This is an optimization exercise on Yosys and OpenROAD, whose aim is small area and a short achievable clock period, not a production implementation.
Where RTL was checked, it was by simulation tests only, not by an equivalence proof against the original.
Not every run is shown, and edits may drop behaviour that the tests do not exercise.
The RTL of runs 2 to 7, 11 and 12 was laid out without a check of its function.

==> design/flow/config.mk <==
export PLATFORM = sky130hd
export DESIGN_NAME = qpsk_demod
export DESIGN_NICKNAME = qpsk_demod
export VERILOG_FILES = /design/flow/design.v
export SDC_FILE = /design/flow/constraint.sdc
export NUM_CORES = 4
export LEC_CHECK = 0
export CAP_MARGIN = 20
export CORE_MARGIN = 2
export CORE_UTILIZATION = 40
export SLEW_MARGIN = 20
export SYNTH_MEMORY_MAX_BITS = 65536
==> design/flow/constraint.sdc <==
create_clock -name core_clock -period 8.5 [get_ports {clk}]
set_input_delay 1.7000 -clock core_clock [delete_from_list [all_inputs] [get_ports {clk}]]
set_output_delay 1.7000 -clock core_clock [all_outputs]
set_load 0.01 [all_outputs]
==> design/flow/design.v <==
module nco_sin_rom (
    input      [9:0]  addr,
    output reg [15:0] data
);
    always @(*) begin
        case (addr)
        10'd0: data = 16'h0000;
        10'd1: data = 16'h00c9;
        10'd2: data = 16'h0192;
        10'd3: data = 16'h025b;
        10'd4: data = 16'h0324;
        10'd5: data = 16'h03ed;
        10'd6: data = 16'h04b6;
        10'd7: data = 16'h057f;
        10'd8: data = 16'h0648;
        10'd9: data = 16'h0711;
        10'd10: data = 16'h07d9;
        10'd11: data = 16'h08a2;
        10'd12: data = 16'h096a;
        10'd13: data = 16'h0a33;
        10'd14: data = 16'h0afb;
        10'd15: data = 16'h0bc4;
        10'd16: data = 16'h0c8c;
        10'd17: data = 16'h0d54;
        10'd18: data = 16'h0e1c;
        10'd19: data = 16'h0ee3;
        10'd20: data = 16'h0fab;
        10'd21: data = 16'h1072;
        10'd22: data = 16'h113a;
        10'd23: data = 16'h1201;
        10'd24: data = 16'h12c8;
        10'd25: data = 16'h138f;
        10'd26: data = 16'h1455;
        10'd27: data = 16'h151c;
        10'd28: data = 16'h15e2;
        10'd29: data = 16'h16a8;
        10'd30: data = 16'h176e;
        10'd31: data = 16'h1833;
        10'd32: data = 16'h18f9;
        10'd33: data = 16'h19be;
        10'd34: data = 16'h1a82;
        10'd35: data = 16'h1b47;
        10'd36: data = 16'h1c0b;
        10'd37: data = 16'h1ccf;
        10'd38: data = 16'h1d93;
        10'd39: data = 16'h1e57;
        10'd40: data = 16'h1f1a;
        10'd41: data = 16'h1fdd;
        10'd42: data = 16'h209f;
        10'd43: data = 16'h2161;
        10'd44: data = 16'h2223;
        10'd45: data = 16'h22e5;
        10'd46: data = 16'h23a6;
        10'd47: data = 16'h2467;
        10'd48: data = 16'h2528;
        10'd49: data = 16'h25e8;
        10'd50: data = 16'h26a8;
        10'd51: data = 16'h2767;
        10'd52: data = 16'h2826;
        10'd53: data = 16'h28e5;
        10'd54: data = 16'h29a3;
        10'd55: data = 16'h2a61;
        10'd56: data = 16'h2b1f;
        10'd57: data = 16'h2bdc;
        10'd58: data = 16'h2c99;
        10'd59: data = 16'h2d55;
        10'd60: data = 16'h2e11;
        10'd61: data = 16'h2ecc;
        10'd62: data = 16'h2f87;
        10'd63: data = 16'h3041;
        10'd64: data = 16'h30fb;
        10'd65: data = 16'h31b5;
        10'd66: data = 16'h326e;
        10'd67: data = 16'h3326;
        10'd68: data = 16'h33df;
        10'd69: data = 16'h3496;
        10'd70: data = 16'h354d;
        10'd71: data = 16'h3604;
        10'd72: data = 16'h36ba;
        10'd73: data = 16'h376f;
        10'd74: data = 16'h3824;
        10'd75: data = 16'h38d9;
        10'd76: data = 16'h398c;
        10'd77: data = 16'h3a40;
        10'd78: data = 16'h3af2;
        10'd79: data = 16'h3ba5;
        10'd80: data = 16'h3c56;
        10'd81: data = 16'h3d07;
        10'd82: data = 16'h3db8;
        10'd83: data = 16'h3e68;
        10'd84: data = 16'h3f17;
        10'd85: data = 16'h3fc5;
        10'd86: data = 16'h4073;
        10'd87: data = 16'h4121;
        10'd88: data = 16'h41ce;
        10'd89: data = 16'h427a;
        10'd90: data = 16'h4325;
        10'd91: data = 16'h43d0;
        10'd92: data = 16'h447a;
        10'd93: data = 16'h4524;
        10'd94: data = 16'h45cd;
        10'd95: data = 16'h4675;
        10'd96: data = 16'h471c;
        10'd97: data = 16'h47c3;
        10'd98: data = 16'h4869;
        10'd99: data = 16'h490f;
        10'd100: data = 16'h49b4;
        10'd101: data = 16'h4a58;
        10'd102: data = 16'h4afb;
        10'd103: data = 16'h4b9d;
        10'd104: data = 16'h4c3f;
        10'd105: data = 16'h4ce0;
        10'd106: data = 16'h4d81;
        10'd107: data = 16'h4e20;
        10'd108: data = 16'h4ebf;
        10'd109: data = 16'h4f5d;
        10'd110: data = 16'h4ffb;
        10'd111: data = 16'h5097;
        10'd112: data = 16'h5133;
        10'd113: data = 16'h51ce;
        10'd114: data = 16'h5268;
        10'd115: data = 16'h5302;
        10'd116: data = 16'h539b;
        10'd117: data = 16'h5432;
        10'd118: data = 16'h54c9;
        10'd119: data = 16'h5560;
        10'd120: data = 16'h55f5;
        10'd121: data = 16'h568a;
        10'd122: data = 16'h571d;
        10'd123: data = 16'h57b0;
        10'd124: data = 16'h5842;
        10'd125: data = 16'h58d3;
        10'd126: data = 16'h5964;
        10'd127: data = 16'h59f3;
        10'd128: data = 16'h5a82;
        10'd129: data = 16'h5b0f;
        10'd130: data = 16'h5b9c;
        10'd131: data = 16'h5c28;
        10'd132: data = 16'h5cb3;
        10'd133: data = 16'h5d3e;
        10'd134: data = 16'h5dc7;
        10'd135: data = 16'h5e4f;
        10'd136: data = 16'h5ed7;
        10'd137: data = 16'h5f5d;
        10'd138: data = 16'h5fe3;
        10'd139: data = 16'h6068;
        10'd140: data = 16'h60eb;
        10'd141: data = 16'h616e;
        10'd142: data = 16'h61f0;
        10'd143: data = 16'h6271;
        10'd144: data = 16'h62f1;
        10'd145: data = 16'h6370;
        10'd146: data = 16'h63ee;
        10'd147: data = 16'h646c;
        10'd148: data = 16'h64e8;
        10'd149: data = 16'h6563;
        10'd150: data = 16'h65dd;
        10'd151: data = 16'h6656;
        10'd152: data = 16'h66cf;
        10'd153: data = 16'h6746;
        10'd154: data = 16'h67bc;
        10'd155: data = 16'h6832;
        10'd156: data = 16'h68a6;
        10'd157: data = 16'h6919;
        10'd158: data = 16'h698b;
        10'd159: data = 16'h69fd;
        10'd160: data = 16'h6a6d;
        10'd161: data = 16'h6adc;
        10'd162: data = 16'h6b4a;
        10'd163: data = 16'h6bb7;
        10'd164: data = 16'h6c23;
        10'd165: data = 16'h6c8e;
        10'd166: data = 16'h6cf8;
        10'd167: data = 16'h6d61;
        10'd168: data = 16'h6dc9;
        10'd169: data = 16'h6e30;
        10'd170: data = 16'h6e96;
        10'd171: data = 16'h6efb;
        10'd172: data = 16'h6f5e;
        10'd173: data = 16'h6fc1;
        10'd174: data = 16'h7022;
        10'd175: data = 16'h7083;
        10'd176: data = 16'h70e2;
        10'd177: data = 16'h7140;
        10'd178: data = 16'h719d;
        10'd179: data = 16'h71f9;
        10'd180: data = 16'h7254;
        10'd181: data = 16'h72ae;
        10'd182: data = 16'h7307;
        10'd183: data = 16'h735e;
        10'd184: data = 16'h73b5;
        10'd185: data = 16'h740a;
        10'd186: data = 16'h745f;
        10'd187: data = 16'h74b2;
        10'd188: data = 16'h7504;
        10'd189: data = 16'h7555;
        10'd190: data = 16'h75a5;
        10'd191: data = 16'h75f3;
        10'd192: data = 16'h7641;
        10'd193: data = 16'h768d;
        10'd194: data = 16'h76d8;
        10'd195: data = 16'h7722;
        10'd196: data = 16'h776b;
        10'd197: data = 16'h77b3;
        10'd198: data = 16'h77fa;
        10'd199: data = 16'h783f;
        10'd200: data = 16'h7884;
        10'd201: data = 16'h78c7;
        10'd202: data = 16'h7909;
        10'd203: data = 16'h794a;
        10'd204: data = 16'h7989;
        10'd205: data = 16'h79c8;
        10'd206: data = 16'h7a05;
        10'd207: data = 16'h7a41;
        10'd208: data = 16'h7a7c;
        10'd209: data = 16'h7ab6;
        10'd210: data = 16'h7aee;
        10'd211: data = 16'h7b26;
        10'd212: data = 16'h7b5c;
        10'd213: data = 16'h7b91;
        10'd214: data = 16'h7bc5;
        10'd215: data = 16'h7bf8;
        10'd216: data = 16'h7c29;
        10'd217: data = 16'h7c59;
        10'd218: data = 16'h7c88;
        10'd219: data = 16'h7cb6;
        10'd220: data = 16'h7ce3;
        10'd221: data = 16'h7d0e;
        10'd222: data = 16'h7d39;
        10'd223: data = 16'h7d62;
        10'd224: data = 16'h7d89;
        10'd225: data = 16'h7db0;
        10'd226: data = 16'h7dd5;
        10'd227: data = 16'h7dfa;
        10'd228: data = 16'h7e1d;
        10'd229: data = 16'h7e3e;
        10'd230: data = 16'h7e5f;
        10'd231: data = 16'h7e7e;
        10'd232: data = 16'h7e9c;
        10'd233: data = 16'h7eb9;
        10'd234: data = 16'h7ed5;
        10'd235: data = 16'h7eef;
        10'd236: data = 16'h7f09;
        10'd237: data = 16'h7f21;
        10'd238: data = 16'h7f37;
        10'd239: data = 16'h7f4d;
        10'd240: data = 16'h7f61;
        10'd241: data = 16'h7f74;
        10'd242: data = 16'h7f86;
        10'd243: data = 16'h7f97;
        10'd244: data = 16'h7fa6;
        10'd245: data = 16'h7fb4;
        10'd246: data = 16'h7fc1;
        10'd247: data = 16'h7fcd;
        10'd248: data = 16'h7fd8;
        10'd249: data = 16'h7fe1;
        10'd250: data = 16'h7fe9;
        10'd251: data = 16'h7ff0;
        10'd252: data = 16'h7ff5;
        10'd253: data = 16'h7ff9;
        10'd254: data = 16'h7ffd;
        10'd255: data = 16'h7ffe;
        10'd256: data = 16'h7fff;
        10'd257: data = 16'h7ffe;
        10'd258: data = 16'h7ffd;
        10'd259: data = 16'h7ff9;
        10'd260: data = 16'h7ff5;
        10'd261: data = 16'h7ff0;
        10'd262: data = 16'h7fe9;
        10'd263: data = 16'h7fe1;
        10'd264: data = 16'h7fd8;
        10'd265: data = 16'h7fcd;
        10'd266: data = 16'h7fc1;
        10'd267: data = 16'h7fb4;
        10'd268: data = 16'h7fa6;
        10'd269: data = 16'h7f97;
        10'd270: data = 16'h7f86;
        10'd271: data = 16'h7f74;
        10'd272: data = 16'h7f61;
        10'd273: data = 16'h7f4d;
        10'd274: data = 16'h7f37;
        10'd275: data = 16'h7f21;
        10'd276: data = 16'h7f09;
        10'd277: data = 16'h7eef;
        10'd278: data = 16'h7ed5;
        10'd279: data = 16'h7eb9;
        10'd280: data = 16'h7e9c;
        10'd281: data = 16'h7e7e;
        10'd282: data = 16'h7e5f;
        10'd283: data = 16'h7e3e;
        10'd284: data = 16'h7e1d;
        10'd285: data = 16'h7dfa;
        10'd286: data = 16'h7dd5;
        10'd287: data = 16'h7db0;
        10'd288: data = 16'h7d89;
        10'd289: data = 16'h7d62;
        10'd290: data = 16'h7d39;
        10'd291: data = 16'h7d0e;
        10'd292: data = 16'h7ce3;
        10'd293: data = 16'h7cb6;
        10'd294: data = 16'h7c88;
        10'd295: data = 16'h7c59;
        10'd296: data = 16'h7c29;
        10'd297: data = 16'h7bf8;
        10'd298: data = 16'h7bc5;
        10'd299: data = 16'h7b91;
        10'd300: data = 16'h7b5c;
        10'd301: data = 16'h7b26;
        10'd302: data = 16'h7aee;
        10'd303: data = 16'h7ab6;
        10'd304: data = 16'h7a7c;
        10'd305: data = 16'h7a41;
        10'd306: data = 16'h7a05;
        10'd307: data = 16'h79c8;
        10'd308: data = 16'h7989;
        10'd309: data = 16'h794a;
        10'd310: data = 16'h7909;
        10'd311: data = 16'h78c7;
        10'd312: data = 16'h7884;
        10'd313: data = 16'h783f;
        10'd314: data = 16'h77fa;
        10'd315: data = 16'h77b3;
        10'd316: data = 16'h776b;
        10'd317: data = 16'h7722;
        10'd318: data = 16'h76d8;
        10'd319: data = 16'h768d;
        10'd320: data = 16'h7641;
        10'd321: data = 16'h75f3;
        10'd322: data = 16'h75a5;
        10'd323: data = 16'h7555;
        10'd324: data = 16'h7504;
        10'd325: data = 16'h74b2;
        10'd326: data = 16'h745f;
        10'd327: data = 16'h740a;
        10'd328: data = 16'h73b5;
        10'd329: data = 16'h735e;
        10'd330: data = 16'h7307;
        10'd331: data = 16'h72ae;
        10'd332: data = 16'h7254;
        10'd333: data = 16'h71f9;
        10'd334: data = 16'h719d;
        10'd335: data = 16'h7140;
        10'd336: data = 16'h70e2;
        10'd337: data = 16'h7083;
        10'd338: data = 16'h7022;
        10'd339: data = 16'h6fc1;
        10'd340: data = 16'h6f5e;
        10'd341: data = 16'h6efb;
        10'd342: data = 16'h6e96;
        10'd343: data = 16'h6e30;
        10'd344: data = 16'h6dc9;
        10'd345: data = 16'h6d61;
        10'd346: data = 16'h6cf8;
        10'd347: data = 16'h6c8e;
        10'd348: data = 16'h6c23;
        10'd349: data = 16'h6bb7;
        10'd350: data = 16'h6b4a;
        10'd351: data = 16'h6adc;
        10'd352: data = 16'h6a6d;
        10'd353: data = 16'h69fd;
        10'd354: data = 16'h698b;
        10'd355: data = 16'h6919;
        10'd356: data = 16'h68a6;
        10'd357: data = 16'h6832;
        10'd358: data = 16'h67bc;
        10'd359: data = 16'h6746;
        10'd360: data = 16'h66cf;
        10'd361: data = 16'h6656;
        10'd362: data = 16'h65dd;
        10'd363: data = 16'h6563;
        10'd364: data = 16'h64e8;
        10'd365: data = 16'h646c;
        10'd366: data = 16'h63ee;
        10'd367: data = 16'h6370;
        10'd368: data = 16'h62f1;
        10'd369: data = 16'h6271;
        10'd370: data = 16'h61f0;
        10'd371: data = 16'h616e;
        10'd372: data = 16'h60eb;
        10'd373: data = 16'h6068;
        10'd374: data = 16'h5fe3;
        10'd375: data = 16'h5f5d;
        10'd376: data = 16'h5ed7;
        10'd377: data = 16'h5e4f;
        10'd378: data = 16'h5dc7;
        10'd379: data = 16'h5d3e;
        10'd380: data = 16'h5cb3;
        10'd381: data = 16'h5c28;
        10'd382: data = 16'h5b9c;
        10'd383: data = 16'h5b0f;
        10'd384: data = 16'h5a82;
        10'd385: data = 16'h59f3;
        10'd386: data = 16'h5964;
        10'd387: data = 16'h58d3;
        10'd388: data = 16'h5842;
        10'd389: data = 16'h57b0;
        10'd390: data = 16'h571d;
        10'd391: data = 16'h568a;
        10'd392: data = 16'h55f5;
        10'd393: data = 16'h5560;
        10'd394: data = 16'h54c9;
        10'd395: data = 16'h5432;
        10'd396: data = 16'h539b;
        10'd397: data = 16'h5302;
        10'd398: data = 16'h5268;
        10'd399: data = 16'h51ce;
        10'd400: data = 16'h5133;
        10'd401: data = 16'h5097;
        10'd402: data = 16'h4ffb;
        10'd403: data = 16'h4f5d;
        10'd404: data = 16'h4ebf;
        10'd405: data = 16'h4e20;
        10'd406: data = 16'h4d81;
        10'd407: data = 16'h4ce0;
        10'd408: data = 16'h4c3f;
        10'd409: data = 16'h4b9d;
        10'd410: data = 16'h4afb;
        10'd411: data = 16'h4a58;
        10'd412: data = 16'h49b4;
        10'd413: data = 16'h490f;
        10'd414: data = 16'h4869;
        10'd415: data = 16'h47c3;
        10'd416: data = 16'h471c;
        10'd417: data = 16'h4675;
        10'd418: data = 16'h45cd;
        10'd419: data = 16'h4524;
        10'd420: data = 16'h447a;
        10'd421: data = 16'h43d0;
        10'd422: data = 16'h4325;
        10'd423: data = 16'h427a;
        10'd424: data = 16'h41ce;
        10'd425: data = 16'h4121;
        10'd426: data = 16'h4073;
        10'd427: data = 16'h3fc5;
        10'd428: data = 16'h3f17;
        10'd429: data = 16'h3e68;
        10'd430: data = 16'h3db8;
        10'd431: data = 16'h3d07;
        10'd432: data = 16'h3c56;
        10'd433: data = 16'h3ba5;
        10'd434: data = 16'h3af2;
        10'd435: data = 16'h3a40;
        10'd436: data = 16'h398c;
        10'd437: data = 16'h38d9;
        10'd438: data = 16'h3824;
        10'd439: data = 16'h376f;
        10'd440: data = 16'h36ba;
        10'd441: data = 16'h3604;
        10'd442: data = 16'h354d;
        10'd443: data = 16'h3496;
        10'd444: data = 16'h33df;
        10'd445: data = 16'h3326;
        10'd446: data = 16'h326e;
        10'd447: data = 16'h31b5;
        10'd448: data = 16'h30fb;
        10'd449: data = 16'h3041;
        10'd450: data = 16'h2f87;
        10'd451: data = 16'h2ecc;
        10'd452: data = 16'h2e11;
        10'd453: data = 16'h2d55;
        10'd454: data = 16'h2c99;
        10'd455: data = 16'h2bdc;
        10'd456: data = 16'h2b1f;
        10'd457: data = 16'h2a61;
        10'd458: data = 16'h29a3;
        10'd459: data = 16'h28e5;
        10'd460: data = 16'h2826;
        10'd461: data = 16'h2767;
        10'd462: data = 16'h26a8;
        10'd463: data = 16'h25e8;
        10'd464: data = 16'h2528;
        10'd465: data = 16'h2467;
        10'd466: data = 16'h23a6;
        10'd467: data = 16'h22e5;
        10'd468: data = 16'h2223;
        10'd469: data = 16'h2161;
        10'd470: data = 16'h209f;
        10'd471: data = 16'h1fdd;
        10'd472: data = 16'h1f1a;
        10'd473: data = 16'h1e57;
        10'd474: data = 16'h1d93;
        10'd475: data = 16'h1ccf;
        10'd476: data = 16'h1c0b;
        10'd477: data = 16'h1b47;
        10'd478: data = 16'h1a82;
        10'd479: data = 16'h19be;
        10'd480: data = 16'h18f9;
        10'd481: data = 16'h1833;
        10'd482: data = 16'h176e;
        10'd483: data = 16'h16a8;
        10'd484: data = 16'h15e2;
        10'd485: data = 16'h151c;
        10'd486: data = 16'h1455;
        10'd487: data = 16'h138f;
        10'd488: data = 16'h12c8;
        10'd489: data = 16'h1201;
        10'd490: data = 16'h113a;
        10'd491: data = 16'h1072;
        10'd492: data = 16'h0fab;
        10'd493: data = 16'h0ee3;
        10'd494: data = 16'h0e1c;
        10'd495: data = 16'h0d54;
        10'd496: data = 16'h0c8c;
        10'd497: data = 16'h0bc4;
        10'd498: data = 16'h0afb;
        10'd499: data = 16'h0a33;
        10'd500: data = 16'h096a;
        10'd501: data = 16'h08a2;
        10'd502: data = 16'h07d9;
        10'd503: data = 16'h0711;
        10'd504: data = 16'h0648;
        10'd505: data = 16'h057f;
        10'd506: data = 16'h04b6;
        10'd507: data = 16'h03ed;
        10'd508: data = 16'h0324;
        10'd509: data = 16'h025b;
        10'd510: data = 16'h0192;
        10'd511: data = 16'h00c9;
        10'd512: data = 16'h0000;
        10'd513: data = 16'hff37;
        10'd514: data = 16'hfe6e;
        10'd515: data = 16'hfda5;
        10'd516: data = 16'hfcdc;
        10'd517: data = 16'hfc13;
        10'd518: data = 16'hfb4a;
        10'd519: data = 16'hfa81;
        10'd520: data = 16'hf9b8;
        10'd521: data = 16'hf8ef;
        10'd522: data = 16'hf827;
        10'd523: data = 16'hf75e;
        10'd524: data = 16'hf696;
        10'd525: data = 16'hf5cd;
        10'd526: data = 16'hf505;
        10'd527: data = 16'hf43c;
        10'd528: data = 16'hf374;
        10'd529: data = 16'hf2ac;
        10'd530: data = 16'hf1e4;
        10'd531: data = 16'hf11d;
        10'd532: data = 16'hf055;
        10'd533: data = 16'hef8e;
        10'd534: data = 16'heec6;
        10'd535: data = 16'hedff;
        10'd536: data = 16'hed38;
        10'd537: data = 16'hec71;
        10'd538: data = 16'hebab;
        10'd539: data = 16'heae4;
        10'd540: data = 16'hea1e;
        10'd541: data = 16'he958;
        10'd542: data = 16'he892;
        10'd543: data = 16'he7cd;
        10'd544: data = 16'he707;
        10'd545: data = 16'he642;
        10'd546: data = 16'he57e;
        10'd547: data = 16'he4b9;
        10'd548: data = 16'he3f5;
        10'd549: data = 16'he331;
        10'd550: data = 16'he26d;
        10'd551: data = 16'he1a9;
        10'd552: data = 16'he0e6;
        10'd553: data = 16'he023;
        10'd554: data = 16'hdf61;
        10'd555: data = 16'hde9f;
        10'd556: data = 16'hdddd;
        10'd557: data = 16'hdd1b;
        10'd558: data = 16'hdc5a;
        10'd559: data = 16'hdb99;
        10'd560: data = 16'hdad8;
        10'd561: data = 16'hda18;
        10'd562: data = 16'hd958;
        10'd563: data = 16'hd899;
        10'd564: data = 16'hd7da;
        10'd565: data = 16'hd71b;
        10'd566: data = 16'hd65d;
        10'd567: data = 16'hd59f;
        10'd568: data = 16'hd4e1;
        10'd569: data = 16'hd424;
        10'd570: data = 16'hd367;
        10'd571: data = 16'hd2ab;
        10'd572: data = 16'hd1ef;
        10'd573: data = 16'hd134;
        10'd574: data = 16'hd079;
        10'd575: data = 16'hcfbf;
        10'd576: data = 16'hcf05;
        10'd577: data = 16'hce4b;
        10'd578: data = 16'hcd92;
        10'd579: data = 16'hccda;
        10'd580: data = 16'hcc21;
        10'd581: data = 16'hcb6a;
        10'd582: data = 16'hcab3;
        10'd583: data = 16'hc9fc;
        10'd584: data = 16'hc946;
        10'd585: data = 16'hc891;
        10'd586: data = 16'hc7dc;
        10'd587: data = 16'hc727;
        10'd588: data = 16'hc674;
        10'd589: data = 16'hc5c0;
        10'd590: data = 16'hc50e;
        10'd591: data = 16'hc45b;
        10'd592: data = 16'hc3aa;
        10'd593: data = 16'hc2f9;
        10'd594: data = 16'hc248;
        10'd595: data = 16'hc198;
        10'd596: data = 16'hc0e9;
        10'd597: data = 16'hc03b;
        10'd598: data = 16'hbf8d;
        10'd599: data = 16'hbedf;
        10'd600: data = 16'hbe32;
        10'd601: data = 16'hbd86;
        10'd602: data = 16'hbcdb;
        10'd603: data = 16'hbc30;
        10'd604: data = 16'hbb86;
        10'd605: data = 16'hbadc;
        10'd606: data = 16'hba33;
        10'd607: data = 16'hb98b;
        10'd608: data = 16'hb8e4;
        10'd609: data = 16'hb83d;
        10'd610: data = 16'hb797;
        10'd611: data = 16'hb6f1;
        10'd612: data = 16'hb64c;
        10'd613: data = 16'hb5a8;
        10'd614: data = 16'hb505;
        10'd615: data = 16'hb463;
        10'd616: data = 16'hb3c1;
        10'd617: data = 16'hb320;
        10'd618: data = 16'hb27f;
        10'd619: data = 16'hb1e0;
        10'd620: data = 16'hb141;
        10'd621: data = 16'hb0a3;
        10'd622: data = 16'hb005;
        10'd623: data = 16'haf69;
        10'd624: data = 16'haecd;
        10'd625: data = 16'hae32;
        10'd626: data = 16'had98;
        10'd627: data = 16'hacfe;
        10'd628: data = 16'hac65;
        10'd629: data = 16'habce;
        10'd630: data = 16'hab37;
        10'd631: data = 16'haaa0;
        10'd632: data = 16'haa0b;
        10'd633: data = 16'ha976;
        10'd634: data = 16'ha8e3;
        10'd635: data = 16'ha850;
        10'd636: data = 16'ha7be;
        10'd637: data = 16'ha72d;
        10'd638: data = 16'ha69c;
        10'd639: data = 16'ha60d;
        10'd640: data = 16'ha57e;
        10'd641: data = 16'ha4f1;
        10'd642: data = 16'ha464;
        10'd643: data = 16'ha3d8;
        10'd644: data = 16'ha34d;
        10'd645: data = 16'ha2c2;
        10'd646: data = 16'ha239;
        10'd647: data = 16'ha1b1;
        10'd648: data = 16'ha129;
        10'd649: data = 16'ha0a3;
        10'd650: data = 16'ha01d;
        10'd651: data = 16'h9f98;
        10'd652: data = 16'h9f15;
        10'd653: data = 16'h9e92;
        10'd654: data = 16'h9e10;
        10'd655: data = 16'h9d8f;
        10'd656: data = 16'h9d0f;
        10'd657: data = 16'h9c90;
        10'd658: data = 16'h9c12;
        10'd659: data = 16'h9b94;
        10'd660: data = 16'h9b18;
        10'd661: data = 16'h9a9d;
        10'd662: data = 16'h9a23;
        10'd663: data = 16'h99aa;
        10'd664: data = 16'h9931;
        10'd665: data = 16'h98ba;
        10'd666: data = 16'h9844;
        10'd667: data = 16'h97ce;
        10'd668: data = 16'h975a;
        10'd669: data = 16'h96e7;
        10'd670: data = 16'h9675;
        10'd671: data = 16'h9603;
        10'd672: data = 16'h9593;
        10'd673: data = 16'h9524;
        10'd674: data = 16'h94b6;
        10'd675: data = 16'h9449;
        10'd676: data = 16'h93dd;
        10'd677: data = 16'h9372;
        10'd678: data = 16'h9308;
        10'd679: data = 16'h929f;
        10'd680: data = 16'h9237;
        10'd681: data = 16'h91d0;
        10'd682: data = 16'h916a;
        10'd683: data = 16'h9105;
        10'd684: data = 16'h90a2;
        10'd685: data = 16'h903f;
        10'd686: data = 16'h8fde;
        10'd687: data = 16'h8f7d;
        10'd688: data = 16'h8f1e;
        10'd689: data = 16'h8ec0;
        10'd690: data = 16'h8e63;
        10'd691: data = 16'h8e07;
        10'd692: data = 16'h8dac;
        10'd693: data = 16'h8d52;
        10'd694: data = 16'h8cf9;
        10'd695: data = 16'h8ca2;
        10'd696: data = 16'h8c4b;
        10'd697: data = 16'h8bf6;
        10'd698: data = 16'h8ba1;
        10'd699: data = 16'h8b4e;
        10'd700: data = 16'h8afc;
        10'd701: data = 16'h8aab;
        10'd702: data = 16'h8a5b;
        10'd703: data = 16'h8a0d;
        10'd704: data = 16'h89bf;
        10'd705: data = 16'h8973;
        10'd706: data = 16'h8928;
        10'd707: data = 16'h88de;
        10'd708: data = 16'h8895;
        10'd709: data = 16'h884d;
        10'd710: data = 16'h8806;
        10'd711: data = 16'h87c1;
        10'd712: data = 16'h877c;
        10'd713: data = 16'h8739;
        10'd714: data = 16'h86f7;
        10'd715: data = 16'h86b6;
        10'd716: data = 16'h8677;
        10'd717: data = 16'h8638;
        10'd718: data = 16'h85fb;
        10'd719: data = 16'h85bf;
        10'd720: data = 16'h8584;
        10'd721: data = 16'h854a;
        10'd722: data = 16'h8512;
        10'd723: data = 16'h84da;
        10'd724: data = 16'h84a4;
        10'd725: data = 16'h846f;
        10'd726: data = 16'h843b;
        10'd727: data = 16'h8408;
        10'd728: data = 16'h83d7;
        10'd729: data = 16'h83a7;
        10'd730: data = 16'h8378;
        10'd731: data = 16'h834a;
        10'd732: data = 16'h831d;
        10'd733: data = 16'h82f2;
        10'd734: data = 16'h82c7;
        10'd735: data = 16'h829e;
        10'd736: data = 16'h8277;
        10'd737: data = 16'h8250;
        10'd738: data = 16'h822b;
        10'd739: data = 16'h8206;
        10'd740: data = 16'h81e3;
        10'd741: data = 16'h81c2;
        10'd742: data = 16'h81a1;
        10'd743: data = 16'h8182;
        10'd744: data = 16'h8164;
        10'd745: data = 16'h8147;
        10'd746: data = 16'h812b;
        10'd747: data = 16'h8111;
        10'd748: data = 16'h80f7;
        10'd749: data = 16'h80df;
        10'd750: data = 16'h80c9;
        10'd751: data = 16'h80b3;
        10'd752: data = 16'h809f;
        10'd753: data = 16'h808c;
        10'd754: data = 16'h807a;
        10'd755: data = 16'h8069;
        10'd756: data = 16'h805a;
        10'd757: data = 16'h804c;
        10'd758: data = 16'h803f;
        10'd759: data = 16'h8033;
        10'd760: data = 16'h8028;
        10'd761: data = 16'h801f;
        10'd762: data = 16'h8017;
        10'd763: data = 16'h8010;
        10'd764: data = 16'h800b;
        10'd765: data = 16'h8007;
        10'd766: data = 16'h8003;
        10'd767: data = 16'h8002;
        10'd768: data = 16'h8001;
        10'd769: data = 16'h8002;
        10'd770: data = 16'h8003;
        10'd771: data = 16'h8007;
        10'd772: data = 16'h800b;
        10'd773: data = 16'h8010;
        10'd774: data = 16'h8017;
        10'd775: data = 16'h801f;
        10'd776: data = 16'h8028;
        10'd777: data = 16'h8033;
        10'd778: data = 16'h803f;
        10'd779: data = 16'h804c;
        10'd780: data = 16'h805a;
        10'd781: data = 16'h8069;
        10'd782: data = 16'h807a;
        10'd783: data = 16'h808c;
        10'd784: data = 16'h809f;
        10'd785: data = 16'h80b3;
        10'd786: data = 16'h80c9;
        10'd787: data = 16'h80df;
        10'd788: data = 16'h80f7;
        10'd789: data = 16'h8111;
        10'd790: data = 16'h812b;
        10'd791: data = 16'h8147;
        10'd792: data = 16'h8164;
        10'd793: data = 16'h8182;
        10'd794: data = 16'h81a1;
        10'd795: data = 16'h81c2;
        10'd796: data = 16'h81e3;
        10'd797: data = 16'h8206;
        10'd798: data = 16'h822b;
        10'd799: data = 16'h8250;
        10'd800: data = 16'h8277;
        10'd801: data = 16'h829e;
        10'd802: data = 16'h82c7;
        10'd803: data = 16'h82f2;
        10'd804: data = 16'h831d;
        10'd805: data = 16'h834a;
        10'd806: data = 16'h8378;
        10'd807: data = 16'h83a7;
        10'd808: data = 16'h83d7;
        10'd809: data = 16'h8408;
        10'd810: data = 16'h843b;
        10'd811: data = 16'h846f;
        10'd812: data = 16'h84a4;
        10'd813: data = 16'h84da;
        10'd814: data = 16'h8512;
        10'd815: data = 16'h854a;
        10'd816: data = 16'h8584;
        10'd817: data = 16'h85bf;
        10'd818: data = 16'h85fb;
        10'd819: data = 16'h8638;
        10'd820: data = 16'h8677;
        10'd821: data = 16'h86b6;
        10'd822: data = 16'h86f7;
        10'd823: data = 16'h8739;
        10'd824: data = 16'h877c;
        10'd825: data = 16'h87c1;
        10'd826: data = 16'h8806;
        10'd827: data = 16'h884d;
        10'd828: data = 16'h8895;
        10'd829: data = 16'h88de;
        10'd830: data = 16'h8928;
        10'd831: data = 16'h8973;
        10'd832: data = 16'h89bf;
        10'd833: data = 16'h8a0d;
        10'd834: data = 16'h8a5b;
        10'd835: data = 16'h8aab;
        10'd836: data = 16'h8afc;
        10'd837: data = 16'h8b4e;
        10'd838: data = 16'h8ba1;
        10'd839: data = 16'h8bf6;
        10'd840: data = 16'h8c4b;
        10'd841: data = 16'h8ca2;
        10'd842: data = 16'h8cf9;
        10'd843: data = 16'h8d52;
        10'd844: data = 16'h8dac;
        10'd845: data = 16'h8e07;
        10'd846: data = 16'h8e63;
        10'd847: data = 16'h8ec0;
        10'd848: data = 16'h8f1e;
        10'd849: data = 16'h8f7d;
        10'd850: data = 16'h8fde;
        10'd851: data = 16'h903f;
        10'd852: data = 16'h90a2;
        10'd853: data = 16'h9105;
        10'd854: data = 16'h916a;
        10'd855: data = 16'h91d0;
        10'd856: data = 16'h9237;
        10'd857: data = 16'h929f;
        10'd858: data = 16'h9308;
        10'd859: data = 16'h9372;
        10'd860: data = 16'h93dd;
        10'd861: data = 16'h9449;
        10'd862: data = 16'h94b6;
        10'd863: data = 16'h9524;
        10'd864: data = 16'h9593;
        10'd865: data = 16'h9603;
        10'd866: data = 16'h9675;
        10'd867: data = 16'h96e7;
        10'd868: data = 16'h975a;
        10'd869: data = 16'h97ce;
        10'd870: data = 16'h9844;
        10'd871: data = 16'h98ba;
        10'd872: data = 16'h9931;
        10'd873: data = 16'h99aa;
        10'd874: data = 16'h9a23;
        10'd875: data = 16'h9a9d;
        10'd876: data = 16'h9b18;
        10'd877: data = 16'h9b94;
        10'd878: data = 16'h9c12;
        10'd879: data = 16'h9c90;
        10'd880: data = 16'h9d0f;
        10'd881: data = 16'h9d8f;
        10'd882: data = 16'h9e10;
        10'd883: data = 16'h9e92;
        10'd884: data = 16'h9f15;
        10'd885: data = 16'h9f98;
        10'd886: data = 16'ha01d;
        10'd887: data = 16'ha0a3;
        10'd888: data = 16'ha129;
        10'd889: data = 16'ha1b1;
        10'd890: data = 16'ha239;
        10'd891: data = 16'ha2c2;
        10'd892: data = 16'ha34d;
        10'd893: data = 16'ha3d8;
        10'd894: data = 16'ha464;
        10'd895: data = 16'ha4f1;
        10'd896: data = 16'ha57e;
        10'd897: data = 16'ha60d;
        10'd898: data = 16'ha69c;
        10'd899: data = 16'ha72d;
        10'd900: data = 16'ha7be;
        10'd901: data = 16'ha850;
        10'd902: data = 16'ha8e3;
        10'd903: data = 16'ha976;
        10'd904: data = 16'haa0b;
        10'd905: data = 16'haaa0;
        10'd906: data = 16'hab37;
        10'd907: data = 16'habce;
        10'd908: data = 16'hac65;
        10'd909: data = 16'hacfe;
        10'd910: data = 16'had98;
        10'd911: data = 16'hae32;
        10'd912: data = 16'haecd;
        10'd913: data = 16'haf69;
        10'd914: data = 16'hb005;
        10'd915: data = 16'hb0a3;
        10'd916: data = 16'hb141;
        10'd917: data = 16'hb1e0;
        10'd918: data = 16'hb27f;
        10'd919: data = 16'hb320;
        10'd920: data = 16'hb3c1;
        10'd921: data = 16'hb463;
        10'd922: data = 16'hb505;
        10'd923: data = 16'hb5a8;
        10'd924: data = 16'hb64c;
        10'd925: data = 16'hb6f1;
        10'd926: data = 16'hb797;
        10'd927: data = 16'hb83d;
        10'd928: data = 16'hb8e4;
        10'd929: data = 16'hb98b;
        10'd930: data = 16'hba33;
        10'd931: data = 16'hbadc;
        10'd932: data = 16'hbb86;
        10'd933: data = 16'hbc30;
        10'd934: data = 16'hbcdb;
        10'd935: data = 16'hbd86;
        10'd936: data = 16'hbe32;
        10'd937: data = 16'hbedf;
        10'd938: data = 16'hbf8d;
        10'd939: data = 16'hc03b;
        10'd940: data = 16'hc0e9;
        10'd941: data = 16'hc198;
        10'd942: data = 16'hc248;
        10'd943: data = 16'hc2f9;
        10'd944: data = 16'hc3aa;
        10'd945: data = 16'hc45b;
        10'd946: data = 16'hc50e;
        10'd947: data = 16'hc5c0;
        10'd948: data = 16'hc674;
        10'd949: data = 16'hc727;
        10'd950: data = 16'hc7dc;
        10'd951: data = 16'hc891;
        10'd952: data = 16'hc946;
        10'd953: data = 16'hc9fc;
        10'd954: data = 16'hcab3;
        10'd955: data = 16'hcb6a;
        10'd956: data = 16'hcc21;
        10'd957: data = 16'hccda;
        10'd958: data = 16'hcd92;
        10'd959: data = 16'hce4b;
        10'd960: data = 16'hcf05;
        10'd961: data = 16'hcfbf;
        10'd962: data = 16'hd079;
        10'd963: data = 16'hd134;
        10'd964: data = 16'hd1ef;
        10'd965: data = 16'hd2ab;
        10'd966: data = 16'hd367;
        10'd967: data = 16'hd424;
        10'd968: data = 16'hd4e1;
        10'd969: data = 16'hd59f;
        10'd970: data = 16'hd65d;
        10'd971: data = 16'hd71b;
        10'd972: data = 16'hd7da;
        10'd973: data = 16'hd899;
        10'd974: data = 16'hd958;
        10'd975: data = 16'hda18;
        10'd976: data = 16'hdad8;
        10'd977: data = 16'hdb99;
        10'd978: data = 16'hdc5a;
        10'd979: data = 16'hdd1b;
        10'd980: data = 16'hdddd;
        10'd981: data = 16'hde9f;
        10'd982: data = 16'hdf61;
        10'd983: data = 16'he023;
        10'd984: data = 16'he0e6;
        10'd985: data = 16'he1a9;
        10'd986: data = 16'he26d;
        10'd987: data = 16'he331;
        10'd988: data = 16'he3f5;
        10'd989: data = 16'he4b9;
        10'd990: data = 16'he57e;
        10'd991: data = 16'he642;
        10'd992: data = 16'he707;
        10'd993: data = 16'he7cd;
        10'd994: data = 16'he892;
        10'd995: data = 16'he958;
        10'd996: data = 16'hea1e;
        10'd997: data = 16'heae4;
        10'd998: data = 16'hebab;
        10'd999: data = 16'hec71;
        10'd1000: data = 16'hed38;
        10'd1001: data = 16'hedff;
        10'd1002: data = 16'heec6;
        10'd1003: data = 16'hef8e;
        10'd1004: data = 16'hf055;
        10'd1005: data = 16'hf11d;
        10'd1006: data = 16'hf1e4;
        10'd1007: data = 16'hf2ac;
        10'd1008: data = 16'hf374;
        10'd1009: data = 16'hf43c;
        10'd1010: data = 16'hf505;
        10'd1011: data = 16'hf5cd;
        10'd1012: data = 16'hf696;
        10'd1013: data = 16'hf75e;
        10'd1014: data = 16'hf827;
        10'd1015: data = 16'hf8ef;
        10'd1016: data = 16'hf9b8;
        10'd1017: data = 16'hfa81;
        10'd1018: data = 16'hfb4a;
        10'd1019: data = 16'hfc13;
        10'd1020: data = 16'hfcdc;
        10'd1021: data = 16'hfda5;
        10'd1022: data = 16'hfe6e;
        10'd1023: data = 16'hff37;
        default: data = 16'h0000;
        endcase
    end
endmodule
module nco (
    input         aclk,
    input         aresetn,
    input         s_axis_phase_tvalid,
    input  [31:0] s_axis_phase_tdata,
    output        m_axis_data_tvalid,
    output [31:0] m_axis_data_tdata
);
    reg [25:0] inc_r;
    reg [25:0] acc;
    reg [9:0]  addr_r;
    reg [15:0] sin_r [0:3];
    reg [15:0] cos_r [0:3];
    reg [6:0]  vld;
    wire [15:0] sin_w, cos_w;
    nco_sin_rom sin_rom (.addr(addr_r),           .data(sin_w));
    nco_sin_rom cos_rom (.addr(addr_r + 10'd256), .data(cos_w));
    integer k;
    always @(posedge aclk or negedge aresetn) begin
        if (!aresetn) begin
            inc_r  <= 26'd0;
            acc    <= 26'd0;
            addr_r <= 10'd0;
            for (k = 0; k < 4; k = k + 1) begin
                sin_r[k] <= 16'd0;
                cos_r[k] <= 16'd0;
            end
            vld    <= 7'd0;
        end else begin
            inc_r  <= s_axis_phase_tdata[25:0];
            acc    <= acc + inc_r;
            addr_r <= acc[25:16];
            sin_r[0] <= sin_w;
            cos_r[0] <= cos_w;
            for (k = 1; k < 4; k = k + 1) begin
                sin_r[k] <= sin_r[k-1];
                cos_r[k] <= cos_r[k-1];
            end
            vld    <= {vld[5:0], s_axis_phase_tvalid};
        end
    end
    assign m_axis_data_tdata  = {sin_r[3], cos_r[3]};
    assign m_axis_data_tvalid = vld[6];
endmodule
module cmpy_0 (
    input         aclk,
    input         aresetn,
    input         s_axis_a_tvalid,
    input  [31:0] s_axis_a_tdata,
    input         s_axis_b_tvalid,
    input  [31:0] s_axis_b_tdata,
    output [79:0] m_axis_dout_tdata
);
    reg signed [15:0] ar, ai, br, bi;
    reg signed [31:0] p_rr, p_ii, p_ri, p_ir;
    reg signed [32:0] re_s, im_s;
    reg signed [32:0] re_o, im_o;
    always @(posedge aclk or negedge aresetn) begin
        if (!aresetn) begin
            ar <= 16'd0; ai <= 16'd0; br <= 16'd0; bi <= 16'd0;
            p_rr <= 32'd0; p_ii <= 32'd0; p_ri <= 32'd0; p_ir <= 32'd0;
            re_s <= 33'd0; im_s <= 33'd0;
            re_o <= 33'd0; im_o <= 33'd0;
        end else begin
            ar <= s_axis_a_tdata[15:0];
            ai <= s_axis_a_tdata[31:16];
            br <= s_axis_b_tdata[15:0];
            bi <= s_axis_b_tdata[31:16];
            p_rr <= ar * br;
            p_ii <= ai * bi;
            p_ri <= ar * bi;
            p_ir <= ai * br;
            re_s <= {p_rr[31], p_rr} - {p_ii[31], p_ii};
            im_s <= {p_ri[31], p_ri} + {p_ir[31], p_ir};
            re_o <= re_s;
            im_o <= im_s;
        end
    end
    assign m_axis_dout_tdata = {7'd0, im_o, 7'd0, re_o};
endmodule
module c_addsub_0 (
    input  [15:0] A,
    input  [15:0] B,
    input         CLK,
    input         ARESETN,
    output [16:0] S
);
    reg signed [16:0] s_r;
    always @(posedge CLK or negedge ARESETN) begin
        if (!ARESETN)
            s_r <= 17'd0;
        else
            s_r <= $signed({A[15], A}) - $signed({B[15], B});
    end
    assign S = s_r;
endmodule
module add_pre_phase (
    input  [26:0] A,
    output [27:0] S
);
    assign S = {1'b0, A + 27'h4000000};
endmodule
module loop_filter
#(
	parameter AVE_DATA_NUM = 64,
	parameter AVE_DATA_BIT = 6
)
(
   input rst_n,
   input clk,
   input signed [16:0] pd,                 
   output signed [22:0] dout   
);
reg [16:0] data_reg [AVE_DATA_NUM-1:0];
reg [7:0]temp_i;
always @ (posedge clk or negedge rst_n)
if(!rst_n)
	for (temp_i=0; temp_i<AVE_DATA_NUM; temp_i=temp_i+1)
		data_reg[temp_i] <= 'd0;
else
begin
	data_reg[0] <= pd;
	for (temp_i=0; temp_i<AVE_DATA_NUM-1; temp_i=temp_i+1)
		data_reg[temp_i+1] <= data_reg[temp_i];
end
reg signed [22:0] sum;
always @ (posedge clk or negedge rst_n)
if (!rst_n)
	sum <= 'd0;
else
	sum <= sum + {{6{pd[16]}}, pd} - {{6{data_reg[AVE_DATA_NUM-1][16]}}, data_reg[AVE_DATA_NUM-1]};  
assign dout = sum;  
endmodule
module polar_costas(
    input ce_clk,
    input ce_rst,
    input signed [15:0] i, q,
    output signed [15:0] i_sync, q_sync
);
    wire nco_tvalid;
    wire [31:0] nco_complex_cos_sin;
    wire [31: 0] loopfilter_out;
    nco nco (
        .aclk(ce_clk),                         
        .aresetn(ce_rst),                      
        .s_axis_phase_tvalid(1'b1),            
        .s_axis_phase_tdata(loopfilter_out),   
        .m_axis_data_tvalid(nco_tvalid),
        .m_axis_data_tdata(nco_complex_cos_sin)         
    );
    wire [79:0] cmult_m_axis_dout_tdata;
    wire signed [15:0] i_after_nco_s;
    wire signed [15:0] q_after_nco_s;
    assign q_after_nco_s = cmult_m_axis_dout_tdata[72:57];
    assign i_after_nco_s = cmult_m_axis_dout_tdata[32:17];
    reg signed [15:0] before_LF_plus;
    reg signed [15:0] before_LF_minus;
    wire signed [16:0] pd;
    cmpy_0 cmult_nco (
        .aclk(ce_clk),                               
        .aresetn(ce_rst),                         
        .s_axis_a_tvalid(nco_tvalid),         
        .s_axis_a_tdata({q,i}),           
        .s_axis_b_tvalid(nco_tvalid),         
        .s_axis_b_tdata(nco_complex_cos_sin),           
        .m_axis_dout_tdata(cmult_m_axis_dout_tdata)     
    );
    always @ (posedge ce_clk or negedge ce_rst) begin
        if(!ce_rst) begin
            before_LF_plus <= 0;
            before_LF_minus <= 0;
        end
        else begin
            if (i_after_nco_s[15])   
                before_LF_plus <= -q_after_nco_s;
            else
                before_LF_plus <= q_after_nco_s;
            if (q_after_nco_s[15])
                before_LF_minus <= -i_after_nco_s;
            else
                before_LF_minus <= i_after_nco_s;
        end
    end
    c_addsub_0 pd_sub (
        .A(before_LF_plus),       
        .B(before_LF_minus),       
        .CLK(ce_clk),   
        .ARESETN(ce_rst),
        .S(pd)       
    );
    assign i_sync = i_after_nco_s;
    assign q_sync = q_after_nco_s;
    wire [22:0] loop_filter;
    wire [27:0] loop_pre_phase;
    assign loopfilter_out = {{6'b0}, loop_pre_phase[25:0]};
    loop_filter lp
    (
       .rst_n(ce_rst),
       .clk(ce_clk),
       .pd(pd),                 
       .dout(loop_filter)  
    );
    add_pre_phase add_pre_phase (
      .A(-{{5{loop_filter[22]}},loop_filter}),   
      .S(loop_pre_phase)   
    );
endmodule
module clktrans (
	rst,clk32,       
	clk_d1,clk_d2);
	input		rst;    
	input		clk32;  
	output clk_d1;   
    output clk_d2;	  
	 reg [1:0] c;
	 reg clkd1,clkd2;
	 always @(posedge clk32 or posedge rst)
	    if (rst)
		    begin
			    c = 0;
				 clkd1 <= 0;
				 clkd2 <= 0;
			end
		else
		   begin
			   c = c+1'b1;
				if (c==0)
				   begin 
					   clkd1 <= 1'b1;
						clkd2 <= 1'b0;
					end
				else if (c==2)
				   begin
					   clkd1 <= 1'b0;
						clkd2 <= 1'b1;
					end
				else 
				   begin
					   clkd1 <= 1'b0;
						clkd2 <= 1'b0;
					end
			end
   assign clk_d1 = clkd1;
   assign clk_d2 = clkd2;
endmodule
module differpd (
	rst,clk32,datain,clk_i,clk_q,
	pd_bef,pd_aft);
	input		rst;     
	input		clk32;   
	input[5:0] datain;  
	input    clk_i;   
	input    clk_q;   
	output pd_bef;    
   output pd_aft;	   
	 wire din;
	 assign din = datain[5];
	 reg din_d,din_edge;
	 reg pdbef,pdaft;
	 always @(posedge clk32 or posedge rst)
	    if (rst)
		    begin
			    din_d <= 0;
				 din_edge <= 0;
				 pdbef <= 0;
				 pdaft <= 0;
			 end
	    else 
		    begin
			    din_d <= din;
				 din_edge <= (din ^ din_d); 
				 pdbef <= (din_edge & clk_i);  
				 pdaft <= (din_edge & clk_q);  
			 end
	 assign pd_bef = pdbef;
	 assign pd_aft = pdaft;
endmodule
module monostable(
	rst,clk32,din,
	dout);
	input		rst;     
	input		clk32;   
	input    din;    
   output   dout;	   
	reg [1:0] c;
	reg start,dtem;
	always @(posedge clk32 or posedge rst)
	   if (rst)
		   begin
			   c = 0;
				start = 0;
				dtem <= 0;
			end 
		else
		   begin
			   if (din)
				   begin
					   start = 1'b1;
						dtem <= 1'b1;
					end
				if (start)
				   begin
					   dtem <= 1'b1;
						if (c<1) 
						   c = c+2'b01;
						else
						   start = 1'b0;
				   end
				else
				   begin
					   c = 0;
						dtem <= 1'b0;
					end
			end
	assign dout = dtem;
endmodule
module controldivfreq(
	rst,clk32,clk_d1,clk_d2,pd_before,pd_after,
	clk_i,clk_q);
	input		rst;     
	input		clk32;   
	input    clk_d1;  
	input    clk_d2;   
	input    pd_before;   
	input    pd_after;   
   output   clk_i;	  
   output   clk_q;
   wire gate_open,gate_close,clk_in;
	assign gate_open  = (~ pd_before) & clk_d1;
	assign gate_close = pd_after & clk_d2;
	assign clk_in = gate_open | gate_close;
	reg clki,clkq;
	reg [1:0] c;
	always @(posedge clk32 or posedge rst)
	   if (rst)
		   begin
			   c = 0;
				clki <= 0;
				clkq <= 0;
			end
		else 
		   begin
			   if (clk_in)
				   c = c + 2'b01;
			   clki <= ~c[1];
				clkq <= c[1];
			end
   assign clk_i = clki;
	assign clk_q = clkq;
endmodule
module syncout(
	rst,clk32,clk_i,clk_d2,datain,
	Bit_Sync,dataout);
	input		rst;     
	input		clk32;   
	input    clk_d2;   
	input    clk_i;  
	input   [5:0] datain;   
   output   Bit_Sync;	  
   output  [5:0] dataout;
	 reg clki,sync;
	 always @(posedge clk32 or posedge rst)
	    if (rst)
		    begin
			    sync <= 0;
				 clki <= 0;
			 end
		 else
		    begin
			    clki <= clk_i;
				 if ((clki==1'b0) & (clk_i==1'b1))
				    sync <= 1'b1;
				 else
				    sync <= 1'b0;
			end	 
	assign Bit_Sync = sync;	
	reg clk_d2_d;
	reg [5:0] dtem;
	always @(posedge clk32 or posedge rst)
	   if (rst)
		   begin
			   clk_d2_d <= 0;
				dtem <= 0;
			end
		else
		   begin
			   clk_d2_d <= clk_d2;
				if ((clk_d2==1'b0) & (clk_d2_d==1'b1))
				   dtem <= datain;
			end
	assign dataout = dtem;
endmodule
module BitSync (
    rst,clk,datain,
    dataout,Bit_Sync);
    input  rst;                    
    input  clk;                    
    input  signed [5:0] datain;    
    output signed [5:0] dataout;   
    output Bit_Sync;               
    wire clk_d1,clk_d2;
    clktrans u2(
        .rst   (rst),
        .clk32 (clk),
        .clk_d1(clk_d1),
        .clk_d2(clk_d2));
    wire clk_i,clk_q,pd_bef,pd_aft;
    differpd u3(
        .rst    (rst),
        .clk32  (clk),
        .datain (datain),
        .clk_i  (clk_i),
        .clk_q  (clk_q),
        .pd_bef (pd_bef),
        .pd_aft (pd_aft));
    wire pd_before,pd_after;
    monostable u4 (
        .rst   (rst),
        .clk32 (clk),
        .din   (pd_bef),
        .dout  (pd_before));
    monostable u5 (
        .rst   (rst),
        .clk32 (clk),
        .din   (pd_aft),
        .dout  (pd_after));
    controldivfreq u6 (
        .rst       (rst),
        .clk32     (clk),
        .clk_d1    (clk_d1),
        .clk_d2    (clk_d2),
        .pd_before (pd_before),
        .pd_after  (pd_after),
        .clk_i     (clk_i),
        .clk_q     (clk_q));
    syncout u7 (
        .rst      (rst),
        .clk32    (clk),
        .clk_i    (clk_i),
        .clk_d2   (clk_d2),
        .datain   (datain),
        .Bit_Sync (Bit_Sync),
        .dataout  (dataout));
endmodule
module qpsk_demod (
    input         clk,
    input         rst,
    input  [15:0] in_i,
    input  [15:0] in_q,
    output [15:0] i_sync,
    output [15:0] q_sync,
    output        bit_sync,
    output [31:0] sym_iq
);
  wire ce_clk = clk;
  wire ce_rst = rst;
  wire [15:0] i = in_i;
  wire [15:0] q = in_q;
  wire [15:0] i_out;
  wire [15:0] q_out;
  polar_costas polar_costas(
    .ce_clk(ce_clk),
    .ce_rst(~ce_rst),
    .i(i),
    .q(q),
    .i_sync(i_out),
    .q_sync(q_out)
  );
  wire [31:0] iq_out = {i_out, q_out};
  reg [15:0] i_out_div2;
  reg div_flag;
  always @(posedge ce_clk or posedge ce_rst) begin
      if (ce_rst) begin
          div_flag <= 0;
          i_out_div2 <= 16'b0;
      end
      else begin
          div_flag <= div_flag + 1'b1;
          if (div_flag == 1'b1) begin
              i_out_div2 <= i_out;
          end
          else begin
              i_out_div2 <= i_out_div2;
          end
      end
  end
  wire Bit_Sync;
  wire signed [5:0] datain;    
  assign datain = {6{i_out_div2[15]}};
  BitSync tb_bs(
    .rst(ce_rst),
    .clk(ce_clk),
    .datain(datain),
    .dataout(),
    .Bit_Sync(Bit_Sync)
  );
  reg [31:0] iq_out_bitsync;
  always @(posedge ce_clk or posedge ce_rst) begin
      if (ce_rst) begin
          iq_out_bitsync <= 32'b0;
      end
      else begin
          if (Bit_Sync) begin
              iq_out_bitsync <= iq_out;
          end
          else begin
              iq_out_bitsync <= iq_out_bitsync;
          end
      end
  end
  assign i_sync   = i_out;
  assign q_sync   = q_out;
  assign bit_sync = Bit_Sync;
  assign sym_iq   = iq_out_bitsync;
endmodule
==> design/flow/run.sh <==
#!/bin/bash
# synth_recipe.tcl (not shown) runs the flow's synth.tcl, then flattens the netlist and writes it again
# the make line also repeats each setting of config.mk as NAME=value (left out here)
make -C /OpenROAD-flow-scripts/flow DESIGN_CONFIG=/design/flow/config.mk WORK_HOME=/design/flow/orfs CLKGATE_MAP_FILE= SYNTH_SCRIPT=/design/flow/synth_recipe.tcl finish
Fig. 1: run 1, congestion heat map
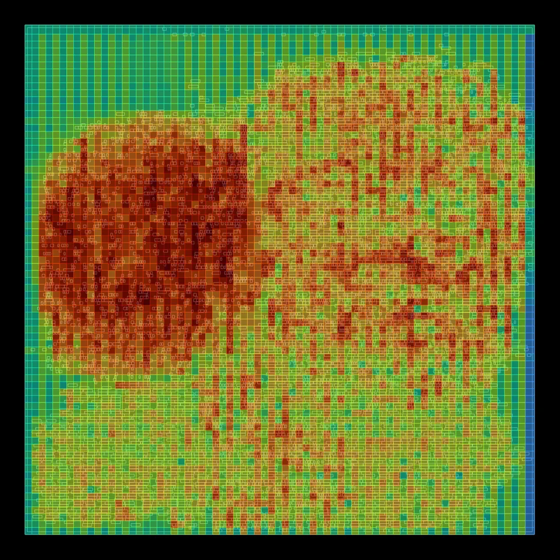
GR Util All Layers: 0.272
WL per Instance: 27.0 microns
GR peak layer: met2
met1 Use GR: 0.362

Fig. 2: run 1, signal wires on met1
Drawn at 1 px/micron.
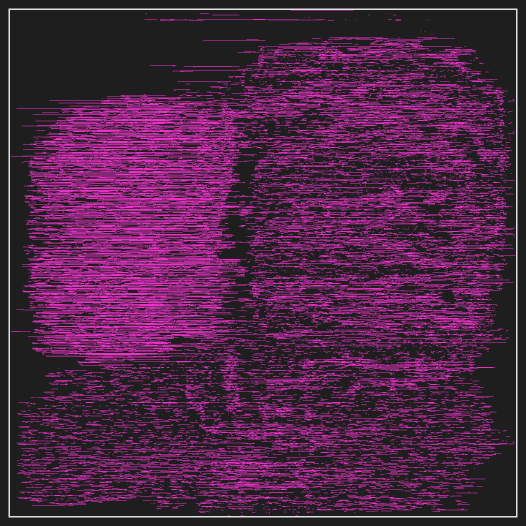
The wires run mostly horizontal. The layer holds 41% of the routed length. 10,085 nets have wire on it. The layer carries 140 mm of wire.
WL final: 344 mm
DR vias: 70,000

Fig. 3: run 1, met4 routing
Drawn at 1 px/micron.
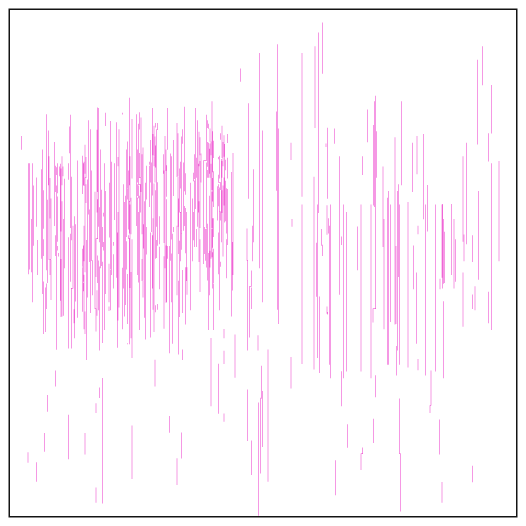
The layer holds 7.5% of the routed length. The wires run mostly vertical.

==> summary.txt, run 1 <==
final worst setup slack 0.884 ns; R2R setup slack 0.88 ns; clkbuf count 237; post-place setup slack 1.01 ns; global-route wire length before repair 510 mm; WP buf/inv 3; Post-Synthesis Cell Area 101,000 sq um; Crit Path Max Fanout 18; CP most frequent cell fa_1; WHS 0.281 ns; Buffers, non-clock 357; XOR/XNOR Fraction of Synth Area 0.0237; M3 GR Usage 0.0515; number of flops mapped to enable cells by yosys 0; max-cap violation count 0; die area 256,000 sq um; post-route insts no fill 12,700; Finished Cell Area 112,000 sq um; area grow syn2layout 11.5%; antenna-violating nets left 0; IO Pins 99; Hold Path End polar_costas.nco.cos_r[2][15]$_DFF_PP0_; Hold Fails Final Rpt 0; DR pass1 iterations 6; die width 506 microns; endpoint class of the critical path flip-flop; top sig layer met5; Post-Route Utilization 0.447; Synth top area share 0.413; multi-input gate share of total cell area 0.466; core area 251,000 sq um; crit path capture polar_costas.cmult_nco.p_ri[31]$_DFF_PP0_; Slew @ Worst Pin 1.26 ns; ordered cell list for the critical path nand2_1 -> inv_1 -> fa_1 -> fa_1 -> fa_1 -> fa_1 -> fa_1 -> inv_1 -> fa_1 -> inv_1 -> ha_1 -> a21o_1 -> nand3_1 -> o211ai_1 -> a2111oi_0 -> nor2_1 -> and4_1 -> a2111oi_2 -> a21oi_1 -> xnor2_1; Worst setup SP type flip-flop; RD Place Congestion 1.06; synth warn 16; Post-Synth Simple-Gate Area 0.103; wire length on met1 140 mm; post-route DRC violation count 0; hold path depth 0; ys async rst share 1.00; CP max stage cell dfrtp_1; clock latency on the worst-skew pair 0.84 ns; CTS max path bufs 3; Clock transition at path regs 0.07 ns; Clock Sinks 1,661; outcome complete, no violations
-- run 1: cell families (layout without fill, tap and decap cells) --
family	after synthesis	after routing
AND/OR/NAND/NOR	2170	2170
adder cells (fa/ha/maj)	1562	1562
other	0	18
flip-flops	1661	1661
multiplexers	98	98
AO/OA/AOI/OAI	1597	1597
XOR/XNOR	273	273
buffers and inverters	1838	2011
-- run 1: cell usage in the layout (no fill, tap or decap), drive strengths merged, types with 19 or more instances in the layout --
master and instances:
a311oi 40, clkbuf 237, nand2b 66, or2 22, a21o 81, o21bai 22
o221ai 25, a211oi 99, o31ai 36, xnor2 217, buf 259, ha 490
a2111oi 22, nor2b 57, mux2 51, nor3 128, mux2i 21, a31oi 80
nand4 19, clkinv 48, o311ai 41, inv 1348, and3 21, mux4 26
dfrtp 1661, clkdlybuf4s50 98, nand2 823, o21a 40, a221oi 25, nand3 113
a211o 25, a21oi 420, fa 1072, and2 522, o211ai 79, o22ai 35
o21ai 372, xor2 56, nor2 346
--- run 2: outline of the changes from run 1 ---
design/flow/design.v: 1549 -> 3953 lines; modules unchanged: 6
  qpsk_demod: edited, 71 -> 3716 lines
  removed: nco_sin_rom, nco, cmpy_0, c_addsub_0, add_pre_phase, loop_filter, polar_costas
Fig. 4: run 2, congestion heat map
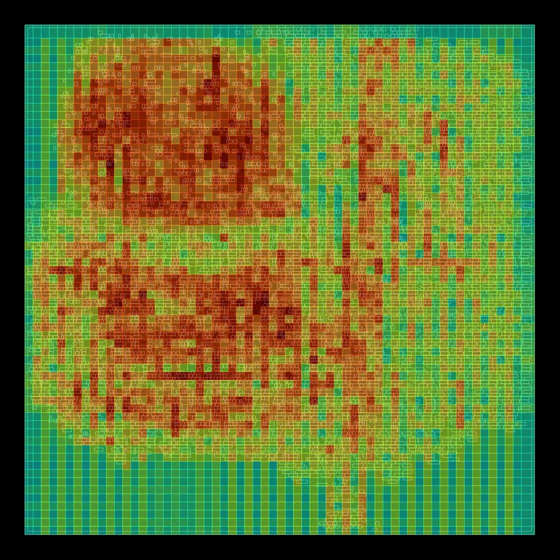
GR Util All Layers: 0.242
WL per Instance: 25.1 microns
met2 Track Usage GR: 0.371

Fig. 5: run 2, met4 routing
Drawn at 1.5 px/micron.
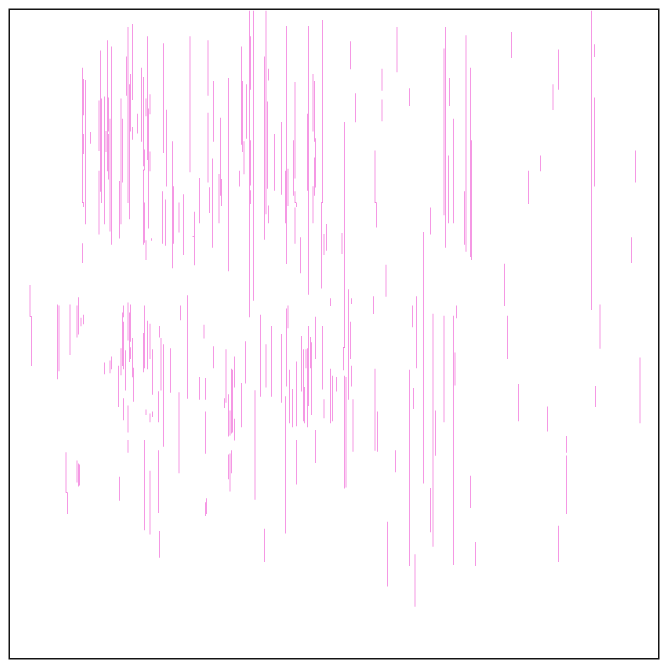
The longest straight run is 204 microns. 160 nets have wire on it. The wires run mostly vertical.
WL final: 227 mm
DR vias: 49,100

Fig. 6: run 2, signal wires on met1
Drawn at 1.5 px/micron.
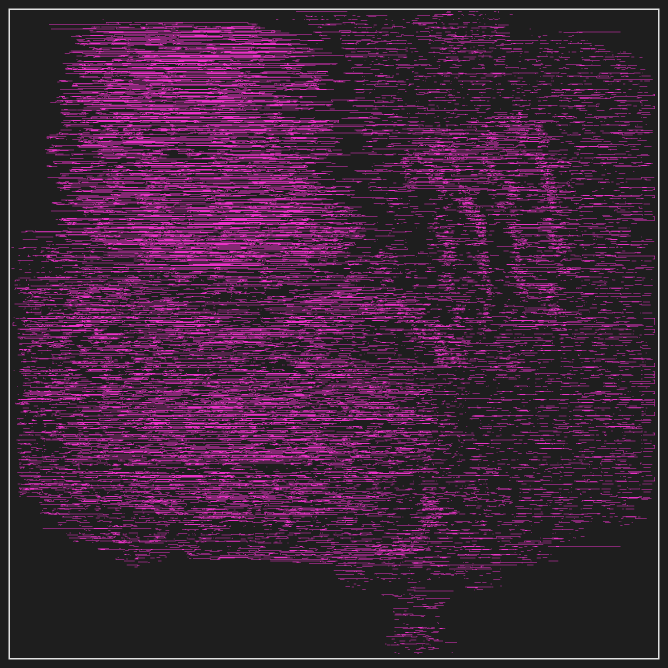
The wires run mostly horizontal. The longest straight run is 103 microns. 6,815 nets have wire on it. The layer carries 95.8 mm of wire. The layer holds 42% of the routed length.
met1 Use GR: 0.324

Fig. 7: run 2, wires at chosen ports, followed through buffers
Drawn at 1.5 px/micron.
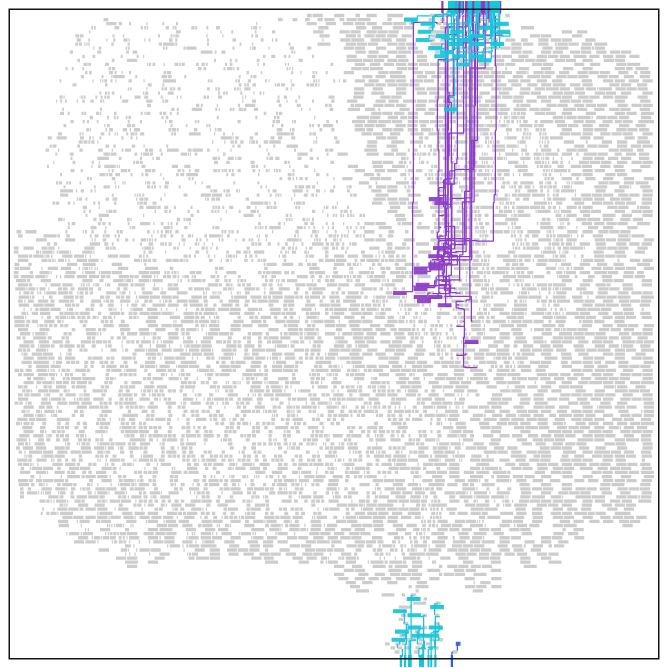
Key: blue = rst [direction input, edge bottom, end cells 1, buffers 1, wire 8.40 microns]; purple = i_sync [direction output, edge top, end cells 16, buffers 26, wire 3,570 microns]; cyan = sym_iq [direction output, edge 22 top, 10 bottom, end cells 32, buffers 32, wire 1,090 microns]
IO Pins: 99
Port Buffers: 98

==> run 2 against run 1 <==
Compared with the run above:
- critical path depth decreased by 10
- synthesized cell count fell by 29%
- global-route usage is 3.0 points lower
- still clean on timing, DRC and antenna
- cell count decreased by 29%
- routed wire length is 34% lower
- critical endpoint is now re_r790_q$_DFF_P_
- cell area decreased by 26%
==> summary.txt, run 2 <==
outcome complete, no violations; Crit Path Max Fanout 23; most frequent cells in the layout 1,565 x dfxtp_1, 637 x inv_1, 491 x a22oi_1; final worst setup slack 4.24 ns; number of flops mapped to enable cells by yosys 0; post-route DRC violation count 0; top sig layer met5; synth warn 254; Worst setup SP type flip-flop; post-route insts no fill 9,047; Finished Cell Area 82,900 sq um; CTS max path bufs 3; Hold Fails Final Rpt 0; WHS 0.305 ns; Clock Sinks 1,768; global-route wire length before repair 336 mm; hold path depth 0; Post-Synthesis Cell Area 73,300 sq um; wire length on met1 95.8 mm; post-place setup slack 4.33 ns; Post-Route Utilization 0.454; ys async rst share 0.0905; CP most frequent cell fa_1
-- run 2: changes by cell type in the layout (fill, tap and decap cells not counted), moves of 165 or more --
cell,change
dfrtp_1,-1491
nand2_1,-594
and2_1,-487
inv_1,-695
fa_1,-590
ha_1,-261
a21oi_1,-165
dfxtp_1,+1565
xnor2_1,+254
a22oi_1,+482
-- run 2: worst register-to-register path: cells and delay by family, from the launching register on --
kind	cells	cell delay [ns]
xor gates and xnor gates	1	0.50
DFF	1	0.31
buffers and inverters	5	1.40
adders and majority gates	4	1.90
-- run 2: layer usage --
layer | vias to the layer above | track usage
met5 | - | 0
met4 | 2 | 0.111
met3 | 578 | 0.0554
met2 | 2354 | 0.371
met1 | 24500 | 0.324
li1 | 21700 | -
-- run 2: final cells by class --
class                   instances  share of cell area
clock buffers                 239              0.0604
multi-input cells            3670               0.397
inverters                     646              0.0293
clock inverters                87              0.0141
repair buffers                242              0.0252
diodes                         10            0.000302
flip-flops and latches       1768               0.437
well taps                    2385              0.0360
-- run 2: kinds of logic after synthesis --
logic type	share of synthesized area
simple gates	0.0524
mux	0.0163
xor+xnor	0.0822
compound gates	0.128
buf+inv	0.0572
flops	0.494
fa+ha+maj	0.171
## Run 3: what changed since run 2
--- a/design/flow/config.mk
+++ b/design/flow/config.mk
@@ -10,2 +10,3 @@
 export CORE_UTILIZATION = 40
+export SETUP_SLACK_MARGIN = 5
 export SLEW_MARGIN = 20
Fig. 8: run 3, met4 routing
Drawn at 1.5 px/micron.
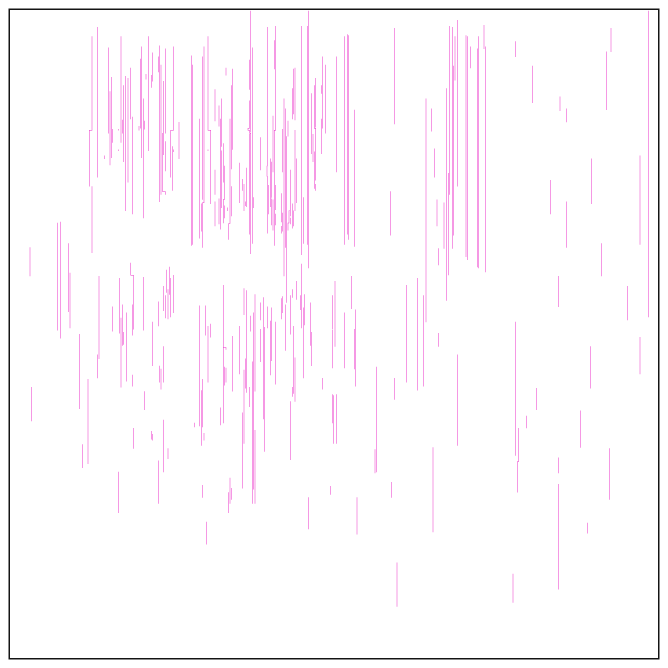
The layer holds 5.4% of the routed length. The longest straight run is 204 microns. 193 nets have wire on it. The wires run mostly vertical.
WL final: 228 mm
DR vias: 49,500

Fig. 9: run 3, signal wires on met1
Drawn at 1.5 px/micron.
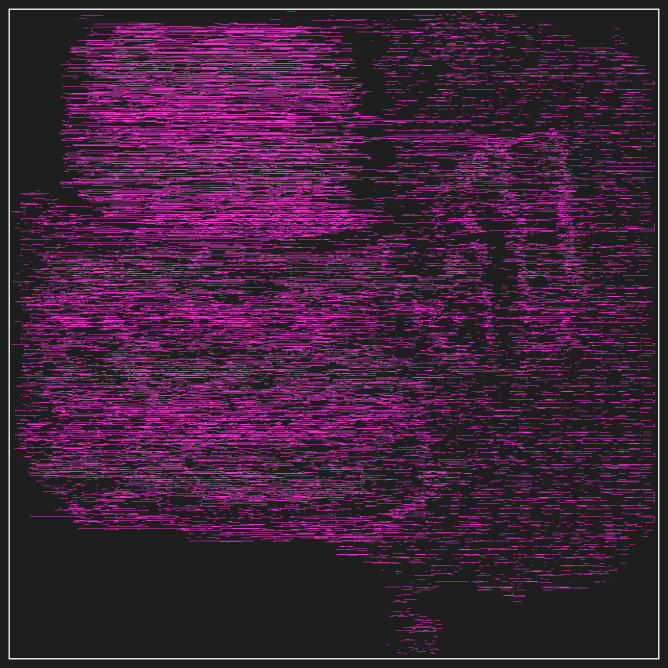
The layer holds 42% of the routed length. 6,864 nets have wire on it. The longest straight run is 97.1 microns. The wires run mostly horizontal.
met1 Use GR: 0.318

Fig. 10: run 3, congestion heat map
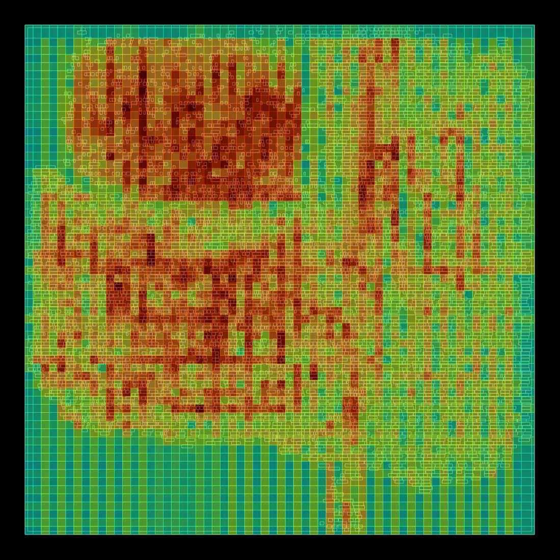
GR Util All Layers: 0.240
M3 GR Usage: 0.0634
Post-Route Utilization: 0.458

Fig. 11: run 3, wires at chosen ports, followed through buffers
Drawn at 1.5 px/micron.
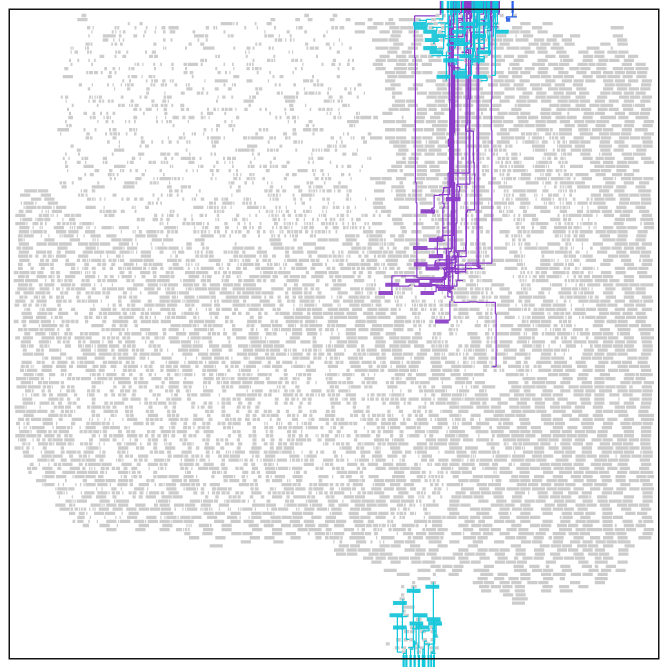
Key: blue = rst [direction input, edge top, end cells 1, buffers 1, wire 12.3 microns]; cyan = sym_iq [direction output, edge 22 top, 10 bottom, end cells 32, buffers 32, wire 1,150 microns]; purple = i_sync [direction output, edge top, end cells 16, buffers 24, wire 3,400 microns]

==> run 3 against run 2 <==
Compared with the run above:
- still clean on timing, DRC and antenna
- worst setup slack improved by 0.62 ns
- non-clock buffer count increased by 20
- routed wire length increased by 0.42%
- global-route usage down 0.21 points
- critical path depth unchanged
- sequential share of layout area down 0.23 points
==> summary.txt, run 3 <==
mux cell area share after synthesis 0.0163; Slew @ Worst Pin 1.20 ns; DR pass1 iterations 7; Clock transition at path regs 0.07 ns; global-route wire length before repair 334 mm; commonest non-fill, non-tap cell in the layout dfxtp_1; post-route DRC violation count 0; WP buf/inv 3; CP max stage cell nor3_1; vias per cell 5.46; area grow syn2layout 13.9%; Worst path max stage delay 0.77 ns; CTS max path bufs 3; GR peak layer met2; share of cells above drive strength 1 0.0972; ordered cell list for the critical path inv_1 -> ha_1 -> buf_4 -> nor2b_1 -> buf_4 -> nor3_1 -> o21ai_0 -> o211ai_1 -> o22ai_1 -> a21oi_1; R2R setup slack 4.86 ns; clock latency on the worst-skew pair 0.85 ns; met2 Track Usage GR 0.361; H-tree lvl count 4; IO Pins 99; WL per Instance 25.1 microns; antenna-violating nets left 0; die area 187,000 sq um; hold path depth 0; endpoint class of the critical path flip-flop; RD Place Congestion 1.01; core area 182,000 sq um; Hold Fails Final Rpt 0; Synth top area share 0.439; RSZ-0062 raised after global routing false; Compound-Gate Fraction of Synth Area 0.128; XOR/XNOR Fraction of Synth Area 0.0822; number of flops mapped to enable cells by yosys 0; max-cap violation count 0; ys async rst share 0.0905; outcome complete, no violations; post-route insts no fill 9,065; Port Buffers 98; Synth Area in Adders 0.171; Clock Sinks 1,768; WP data arrival 4.32 ns; Crit Path Max Fanout 14; Post-Synth Simple-Gate Area 0.0524; CP most frequent cell buf_4; synth warn 254; crit path capture v[2]$_DFF_P_; Worst setup SP type flip-flop; most frequent cells in the layout 1,556 x dfxtp_1, 636 x inv_1, 491 x a22oi_1; largest family of logic cells by synthesized area adder cells; Post-Synthesis Cell Area 73,300 sq um; Hold Path End dl[549]$_DFF_P_; synthesized area per cell 11.2 sq um
[run 3: cell counts after synthesis]
Identical to the previous run, type by type.
[run 3: through the flow]
step	instance area (sq um)	hold slack, ns	utilization	setup WS [ns]
4_1_cts	83100	0.260	0.456	5.00
5_1_grt	83500	0.263	0.458	4.99
3_3_place_gp	76600	0.310	0.420	4.39
2_1_floorplan	73300	0.310	-	4.77
3_5_place_dp	76600	0.312	0.420	4.38
6_report	83500	0.267	0.458	4.86
[run 3: metal layers]
metal | share of wire | up-vias
li1 | - | 21700
met4 | 0.054 | 8
met3 | 0.094 | 649
met5 | 0.00033 | -
met2 | 0.44 | 2458
met1 | 0.42 | 24700
[run 3: final cells by class]
class	instances	area, sq um
clock buffers	236	4900
repair buffers	262	2540
clock inverters	86	1230
well taps	2385	2980
inverters	646	2450
fillers	16700	99000
multi-input cells	3670	33000
diodes	12	30.0
flip-flops and latches	1768	36300
## Run 4: large edit since run 3, in outline
design/flow/design.v: 3953 -> 3433 lines; modules unchanged: 6
  qpsk_demod: edited, 3716 -> 3188 lines
  fa1: new, 4 lines
  ha1: new, 4 lines
==> module fa1 as of run 4 <==
module fa1 (input a, input b, input c, output s, output co);
  assign s  = a ^ b ^ c;
  assign co = (a & b) | (a & c) | (b & c);
endmodule
==> module ha1 as of run 4 <==
module ha1 (input a, input b, output s, output co);
  assign s  = a ^ b;
  assign co = a & b;
endmodule
--- a/design/flow/config.mk
+++ b/design/flow/config.mk
@@ -11,3 +11,4 @@
 export SETUP_SLACK_MARGIN = 5
 export SLEW_MARGIN = 20
+export SYNTH_HIERARCHICAL = 1
 export SYNTH_MEMORY_MAX_BITS = 65536
Fig. 12: run 4, met4 routing
Drawn at 1.5 px/micron.
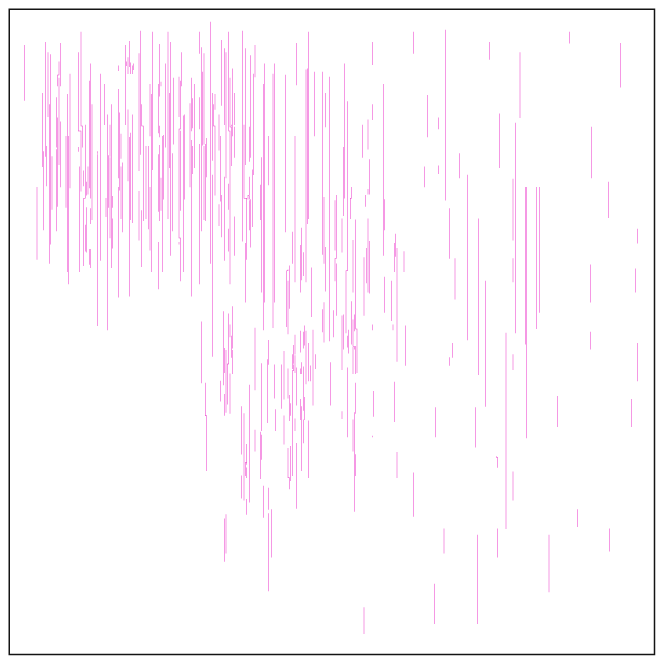
The longest straight run is 176 microns. The wires run mostly vertical. The layer carries 15,200 microns of wire.
DR vias: 47,700
WL final: 220 mm

Fig. 13: run 4, wires at chosen ports, followed through buffers
Drawn at 1.5 px/micron.
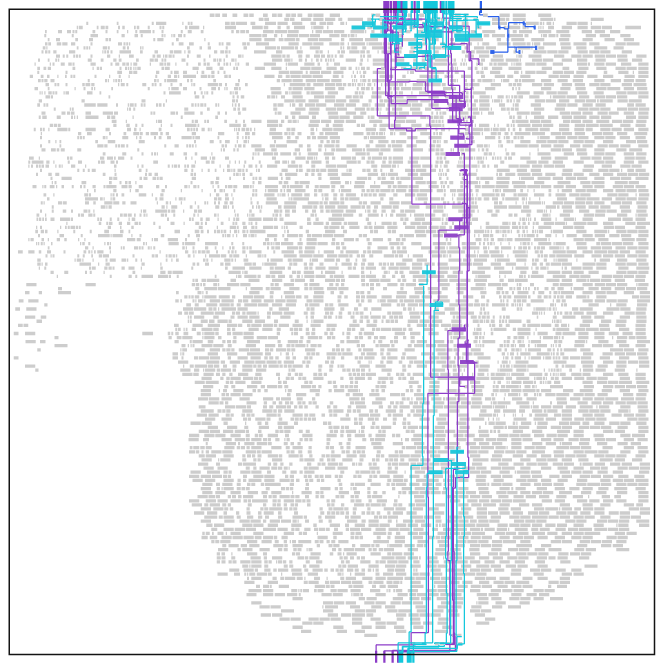
Key: cyan = sym_iq [direction output, edge 25 top, 7 bottom, end cells 32, buffers 32, wire 2,220 microns]; purple = i_sync [direction output, edge 12 top, 4 bottom, end cells 16, buffers 19, wire 3,400 microns]; blue = rst [direction input, edge top, end cells 7, buffers 1, wire 104 microns]

Fig. 14: run 4, signal wires on met1
Drawn at 1.5 px/micron.
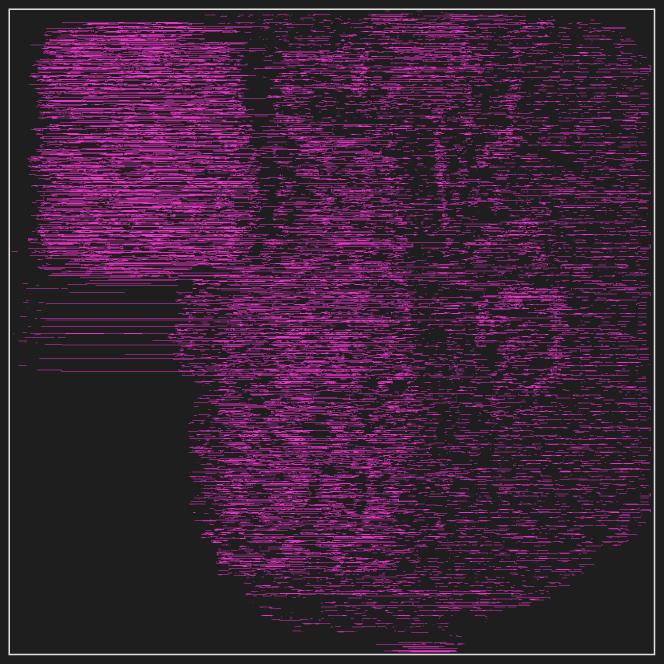
The layer holds 39% of the routed length. The layer carries 86.0 mm of wire. The longest straight run is 165 microns.
met1 Use GR: 0.291

Fig. 15: run 4, congestion heat map
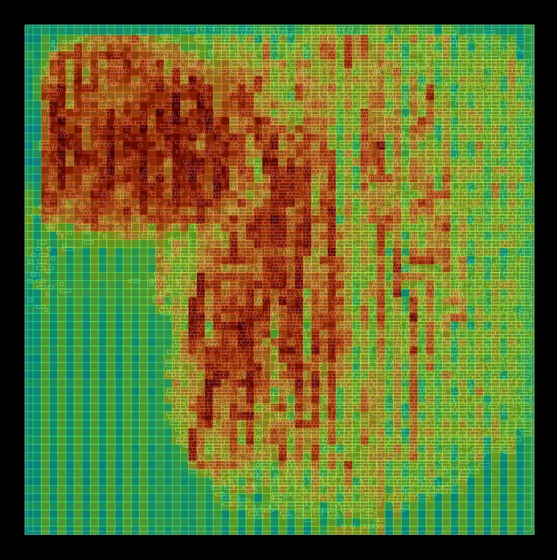
M3 GR Usage: 0.0539
Post-Route Utilization: 0.456

==> run 4 against run 3 <==
Compared with the run above:
- still clean on timing, DRC and antenna
- count of clock-buffer cells in the layout grew 22
- core utilization is 0.19 points lower
- sequential share of layout area up 0.99 points
- cell count fell by 4.9%
- die area shrank 1.3%
- area after synthesis decreased by 1.3%
- critical endpoint is now u_r[4]$_DFF_P_
==> summary.txt, run 4 <==
outcome complete, no violations; area grow syn2layout 13.5%; DR pass1 iterations 7; synth warn 260; die width 429 microns; commonest non-fill, non-tap cell in the layout dfxtp_1; Fillers 16,400; Clock transition at path regs 0.06 ns; Crit Path Max Fanout 147; register area 36,500 sq um; share of cells above drive strength 1 0.102; IO Pins 99; most frequent cells in the layout 1,555 x dfxtp_1, 639 x xnor2_1, 520 x fa_1; area of the multi-input gates 33,400 sq um; post-route DRC violation count 0; hold path depth 0; core area 180,000 sq um; max-cap violation count 0; vias per cell 5.53; metal3 WL 18.2 mm; met2 Track Usage GR 0.376; final worst setup slack 4.89 ns; crit path capture u_r[4]$_DFF_P_; R2R setup slack 4.89 ns; Post-Synthesis Cell Area 72,300 sq um; antenna-violating nets left 0; Port Buffers 98; wire length on met1 86.0 mm; post-place setup slack 4.52 ns; top sig layer met5
## run 4: area by class of cell
class	instances	area share
clock inverter	64	0.0123
timing repair buffer	243	0.0271
sequential	1776	0.445
tap	2370	0.0361
antenna	1	0.0000305
multi-input combinational	3680	0.407
clock buffer	258	0.0618
inverter	230	0.0107
## run 4: metrics by stage
stage / std cells / instance area [sq um] / hold WS (ns)
after floorplan: 6141 / 72400 / 0.310
after global placement: 8269 / 75400 / 0.310
after detailed placement: 8269 / 75400 / 0.312
after CTS: 8613 / 81800 / 0.294
after global routing: 8621 / 82100 / 0.307
final: 8622 / 82100 / 0.298
## run 4: worst max-delay path: stages, from the launching register on
cell,delay (ns)
dfxtp_4,0.58
buf_12,0.52
nand2_1,0.70
a21oi_1,0.31
o21ai_0,0.20
o21ai_0,0.69
mux4_2,0.36
## Run 5: what changed since run 4
--- a/design/flow/design.v
+++ b/design/flow/design.v
@@ -254,11 +254,10 @@
   reg  [15:0] re_o, im_o;             
-  reg  [15:0] plus, minus;
+  wire [15:0] plus  = re_o[15] ? (16'd0 - im_o) : im_o;
+  wire [15:0] minus = im_o[15] ? (16'd0 - re_o) : re_o;
+  reg  [16:0] pdg;
+  always @(posedge clk) pdg <= {plus[15], plus} - {minus[15], minus};
   reg  [16:0] pdr;
-  always @(posedge clk) begin
-    plus  <= re_o[15] ? (16'd0 - im_o) : im_o;
-    minus <= im_o[15] ? (16'd0 - re_o) : re_o;
-  end
   always @(posedge clk or posedge rst)
     if (rst) pdr <= 17'd0;
-    else     pdr <= {plus[15], plus} - {minus[15], minus};
+    else     pdr <= pdg;
   reg  [17*64-1:0] dl;                
@@ -276,277 +275,161 @@
     else     acc <= acc - {{3{sum_d[22]}}, sum_d};
-  reg  [9:0] a1, a2, a3, a4;
+  reg  [9:0] a1, a2, a3;
+  always @(posedge clk) begin
+    a1 <= acc[25:16]; a2 <= a1; a3 <= a2;
+  end
+  wire       big = a3[7] & (|a3[6:0]);
+  reg  [7:0] mf;
+  reg  [1:0] qd4;
+  reg        sw4;
   always @(posedge clk) begin
-    a1 <= acc[25:16]; a2 <= a1; a3 <= a2; a4 <= a3;
+    mf  <= big ? (8'd0 - a3[7:0]) : a3[7:0];
+    qd4 <= a3[9:8];
+    sw4 <= big ^ a3[8];
   end
-  reg [14:0] u, v;
+  reg [14:0] ts, tc;
   always @(*) begin
-    case (a4[7:0])
-      8'd0: begin u = 15'd0; v = 15'd32767; end
-      8'd1: begin u = 15'd201; v = 15'd32766; end
-      8'd2: begin u = 15'd402; v = 15'd32765; end
-      8'd3: begin u = 15'd603; v = 15'd32761; end
-      8'd4: begin u = 15'd804; v = 15'd32757; end
-      8'd5: begin u = 15'd1005; v = 15'd32752; end
-      8'd6: begin u = 15'd1206; v = 15'd32745; end
-      8'd7: begin u = 15'd1407; v = 15'd32737; end
-      8'd8: begin u = 15'd1608; v = 15'd32728; end
-      8'd9: begin u = 15'd1809; v = 15'd32717; end
-      8'd10: begin u = 15'd2009; v = 15'd32705; end
-      8'd11: begin u = 15'd2210; v = 15'd32692; end
-      8'd12: begin u = 15'd2410; v = 15'd32678; end
-      8'd13: begin u = 15'd2611; v = 15'd32663; end
-      8'd14: begin u = 15'd2811; v = 15'd32646; end
-      8'd15: begin u = 15'd3012; v = 15'd32628; end
-      8'd16: begin u = 15'd3212; v = 15'd32609; end
-      8'd17: begin u = 15'd3412; v = 15'd32589; end
-      8'd18: begin u = 15'd3612; v = 15'd32567; end
-      8'd19: begin u = 15'd3811; v = 15'd32545; end
-      8'd20: begin u = 15'd4011; v = 15'd32521; end
-      8'd21: begin u = 15'd4210; v = 15'd32495; end
-      8'd22: begin u = 15'd4410; v = 15'd32469; end
-      8'd23: begin u = 15'd4609; v = 15'd32441; end
-      8'd24: begin u = 15'd4808; v = 15'd32412; end
-      8'd25: begin u = 15'd5007; v = 15'd32382; end
-      8'd26: begin u = 15'd5205; v = 15'd32351; end
-      8'd27: begin u = 15'd5404; v = 15'd32318; end
-      8'd28: begin u = 15'd5602; v = 15'd32285; end
-      8'd29: begin u = 15'd5800; v = 15'd32250; end
-      8'd30: begin u = 15'd5998; v = 15'd32213; end
-      8'd31: begin u = 15'd6195; v = 15'd32176; end
-      8'd32: begin u = 15'd6393; v = 15'd32137; end
-      8'd33: begin u = 15'd6590; v = 15'd32098; end
-      8'd34: begin u = 15'd6786; v = 15'd32057; end
-      8'd35: begin u = 15'd6983; v = 15'd32014; end
-      8'd36: begin u = 15'd7179; v = 15'd31971; end
-      8'd37: begin u = 15'd7375; v = 15'd31926; end
-      8'd38: begin u = 15'd7571; v = 15'd31880; end
-      8'd39: begin u = 15'd7767; v = 15'd31833; end
-      8'd40: begin u = 15'd7962; v = 15'd31785; end
-      8'd41: begin u = 15'd8157; v = 15'd31736; end
-      8'd42: begin u = 15'd8351; v = 15'd31685; end
-      8'd43: begin u = 15'd8545; v = 15'd31633; end
-      8'd44: begin u = 15'd8739; v = 15'd31580; end
-      8'd45: begin u = 15'd8933; v = 15'd31526; end
-      8'd46: begin u = 15'd9126; v = 15'd31470; end
-      8'd47: begin u = 15'd9319; v = 15'd31414; end
-      8'd48: begin u = 15'd9512; v = 15'd31356; end
-      8'd49: begin u = 15'd9704; v = 15'd31297; end
-      8'd50: begin u = 15'd9896; v = 15'd31237; end
-      8'd51: begin u = 15'd10087; v = 15'd31176; end
-      8'd52: begin u = 15'd10278; v = 15'd31113; end
-      8'd53: begin u = 15'd10469; v = 15'd31050; end
-      8'd54: begin u = 15'd10659; v = 15'd30985; end
-      8'd55: begin u = 15'd10849; v = 15'd30919; end
-      8'd56: begin u = 15'd11039; v = 15'd30852; end
-      8'd57: begin u = 15'd11228; v = 15'd30783; end
-      8'd58: begin u = 15'd11417; v = 15'd30714; end
-      8'd59: begin u = 15'd11605; v = 15'd30643; end
-      8'd60: begin u = 15'd11793; v = 15'd30571; end
-      8'd61: begin u = 15'd11980; v = 15'd30498; end
-      8'd62: begin u = 15'd12167; v = 15'd30424; end
-      8'd63: begin u = 15'd12353; v = 15'd30349; end
-      8'd64: begin u = 15'd12539; v = 15'd30273; end
-      8'd65: begin u = 15'd12725; v = 15'd30195; end
-      8'd66: begin u = 15'd12910; v = 15'd30117; end
-      8'd67: begin u = 15'd13094; v = 15'd30037; end
-      8'd68: begin u = 15'd13279; v = 15'd29956; end
-      8'd69: begin u = 15'd13462; v = 15'd29874; end
-      8'd70: begin u = 15'd13645; v = 15'd29791; end
-      8'd71: begin u = 15'd13828; v = 15'd29706; end
-      8'd72: begin u = 15'd14010; v = 15'd29621; end
-      8'd73: begin u = 15'd14191; v = 15'd29534; end
-      8'd74: begin u = 15'd14372; v = 15'd29447; end
-      8'd75: begin u = 15'd14553; v = 15'd29358; end
-      8'd76: begin u = 15'd14732; v = 15'd29268; end
-      8'd77: begin u = 15'd14912; v = 15'd29177; end
-      8'd78: begin u = 15'd15090; v = 15'd29085; end
-      8'd79: begin u = 15'd15269; v = 15'd28992; end
-      8'd80: begin u = 15'd15446; v = 15'd28898; end
-      8'd81: begin u = 15'd15623; v = 15'd28803; end
-      8'd82: begin u = 15'd15800; v = 15'd28706; end
-      8'd83: begin u = 15'd15976; v = 15'd28609; end
-      8'd84: begin u = 15'd16151; v = 15'd28510; end
-      8'd85: begin u = 15'd16325; v = 15'd28411; end
-      8'd86: begin u = 15'd16499; v = 15'd28310; end
-      8'd87: begin u = 15'd16673; v = 15'd28208; end
-      8'd88: begin u = 15'd16846; v = 15'd28105; end
-      8'd89: begin u = 15'd17018; v = 15'd28001; end
-      8'd90: begin u = 15'd17189; v = 15'd27896; end
-      8'd91: begin u = 15'd17360; v = 15'd27790; end
-      8'd92: begin u = 15'd17530; v = 15'd27683; end
-      8'd93: begin u = 15'd17700; v = 15'd27575; end
-      8'd94: begin u = 15'd17869; v = 15'd27466; end
-      8'd95: begin u = 15'd18037; v = 15'd27356; end
-      8'd96: begin u = 15'd18204; v = 15'd27245; end
-      8'd97: begin u = 15'd18371; v = 15'd27133; end
-      8'd98: begin u = 15'd18537; v = 15'd27019; end
-      8'd99: begin u = 15'd18703; v = 15'd26905; end
-      8'd100: begin u = 15'd18868; v = 15'd26790; end
-      8'd101: begin u = 15'd19032; v = 15'd26674; end
-      8'd102: begin u = 15'd19195; v = 15'd26556; end
-      8'd103: begin u = 15'd19357; v = 15'd26438; end
-      8'd104: begin u = 15'd19519; v = 15'd26319; end
-      8'd105: begin u = 15'd19680; v = 15'd26198; end
-      8'd106: begin u = 15'd19841; v = 15'd26077; end
-      8'd107: begin u = 15'd20000; v = 15'd25955; end
-      8'd108: begin u = 15'd20159; v = 15'd25832; end
-      8'd109: begin u = 15'd20317; v = 15'd25708; end
-      8'd110: begin u = 15'd20475; v = 15'd25582; end
-      8'd111: begin u = 15'd20631; v = 15'd25456; end
-      8'd112: begin u = 15'd20787; v = 15'd25329; end
-      8'd113: begin u = 15'd20942; v = 15'd25201; end
-      8'd114: begin u = 15'd21096; v = 15'd25072; end
-      8'd115: begin u = 15'd21250; v = 15'd24942; end
-      8'd116: begin u = 15'd21403; v = 15'd24811; end
-      8'd117: begin u = 15'd21554; v = 15'd24680; end
-      8'd118: begin u = 15'd21705; v = 15'd24547; end
-      8'd119: begin u = 15'd21856; v = 15'd24413; end
-      8'd120: begin u = 15'd22005; v = 15'd24279; end
-      8'd121: begin u = 15'd22154; v = 15'd24143; end
-      8'd122: begin u = 15'd22301; v = 15'd24007; end
-      8'd123: begin u = 15'd22448; v = 15'd23870; end
-      8'd124: begin u = 15'd22594; v = 15'd23731; end
-      8'd125: begin u = 15'd22739; v = 15'd23592; end
-      8'd126: begin u = 15'd22884; v = 15'd23452; end
-      8'd127: begin u = 15'd23027; v = 15'd23311; end
-      8'd128: begin u = 15'd23170; v = 15'd23170; end
-      8'd129: begin u = 15'd23311; v = 15'd23027; end
-      8'd130: begin u = 15'd23452; v = 15'd22884; end
-      8'd131: begin u = 15'd23592; v = 15'd22739; end
-      8'd132: begin u = 15'd23731; v = 15'd22594; end
-      8'd133: begin u = 15'd23870; v = 15'd22448; end
-      8'd134: begin u = 15'd24007; v = 15'd22301; end
-      8'd135: begin u = 15'd24143; v = 15'd22154; end
-      8'd136: begin u = 15'd24279; v = 15'd22005; end
-      8'd137: begin u = 15'd24413; v = 15'd21856; end
-      8'd138: begin u = 15'd24547; v = 15'd21705; end
-      8'd139: begin u = 15'd24680; v = 15'd21554; end
-      8'd140: begin u = 15'd24811; v = 15'd21403; end
-      8'd141: begin u = 15'd24942; v = 15'd21250; end
-      8'd142: begin u = 15'd25072; v = 15'd21096; end
-      8'd143: begin u = 15'd25201; v = 15'd20942; end
-      8'd144: begin u = 15'd25329; v = 15'd20787; end
-      8'd145: begin u = 15'd25456; v = 15'd20631; end
-      8'd146: begin u = 15'd25582; v = 15'd20475; end
-      8'd147: begin u = 15'd25708; v = 15'd20317; end
-      8'd148: begin u = 15'd25832; v = 15'd20159; end
-      8'd149: begin u = 15'd25955; v = 15'd20000; end
-      8'd150: begin u = 15'd26077; v = 15'd19841; end
-      8'd151: begin u = 15'd26198; v = 15'd19680; end
-      8'd152: begin u = 15'd26319; v = 15'd19519; end
-      8'd153: begin u = 15'd26438; v = 15'd19357; end
-      8'd154: begin u = 15'd26556; v = 15'd19195; end
-      8'd155: begin u = 15'd26674; v = 15'd19032; end
-      8'd156: begin u = 15'd26790; v = 15'd18868; end
-      8'd157: begin u = 15'd26905; v = 15'd18703; end
-      8'd158: begin u = 15'd27019; v = 15'd18537; end
-      8'd159: begin u = 15'd27133; v = 15'd18371; end
-      8'd160: begin u = 15'd27245; v = 15'd18204; end
-      8'd161: begin u = 15'd27356; v = 15'd18037; end
-      8'd162: begin u = 15'd27466; v = 15'd17869; end
-      8'd163: begin u = 15'd27575; v = 15'd17700; end
-      8'd164: begin u = 15'd27683; v = 15'd17530; end
-      8'd165: begin u = 15'd27790; v = 15'd17360; end
-      8'd166: begin u = 15'd27896; v = 15'd17189; end
-      8'd167: begin u = 15'd28001; v = 15'd17018; end
-      8'd168: begin u = 15'd28105; v = 15'd16846; end
-      8'd169: begin u = 15'd28208; v = 15'd16673; end
-      8'd170: begin u = 15'd28310; v = 15'd16499; end
-      8'd171: begin u = 15'd28411; v = 15'd16325; end
-      8'd172: begin u = 15'd28510; v = 15'd16151; end
-      8'd173: begin u = 15'd28609; v = 15'd15976; end
-      8'd174: begin u = 15'd28706; v = 15'd15800; end
-      8'd175: begin u = 15'd28803; v = 15'd15623; end
-      8'd176: begin u = 15'd28898; v = 15'd15446; end
-      8'd177: begin u = 15'd28992; v = 15'd15269; end
-      8'd178: begin u = 15'd29085; v = 15'd15090; end
-      8'd179: begin u = 15'd29177; v = 15'd14912; end
-      8'd180: begin u = 15'd29268; v = 15'd14732; end
-      8'd181: begin u = 15'd29358; v = 15'd14553; end
-      8'd182: begin u = 15'd29447; v = 15'd14372; end
-      8'd183: begin u = 15'd29534; v = 15'd14191; end
-      8'd184: begin u = 15'd29621; v = 15'd14010; end
-      8'd185: begin u = 15'd29706; v = 15'd13828; end
-      8'd186: begin u = 15'd29791; v = 15'd13645; end
-      8'd187: begin u = 15'd29874; v = 15'd13462; end
-      8'd188: begin u = 15'd29956; v = 15'd13279; end
-      8'd189: begin u = 15'd30037; v = 15'd13094; end
-      8'd190: begin u = 15'd30117; v = 15'd12910; end
-      8'd191: begin u = 15'd30195; v = 15'd12725; end
-      8'd192: begin u = 15'd30273; v = 15'd12539; end
-      8'd193: begin u = 15'd30349; v = 15'd12353; end
-      8'd194: begin u = 15'd30424; v = 15'd12167; end
-      8'd195: begin u = 15'd30498; v = 15'd11980; end
-      8'd196: begin u = 15'd30571; v = 15'd11793; end
-      8'd197: begin u = 15'd30643; v = 15'd11605; end
-      8'd198: begin u = 15'd30714; v = 15'd11417; end
-      8'd199: begin u = 15'd30783; v = 15'd11228; end
-      8'd200: begin u = 15'd30852; v = 15'd11039; end
-      8'd201: begin u = 15'd30919; v = 15'd10849; end
-      8'd202: begin u = 15'd30985; v = 15'd10659; end
-      8'd203: begin u = 15'd31050; v = 15'd10469; end
-      8'd204: begin u = 15'd31113; v = 15'd10278; end
-      8'd205: begin u = 15'd31176; v = 15'd10087; end
-      8'd206: begin u = 15'd31237; v = 15'd9896; end
-      8'd207: begin u = 15'd31297; v = 15'd9704; end
-      8'd208: begin u = 15'd31356; v = 15'd9512; end
-      8'd209: begin u = 15'd31414; v = 15'd9319; end
-      8'd210: begin u = 15'd31470; v = 15'd9126; end
-      8'd211: begin u = 15'd31526; v = 15'd8933; end
-      8'd212: begin u = 15'd31580; v = 15'd8739; end
-      8'd213: begin u = 15'd31633; v = 15'd8545; end
-      8'd214: begin u = 15'd31685; v = 15'd8351; end
-      8'd215: begin u = 15'd31736; v = 15'd8157; end
-      8'd216: begin u = 15'd31785; v = 15'd7962; end
-      8'd217: begin u = 15'd31833; v = 15'd7767; end
-      8'd218: begin u = 15'd31880; v = 15'd7571; end
-      8'd219: begin u = 15'd31926; v = 15'd7375; end
-      8'd220: begin u = 15'd31971; v = 15'd7179; end
-      8'd221: begin u = 15'd32014; v = 15'd6983; end
-      8'd222: begin u = 15'd32057; v = 15'd6786; end
-      8'd223: begin u = 15'd32098; v = 15'd6590; end
-      8'd224: begin u = 15'd32137; v = 15'd6393; end
-      8'd225: begin u = 15'd32176; v = 15'd6195; end
-      8'd226: begin u = 15'd32213; v = 15'd5998; end
-      8'd227: begin u = 15'd32250; v = 15'd5800; end
-      8'd228: begin u = 15'd32285; v = 15'd5602; end
-      8'd229: begin u = 15'd32318; v = 15'd5404; end
-      8'd230: begin u = 15'd32351; v = 15'd5205; end
-      8'd231: begin u = 15'd32382; v = 15'd5007; end
-      8'd232: begin u = 15'd32412; v = 15'd4808; end
-      8'd233: begin u = 15'd32441; v = 15'd4609; end
-      8'd234: begin u = 15'd32469; v = 15'd4410; end
-      8'd235: begin u = 15'd32495; v = 15'd4210; end
-      8'd236: begin u = 15'd32521; v = 15'd4011; end
-      8'd237: begin u = 15'd32545; v = 15'd3811; end
-      8'd238: begin u = 15'd32567; v = 15'd3612; end
-      8'd239: begin u = 15'd32589; v = 15'd3412; end
-      8'd240: begin u = 15'd32609; v = 15'd3212; end
-      8'd241: begin u = 15'd32628; v = 15'd3012; end
-      8'd242: begin u = 15'd32646; v = 15'd2811; end
-      8'd243: begin u = 15'd32663; v = 15'd2611; end
-      8'd244: begin u = 15'd32678; v = 15'd2410; end
-      8'd245: begin u = 15'd32692; v = 15'd2210; end
-      8'd246: begin u = 15'd32705; v = 15'd2009; end
-      8'd247: begin u = 15'd32717; v = 15'd1809; end
-      8'd248: begin u = 15'd32728; v = 15'd1608; end
-      8'd249: begin u = 15'd32737; v = 15'd1407; end
-      8'd250: begin u = 15'd32745; v = 15'd1206; end
-      8'd251: begin u = 15'd32752; v = 15'd1005; end
-      8'd252: begin u = 15'd32757; v = 15'd804; end
-      8'd253: begin u = 15'd32761; v = 15'd603; end
-      8'd254: begin u = 15'd32765; v = 15'd402; end
-      8'd255: begin u = 15'd32766; v = 15'd201; end
-      default: begin u = 15'd0; v = 15'd0; end
+    case (mf)
+      8'd0: begin ts = 15'd0; tc = 15'd32767; end
+      8'd1: begin ts = 15'd201; tc = 15'd32766; end
+      8'd2: begin ts = 15'd402; tc = 15'd32765; end
+      8'd3: begin ts = 15'd603; tc = 15'd32761; end
+      8'd4: begin ts = 15'd804; tc = 15'd32757; end
+      8'd5: begin ts = 15'd1005; tc = 15'd32752; end
+      8'd6: begin ts = 15'd1206; tc = 15'd32745; end
+      8'd7: begin ts = 15'd1407; tc = 15'd32737; end
+      8'd8: begin ts = 15'd1608; tc = 15'd32728; end
+      8'd9: begin ts = 15'd1809; tc = 15'd32717; end
+      8'd10: begin ts = 15'd2009; tc = 15'd32705; end
+      8'd11: begin ts = 15'd2210; tc = 15'd32692; end
+      8'd12: begin ts = 15'd2410; tc = 15'd32678; end
+      8'd13: begin ts = 15'd2611; tc = 15'd32663; end
+      8'd14: begin ts = 15'd2811; tc = 15'd32646; end
+      8'd15: begin ts = 15'd3012; tc = 15'd32628; end
+      8'd16: begin ts = 15'd3212; tc = 15'd32609; end
+      8'd17: begin ts = 15'd3412; tc = 15'd32589; end
+      8'd18: begin ts = 15'd3612; tc = 15'd32567; end
+      8'd19: begin ts = 15'd3811; tc = 15'd32545; end
+      8'd20: begin ts = 15'd4011; tc = 15'd32521; end
+      8'd21: begin ts = 15'd4210; tc = 15'd32495; end
+      8'd22: begin ts = 15'd4410; tc = 15'd32469; end
+      8'd23: begin ts = 15'd4609; tc = 15'd32441; end
+      8'd24: begin ts = 15'd4808; tc = 15'd32412; end
+      8'd25: begin ts = 15'd5007; tc = 15'd32382; end
+      8'd26: begin ts = 15'd5205; tc = 15'd32351; end
+      8'd27: begin ts = 15'd5404; tc = 15'd32318; end
+      8'd28: begin ts = 15'd5602; tc = 15'd32285; end
+      8'd29: begin ts = 15'd5800; tc = 15'd32250; end
+      8'd30: begin ts = 15'd5998; tc = 15'd32213; end
+      8'd31: begin ts = 15'd6195; tc = 15'd32176; end
+      8'd32: begin ts = 15'd6393; tc = 15'd32137; end
+      8'd33: begin ts = 15'd6590; tc = 15'd32098; end
+      8'd34: begin ts = 15'd6786; tc = 15'd32057; end
+      8'd35: begin ts = 15'd6983; tc = 15'd32014; end
+      8'd36: begin ts = 15'd7179; tc = 15'd31971; end
+      8'd37: begin ts = 15'd7375; tc = 15'd31926; end
+      8'd38: begin ts = 15'd7571; tc = 15'd31880; end
+      8'd39: begin ts = 15'd7767; tc = 15'd31833; end
+      8'd40: begin ts = 15'd7962; tc = 15'd31785; end
+      8'd41: begin ts = 15'd8157; tc = 15'd31736; end
+      8'd42: begin ts = 15'd8351; tc = 15'd31685; end
+      8'd43: begin ts = 15'd8545; tc = 15'd31633; end
+      8'd44: begin ts = 15'd8739; tc = 15'd31580; end
+      8'd45: begin ts = 15'd8933; tc = 15'd31526; end
+      8'd46: begin ts = 15'd9126; tc = 15'd31470; end
+      8'd47: begin ts = 15'd9319; tc = 15'd31414; end
+      8'd48: begin ts = 15'd9512; tc = 15'd31356; end
+      8'd49: begin ts = 15'd9704; tc = 15'd31297; end
+      8'd50: begin ts = 15'd9896; tc = 15'd31237; end
+      8'd51: begin ts = 15'd10087; tc = 15'd31176; end
+      8'd52: begin ts = 15'd10278; tc = 15'd31113; end
+      8'd53: begin ts = 15'd10469; tc = 15'd31050; end
+      8'd54: begin ts = 15'd10659; tc = 15'd30985; end
+      8'd55: begin ts = 15'd10849; tc = 15'd30919; end
+      8'd56: begin ts = 15'd11039; tc = 15'd30852; end
+      8'd57: begin ts = 15'd11228; tc = 15'd30783; end
+      8'd58: begin ts = 15'd11417; tc = 15'd30714; end
+      8'd59: begin ts = 15'd11605; tc = 15'd30643; end
+      8'd60: begin ts = 15'd11793; tc = 15'd30571; end
+      8'd61: begin ts = 15'd11980; tc = 15'd30498; end
+      8'd62: begin ts = 15'd12167; tc = 15'd30424; end
+      8'd63: begin ts = 15'd12353; tc = 15'd30349; end
+      8'd64: begin ts = 15'd12539; tc = 15'd30273; end
+      8'd65: begin ts = 15'd12725; tc = 15'd30195; end
+      8'd66: begin ts = 15'd12910; tc = 15'd30117; end
+      8'd67: begin ts = 15'd13094; tc = 15'd30037; end
+      8'd68: begin ts = 15'd13279; tc = 15'd29956; end
+      8'd69: begin ts = 15'd13462; tc = 15'd29874; end
+      8'd70: begin ts = 15'd13645; tc = 15'd29791; end
+      8'd71: begin ts = 15'd13828; tc = 15'd29706; end
+      8'd72: begin ts = 15'd14010; tc = 15'd29621; end
+      8'd73: begin ts = 15'd14191; tc = 15'd29534; end
+      8'd74: begin ts = 15'd14372; tc = 15'd29447; end
+      8'd75: begin ts = 15'd14553; tc = 15'd29358; end
+      8'd76: begin ts = 15'd14732; tc = 15'd29268; end
+      8'd77: begin ts = 15'd14912; tc = 15'd29177; end
+      8'd78: begin ts = 15'd15090; tc = 15'd29085; end
+      8'd79: begin ts = 15'd15269; tc = 15'd28992; end
+      8'd80: begin ts = 15'd15446; tc = 15'd28898; end
+      8'd81: begin ts = 15'd15623; tc = 15'd28803; end
+      8'd82: begin ts = 15'd15800; tc = 15'd28706; end
+      8'd83: begin ts = 15'd15976; tc = 15'd28609; end
+      8'd84: begin ts = 15'd16151; tc = 15'd28510; end
+      8'd85: begin ts = 15'd16325; tc = 15'd28411; end
+      8'd86: begin ts = 15'd16499; tc = 15'd28310; end
+      8'd87: begin ts = 15'd16673; tc = 15'd28208; end
+      8'd88: begin ts = 15'd16846; tc = 15'd28105; end
+      8'd89: begin ts = 15'd17018; tc = 15'd28001; end
+      8'd90: begin ts = 15'd17189; tc = 15'd27896; end
+      8'd91: begin ts = 15'd17360; tc = 15'd27790; end
+      8'd92: begin ts = 15'd17530; tc = 15'd27683; end
+      8'd93: begin ts = 15'd17700; tc = 15'd27575; end
+      8'd94: begin ts = 15'd17869; tc = 15'd27466; end
+      8'd95: begin ts = 15'd18037; tc = 15'd27356; end
+      8'd96: begin ts = 15'd18204; tc = 15'd27245; end
+      8'd97: begin ts = 15'd18371; tc = 15'd27133; end
+      8'd98: begin ts = 15'd18537; tc = 15'd27019; end
+      8'd99: begin ts = 15'd18703; tc = 15'd26905; end
+      8'd100: begin ts = 15'd18868; tc = 15'd26790; end
+      8'd101: begin ts = 15'd19032; tc = 15'd26674; end
+      8'd102: begin ts = 15'd19195; tc = 15'd26556; end
+      8'd103: begin ts = 15'd19357; tc = 15'd26438; end
+      8'd104: begin ts = 15'd19519; tc = 15'd26319; end
+      8'd105: begin ts = 15'd19680; tc = 15'd26198; end
+      8'd106: begin ts = 15'd19841; tc = 15'd26077; end
+      8'd107: begin ts = 15'd20000; tc = 15'd25955; end
+      8'd108: begin ts = 15'd20159; tc = 15'd25832; end
+      8'd109: begin ts = 15'd20317; tc = 15'd25708; end
+      8'd110: begin ts = 15'd20475; tc = 15'd25582; end
+      8'd111: begin ts = 15'd20631; tc = 15'd25456; end
+      8'd112: begin ts = 15'd20787; tc = 15'd25329; end
+      8'd113: begin ts = 15'd20942; tc = 15'd25201; end
+      8'd114: begin ts = 15'd21096; tc = 15'd25072; end
+      8'd115: begin ts = 15'd21250; tc = 15'd24942; end
+      8'd116: begin ts = 15'd21403; tc = 15'd24811; end
+      8'd117: begin ts = 15'd21554; tc = 15'd24680; end
+      8'd118: begin ts = 15'd21705; tc = 15'd24547; end
+      8'd119: begin ts = 15'd21856; tc = 15'd24413; end
+      8'd120: begin ts = 15'd22005; tc = 15'd24279; end
+      8'd121: begin ts = 15'd22154; tc = 15'd24143; end
+      8'd122: begin ts = 15'd22301; tc = 15'd24007; end
+      8'd123: begin ts = 15'd22448; tc = 15'd23870; end
+      8'd124: begin ts = 15'd22594; tc = 15'd23731; end
+      8'd125: begin ts = 15'd22739; tc = 15'd23592; end
+      8'd126: begin ts = 15'd22884; tc = 15'd23452; end
+      8'd127: begin ts = 15'd23027; tc = 15'd23311; end
+      8'd128: begin ts = 15'd23170; tc = 15'd23170; end
+      default: begin ts = 15'd0; tc = 15'd0; end
     endcase
   end
-  reg [14:0] u_r, v_r;
+  reg [14:0] ts_r, tc_r;
   reg [1:0]  qd;
+  reg        sw;
   always @(posedge clk) begin
-    u_r <= u;
-    v_r <= v;
-    qd  <= a4[9:8];
+    ts_r <= ts;
+    tc_r <= tc;
+    qd   <= qd4;
+    sw   <= sw4;
   end
-  wire [14:0] smag = qd[0] ? v_r : u_r;
-  wire [14:0] cmag = qd[0] ? u_r : v_r;
+  wire [14:0] smag = sw ? tc_r : ts_r;
+  wire [14:0] cmag = sw ? ts_r : tc_r;
   wire        ssgn = qd[1];
@@ -3378,14 +3261,11 @@
   wire [32:0] re_b = {re4_c906, re5_s969, re5_s967, re5_s965, re5_s963, re5_s961, re5_s959, re5_s957, re5_s955, re5_s953, re5_s951, re5_s949, re5_s947, re5_s945, re5_s943, re5_s941, re5_s939, re5_s937, re5_s935, re5_s933, re5_s931, re5_s929, re5_s927, re5_s925, re5_s923, re5_s921, re5_s919, re5_s917, re5_s915, re5_s913, re5_s911, re5_s909, re_r724};
-  wire [17:0] re_lo = {1'b0, re_a[16:0]} + {1'b0, re_b[16:0]};
+  wire [32:0] re_s = re_a + re_b;
   wire [32:0] im_a = {im5_c1940, im5_c1938, im5_c1936, im5_c1934, im5_c1932, im5_c1930, im5_c1928, im5_c1926, im5_c1924, im5_c1922, im5_c1920, im5_c1918, im5_c1916, im5_c1914, im5_c1912, im5_c1910, im5_c1908, im5_c1906, im5_c1904, im5_c1902, im5_c1900, im5_c1898, im5_c1896, im5_c1894, im5_c1892, im5_c1890, im5_c1888, im5_c1886, im5_c1884, im5_c1882, im5_c1880, im5_c1878, im5_s1877};
   wire [32:0] im_b = {im4_c1876, im5_s1939, im5_s1937, im5_s1935, im5_s1933, im5_s1931, im5_s1929, im5_s1927, im5_s1925, im5_s1923, im5_s1921, im5_s1919, im5_s1917, im5_s1915, im5_s1913, im5_s1911, im5_s1909, im5_s1907, im5_s1905, im5_s1903, im5_s1901, im5_s1899, im5_s1897, im5_s1895, im5_s1893, im5_s1891, im5_s1889, im5_s1887, im5_s1885, im5_s1883, im5_s1881, im5_s1879, im_r1694};
-  wire [17:0] im_lo = {1'b0, im_a[16:0]} + {1'b0, im_b[16:0]};
-  reg [15:0] re_ha, re_hb, im_ha, im_hb;
-  reg        re_c, im_c;
+  wire [32:0] im_s = im_a + im_b;
+  reg [15:0] re_h, im_h;
   always @(posedge clk) begin
-    re_ha <= re_a[32:17]; re_hb <= re_b[32:17]; re_c <= re_lo[17];
-    im_ha <= im_a[32:17]; im_hb <= im_b[32:17]; im_c <= im_lo[17];
+    re_h <= re_s[32:17];
+    im_h <= im_s[32:17];
   end
-  wire [15:0] re_h = re_ha + re_hb + {15'd0, re_c};
-  wire [15:0] im_h = im_ha + im_hb + {15'd0, im_c};
   always @(posedge clk or posedge rst)
Fig. 16: run 5, signal wires on met1
Drawn at 1.5 px/micron.
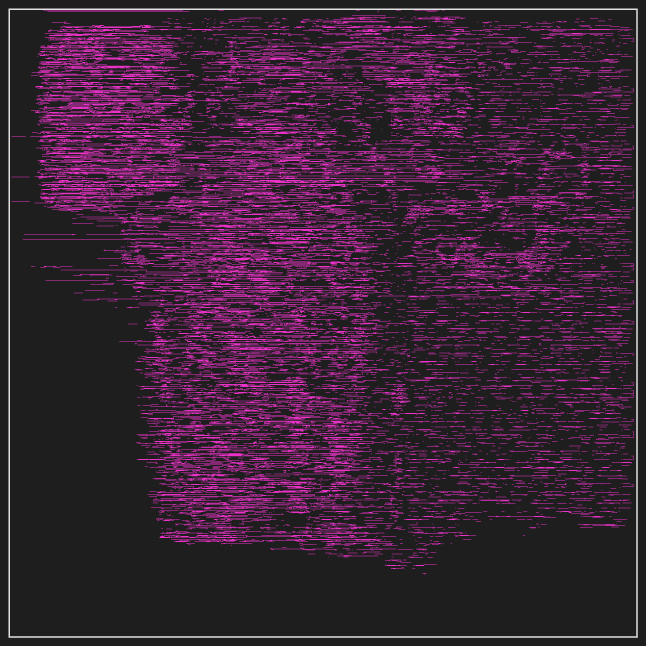
The wires run mostly horizontal. 5,963 nets have wire on it.
WL final: 177 mm
met1 Use GR: 0.256
DR vias: 42,400

Fig. 17: run 5, wires at chosen ports, followed through buffers
Drawn at 1.5 px/micron.
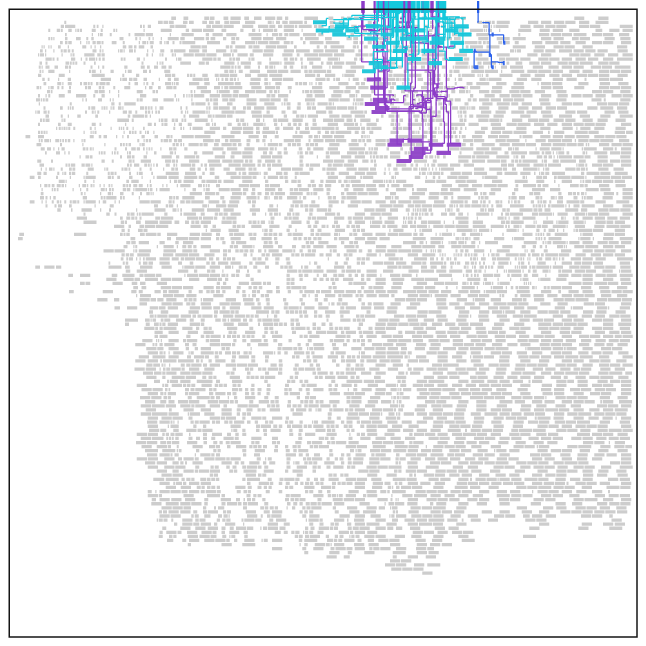
Key: cyan = sym_iq [direction output, edge top, end cells 32, buffers 32, wire 1,260 microns]; purple = i_sync [direction output, edge top, end cells 16, buffers 16, wire 1,800 microns]; blue = rst [direction input, edge top, end cells 7, buffers 1, wire 91.7 microns]

Fig. 18: run 5, met4 routing
Drawn at 1.5 px/micron.
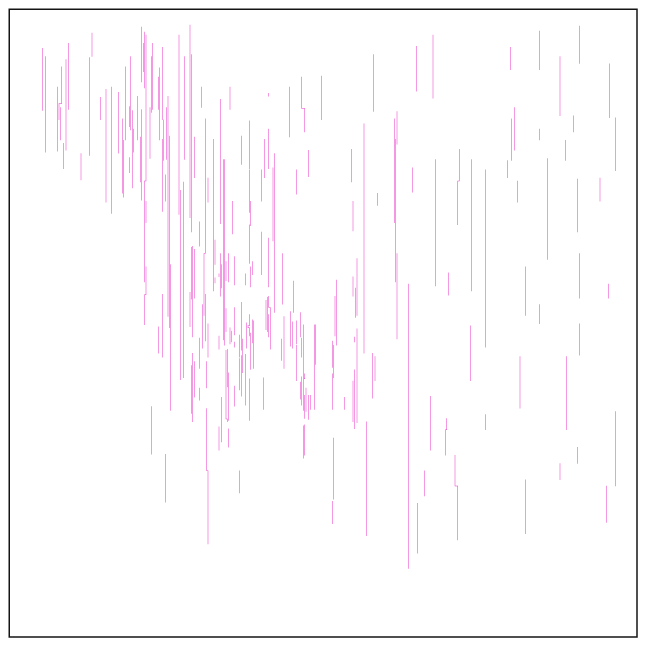
The layer carries 8,470 microns of wire. The layer holds 4.8% of the routed length.

Fig. 19: run 5, congestion heat map
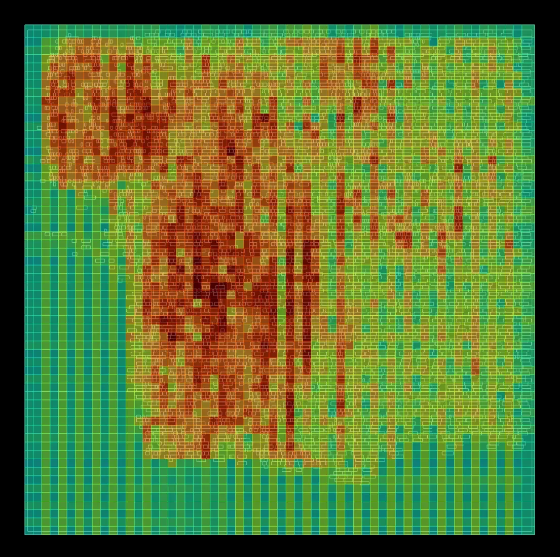
WL per Instance: 22.2 microns
M3 GR Usage: 0.0395
GR Util All Layers: 0.201
Post-Route Utilization: 0.462

==> run 5 against run 4 <==
Compared with the run above:
- flip-flop and latch count down 47
- register-to-register slack worse by 0.03 ns
- worst hold slack worse by 0.030 ns
- non-clock buffer count down 4
- count of clock-buffer cells in the layout down 37
- critical path depth up 7
- synthesized cell count down 8.9%
- area after synthesis down 5.4%
- critical path type unchanged
- largest cell class unchanged
==> summary.txt, run 5 <==
outcome complete, no violations; met2 Track Usage GR 0.328; Slew @ Worst Pin 1.17 ns; # Taps 2,218; H-tree lvl count 4; ClkCell Share 0.0724; WP buf/inv 1; Seq area share 0.454; ordered cell list for the critical path fa_1 -> fa_1 -> ha_2 -> a21o_1 -> a21o_1 -> a21oi_1 -> o21ai_0 -> o21bai_4 -> buf_12 -> a311o_1 -> a21o_1 -> a21o_1 -> xnor2_1; wire length on met1 73.6 mm; FFs & Latches 1,729; NonClk Buf Share 0.0291; R2R setup slack 4.87 ns; hold path depth 0; Clock Sinks 1,729; antenna-violating nets left 0; Clock transition at path regs 0.06 ns; synth warn 260; global-route wire length before repair 271 mm; commonest non-fill, non-tap cell in the layout dfxtp_1; metal3 WL 12.0 mm; core area 170,000 sq um; RD Place Congestion 0.914; clock latency on the worst-skew pair 0.81 ns; most frequent cells in the layout 1,518 x dfxtp_1, 642 x xnor2_1, 515 x fa_1; DR pass1 iterations 6; Hold Path End dl[219]$_DFF_P_; post-route DRC violation count 0; Buffers, non-clock 239; vias per cell 5.32; Port Buffers 98; share of cells above drive strength 1 0.112; CTS max path bufs 3; Worst path top cell family by delay compound AO/OA/AOI/OAI gates; Met2 Wirelength 83.1 mm
==> run 5: worst max-delay path by stage <==
stage / startpoint / depth (start not counted) / endpoint / slack [ns]
after floorplan: is_neg[6]$_DFF_P_ / 7 / im_r1752_q$_DFF_P_ / 5.05
after global placement: im_r1733_q$_DFF_P_ / 12 / im_h[12]$_DFF_P_ / 4.26
after detailed placement: im_r1733_q$_DFF_P_ / 12 / im_h[12]$_DFF_P_ / 4.29
after CTS: im_r1723_q$_DFF_P_ / 13 / im_h[12]$_DFF_P_ / 4.90
after global routing: im_r1723_q$_DFF_P_ / 13 / im_h[15]$_DFF_P_ / 4.76
final: im_r1773_q$_DFF_P_ / 13 / im_h[15]$_DFF_P_ / 4.87
==> run 5: metrics by stage <==
| step | std cells | setup WS, ns | hold slack (ns) | area, sq um |
|---|---|---|---|---|
| floorplan | 5595 | 5.05 | 0.310 | 68500 |
| global placement | 7619 | 4.26 | 0.310 | 71500 |
| global route | 7971 | 4.76 | 0.265 | 78400 |
| CTS | 7952 | 4.90 | 0.258 | 77900 |
| finish | 7972 | 4.87 | 0.269 | 78400 |
| detailed placement | 7619 | 4.29 | 0.312 | 71500 |
## Run 6: what changed since run 5
--- a/design/flow/config.mk
+++ b/design/flow/config.mk
@@ -7,2 +7,3 @@
 export LEC_CHECK = 0
+export ABC_CLOCK_PERIOD_IN_PS = 3000
 export CAP_MARGIN = 20
==> run 6 against run 5 <==
Compared with the run above:
- still clean on timing, DRC and antenna
- maximum frequency unchanged
- register-to-register slack about the same
- area after synthesis unchanged
- critical path type unchanged
- critical endpoint unchanged
==> summary.txt, run 6 <==
clock latency on the worst-skew pair 0.81 ns; multi-input gate share of total cell area 0.400; outcome complete, no violations; Non-clk invs 199; register area 35,600 sq um; post-place setup slack 4.29 ns; FFs & Latches 1,729; Met2 Wirelength 83.1 mm; metal3 WL 12.0 mm; synth warn 260; n_diodes 1; RD Place Congestion 0.914; RSZ-0062 raised after global routing true; Post-Synthesis Cell Area 68,400 sq um; area grow syn2layout 14.6%; Multi-input comb cells 3,285; Biggest Area Class registers; endpoint class of the critical path flip-flop; M3 GR Usage 0.0395; met1 Use GR 0.256; Clock Sinks 1,729; WP data arrival 4.29 ns; WL per Instance 22.2 microns; Post-Route Utilization 0.462; Clock transition at path regs 0.06 ns; WL final 177 mm; met2 Track Usage GR 0.328; Seq area share 0.454; ClkCell Share 0.0724; post-route insts no fill 7,972; die area 174,000 sq um
-- run 6: repair_timing --
item / CTS / global route
setup endpoints to repair: 152 / 72
buffers inserted: 30 / 16
pin swaps: 21 / 31
resized for setup: 137 / 80
gates cloned: 2 / 2
-- run 6: worst max-delay path, stage by stage, from the launching register on --
cell and delay (ns):
dfxtp_1 0.31, fa_1 0.51, fa_1 0.54, ha_2 0.31, a21o_1 0.17, a21o_1 0.18, a21oi_1 0.19, o21ai_0 0.13
o21bai_4 0.20, buf_12 0.14, a311o_1 0.32, a21o_1 0.21, a21o_1 0.17, xnor2_1 0.11
-- run 6: final timing paths --
| path | start | end | slack, ns | cells past startpoint |
|---|---|---|---|---|
| max | im_r1773_q$_DFF_P_ | im_h[15]$_DFF_P_ | 4.87 | 13 |
| min reg2reg | dl[202]$_DFF_P_ | dl[219]$_DFF_P_ | 0.27 | 0 |
| min in group asynchronous | rst | tb_bs.u7.sync$_DFF_PP0_ | 1.33 | 2 |
| max in group asynchronous | rst | re_o[15]$_DFF_PP0_ | 6.00 | 3 |
| max reg2reg | im_r1773_q$_DFF_P_ | im_h[15]$_DFF_P_ | 4.87 | 13 |
| min | dl[202]$_DFF_P_ | dl[219]$_DFF_P_ | 0.27 | 0 |
## Run 7: what changed since run 6
==> design/flow/flow/run.sh (new file) <==
#!/bin/bash
set -euo pipefail
bash standard.sh SETUP_SLACK_MARGIN=6 finish > flow_standard.log 2>&1
==> design/flow/standard.sh (new file) <==
#!/bin/bash
# synth_recipe.tcl (not shown) runs the flow's synth.tcl, then flattens the netlist and writes it again
# the make line also repeats each setting of config.mk as NAME=value (left out here)
make -C /OpenROAD-flow-scripts/flow DESIGN_CONFIG=/design/flow/config.mk WORK_HOME=/design/flow/orfs CLKGATE_MAP_FILE= SYNTH_SCRIPT=/design/flow/synth_recipe.tcl "${@:-finish}"
--- a/design/flow/config.mk
+++ b/design/flow/config.mk
@@ -7,3 +7,2 @@
 export LEC_CHECK = 0
-export ABC_CLOCK_PERIOD_IN_PS = 3000
 export CAP_MARGIN = 20
removed: design/flow/run.sh
Fig. 20: run 7, congestion heat map
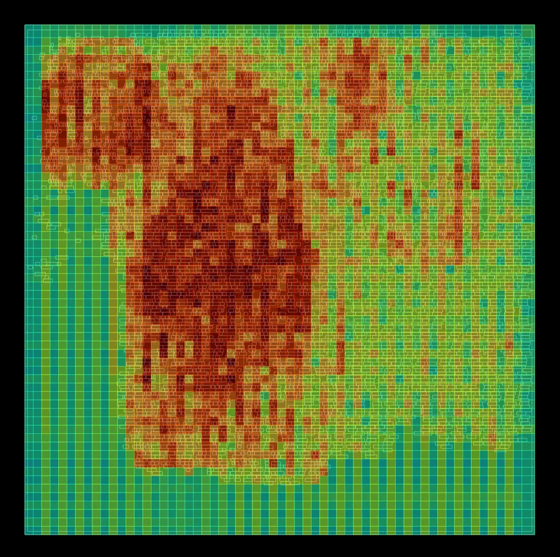
Post-Route Utilization: 0.523
GR Util All Layers: 0.236

Fig. 21: run 7, wires at chosen ports, followed through buffers
Drawn at 1.5 px/micron.
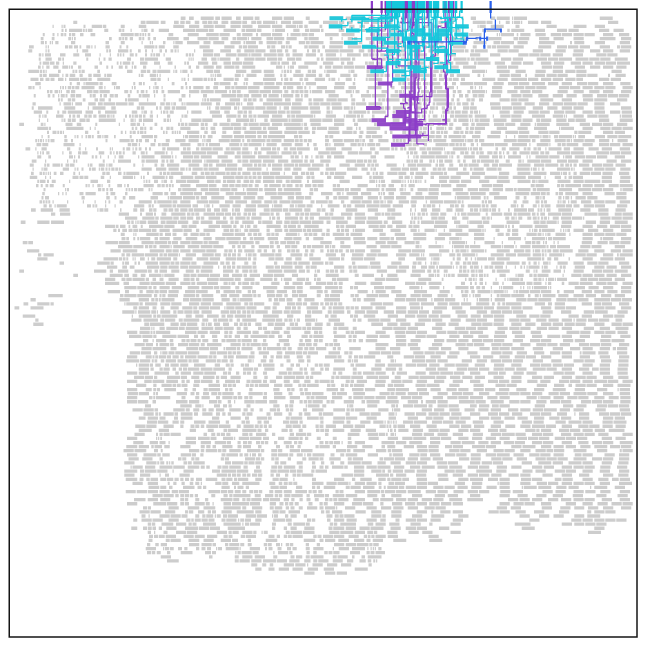
Key: cyan = sym_iq [direction output, edge top, end cells 32, buffers 32, wire 1,250 microns]; purple = i_sync [direction output, edge top, end cells 16, buffers 22, wire 1,420 microns]; blue = rst [direction input, edge top, end cells 8, buffers 1, wire 93.7 microns]

Fig. 22: run 7, signal wires on met1
Drawn at 1.5 px/micron.
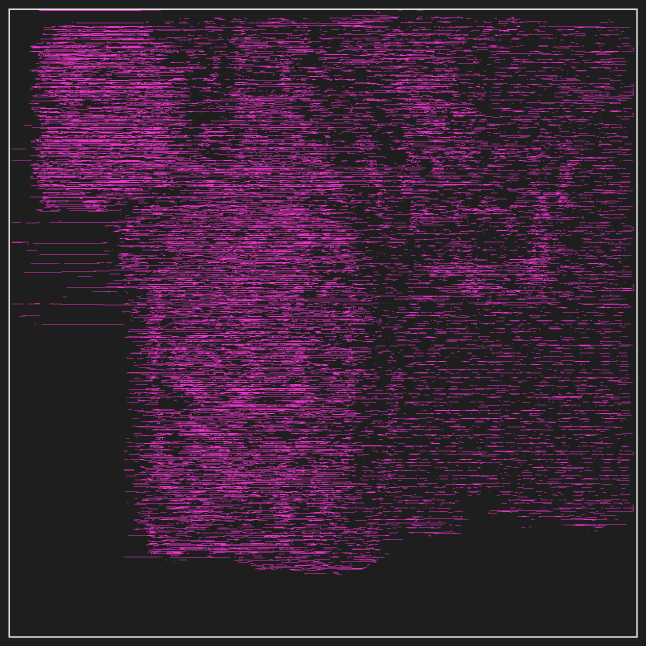
The layer holds 37% of the routed length. 6,397 nets have wire on it. The wires run mostly horizontal.
WL final: 210 mm
DR vias: 45,600
met1 Use GR: 0.280

Fig. 23: run 7, met4 routing
Drawn at 1.5 px/micron.
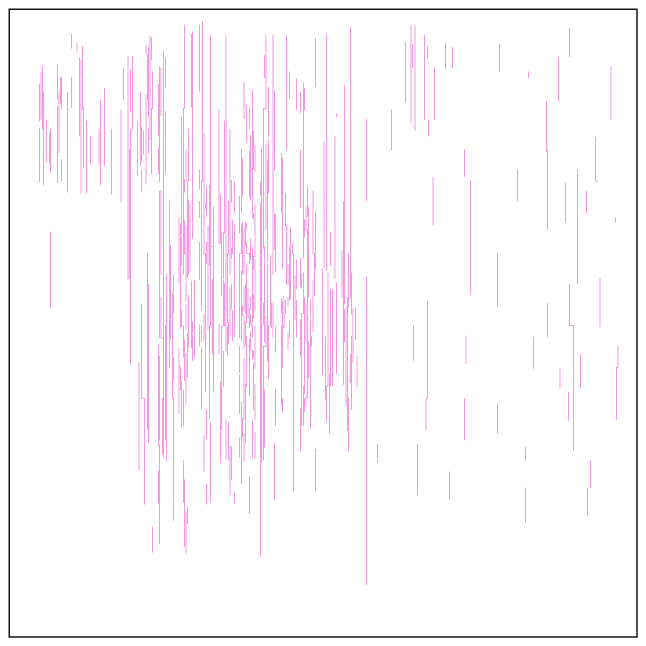
236 nets have wire on it. The layer carries 16,100 microns of wire. The longest straight run is 205 microns. The layer holds 7.7% of the routed length.

==> run 7 against run 6 <==
Compared with the run above:
- still clean on timing, DRC and antenna
- cell area grew 13%
- non-clock buffer count grew 431
- worst setup slack lost 0.0094 ns
- synthesized cell count is the same
- count of clock-buffer cells in the layout grew 8
- routed wire length grew 18%
- maximum frequency shrank 0.26%
- critical path type unchanged
==> summary.txt, run 7 <==
max-cap violation count 0; ordered cell list for the critical path fa_1 -> fa_1 -> ha_4 -> a211o_1 -> a211oi_2 -> o211ai_1 -> a21boi_2 -> o21bai_4 -> a311o_1 -> a21o_1 -> a21o_1 -> xnor2_1; Worst path max stage delay 0.55 ns; multi-input gate share of total cell area 0.394; share of cells above drive strength 1 0.306; CP max stage cell fa_1; Hold Fails Final Rpt 0; Clock Sinks 1,729; Post-Synthesis Cell Area 68,400 sq um; Buffers, non-clock 670; endpoint class of the critical path flip-flop; n_diodes 5; die width 418 microns; area grow syn2layout 29.6%; final worst setup slack 4.86 ns; WP buf/inv 0; # Taps 2,218; Clock transition at path regs 0.06 ns; synth warn 260; antenna-violating nets left 0; outcome complete, no violations; commonest non-fill, non-tap cell in the layout dfxtp_1; metal3 WL 20.0 mm; WP data arrival 4.31 ns; most frequent cells in the layout 1,479 x dfxtp_1, 563 x xnor2_1, 324 x a22oi_1
[run 7: worst paths after layout]
kind,startpoint,end,slack (ns),cells past startpoint
max,im_r1733_q$_DFF_P_,im_h[15]$_DFF_P_,4.86,12
min,dl[24]$_DFF_P_,dl[41]$_DFF_P_,0.30,0
max reg2reg,im_r1733_q$_DFF_P_,im_h[15]$_DFF_P_,4.86,12
min reg2reg,dl[24]$_DFF_P_,dl[41]$_DFF_P_,0.30,0
max in group asynchronous,rst,pdr[10]$_DFF_PP0_,6.24,4
min in group asynchronous,rst,asynchronous set/reset pin,1.39,2
[run 7: worst reg2reg max path: cells and delay by family, from the launching register on]
kind | cells | cell delay, ns
compound gates | 8 | 1.85
fa+ha+maj | 3 | 1.25
flops | 1 | 0.32
xor+xnor | 1 | 0.11
[run 7: what timing repair did]
item                                   4_1_cts  5_1_grt
setup endpoints to repair                  416      409
resized for setup                         1098      276
gates cloned                                46        6
buffers inserted                           363       80
pin swaps                                  394      242
endpoints found under the hold margin        0        0
## Run 8: what changed since run 7
--- a/design/flow/design.v
+++ b/design/flow/design.v
@@ -254,13 +254,17 @@
   reg  [15:0] re_o, im_o;             
-  wire [15:0] plus  = re_o[15] ? (16'd0 - im_o) : im_o;
-  wire [15:0] minus = im_o[15] ? (16'd0 - re_o) : re_o;
+  wire        si = re_o[15], sq = im_o[15];
+  wire [15:0] pa = im_o ^ {16{si}};
+  wire [15:0] pb = ~(re_o ^ {16{sq}});
+  wire [16:0] pds = {pa[15], pa} + {pb[15], pb} + {15'd0, si} + {15'd0, ~sq};
+  wire        ovp = si & (im_o == 16'h8000);
+  wire        ovm = sq & (re_o == 16'h8000);
   reg  [16:0] pdg;
-  always @(posedge clk) pdg <= {plus[15], plus} - {minus[15], minus};
-  reg  [16:0] pdr;
-  always @(posedge clk or posedge rst)
-    if (rst) pdr <= 17'd0;
-    else     pdr <= pdg;
-  reg  [17*64-1:0] dl;                
-  always @(posedge clk) dl <= {dl[17*63-1:0], pdr};
+  always @(posedge clk) pdg <= {pds[16] ^ ovp ^ ovm, pds[15:0]};
+  reg  [17*64-1:0] dl;
+  always @(posedge clk) dl <= {dl[17*63-1:0], pdg};
   wire [16:0] old = run64 ? dl[17*64-1:17*63] : 17'd0;
+  reg  [17:0] x;
+  always @(posedge clk or posedge rst)
+    if (rst) x <= 18'd0;
+    else     x <= {pdg[16], pdg} - {old[16], old};
   reg  [22:0] sum;
@@ -268,3 +272,3 @@
     if (rst) sum <= 23'd0;
-    else     sum <= sum + {{6{pdr[16]}}, pdr} - {{6{old[16]}}, old};
+    else     sum <= sum + {{5{x[17]}}, x};
   reg  [22:0] sum_d;
@@ -3261,11 +3265,14 @@
   wire [32:0] re_b = {re4_c906, re5_s969, re5_s967, re5_s965, re5_s963, re5_s961, re5_s959, re5_s957, re5_s955, re5_s953, re5_s951, re5_s949, re5_s947, re5_s945, re5_s943, re5_s941, re5_s939, re5_s937, re5_s935, re5_s933, re5_s931, re5_s929, re5_s927, re5_s925, re5_s923, re5_s921, re5_s919, re5_s917, re5_s915, re5_s913, re5_s911, re5_s909, re_r724};
-  wire [32:0] re_s = re_a + re_b;
+  wire [17:0] re_lo = {1'b0, re_a[16:0]} + {1'b0, re_b[16:0]};
   wire [32:0] im_a = {im5_c1940, im5_c1938, im5_c1936, im5_c1934, im5_c1932, im5_c1930, im5_c1928, im5_c1926, im5_c1924, im5_c1922, im5_c1920, im5_c1918, im5_c1916, im5_c1914, im5_c1912, im5_c1910, im5_c1908, im5_c1906, im5_c1904, im5_c1902, im5_c1900, im5_c1898, im5_c1896, im5_c1894, im5_c1892, im5_c1890, im5_c1888, im5_c1886, im5_c1884, im5_c1882, im5_c1880, im5_c1878, im5_s1877};
   wire [32:0] im_b = {im4_c1876, im5_s1939, im5_s1937, im5_s1935, im5_s1933, im5_s1931, im5_s1929, im5_s1927, im5_s1925, im5_s1923, im5_s1921, im5_s1919, im5_s1917, im5_s1915, im5_s1913, im5_s1911, im5_s1909, im5_s1907, im5_s1905, im5_s1903, im5_s1901, im5_s1899, im5_s1897, im5_s1895, im5_s1893, im5_s1891, im5_s1889, im5_s1887, im5_s1885, im5_s1883, im5_s1881, im5_s1879, im_r1694};
-  wire [32:0] im_s = im_a + im_b;
-  reg [15:0] re_h, im_h;
+  wire [17:0] im_lo = {1'b0, im_a[16:0]} + {1'b0, im_b[16:0]};
+  reg [15:0] re_ha, re_hb, im_ha, im_hb;
+  reg        re_c, im_c;
   always @(posedge clk) begin
-    re_h <= re_s[32:17];
-    im_h <= im_s[32:17];
+    re_ha <= re_a[32:17]; re_hb <= re_b[32:17]; re_c <= re_lo[17];
+    im_ha <= im_a[32:17]; im_hb <= im_b[32:17]; im_c <= im_lo[17];
   end
+  wire [15:0] re_h = re_ha + re_hb + {15'd0, re_c};
+  wire [15:0] im_h = im_ha + im_hb + {15'd0, im_c};
   always @(posedge clk or posedge rst)
==> design/flow/flow/run.sh (replaced) <==
#!/bin/bash
set -euo pipefail
bash standard.sh SETUP_SLACK_MARGIN=5.5 finish > flow_standard.log 2>&1
--- a/design/flow/config.mk
+++ b/design/flow/config.mk
@@ -9,3 +9,5 @@
 export CORE_MARGIN = 2
-export CORE_UTILIZATION = 40
+export CORE_UTILIZATION = 50
+export CTS_CLUSTER_DIAMETER = 100
+export CTS_CLUSTER_SIZE = 25
 export SETUP_SLACK_MARGIN = 5
Fig. 24: run 8, signal wires on met1
Drawn at 1.5 px/micron.
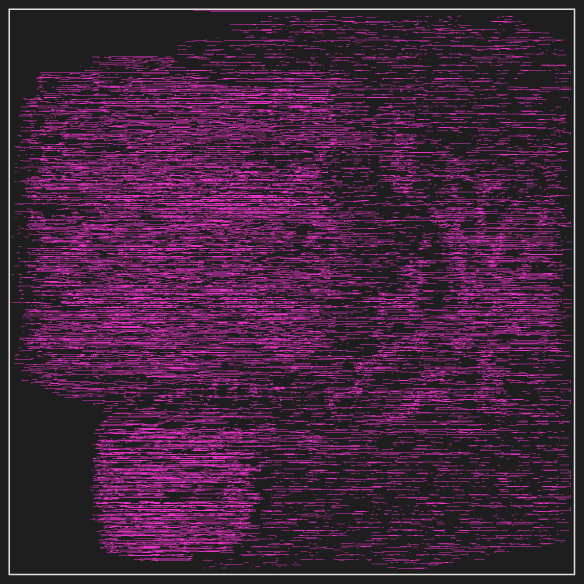
The longest straight run is 97.5 microns. The wires run mostly horizontal. 6,100 nets have wire on it. The layer holds 41% of the routed length. The layer carries 80.3 mm of wire.
WL final: 194 mm
DR vias: 44,100
met1 Use GR: 0.363

Fig. 25: run 8, congestion heat map
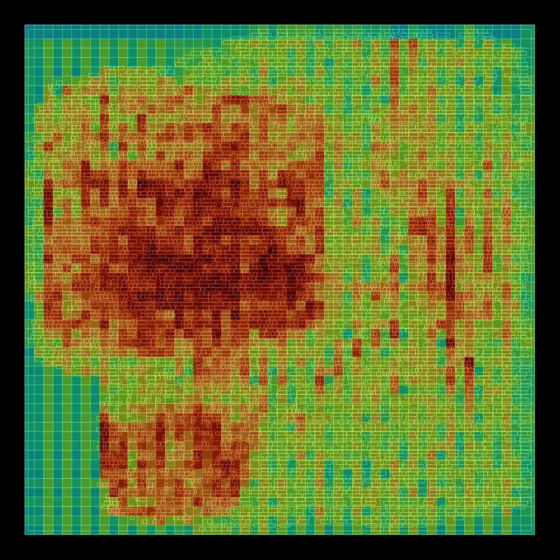
GR Util All Layers: 0.271
WL per Instance: 25.5 microns

Fig. 26: run 8, met4 routing
Drawn at 1.5 px/micron.
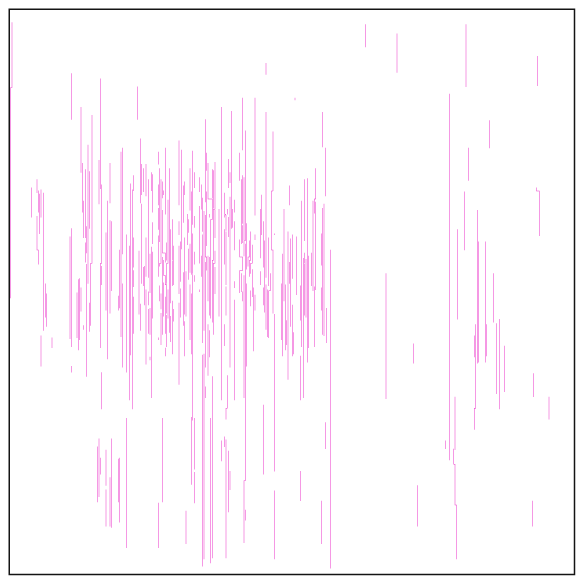
210 nets have wire on it. The layer holds 6.6% of the routed length. The layer carries 12,900 microns of wire. The wires run mostly vertical. The longest straight run is 244 microns.

Fig. 27: run 8, wires at chosen ports, followed through buffers
Drawn at 2 px/micron.
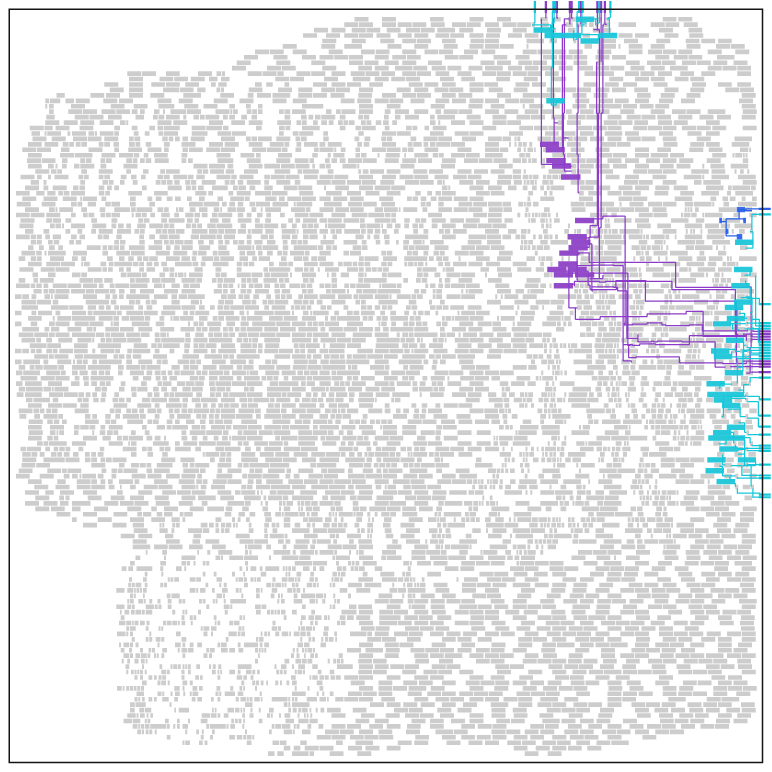
Key: blue = rst [direction input, edge right, end cells 7, buffers 1, wire 47.4 microns]; cyan = sym_iq [direction output, edge 25 right, 7 top, end cells 32, buffers 32, wire 754 microns]; purple = i_sync [direction output, edge 8 top, 8 right, end cells 16, buffers 17, wire 1,960 microns]

==> run 8 against run 7 <==
Compared with the run above:
- worst hold slack gained 0.019 ns
- still clean on timing, DRC and antenna
- first-iteration DRC count grew 8.0%
- count of clock-buffer cells in the layout shrank 125
- synthesized cell count grew 0.22%
- critical path type unchanged
==> summary.txt, run 8 <==
top sig layer met5; IO Pins 99; CTS max path bufs 3; commonest non-fill, non-tap cell in the layout dfxtp_1; hold path depth 0; CTS resizes 709; max-cap violation count 0; endpoint class of the critical path flip-flop; RR Endpoint re_r782_q$_DFF_P_; Seq area share 0.456; Post-Synthesis Cell Area 69,200 sq um; Finished Cell Area 79,800 sq um; global-route wire length before repair 286 mm; Biggest Area Class registers; Slew @ Worst Pin 1.12 ns; Worst setup SP type flip-flop; post-route DRC violation count 0; placed instance count 7,194; synth warn 260; clkbuf count 104; post-place setup slack 4.57 ns; post-CTS setup buffer count 207; post-route insts no fill 7,616; # Taps 1,794; Worst R2R Start rc_one[1]$_DFF_P_; synthesized area per cell 12.4 sq um; n_diodes 2; outcome complete, no violations; die width 376 microns; Met2 Wirelength 81.4 mm; final worst setup slack 5.28 ns; Clock Sinks 1,764; Reg2Reg Depth 8; WHS 0.317 ns; Port Buffers 98
## run 8: how the worst max path moves through the flow
stage	startpoint	endpoint	depth (start not counted)	slack, ns
after floorplan	rst	acc[0]$_DFF_PP0_	1	5.05
after global placement	rst	acc[23]$_DFF_PP0_	3	4.62
after detailed placement	rst	acc[23]$_DFF_PP0_	3	4.57
after CTS	im_o[15]$_DFF_PP0_	q_sync[15]	2	5.33
after global routing	rs_two[0]$_DFF_P_	re_r786_q$_DFF_P_	9	5.28
final	rc_one[1]$_DFF_P_	re_r782_q$_DFF_P_	8	5.28
## run 8: worst max-delay path, cell delays in order, from the launching register on
cell and delay [ns]:
dfxtp_4 0.50, buf_6 0.23, buf_4 0.14, a22oi_2 0.06, xnor2_2 0.21, fa_2 0.49, fa_1 0.49, fa_2 0.56
fa_1 0.41
## run 8: layer usage
layer,global-route usage,up-vias
li1,-,19300
met1,0.363,21800
met2,0.396,2316
met3,0.0737,716
met4,0.155,6
met5,0.00206,-
## Run 9: what changed since run 8
==> design/flow/run.sh (new file) <==
#!/bin/bash
# synth_recipe.tcl (not shown) runs the flow's synth.tcl, then flattens the netlist and writes it again
# the make line also repeats each setting of config.mk as NAME=value (left out here)
make -C /OpenROAD-flow-scripts/flow DESIGN_CONFIG=/design/flow/config.mk WORK_HOME=/design/flow/orfs CLKGATE_MAP_FILE= SYNTH_SCRIPT=/design/flow/synth_recipe.tcl finish
removed: design/flow/flow/run.sh
removed: design/flow/standard.sh
Fig. 28: run 9, wires at chosen ports, followed through buffers
Drawn at 2 px/micron.
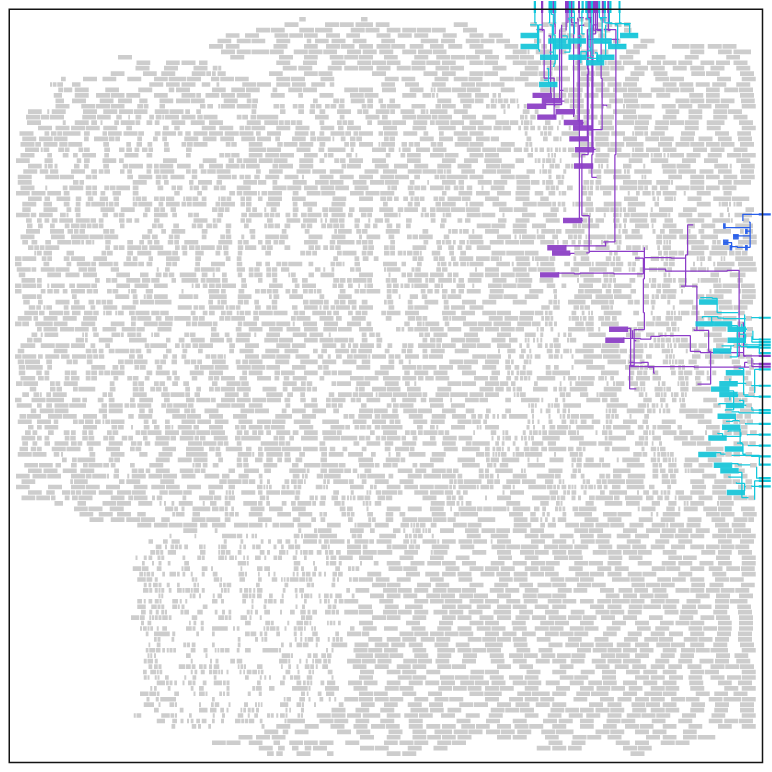
Key: blue = rst [direction input, edge right, end cells 7, buffers 1, wire 66.4 microns]; purple = i_sync [direction output, edge 13 top, 3 right, end cells 16, buffers 17, wire 1,640 microns]; cyan = sym_iq [direction output, edge 19 right, 13 top, end cells 32, buffers 32, wire 800 microns]

Fig. 29: run 9, congestion heat map
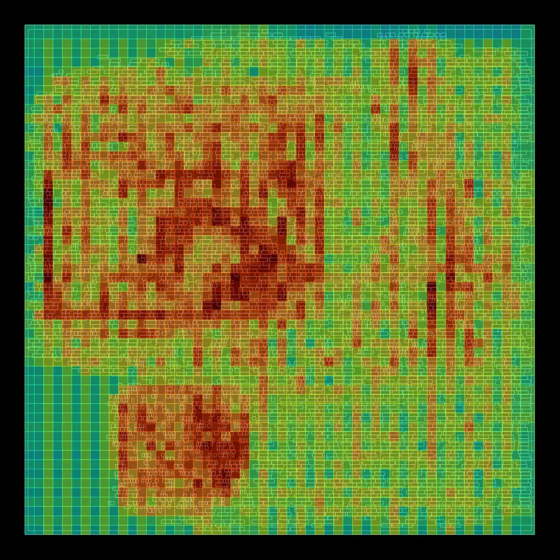
met1 Use GR: 0.331
met2 Track Usage GR: 0.368
GR Util All Layers: 0.238
Post-Route Utilization: 0.543

Fig. 30: run 9, met4 routing
Drawn at 1.5 px/micron.
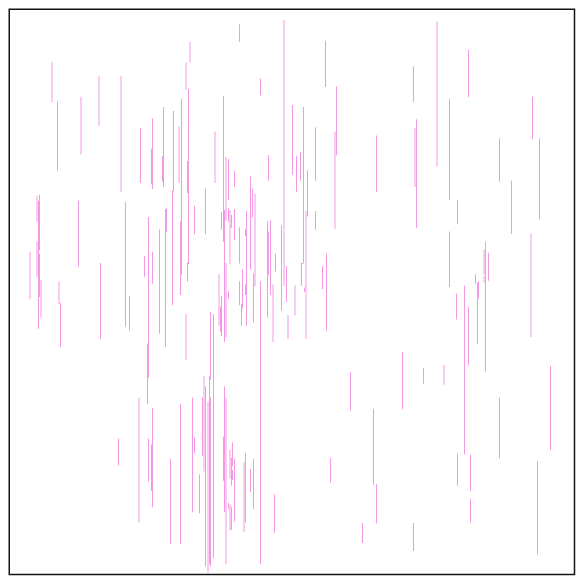
The layer holds 4.3% of the routed length. 120 nets have wire on it. The wires run mostly vertical. The layer carries 7,200 microns of wire. The longest straight run is 188 microns.
WL final: 168 mm
DR vias: 41,500

Fig. 31: run 9, signal wires on met1
Drawn at 1.5 px/micron.
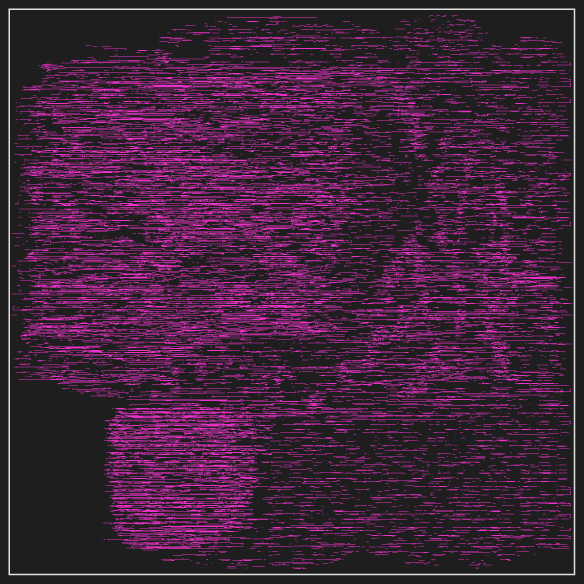
The layer carries 73.5 mm of wire. 5,827 nets have wire on it. The wires run mostly horizontal.

==> run 9 against run 8 <==
Compared with the run above:
- area after synthesis unchanged
- first-iteration DRC count decreased by 19%
- register-to-register slack got worse by 0.29 ns
- via count decreased by 6.0%
- critical path depth increased by 4
- synthesized cell count unchanged
- global-route usage decreased by 3.3 points
- still clean on timing, DRC and antenna
- highest routed layer unchanged
- cell count decreased by 3.5%
- flip-flop and latch count unchanged
==> summary.txt, run 9 <==
die area 141,000 sq um; outcome complete, no violations; CTS max path bufs 3; WL per Instance 22.8 microns; Clock transition at path regs 0.10 ns; wire length on met1 73.5 mm; WP data arrival 4.08 ns; Clock Sinks 1,764; top sig layer met5; share of cells above drive strength 1 0.0683; Worst path top cell family by delay buffers and inverters; Non-clk invs 127; max-cap violation count 0; GR peak layer met2; NonClk Buf Share 0.0270; synthesized area per cell 12.4 sq um; synth warn 260; CTS resizes 77; Hold Fails Final Rpt 0; global-route wire length before repair 258 mm; FFs & Latches 1,764; Worst setup SP type flip-flop; Slew @ Worst Pin 1.24 ns; area of the multi-input gates 31,100 sq um; ordered cell list for the critical path buf_4 -> inv_1 -> buf_4 -> ha_1 -> buf_4 -> or2_1 -> nand3_1 -> o21ai_0 -> nand2_1 -> o21ai_0 -> a31oi_1 -> a221oi_1; CP max stage cell a221oi_1; WP buf/inv 4; Post-DP Area 71,600 sq um; IO Pins 99; ClkCell Share 0.0335; # Taps 1,794; die width 376 microns; Buffers, non-clock 216; area grow syn2layout 7.91%; M3 GR Usage 0.0407; register area 36,300 sq um; Post-Synthesis Cell Area 69,200 sq um; RD Place Congestion 0.914; Port Buffers 98; Crit Path Max Fanout 32; clock latency on the worst-skew pair 0.76 ns; H-tree lvl count 3; metal3 WL 12.2 mm; antenna-violating nets left 0; Seq area share 0.486; multi-input gate share of total cell area 0.417; Biggest Area Class registers; n_diodes 5; vias per cell 5.64; RSZ-0062 raised after global routing true; post-route DRC violation count 0; DR pass1 iterations 6; Met2 Wirelength 74.9 mm
run 9: final timing paths:
path,startpoint,slack [ns],cells after the start,end
min in group asynchronous,rst,1.33,2,tb_bs.u7.clki$_DFF_PP0_
min reg2reg,dl[765]$_DFF_P_,0.30,0,dl[782]$_DFF_P_
min,dl[765]$_DFF_P_,0.30,0,dl[782]$_DFF_P_
max in group asynchronous,rst,5.36,4,im_o[1]$_DFF_PP0_
max reg2reg,mf[1]$_DFF_P_,4.99,12,tc_r[7]$_DFF_P_
max,mf[1]$_DFF_P_,4.99,12,tc_r[7]$_DFF_P_
run 9: stage by stage:
step / cells / worst slack (ns) / hold slack, ns
floorplan: 5607 / 5.05 / 0.310
global placement: 7191 / 4.35 / 0.310
detailed placement: 7191 / 4.34 / 0.312
CTS: 7336 / 4.89 / 0.291
global route: 7344 / 4.86 / 0.298
finish: 7348 / 4.99 / 0.300
## Run 10: what changed since run 9
==> design/flow/flow/run.sh (new file) <==
#!/bin/bash
set -euo pipefail
bash standard.sh SETUP_SLACK_MARGIN=5.3 finish > flow_standard.log 2>&1
==> design/flow/standard.sh (new file) <==
#!/bin/bash
# synth_recipe.tcl (not shown) runs the flow's synth.tcl, then flattens the netlist and writes it again
# the make line also repeats each setting of config.mk as NAME=value (left out here)
make -C /OpenROAD-flow-scripts/flow DESIGN_CONFIG=/design/flow/config.mk WORK_HOME=/design/flow/orfs CLKGATE_MAP_FILE= SYNTH_SCRIPT=/design/flow/synth_recipe.tcl "${@:-finish}"
removed: design/flow/run.sh
Fig. 32: run 10, signal wires on met1
Drawn at 1.5 px/micron.
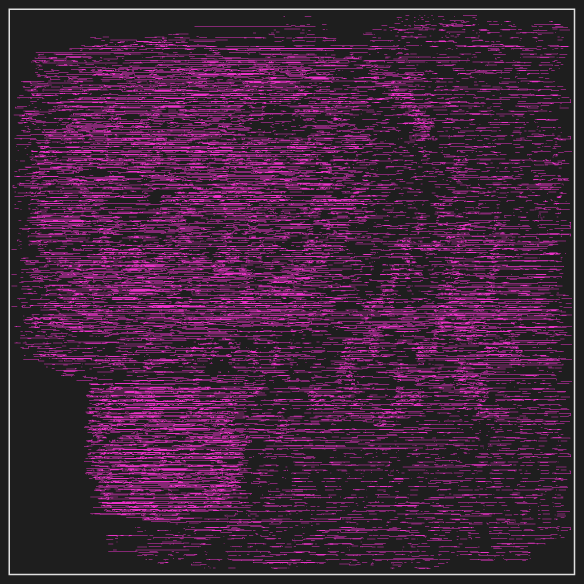
The layer holds 44% of the routed length. The longest straight run is 96.2 microns. 5,863 nets have wire on it. The layer carries 76.3 mm of wire. The wires run mostly horizontal.
DR vias: 41,900
WL final: 175 mm

Fig. 33: run 10, congestion heat map
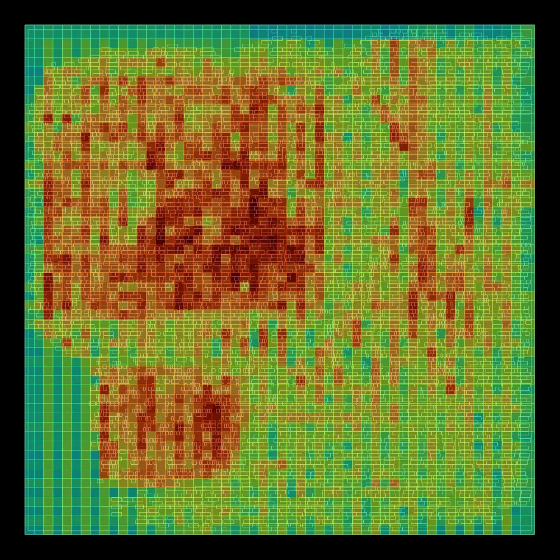
met1 Use GR: 0.343
M3 GR Usage: 0.0492

Fig. 34: run 10, met4 routing
Drawn at 1.5 px/micron.
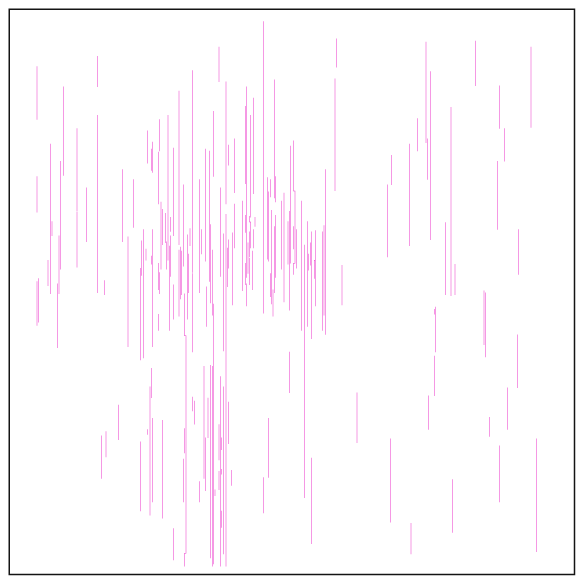
The layer holds 4.9% of the routed length. 132 nets have wire on it.

Fig. 35: run 10, wires at chosen ports, followed through buffers
Drawn at 2 px/micron.
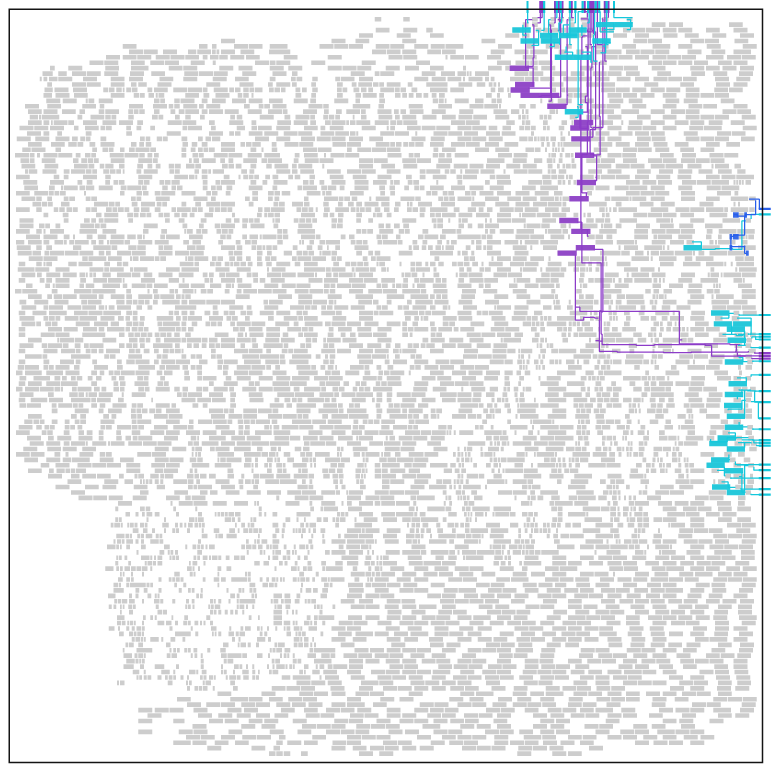
Key: purple = i_sync [direction output, edge 13 top, 3 right, end cells 16, buffers 16, wire 1,350 microns]; blue = rst [direction input, edge right, end cells 7, buffers 1, wire 65.3 microns]; cyan = sym_iq [direction output, edge 20 right, 12 top, end cells 32, buffers 32, wire 723 microns]

==> run 10 against run 9 <==
Compared with the run above:
- synthesized cell count did not move
- non-clock buffer count rose by 81
- maximum frequency rose by 10%
- flip-flop and latch count did not move
- via count rose by 1.0%
- still clean on timing, DRC and antenna
- count of clock-buffer cells in the layout rose by 2
- register-to-register slack improved by 0.33 ns
- critical path type unchanged
- worst hold slack improved by 0.0058 ns
- core utilization rose by 1.3 points
- worst setup slack improved by 0.33 ns
==> summary.txt, run 10 <==
CTS max path bufs 3; wire length on met1 76.3 mm; Reg2Reg Depth 8; Slew @ Worst Pin 1.03 ns; Crit. Startpoint ar[15]$_DFF_P_; global-route wire length before repair 263 mm; top sig layer met5; clock latency on the worst-skew pair 0.74 ns; antenna-violating nets left 0; WL per Instance 23.6 microns; outcome complete, no violations; instance count on the critical path 8; most frequent cells in the layout 1,542 x dfxtp_1, 644 x xnor2_1, 500 x fa_1; Hold Path Origin dl[294]$_DFF_P_; met2 Track Usage GR 0.365; H-tree lvl count 3; max-cap violation count 0; R2R setup slack 5.32 ns; synth warn 260; synthesized area per cell 12.4 sq um; Worst path max stage delay 0.59 ns; hold path depth 0; Worst path top cell family by delay adder cells; GR peak layer met2; Worst R2R Start ar[15]$_DFF_P_; RR Endpoint im_r1768_q$_DFF_P_; crit path capture im_r1768_q$_DFF_P_; final worst setup slack 5.32 ns; Post-Synthesis Cell Area 69,200 sq um; IO Pins 99; Met2 Wirelength 75.9 mm; CP most frequent cell fa_1; GR Util All Layers 0.244; Hold Fails Final Rpt 0; WP data arrival 3.80 ns; WP buf/inv 2; post-place setup slack 4.62 ns; area grow syn2layout 10.5%
==> run 10: worst reg2reg max path, cell delays in order, from the launching register on <==
cell     delay (ns)
dfxtp_4        0.40
buf_12         0.16
o21ai_1        0.12
xnor2_2        0.27
inv_1          0.11
fa_1           0.51
fa_1           0.59
fa_1           0.45
fa_1           0.47
==> run 10: repair_timing <==
action,4_1_cts,5_1_grt
pin swaps,5,16
gates resized for setup,257,128
setup buffers,57,35
gates cloned,5,13
endpoints found under the setup margin,203,157
==> run 10: stage by stage <==
step | hold slack (ns) | instance area, sq um | std cells
2_1_floorplan | 0.310 | 69200 | 5607
3_3_place_gp | 0.310 | 71600 | 7193
3_5_place_dp | 0.312 | 71600 | 7193
4_1_cts | 0.317 | 75400 | 7379
5_1_grt | 0.325 | 76400 | 7429
6_report | 0.306 | 76400 | 7430
==> run 10: layout make-up <==
type	count	area (sq um)
Antenna cell	3	7.51
Clock buffer	106	2180
Clock inverter	18	308
Fill cell	11500	60900
Inverter	127	482
Multi-Input combinational cell	3321	31200
Sequential cell	1764	36300
Tap cell	1794	2240
Timing Repair Buffer	297	3700
--- run 11: outline of the changes from run 10 ---
design/flow/design.v: 3320 -> 3629 lines; modules unchanged: 8
  qpsk_demod: edited, 3075 -> 3384 lines
==> design/flow/run.sh (new file) <==
#!/bin/bash
# synth_recipe.tcl (not shown) runs the flow's synth.tcl, then flattens the netlist and writes it again
# the make line also repeats each setting of config.mk as NAME=value (left out here)
make -C /OpenROAD-flow-scripts/flow DESIGN_CONFIG=/design/flow/config.mk WORK_HOME=/design/flow/orfs CLKGATE_MAP_FILE= SYNTH_SCRIPT=/design/flow/synth_recipe.tcl finish
--- a/design/flow/config.mk
+++ b/design/flow/config.mk
@@ -8,7 +8,5 @@
 export CAP_MARGIN = 20
 export CORE_MARGIN = 2
-export CORE_UTILIZATION = 50
-export CTS_CLUSTER_DIAMETER = 100
-export CTS_CLUSTER_SIZE = 25
+export CORE_UTILIZATION = 40
 export SETUP_SLACK_MARGIN = 5
 export SLEW_MARGIN = 20
removed: design/flow/flow/run.sh
removed: design/flow/standard.sh
Fig. 36: run 11, met4 routing
Drawn at 1.5 px/micron.
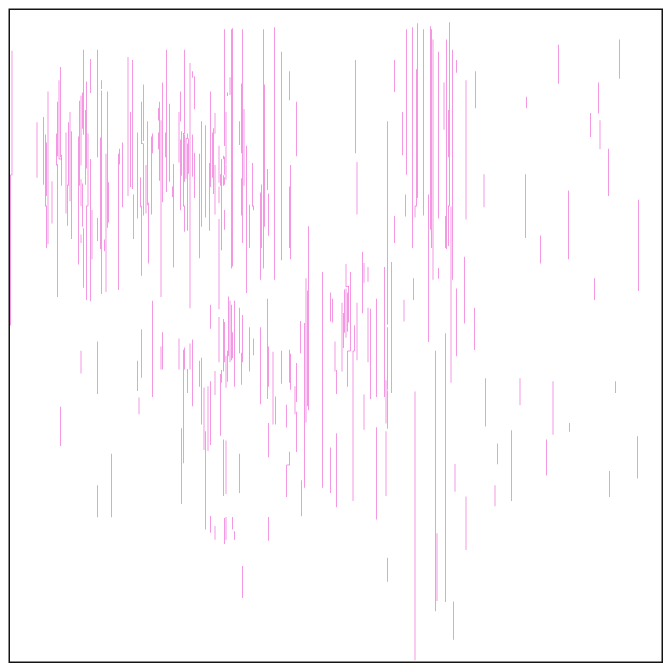
The layer holds 6.3% of the routed length. The wires run mostly vertical.
WL final: 222 mm
DR vias: 48,400

Fig. 37: run 11, congestion heat map
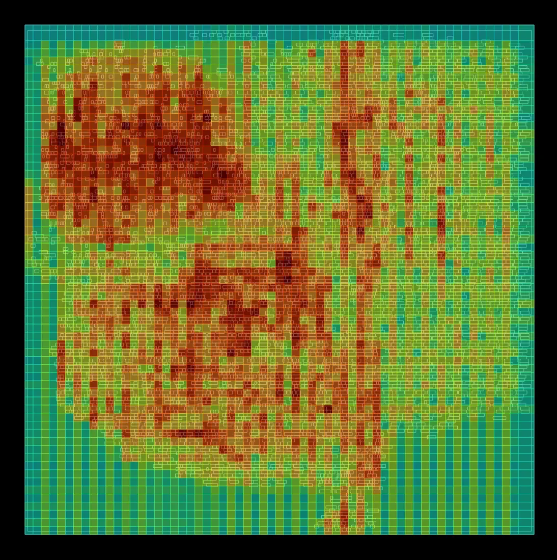
met1 Use GR: 0.296
WL per Instance: 25.1 microns
met2 Track Usage GR: 0.370

Fig. 38: run 11, wires at chosen ports, followed through buffers
Drawn at 1.5 px/micron.
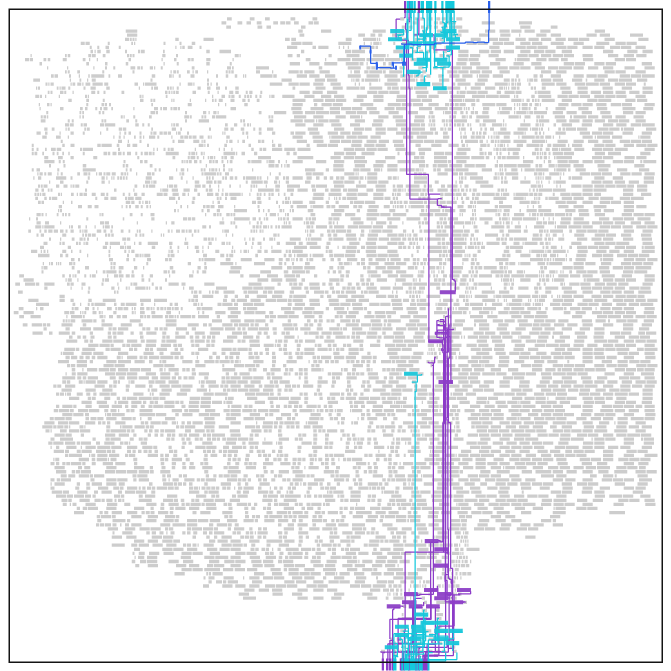
Key: blue = rst [direction input, edge top, end cells 7, buffers 1, wire 149 microns]; cyan = sym_iq [direction output, edge 18 top, 14 bottom, end cells 32, buffers 32, wire 1,370 microns]; purple = i_sync [direction output, edge 13 bottom, 3 top, end cells 16, buffers 23, wire 3,040 microns]

Fig. 39: run 11, signal wires on met1
Drawn at 1.5 px/micron.
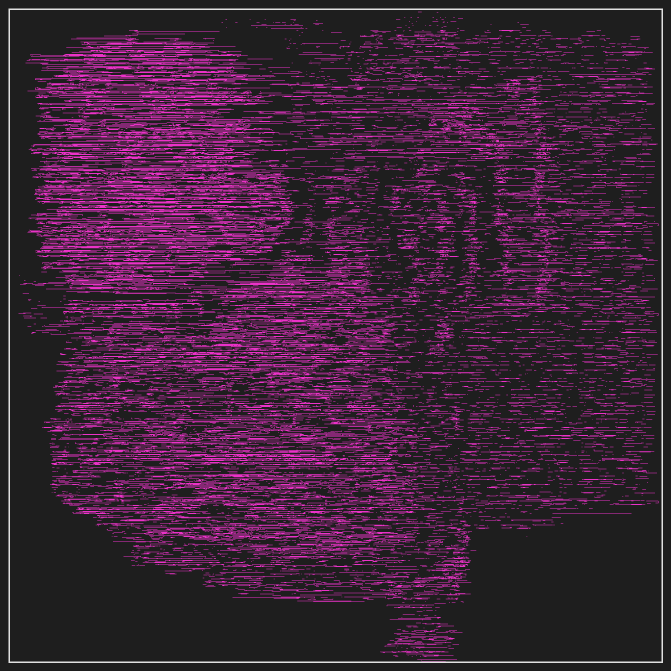
The wires run mostly horizontal. The longest straight run is 102 microns. The layer carries 89.4 mm of wire. 6,549 nets have wire on it.

==> run 11 against run 10 <==
Compared with the run above:
- worst hold slack got worse by 0.010 ns
- register-to-register slack lost 0.38 ns
- worst setup slack got worse by 0.38 ns
- highest routed layer unchanged
- critical path depth grew 1
- non-clock buffer count is 42 lower
- synthesized cell count grew 11%
- flip-flop and latch count grew 108
- die area up 34%
- global-route usage is 0.94 points lower
==> summary.txt, run 11 <==
post-CTS setup buffer count 25; vias per cell 5.46; Port Buffers 98; Clock Sinks 1,872; synthesized area per cell 11.9 sq um; Worst path max stage delay 0.78 ns; hold path depth 0; core area 183,000 sq um; WP buf/inv 2; CP max stage cell nand2_1; die area 189,000 sq um; commonest non-fill, non-tap cell in the layout dfxtp_1; Clock transition at path regs 0.07 ns; outcome complete, no violations; Worst setup SP type flip-flop; share of cells above drive strength 1 0.103; post-route insts no fill 8,852; placed instance count 8,482; DR pass1 iterations 8; RSZ-0062 raised after global routing true; RR Endpoint u_r[0]$_DFF_P_; crit path capture u_r[0]$_DFF_P_; RD Place Congestion 0.991; endpoint class of the critical path flip-flop; Crit Path Max Fanout 26; GR Util All Layers 0.234; Hold Fails Final Rpt 0; IO Pins 99; Hold Path End dl[465]$_DFF_P_; Crit. Startpoint a4[1]$_DFF_P_; CTS resizes 93; clock latency on the worst-skew pair 0.85 ns; Hold Path Origin dl[448]$_DFF_P_; WP data arrival 4.22 ns; global-route wire length before repair 328 mm; Slew @ Worst Pin 1.15 ns; area grow syn2layout 13.8%; most frequent cells in the layout 1,651 x dfxtp_1, 648 x xnor2_1, 520 x fa_1; antenna-violating nets left 0; Reg2Reg Depth 9
## run 11: metal layers
metal,global-route usage,wire length (microns)
met4,0.131,14100
met1,0.296,89400
met5,0.00102,13
met2,0.370,101000
met3,0.0537,17600
## run 11: layout make-up
class / instances / area [sq um] / area share
antenna: 4 / 10.0 / 0.000119
multi-input combinational: 3693 / 33400 / 0.396
sequential: 1872 / 38400 / 0.456
timing repair buffer: 255 / 2160 / 0.0256
inverter: 226 / 856 / 0.0102
clock inverter: 83 / 1030 / 0.0122
tap: 2464 / 3080 / 0.0366
clock buffer: 255 / 5350 / 0.0635
## run 11: through the flow
| stage | hold WS, ns | util | instance area [sq um] | worst slack, ns |
|---|---|---|---|---|
| floorplan | 0.310 | - | 74100 | 5.06 |
| global placement | 0.310 | 0.422 | 77500 | 4.42 |
| detailed placement | 0.312 | 0.422 | 77500 | 4.41 |
| CTS | 0.311 | 0.458 | 84100 | 4.91 |
| global route | 0.309 | 0.459 | 84200 | 4.85 |
| finish | 0.296 | 0.459 | 84300 | 4.94 |
## Run 12: large edit since run 11, in outline
design/flow/design.v: 3629 -> 2804 lines; modules unchanged: 8
  qpsk_demod: edited, 3384 -> 2559 lines
==> design/flow/flow/run.sh (new file) <==
#!/bin/bash
set -euo pipefail
bash standard.sh SETUP_SLACK_MARGIN=5.3 finish > flow_standard.log 2>&1
==> design/flow/standard.sh (new file) <==
#!/bin/bash
# synth_recipe.tcl (not shown) runs the flow's synth.tcl, then flattens the netlist and writes it again
# the make line also repeats each setting of config.mk as NAME=value (left out here)
make -C /OpenROAD-flow-scripts/flow DESIGN_CONFIG=/design/flow/config.mk WORK_HOME=/design/flow/orfs CLKGATE_MAP_FILE= SYNTH_SCRIPT=/design/flow/synth_recipe.tcl "${@:-finish}"
--- a/design/flow/config.mk
+++ b/design/flow/config.mk
@@ -8,5 +8,7 @@
 export CAP_MARGIN = 20
 export CORE_MARGIN = 2
-export CORE_UTILIZATION = 40
+export CORE_UTILIZATION = 50
+export CTS_CLUSTER_DIAMETER = 100
+export CTS_CLUSTER_SIZE = 25
 export SETUP_SLACK_MARGIN = 5
 export SLEW_MARGIN = 20
removed: design/flow/run.sh
Fig. 40: run 12, wires at chosen ports, followed through buffers
Drawn at 2 px/micron.
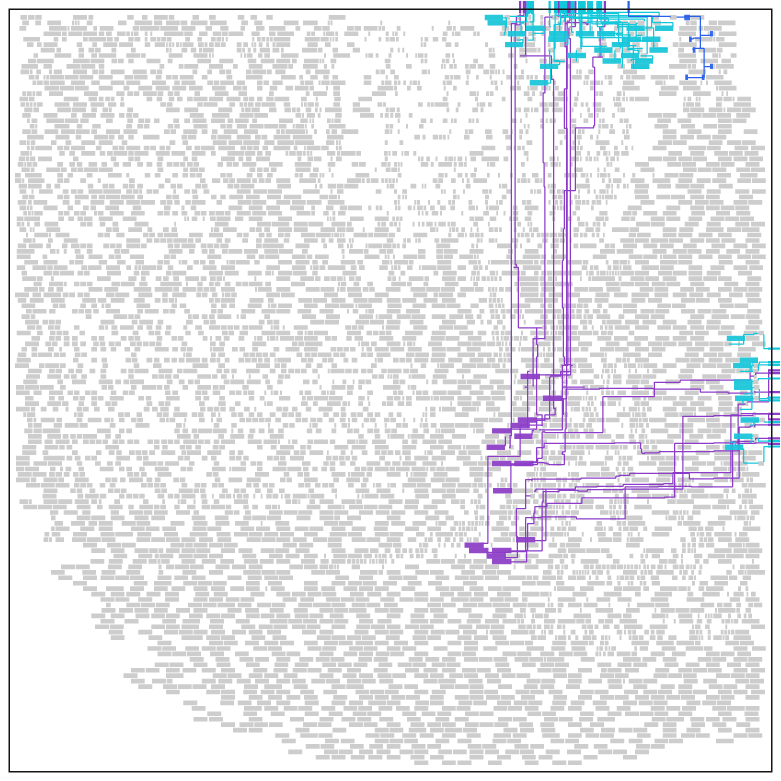
Key: purple = i_sync [direction output, edge 8 right, 8 top, end cells 16, buffers 19, wire 3,470 microns]; cyan = sym_iq [direction output, edge 23 top, 9 right, end cells 32, buffers 32, wire 1,080 microns]; blue = rst [direction input, edge top, end cells 7, buffers 1, wire 97.0 microns]

Fig. 41: run 12, signal wires on met1
Drawn at 1.5 px/micron.
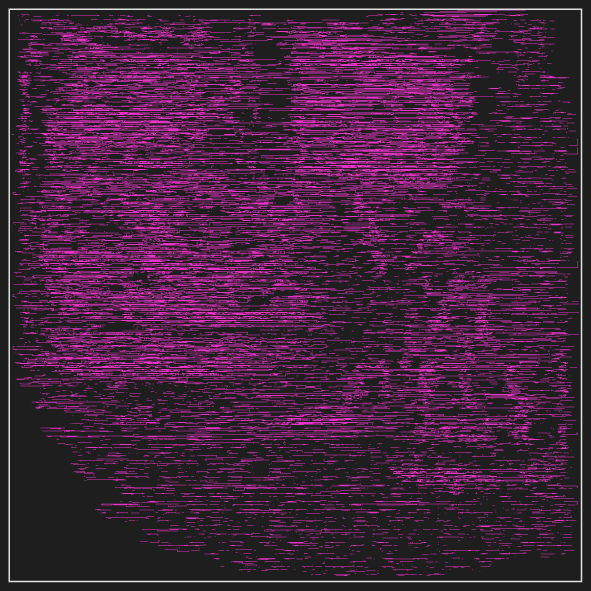
6,129 nets have wire on it. The layer holds 42% of the routed length. The layer carries 81.8 mm of wire.
met1 Use GR: 0.357
WL final: 196 mm

Fig. 42: run 12, congestion heat map
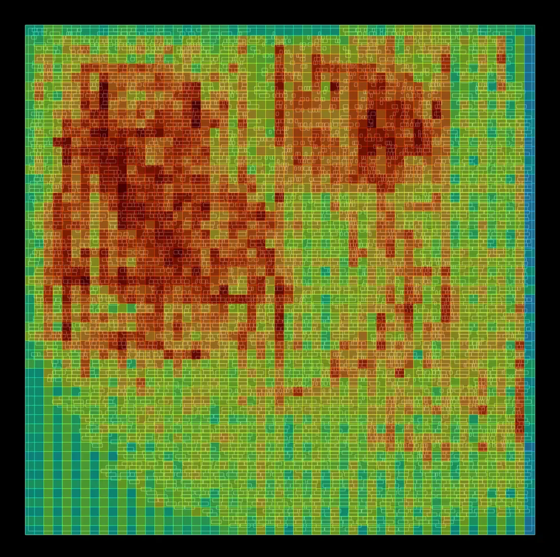
WL per Instance: 25.2 microns
Post-Route Utilization: 0.545

Fig. 43: run 12, met4 routing
Drawn at 1.5 px/micron.
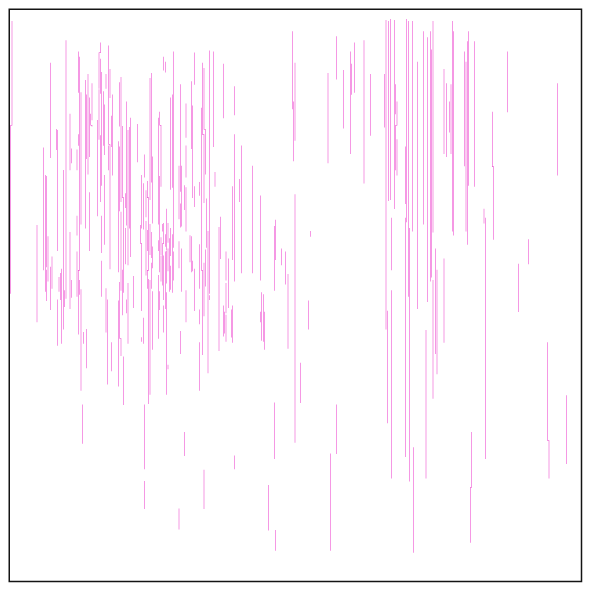
The layer carries 13,700 microns of wire. The wires run mostly vertical. 179 nets have wire on it.
DR vias: 46,000

==> run 12 against run 11 <==
Compared with the run above:
- maximum frequency up 9.8%
- routed wire length fell by 12%
- first-iteration DRC count increased by 5.4%
- core utilization increased by 8.5 points
- global-route usage increased by 3.1 points
- critical endpoint is now re_r584_q$_DFF_P_
==> summary.txt, run 12 <==
Fillers 12,000; DR pass1 iterations 10; Clock Sinks 1,816; Worst path max stage delay 1.06 ns; M3 GR Usage 0.0538; synthesized area per cell 12.0 sq um; RD Place Congestion 0.939; Crit. Startpoint ai3[13]$_DFF_P_; Crit Path Max Fanout 10; instance count on the critical path 5; GR Util All Layers 0.265; global-route wire length before repair 292 mm; post-route DRC violation count 0; RR Endpoint re_r584_q$_DFF_P_; max-cap violation count 0; metal3 WL 17.1 mm; core area 141,000 sq um; CP most frequent cell fa_1; ordered cell list for the critical path a221oi_1 -> xnor2_1 -> fa_1 -> fa_2 -> fa_1; Worst path top cell family by delay adder cells; RSZ-0062 raised after global routing true; Port Buffers 98; area grow syn2layout 8.43%; outcome complete, no violations; antenna-violating nets left 0; Met2 Wirelength 83.0 mm; top sig layer met5; WHS 0.312 ns; Clock transition at path regs 0.10 ns; post-CTS setup buffer count 31; Hold Path End dl[935]$_DFF_P_; IO Pins 99; clock latency on the worst-skew pair 0.74 ns; commonest non-fill, non-tap cell in the layout dfxtp_1; WP data arrival 3.82 ns; Hold Path Origin dl[918]$_DFF_P_; vias per cell 5.93; endpoint class of the critical path flip-flop
[run 12: cell type report]
cell class / count / area, sq um / share of cell area
inverters: 177 / 673 / 0.00876
repair buffers: 251 / 2210 / 0.0288
clock buffers: 108 / 2270 / 0.0295
well taps: 1890 / 2360 / 0.0308
clock inverters: 17 / 312 / 0.00406
multi-input cells: 3493 / 31600 / 0.412
flip-flops and latches: 1816 / 37400 / 0.486
[run 12: through the flow]
step	setup WS [ns]	utilization	cells	instance area, sq um
finish	5.26	0.545	7752	76800
floorplan	5.05	-	5922	71100
global route	5.24	0.545	7752	76800
CTS	5.08	0.542	7727	76500
global placement	4.34	0.521	7570	73500
detailed placement	4.36	0.521	7570	73500
[run 12: worst register-to-register path, cell delays in order, from the launching register on]
cell	delay [ns]
dfxtp_1	1.06
a221oi_1	0.26
xnor2_1	0.28
fa_1	0.47
fa_2	0.61
fa_1	0.44
==> run 13: too many edits to list; what changed since run 12 <==
design/flow/design.v: 2804 -> 3181 lines; modules unchanged: 8
  qpsk_demod: edited, 2559 -> 2936 lines
==> design/flow/flow/run.sh (replaced) <==
#!/bin/bash
set -euo pipefail
bash standard.sh SETUP_SLACK_MARGIN=5.1 finish > flow_standard.log 2>&1
Fig. 44: run 13, congestion heat map
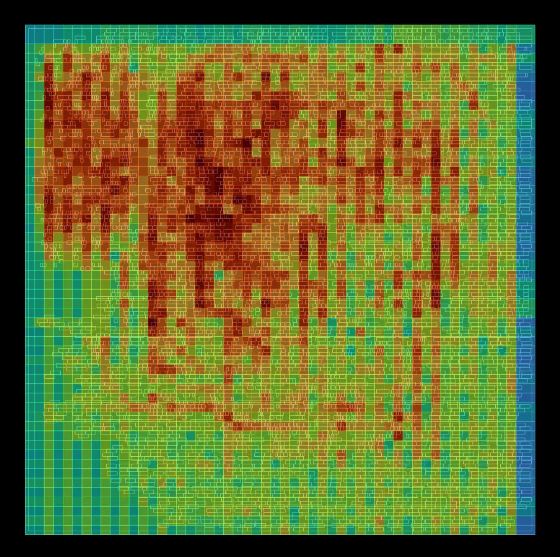
Post-Route Utilization: 0.545
met1 Use GR: 0.349
WL per Instance: 24.4 microns
met2 Track Usage GR: 0.386
M3 GR Usage: 0.0449

Fig. 45: run 13, signal wires on met1
Drawn at 1.5 px/micron.
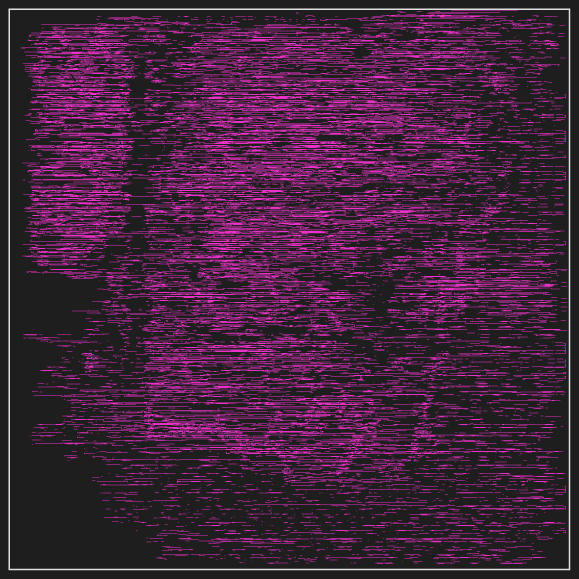
The wires run mostly horizontal. The layer carries 76.4 mm of wire. 5,764 nets have wire on it.
DR vias: 41,500
WL final: 177 mm

Fig. 46: run 13, wires at chosen ports, followed through buffers
Drawn at 2 px/micron.
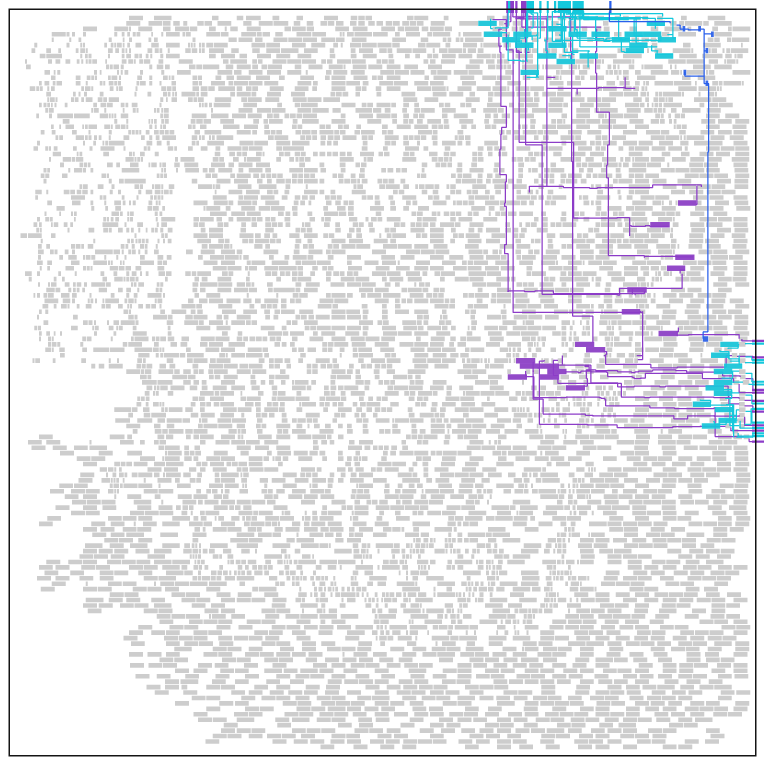
Key: cyan = sym_iq [direction output, edge 21 top, 11 right, end cells 32, buffers 32, wire 1,170 microns]; blue = rst [direction input, edge top, end cells 7, buffers 1, wire 230 microns]; purple = i_sync [direction output, edge 9 right, 7 top, end cells 16, buffers 19, wire 2,640 microns]

Fig. 47: run 13, met4 routing
Drawn at 1.5 px/micron.
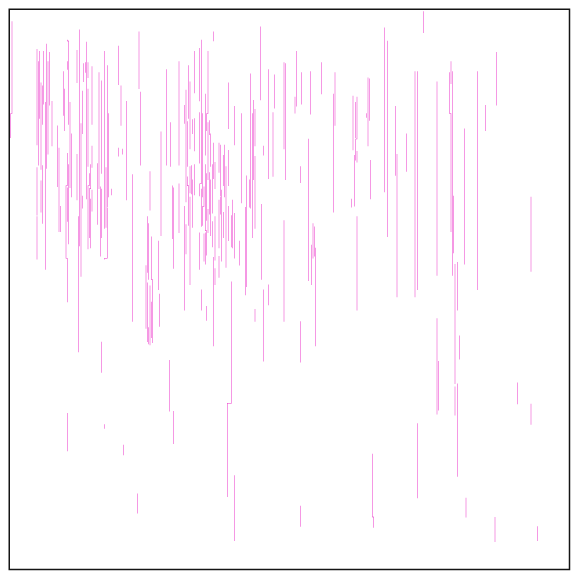
The longest straight run is 150 microns. The layer holds 5.6% of the routed length. The wires run mostly vertical. 139 nets have wire on it. The layer carries 9,840 microns of wire.

==> run 13 against run 12 <==
Compared with the run above:
- cell count decreased by 6.3%
- critical path depth up 1
- cell area shrank 4.2%
- synthesized cell count shrank 6.9%
- first-iteration DRC count down 19%
- routed wire length decreased by 9.4%
- sequential share of layout area about the same
- worst setup slack got worse by 0.15 ns
- critical endpoint is now im_r1664_q$_DFF_P_
- largest cell class unchanged
==> summary.txt, run 13 <==
CTS max path bufs 3; synth warn 252; die width 373 microns; outcome complete, no violations; DR pass1 iterations 6; vias per cell 5.71; Reg2Reg Depth 6; share of cells above drive strength 1 0.0716; hold path depth 0; post-route DRC violation count 0; core area 135,000 sq um; WP data arrival 4.00 ns; endpoint class of the critical path flip-flop; register area 35,800 sq um; Finished Cell Area 73,600 sq um; crit path capture im_r1664_q$_DFF_P_; Hold Path Origin dl[1038]$_DFF_P_; top sig layer met5; Post-DP Area 70,500 sq um; final worst setup slack 5.11 ns; RD Place Congestion 0.901; Slew @ Worst Pin 1.23 ns; GR peak layer met2; Clock transition at path regs 0.10 ns; Crit Path Max Fanout 35; synthesized area per cell 12.4 sq um; wire length on met1 76.4 mm; Crit. Startpoint rc_neg[0]$_DFF_P_; H-tree lvl count 3; placed instance count 7,097; Fillers 11,500
[run 13: critical path, cell delays in order (launching register included)]
cell and delay, ns:
dfxtp_2 0.32, buf_4 0.55, xor2_1 0.29, fa_1 0.48, fa_1 0.55, fa_1 0.57, fa_1 0.42
[run 13: area by class of cell]
| type | instances | area share |
|---|---|---|
| clock inverters | 17 | 0.00454 |
| diodes | 2 | 0.0000680 |
| flip-flops and latches | 1739 | 0.487 |
| multi-input cells | 3280 | 0.413 |
| inverters | 101 | 0.00520 |
| well taps | 1781 | 0.0303 |
| clock buffers | 114 | 0.0305 |
| repair buffers | 227 | 0.0302 |
[run 13: repair_timing]
| action | 4_1_cts | 5_1_grt |
|---|---|---|
| buffers inserted | 25 | 4 |
| endpoints found under the setup margin | 112 | 57 |
| gates cloned | 2 | 0 |
| resized for setup | 90 | 54 |
## Run 14: what changed since run 13
==> design/flow/flow/run.sh (replaced) <==
#!/bin/bash
set -euo pipefail
bash standard.sh SETUP_SLACK_MARGIN=5.3 finish > flow_standard.log 2>&1
Fig. 48: run 14, met4 routing
Drawn at 1.5 px/micron.
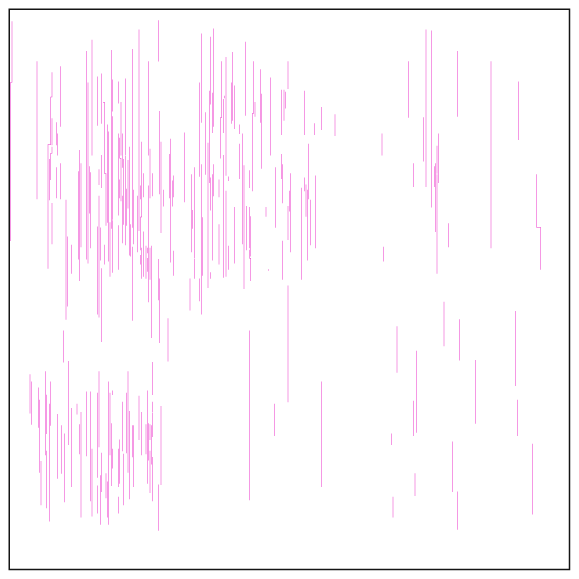
The wires run mostly vertical. The longest straight run is 139 microns.
DR vias: 42,500
WL final: 184 mm

Fig. 49: run 14, wires at chosen ports, followed through buffers
Drawn at 2 px/micron.
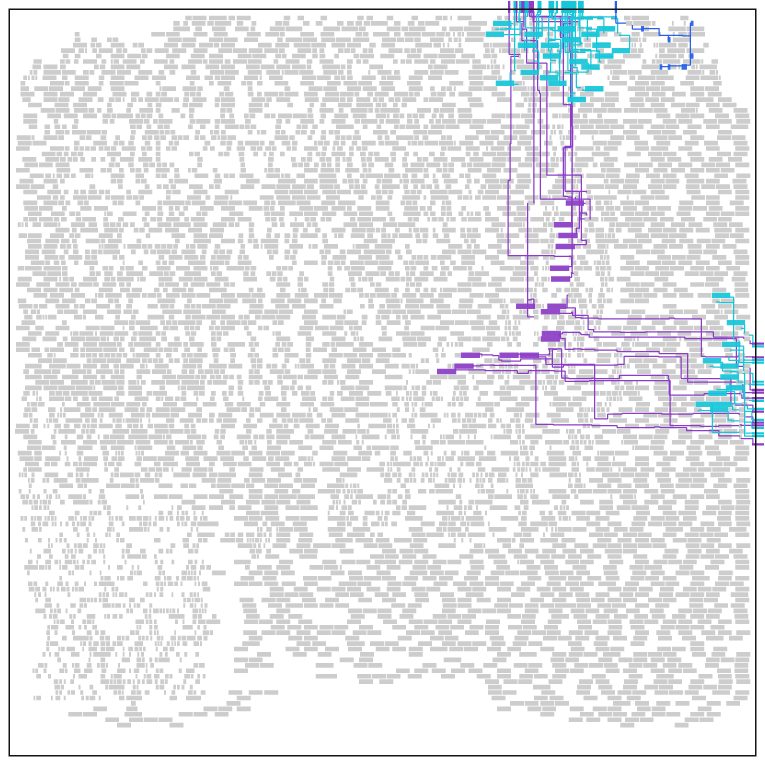
Key: purple = i_sync [direction output, edge 9 right, 7 top, end cells 16, buffers 17, wire 2,430 microns]; blue = rst [direction input, edge top, end cells 7, buffers 1, wire 87.1 microns]; cyan = sym_iq [direction output, edge 21 top, 11 right, end cells 32, buffers 32, wire 1,090 microns]

Fig. 50: run 14, congestion heat map
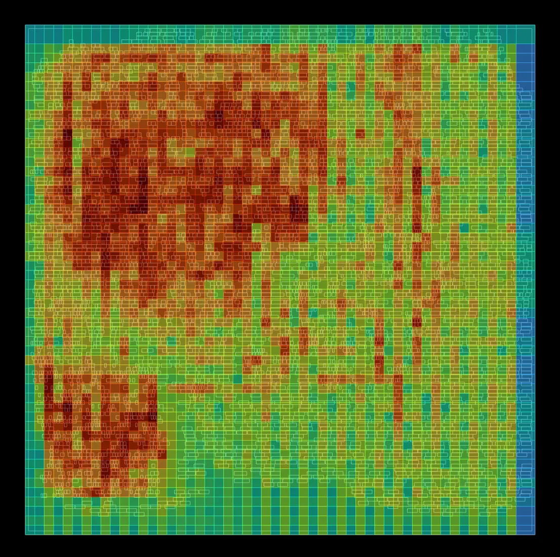
Post-Route Utilization: 0.560
WL per Instance: 25.0 microns
met1 Use GR: 0.351
met2 Track Usage GR: 0.389

Fig. 51: run 14, signal wires on met1
Drawn at 1.5 px/micron.
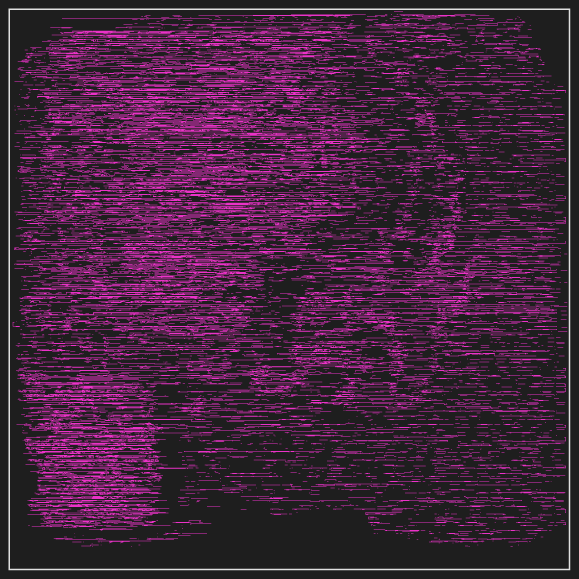
The longest straight run is 98.0 microns. 5,896 nets have wire on it. The wires run mostly horizontal.

==> run 14 against run 13 <==
Compared with the run above:
- global-route usage hardly changed
- sequential share of layout area decreased by 1.2 points
- still clean on timing, DRC and antenna
- area after synthesis unchanged
- maximum frequency rose by 6.1%
- cell count increased by 1.6%
- count of clock-buffer cells in the layout decreased by 7
- largest cell class unchanged
- cell area is 2.8% higher
- first-iteration DRC count is 13% higher
- routed wire length up 4.1%
- via count increased by 2.3%
==> summary.txt, run 14 <==
commonest non-fill, non-tap cell in the layout dfxtp_1; WHS 0.315 ns; post-route DRC violation count 0; register area 35,900 sq um; Port Buffers 98; crit path capture tc_r[3]$_SDFF_PP0_; top sig layer met5; Fillers 11,300; synthesized area per cell 12.4 sq um; metal3 WL 17.3 mm; Clock transition at path regs 0.09 ns; DR pass1 iterations 8; outcome complete, no violations; Crit Path Max Fanout 26; GR Util All Layers 0.253; endpoint class of the critical path flip-flop; CTS max path bufs 3; RR Endpoint tc_r[3]$_SDFF_PP0_; vias per cell 5.76; core area 135,000 sq um; RSZ-0062 raised after global routing true; IO Pins 99; Reg2Reg Depth 8; Hold Path Origin dl[1039]$_DFF_P_; placed instance count 7,089; Hold Path End dl[1056]$_DFF_P_; share of cells above drive strength 1 0.0998; Worst R2R Start mf[1]$_DFF_P_; die area 139,000 sq um; global-route wire length before repair 265 mm; Hold Fails Final Rpt 0; post-route insts no fill 7,376; Finished Cell Area 75,700 sq um; die width 373 microns; antenna-violating nets left 0; wire length on met1 77.5 mm; synth warn 252
run 14: repair_timing:
action / in CTS / in global routing
gates cloned: 2 / 28
setup buffers: 47 / 82
setup endpoints to repair: 174 / 96
resized for setup: 232 / 166
pin swaps: 0 / 29
run 14: critical path: stages (launching register included):
cell	delay (ns)
dfxtp_1	0.32
buf_4	0.30
clkinvlp_4	0.23
buf_4	0.17
ha_1	0.39
nor2b_1	0.29
o311ai_0	0.68
a311oi_1	0.20
a211oi_1	0.45
run 14: area by class of cell:
class,count,share of cell area
repair buffers,347,0.0549
multi-input cells,3280,0.402
well taps,1781,0.0294
diodes,3,0.0000992
clock buffers,107,0.0286
flip-flops and latches,1739,0.475
clock inverters,18,0.00476
inverters,101,0.00521
run 14: stage by stage:
stage           util  setup slack (ns)
6_report       0.560              5.31
5_1_grt        0.560              5.23
4_1_cts        0.546              5.16
3_5_place_dp   0.521              4.85
3_3_place_gp   0.521              4.87
2_1_floorplan      -              4.91

-- separate check: timing with driven ports --
How much do the figures lean on ideal ports? The routed layouts below were timed once more, with nothing changed but the port constraints.
Step 1, drivers: a clkbuf_16 drives clk and a buf_2 each remaining input, both assumed.
Step 2 adds t to the input delays and takes it off the output delays; t is the mean of the earliest and latest rising clock arrival at the registers after step 1. Input paths then give back, and output paths get back, about the clock's delay inside the block.
Slacks: ideal ports / drivers / drivers and shift; pairs: ideal ports / drivers.
| run | shift t [ns] | slack for setup (ns) | worst setup path after step 2 |
|---|---|---|---|
| run 1 | 0.860 | 0.884 / 0.884 / 0.884 | register to register |
| run 2 | 0.887 | 4.245 / 4.245 / 4.245 | register to register |
| run 3 | 0.891 | 4.862 / 4.862 / 4.862 | register to register |
| run 4 | 0.910 | 4.895 / 4.895 / 4.889 | input, reset recovery |
| run 5 | 0.859 | 4.868 / 4.868 / 4.868 | register to register |
| run 6 | 0.859 | 4.868 / 4.868 / 4.868 | register to register |
| run 7 | 0.863 | 4.859 / 4.859 / 4.859 | register to register |
| run 8 | 0.816 | 5.284 / 5.284 / 5.013 | input, reset recovery |
| run 9 | 0.804 | 4.994 / 4.956 / 4.604 | input, reset recovery |
| run 10 | 0.788 | 5.323 / 5.263 / 5.073 | input, reset recovery |
| run 11 | 0.894 | 4.944 / 4.944 / 4.944 | register to register |
| run 12 | 0.789 | 5.260 / 5.260 / 4.644 | input to register |
| run 13 | 0.814 | 5.114 / 5.064 / 4.984 | input, reset recovery |
| run 14 | 0.803 | 5.308 / 5.279 / 5.211 | input, reset recovery |
After both steps setup and hold are still met in every run listed. The setup slack of run 12, which loses most, moves by 0.000 ns with the drivers and by -0.616 ns with both steps. The worst setup slack also covers recovery checks on asynchronous resets.
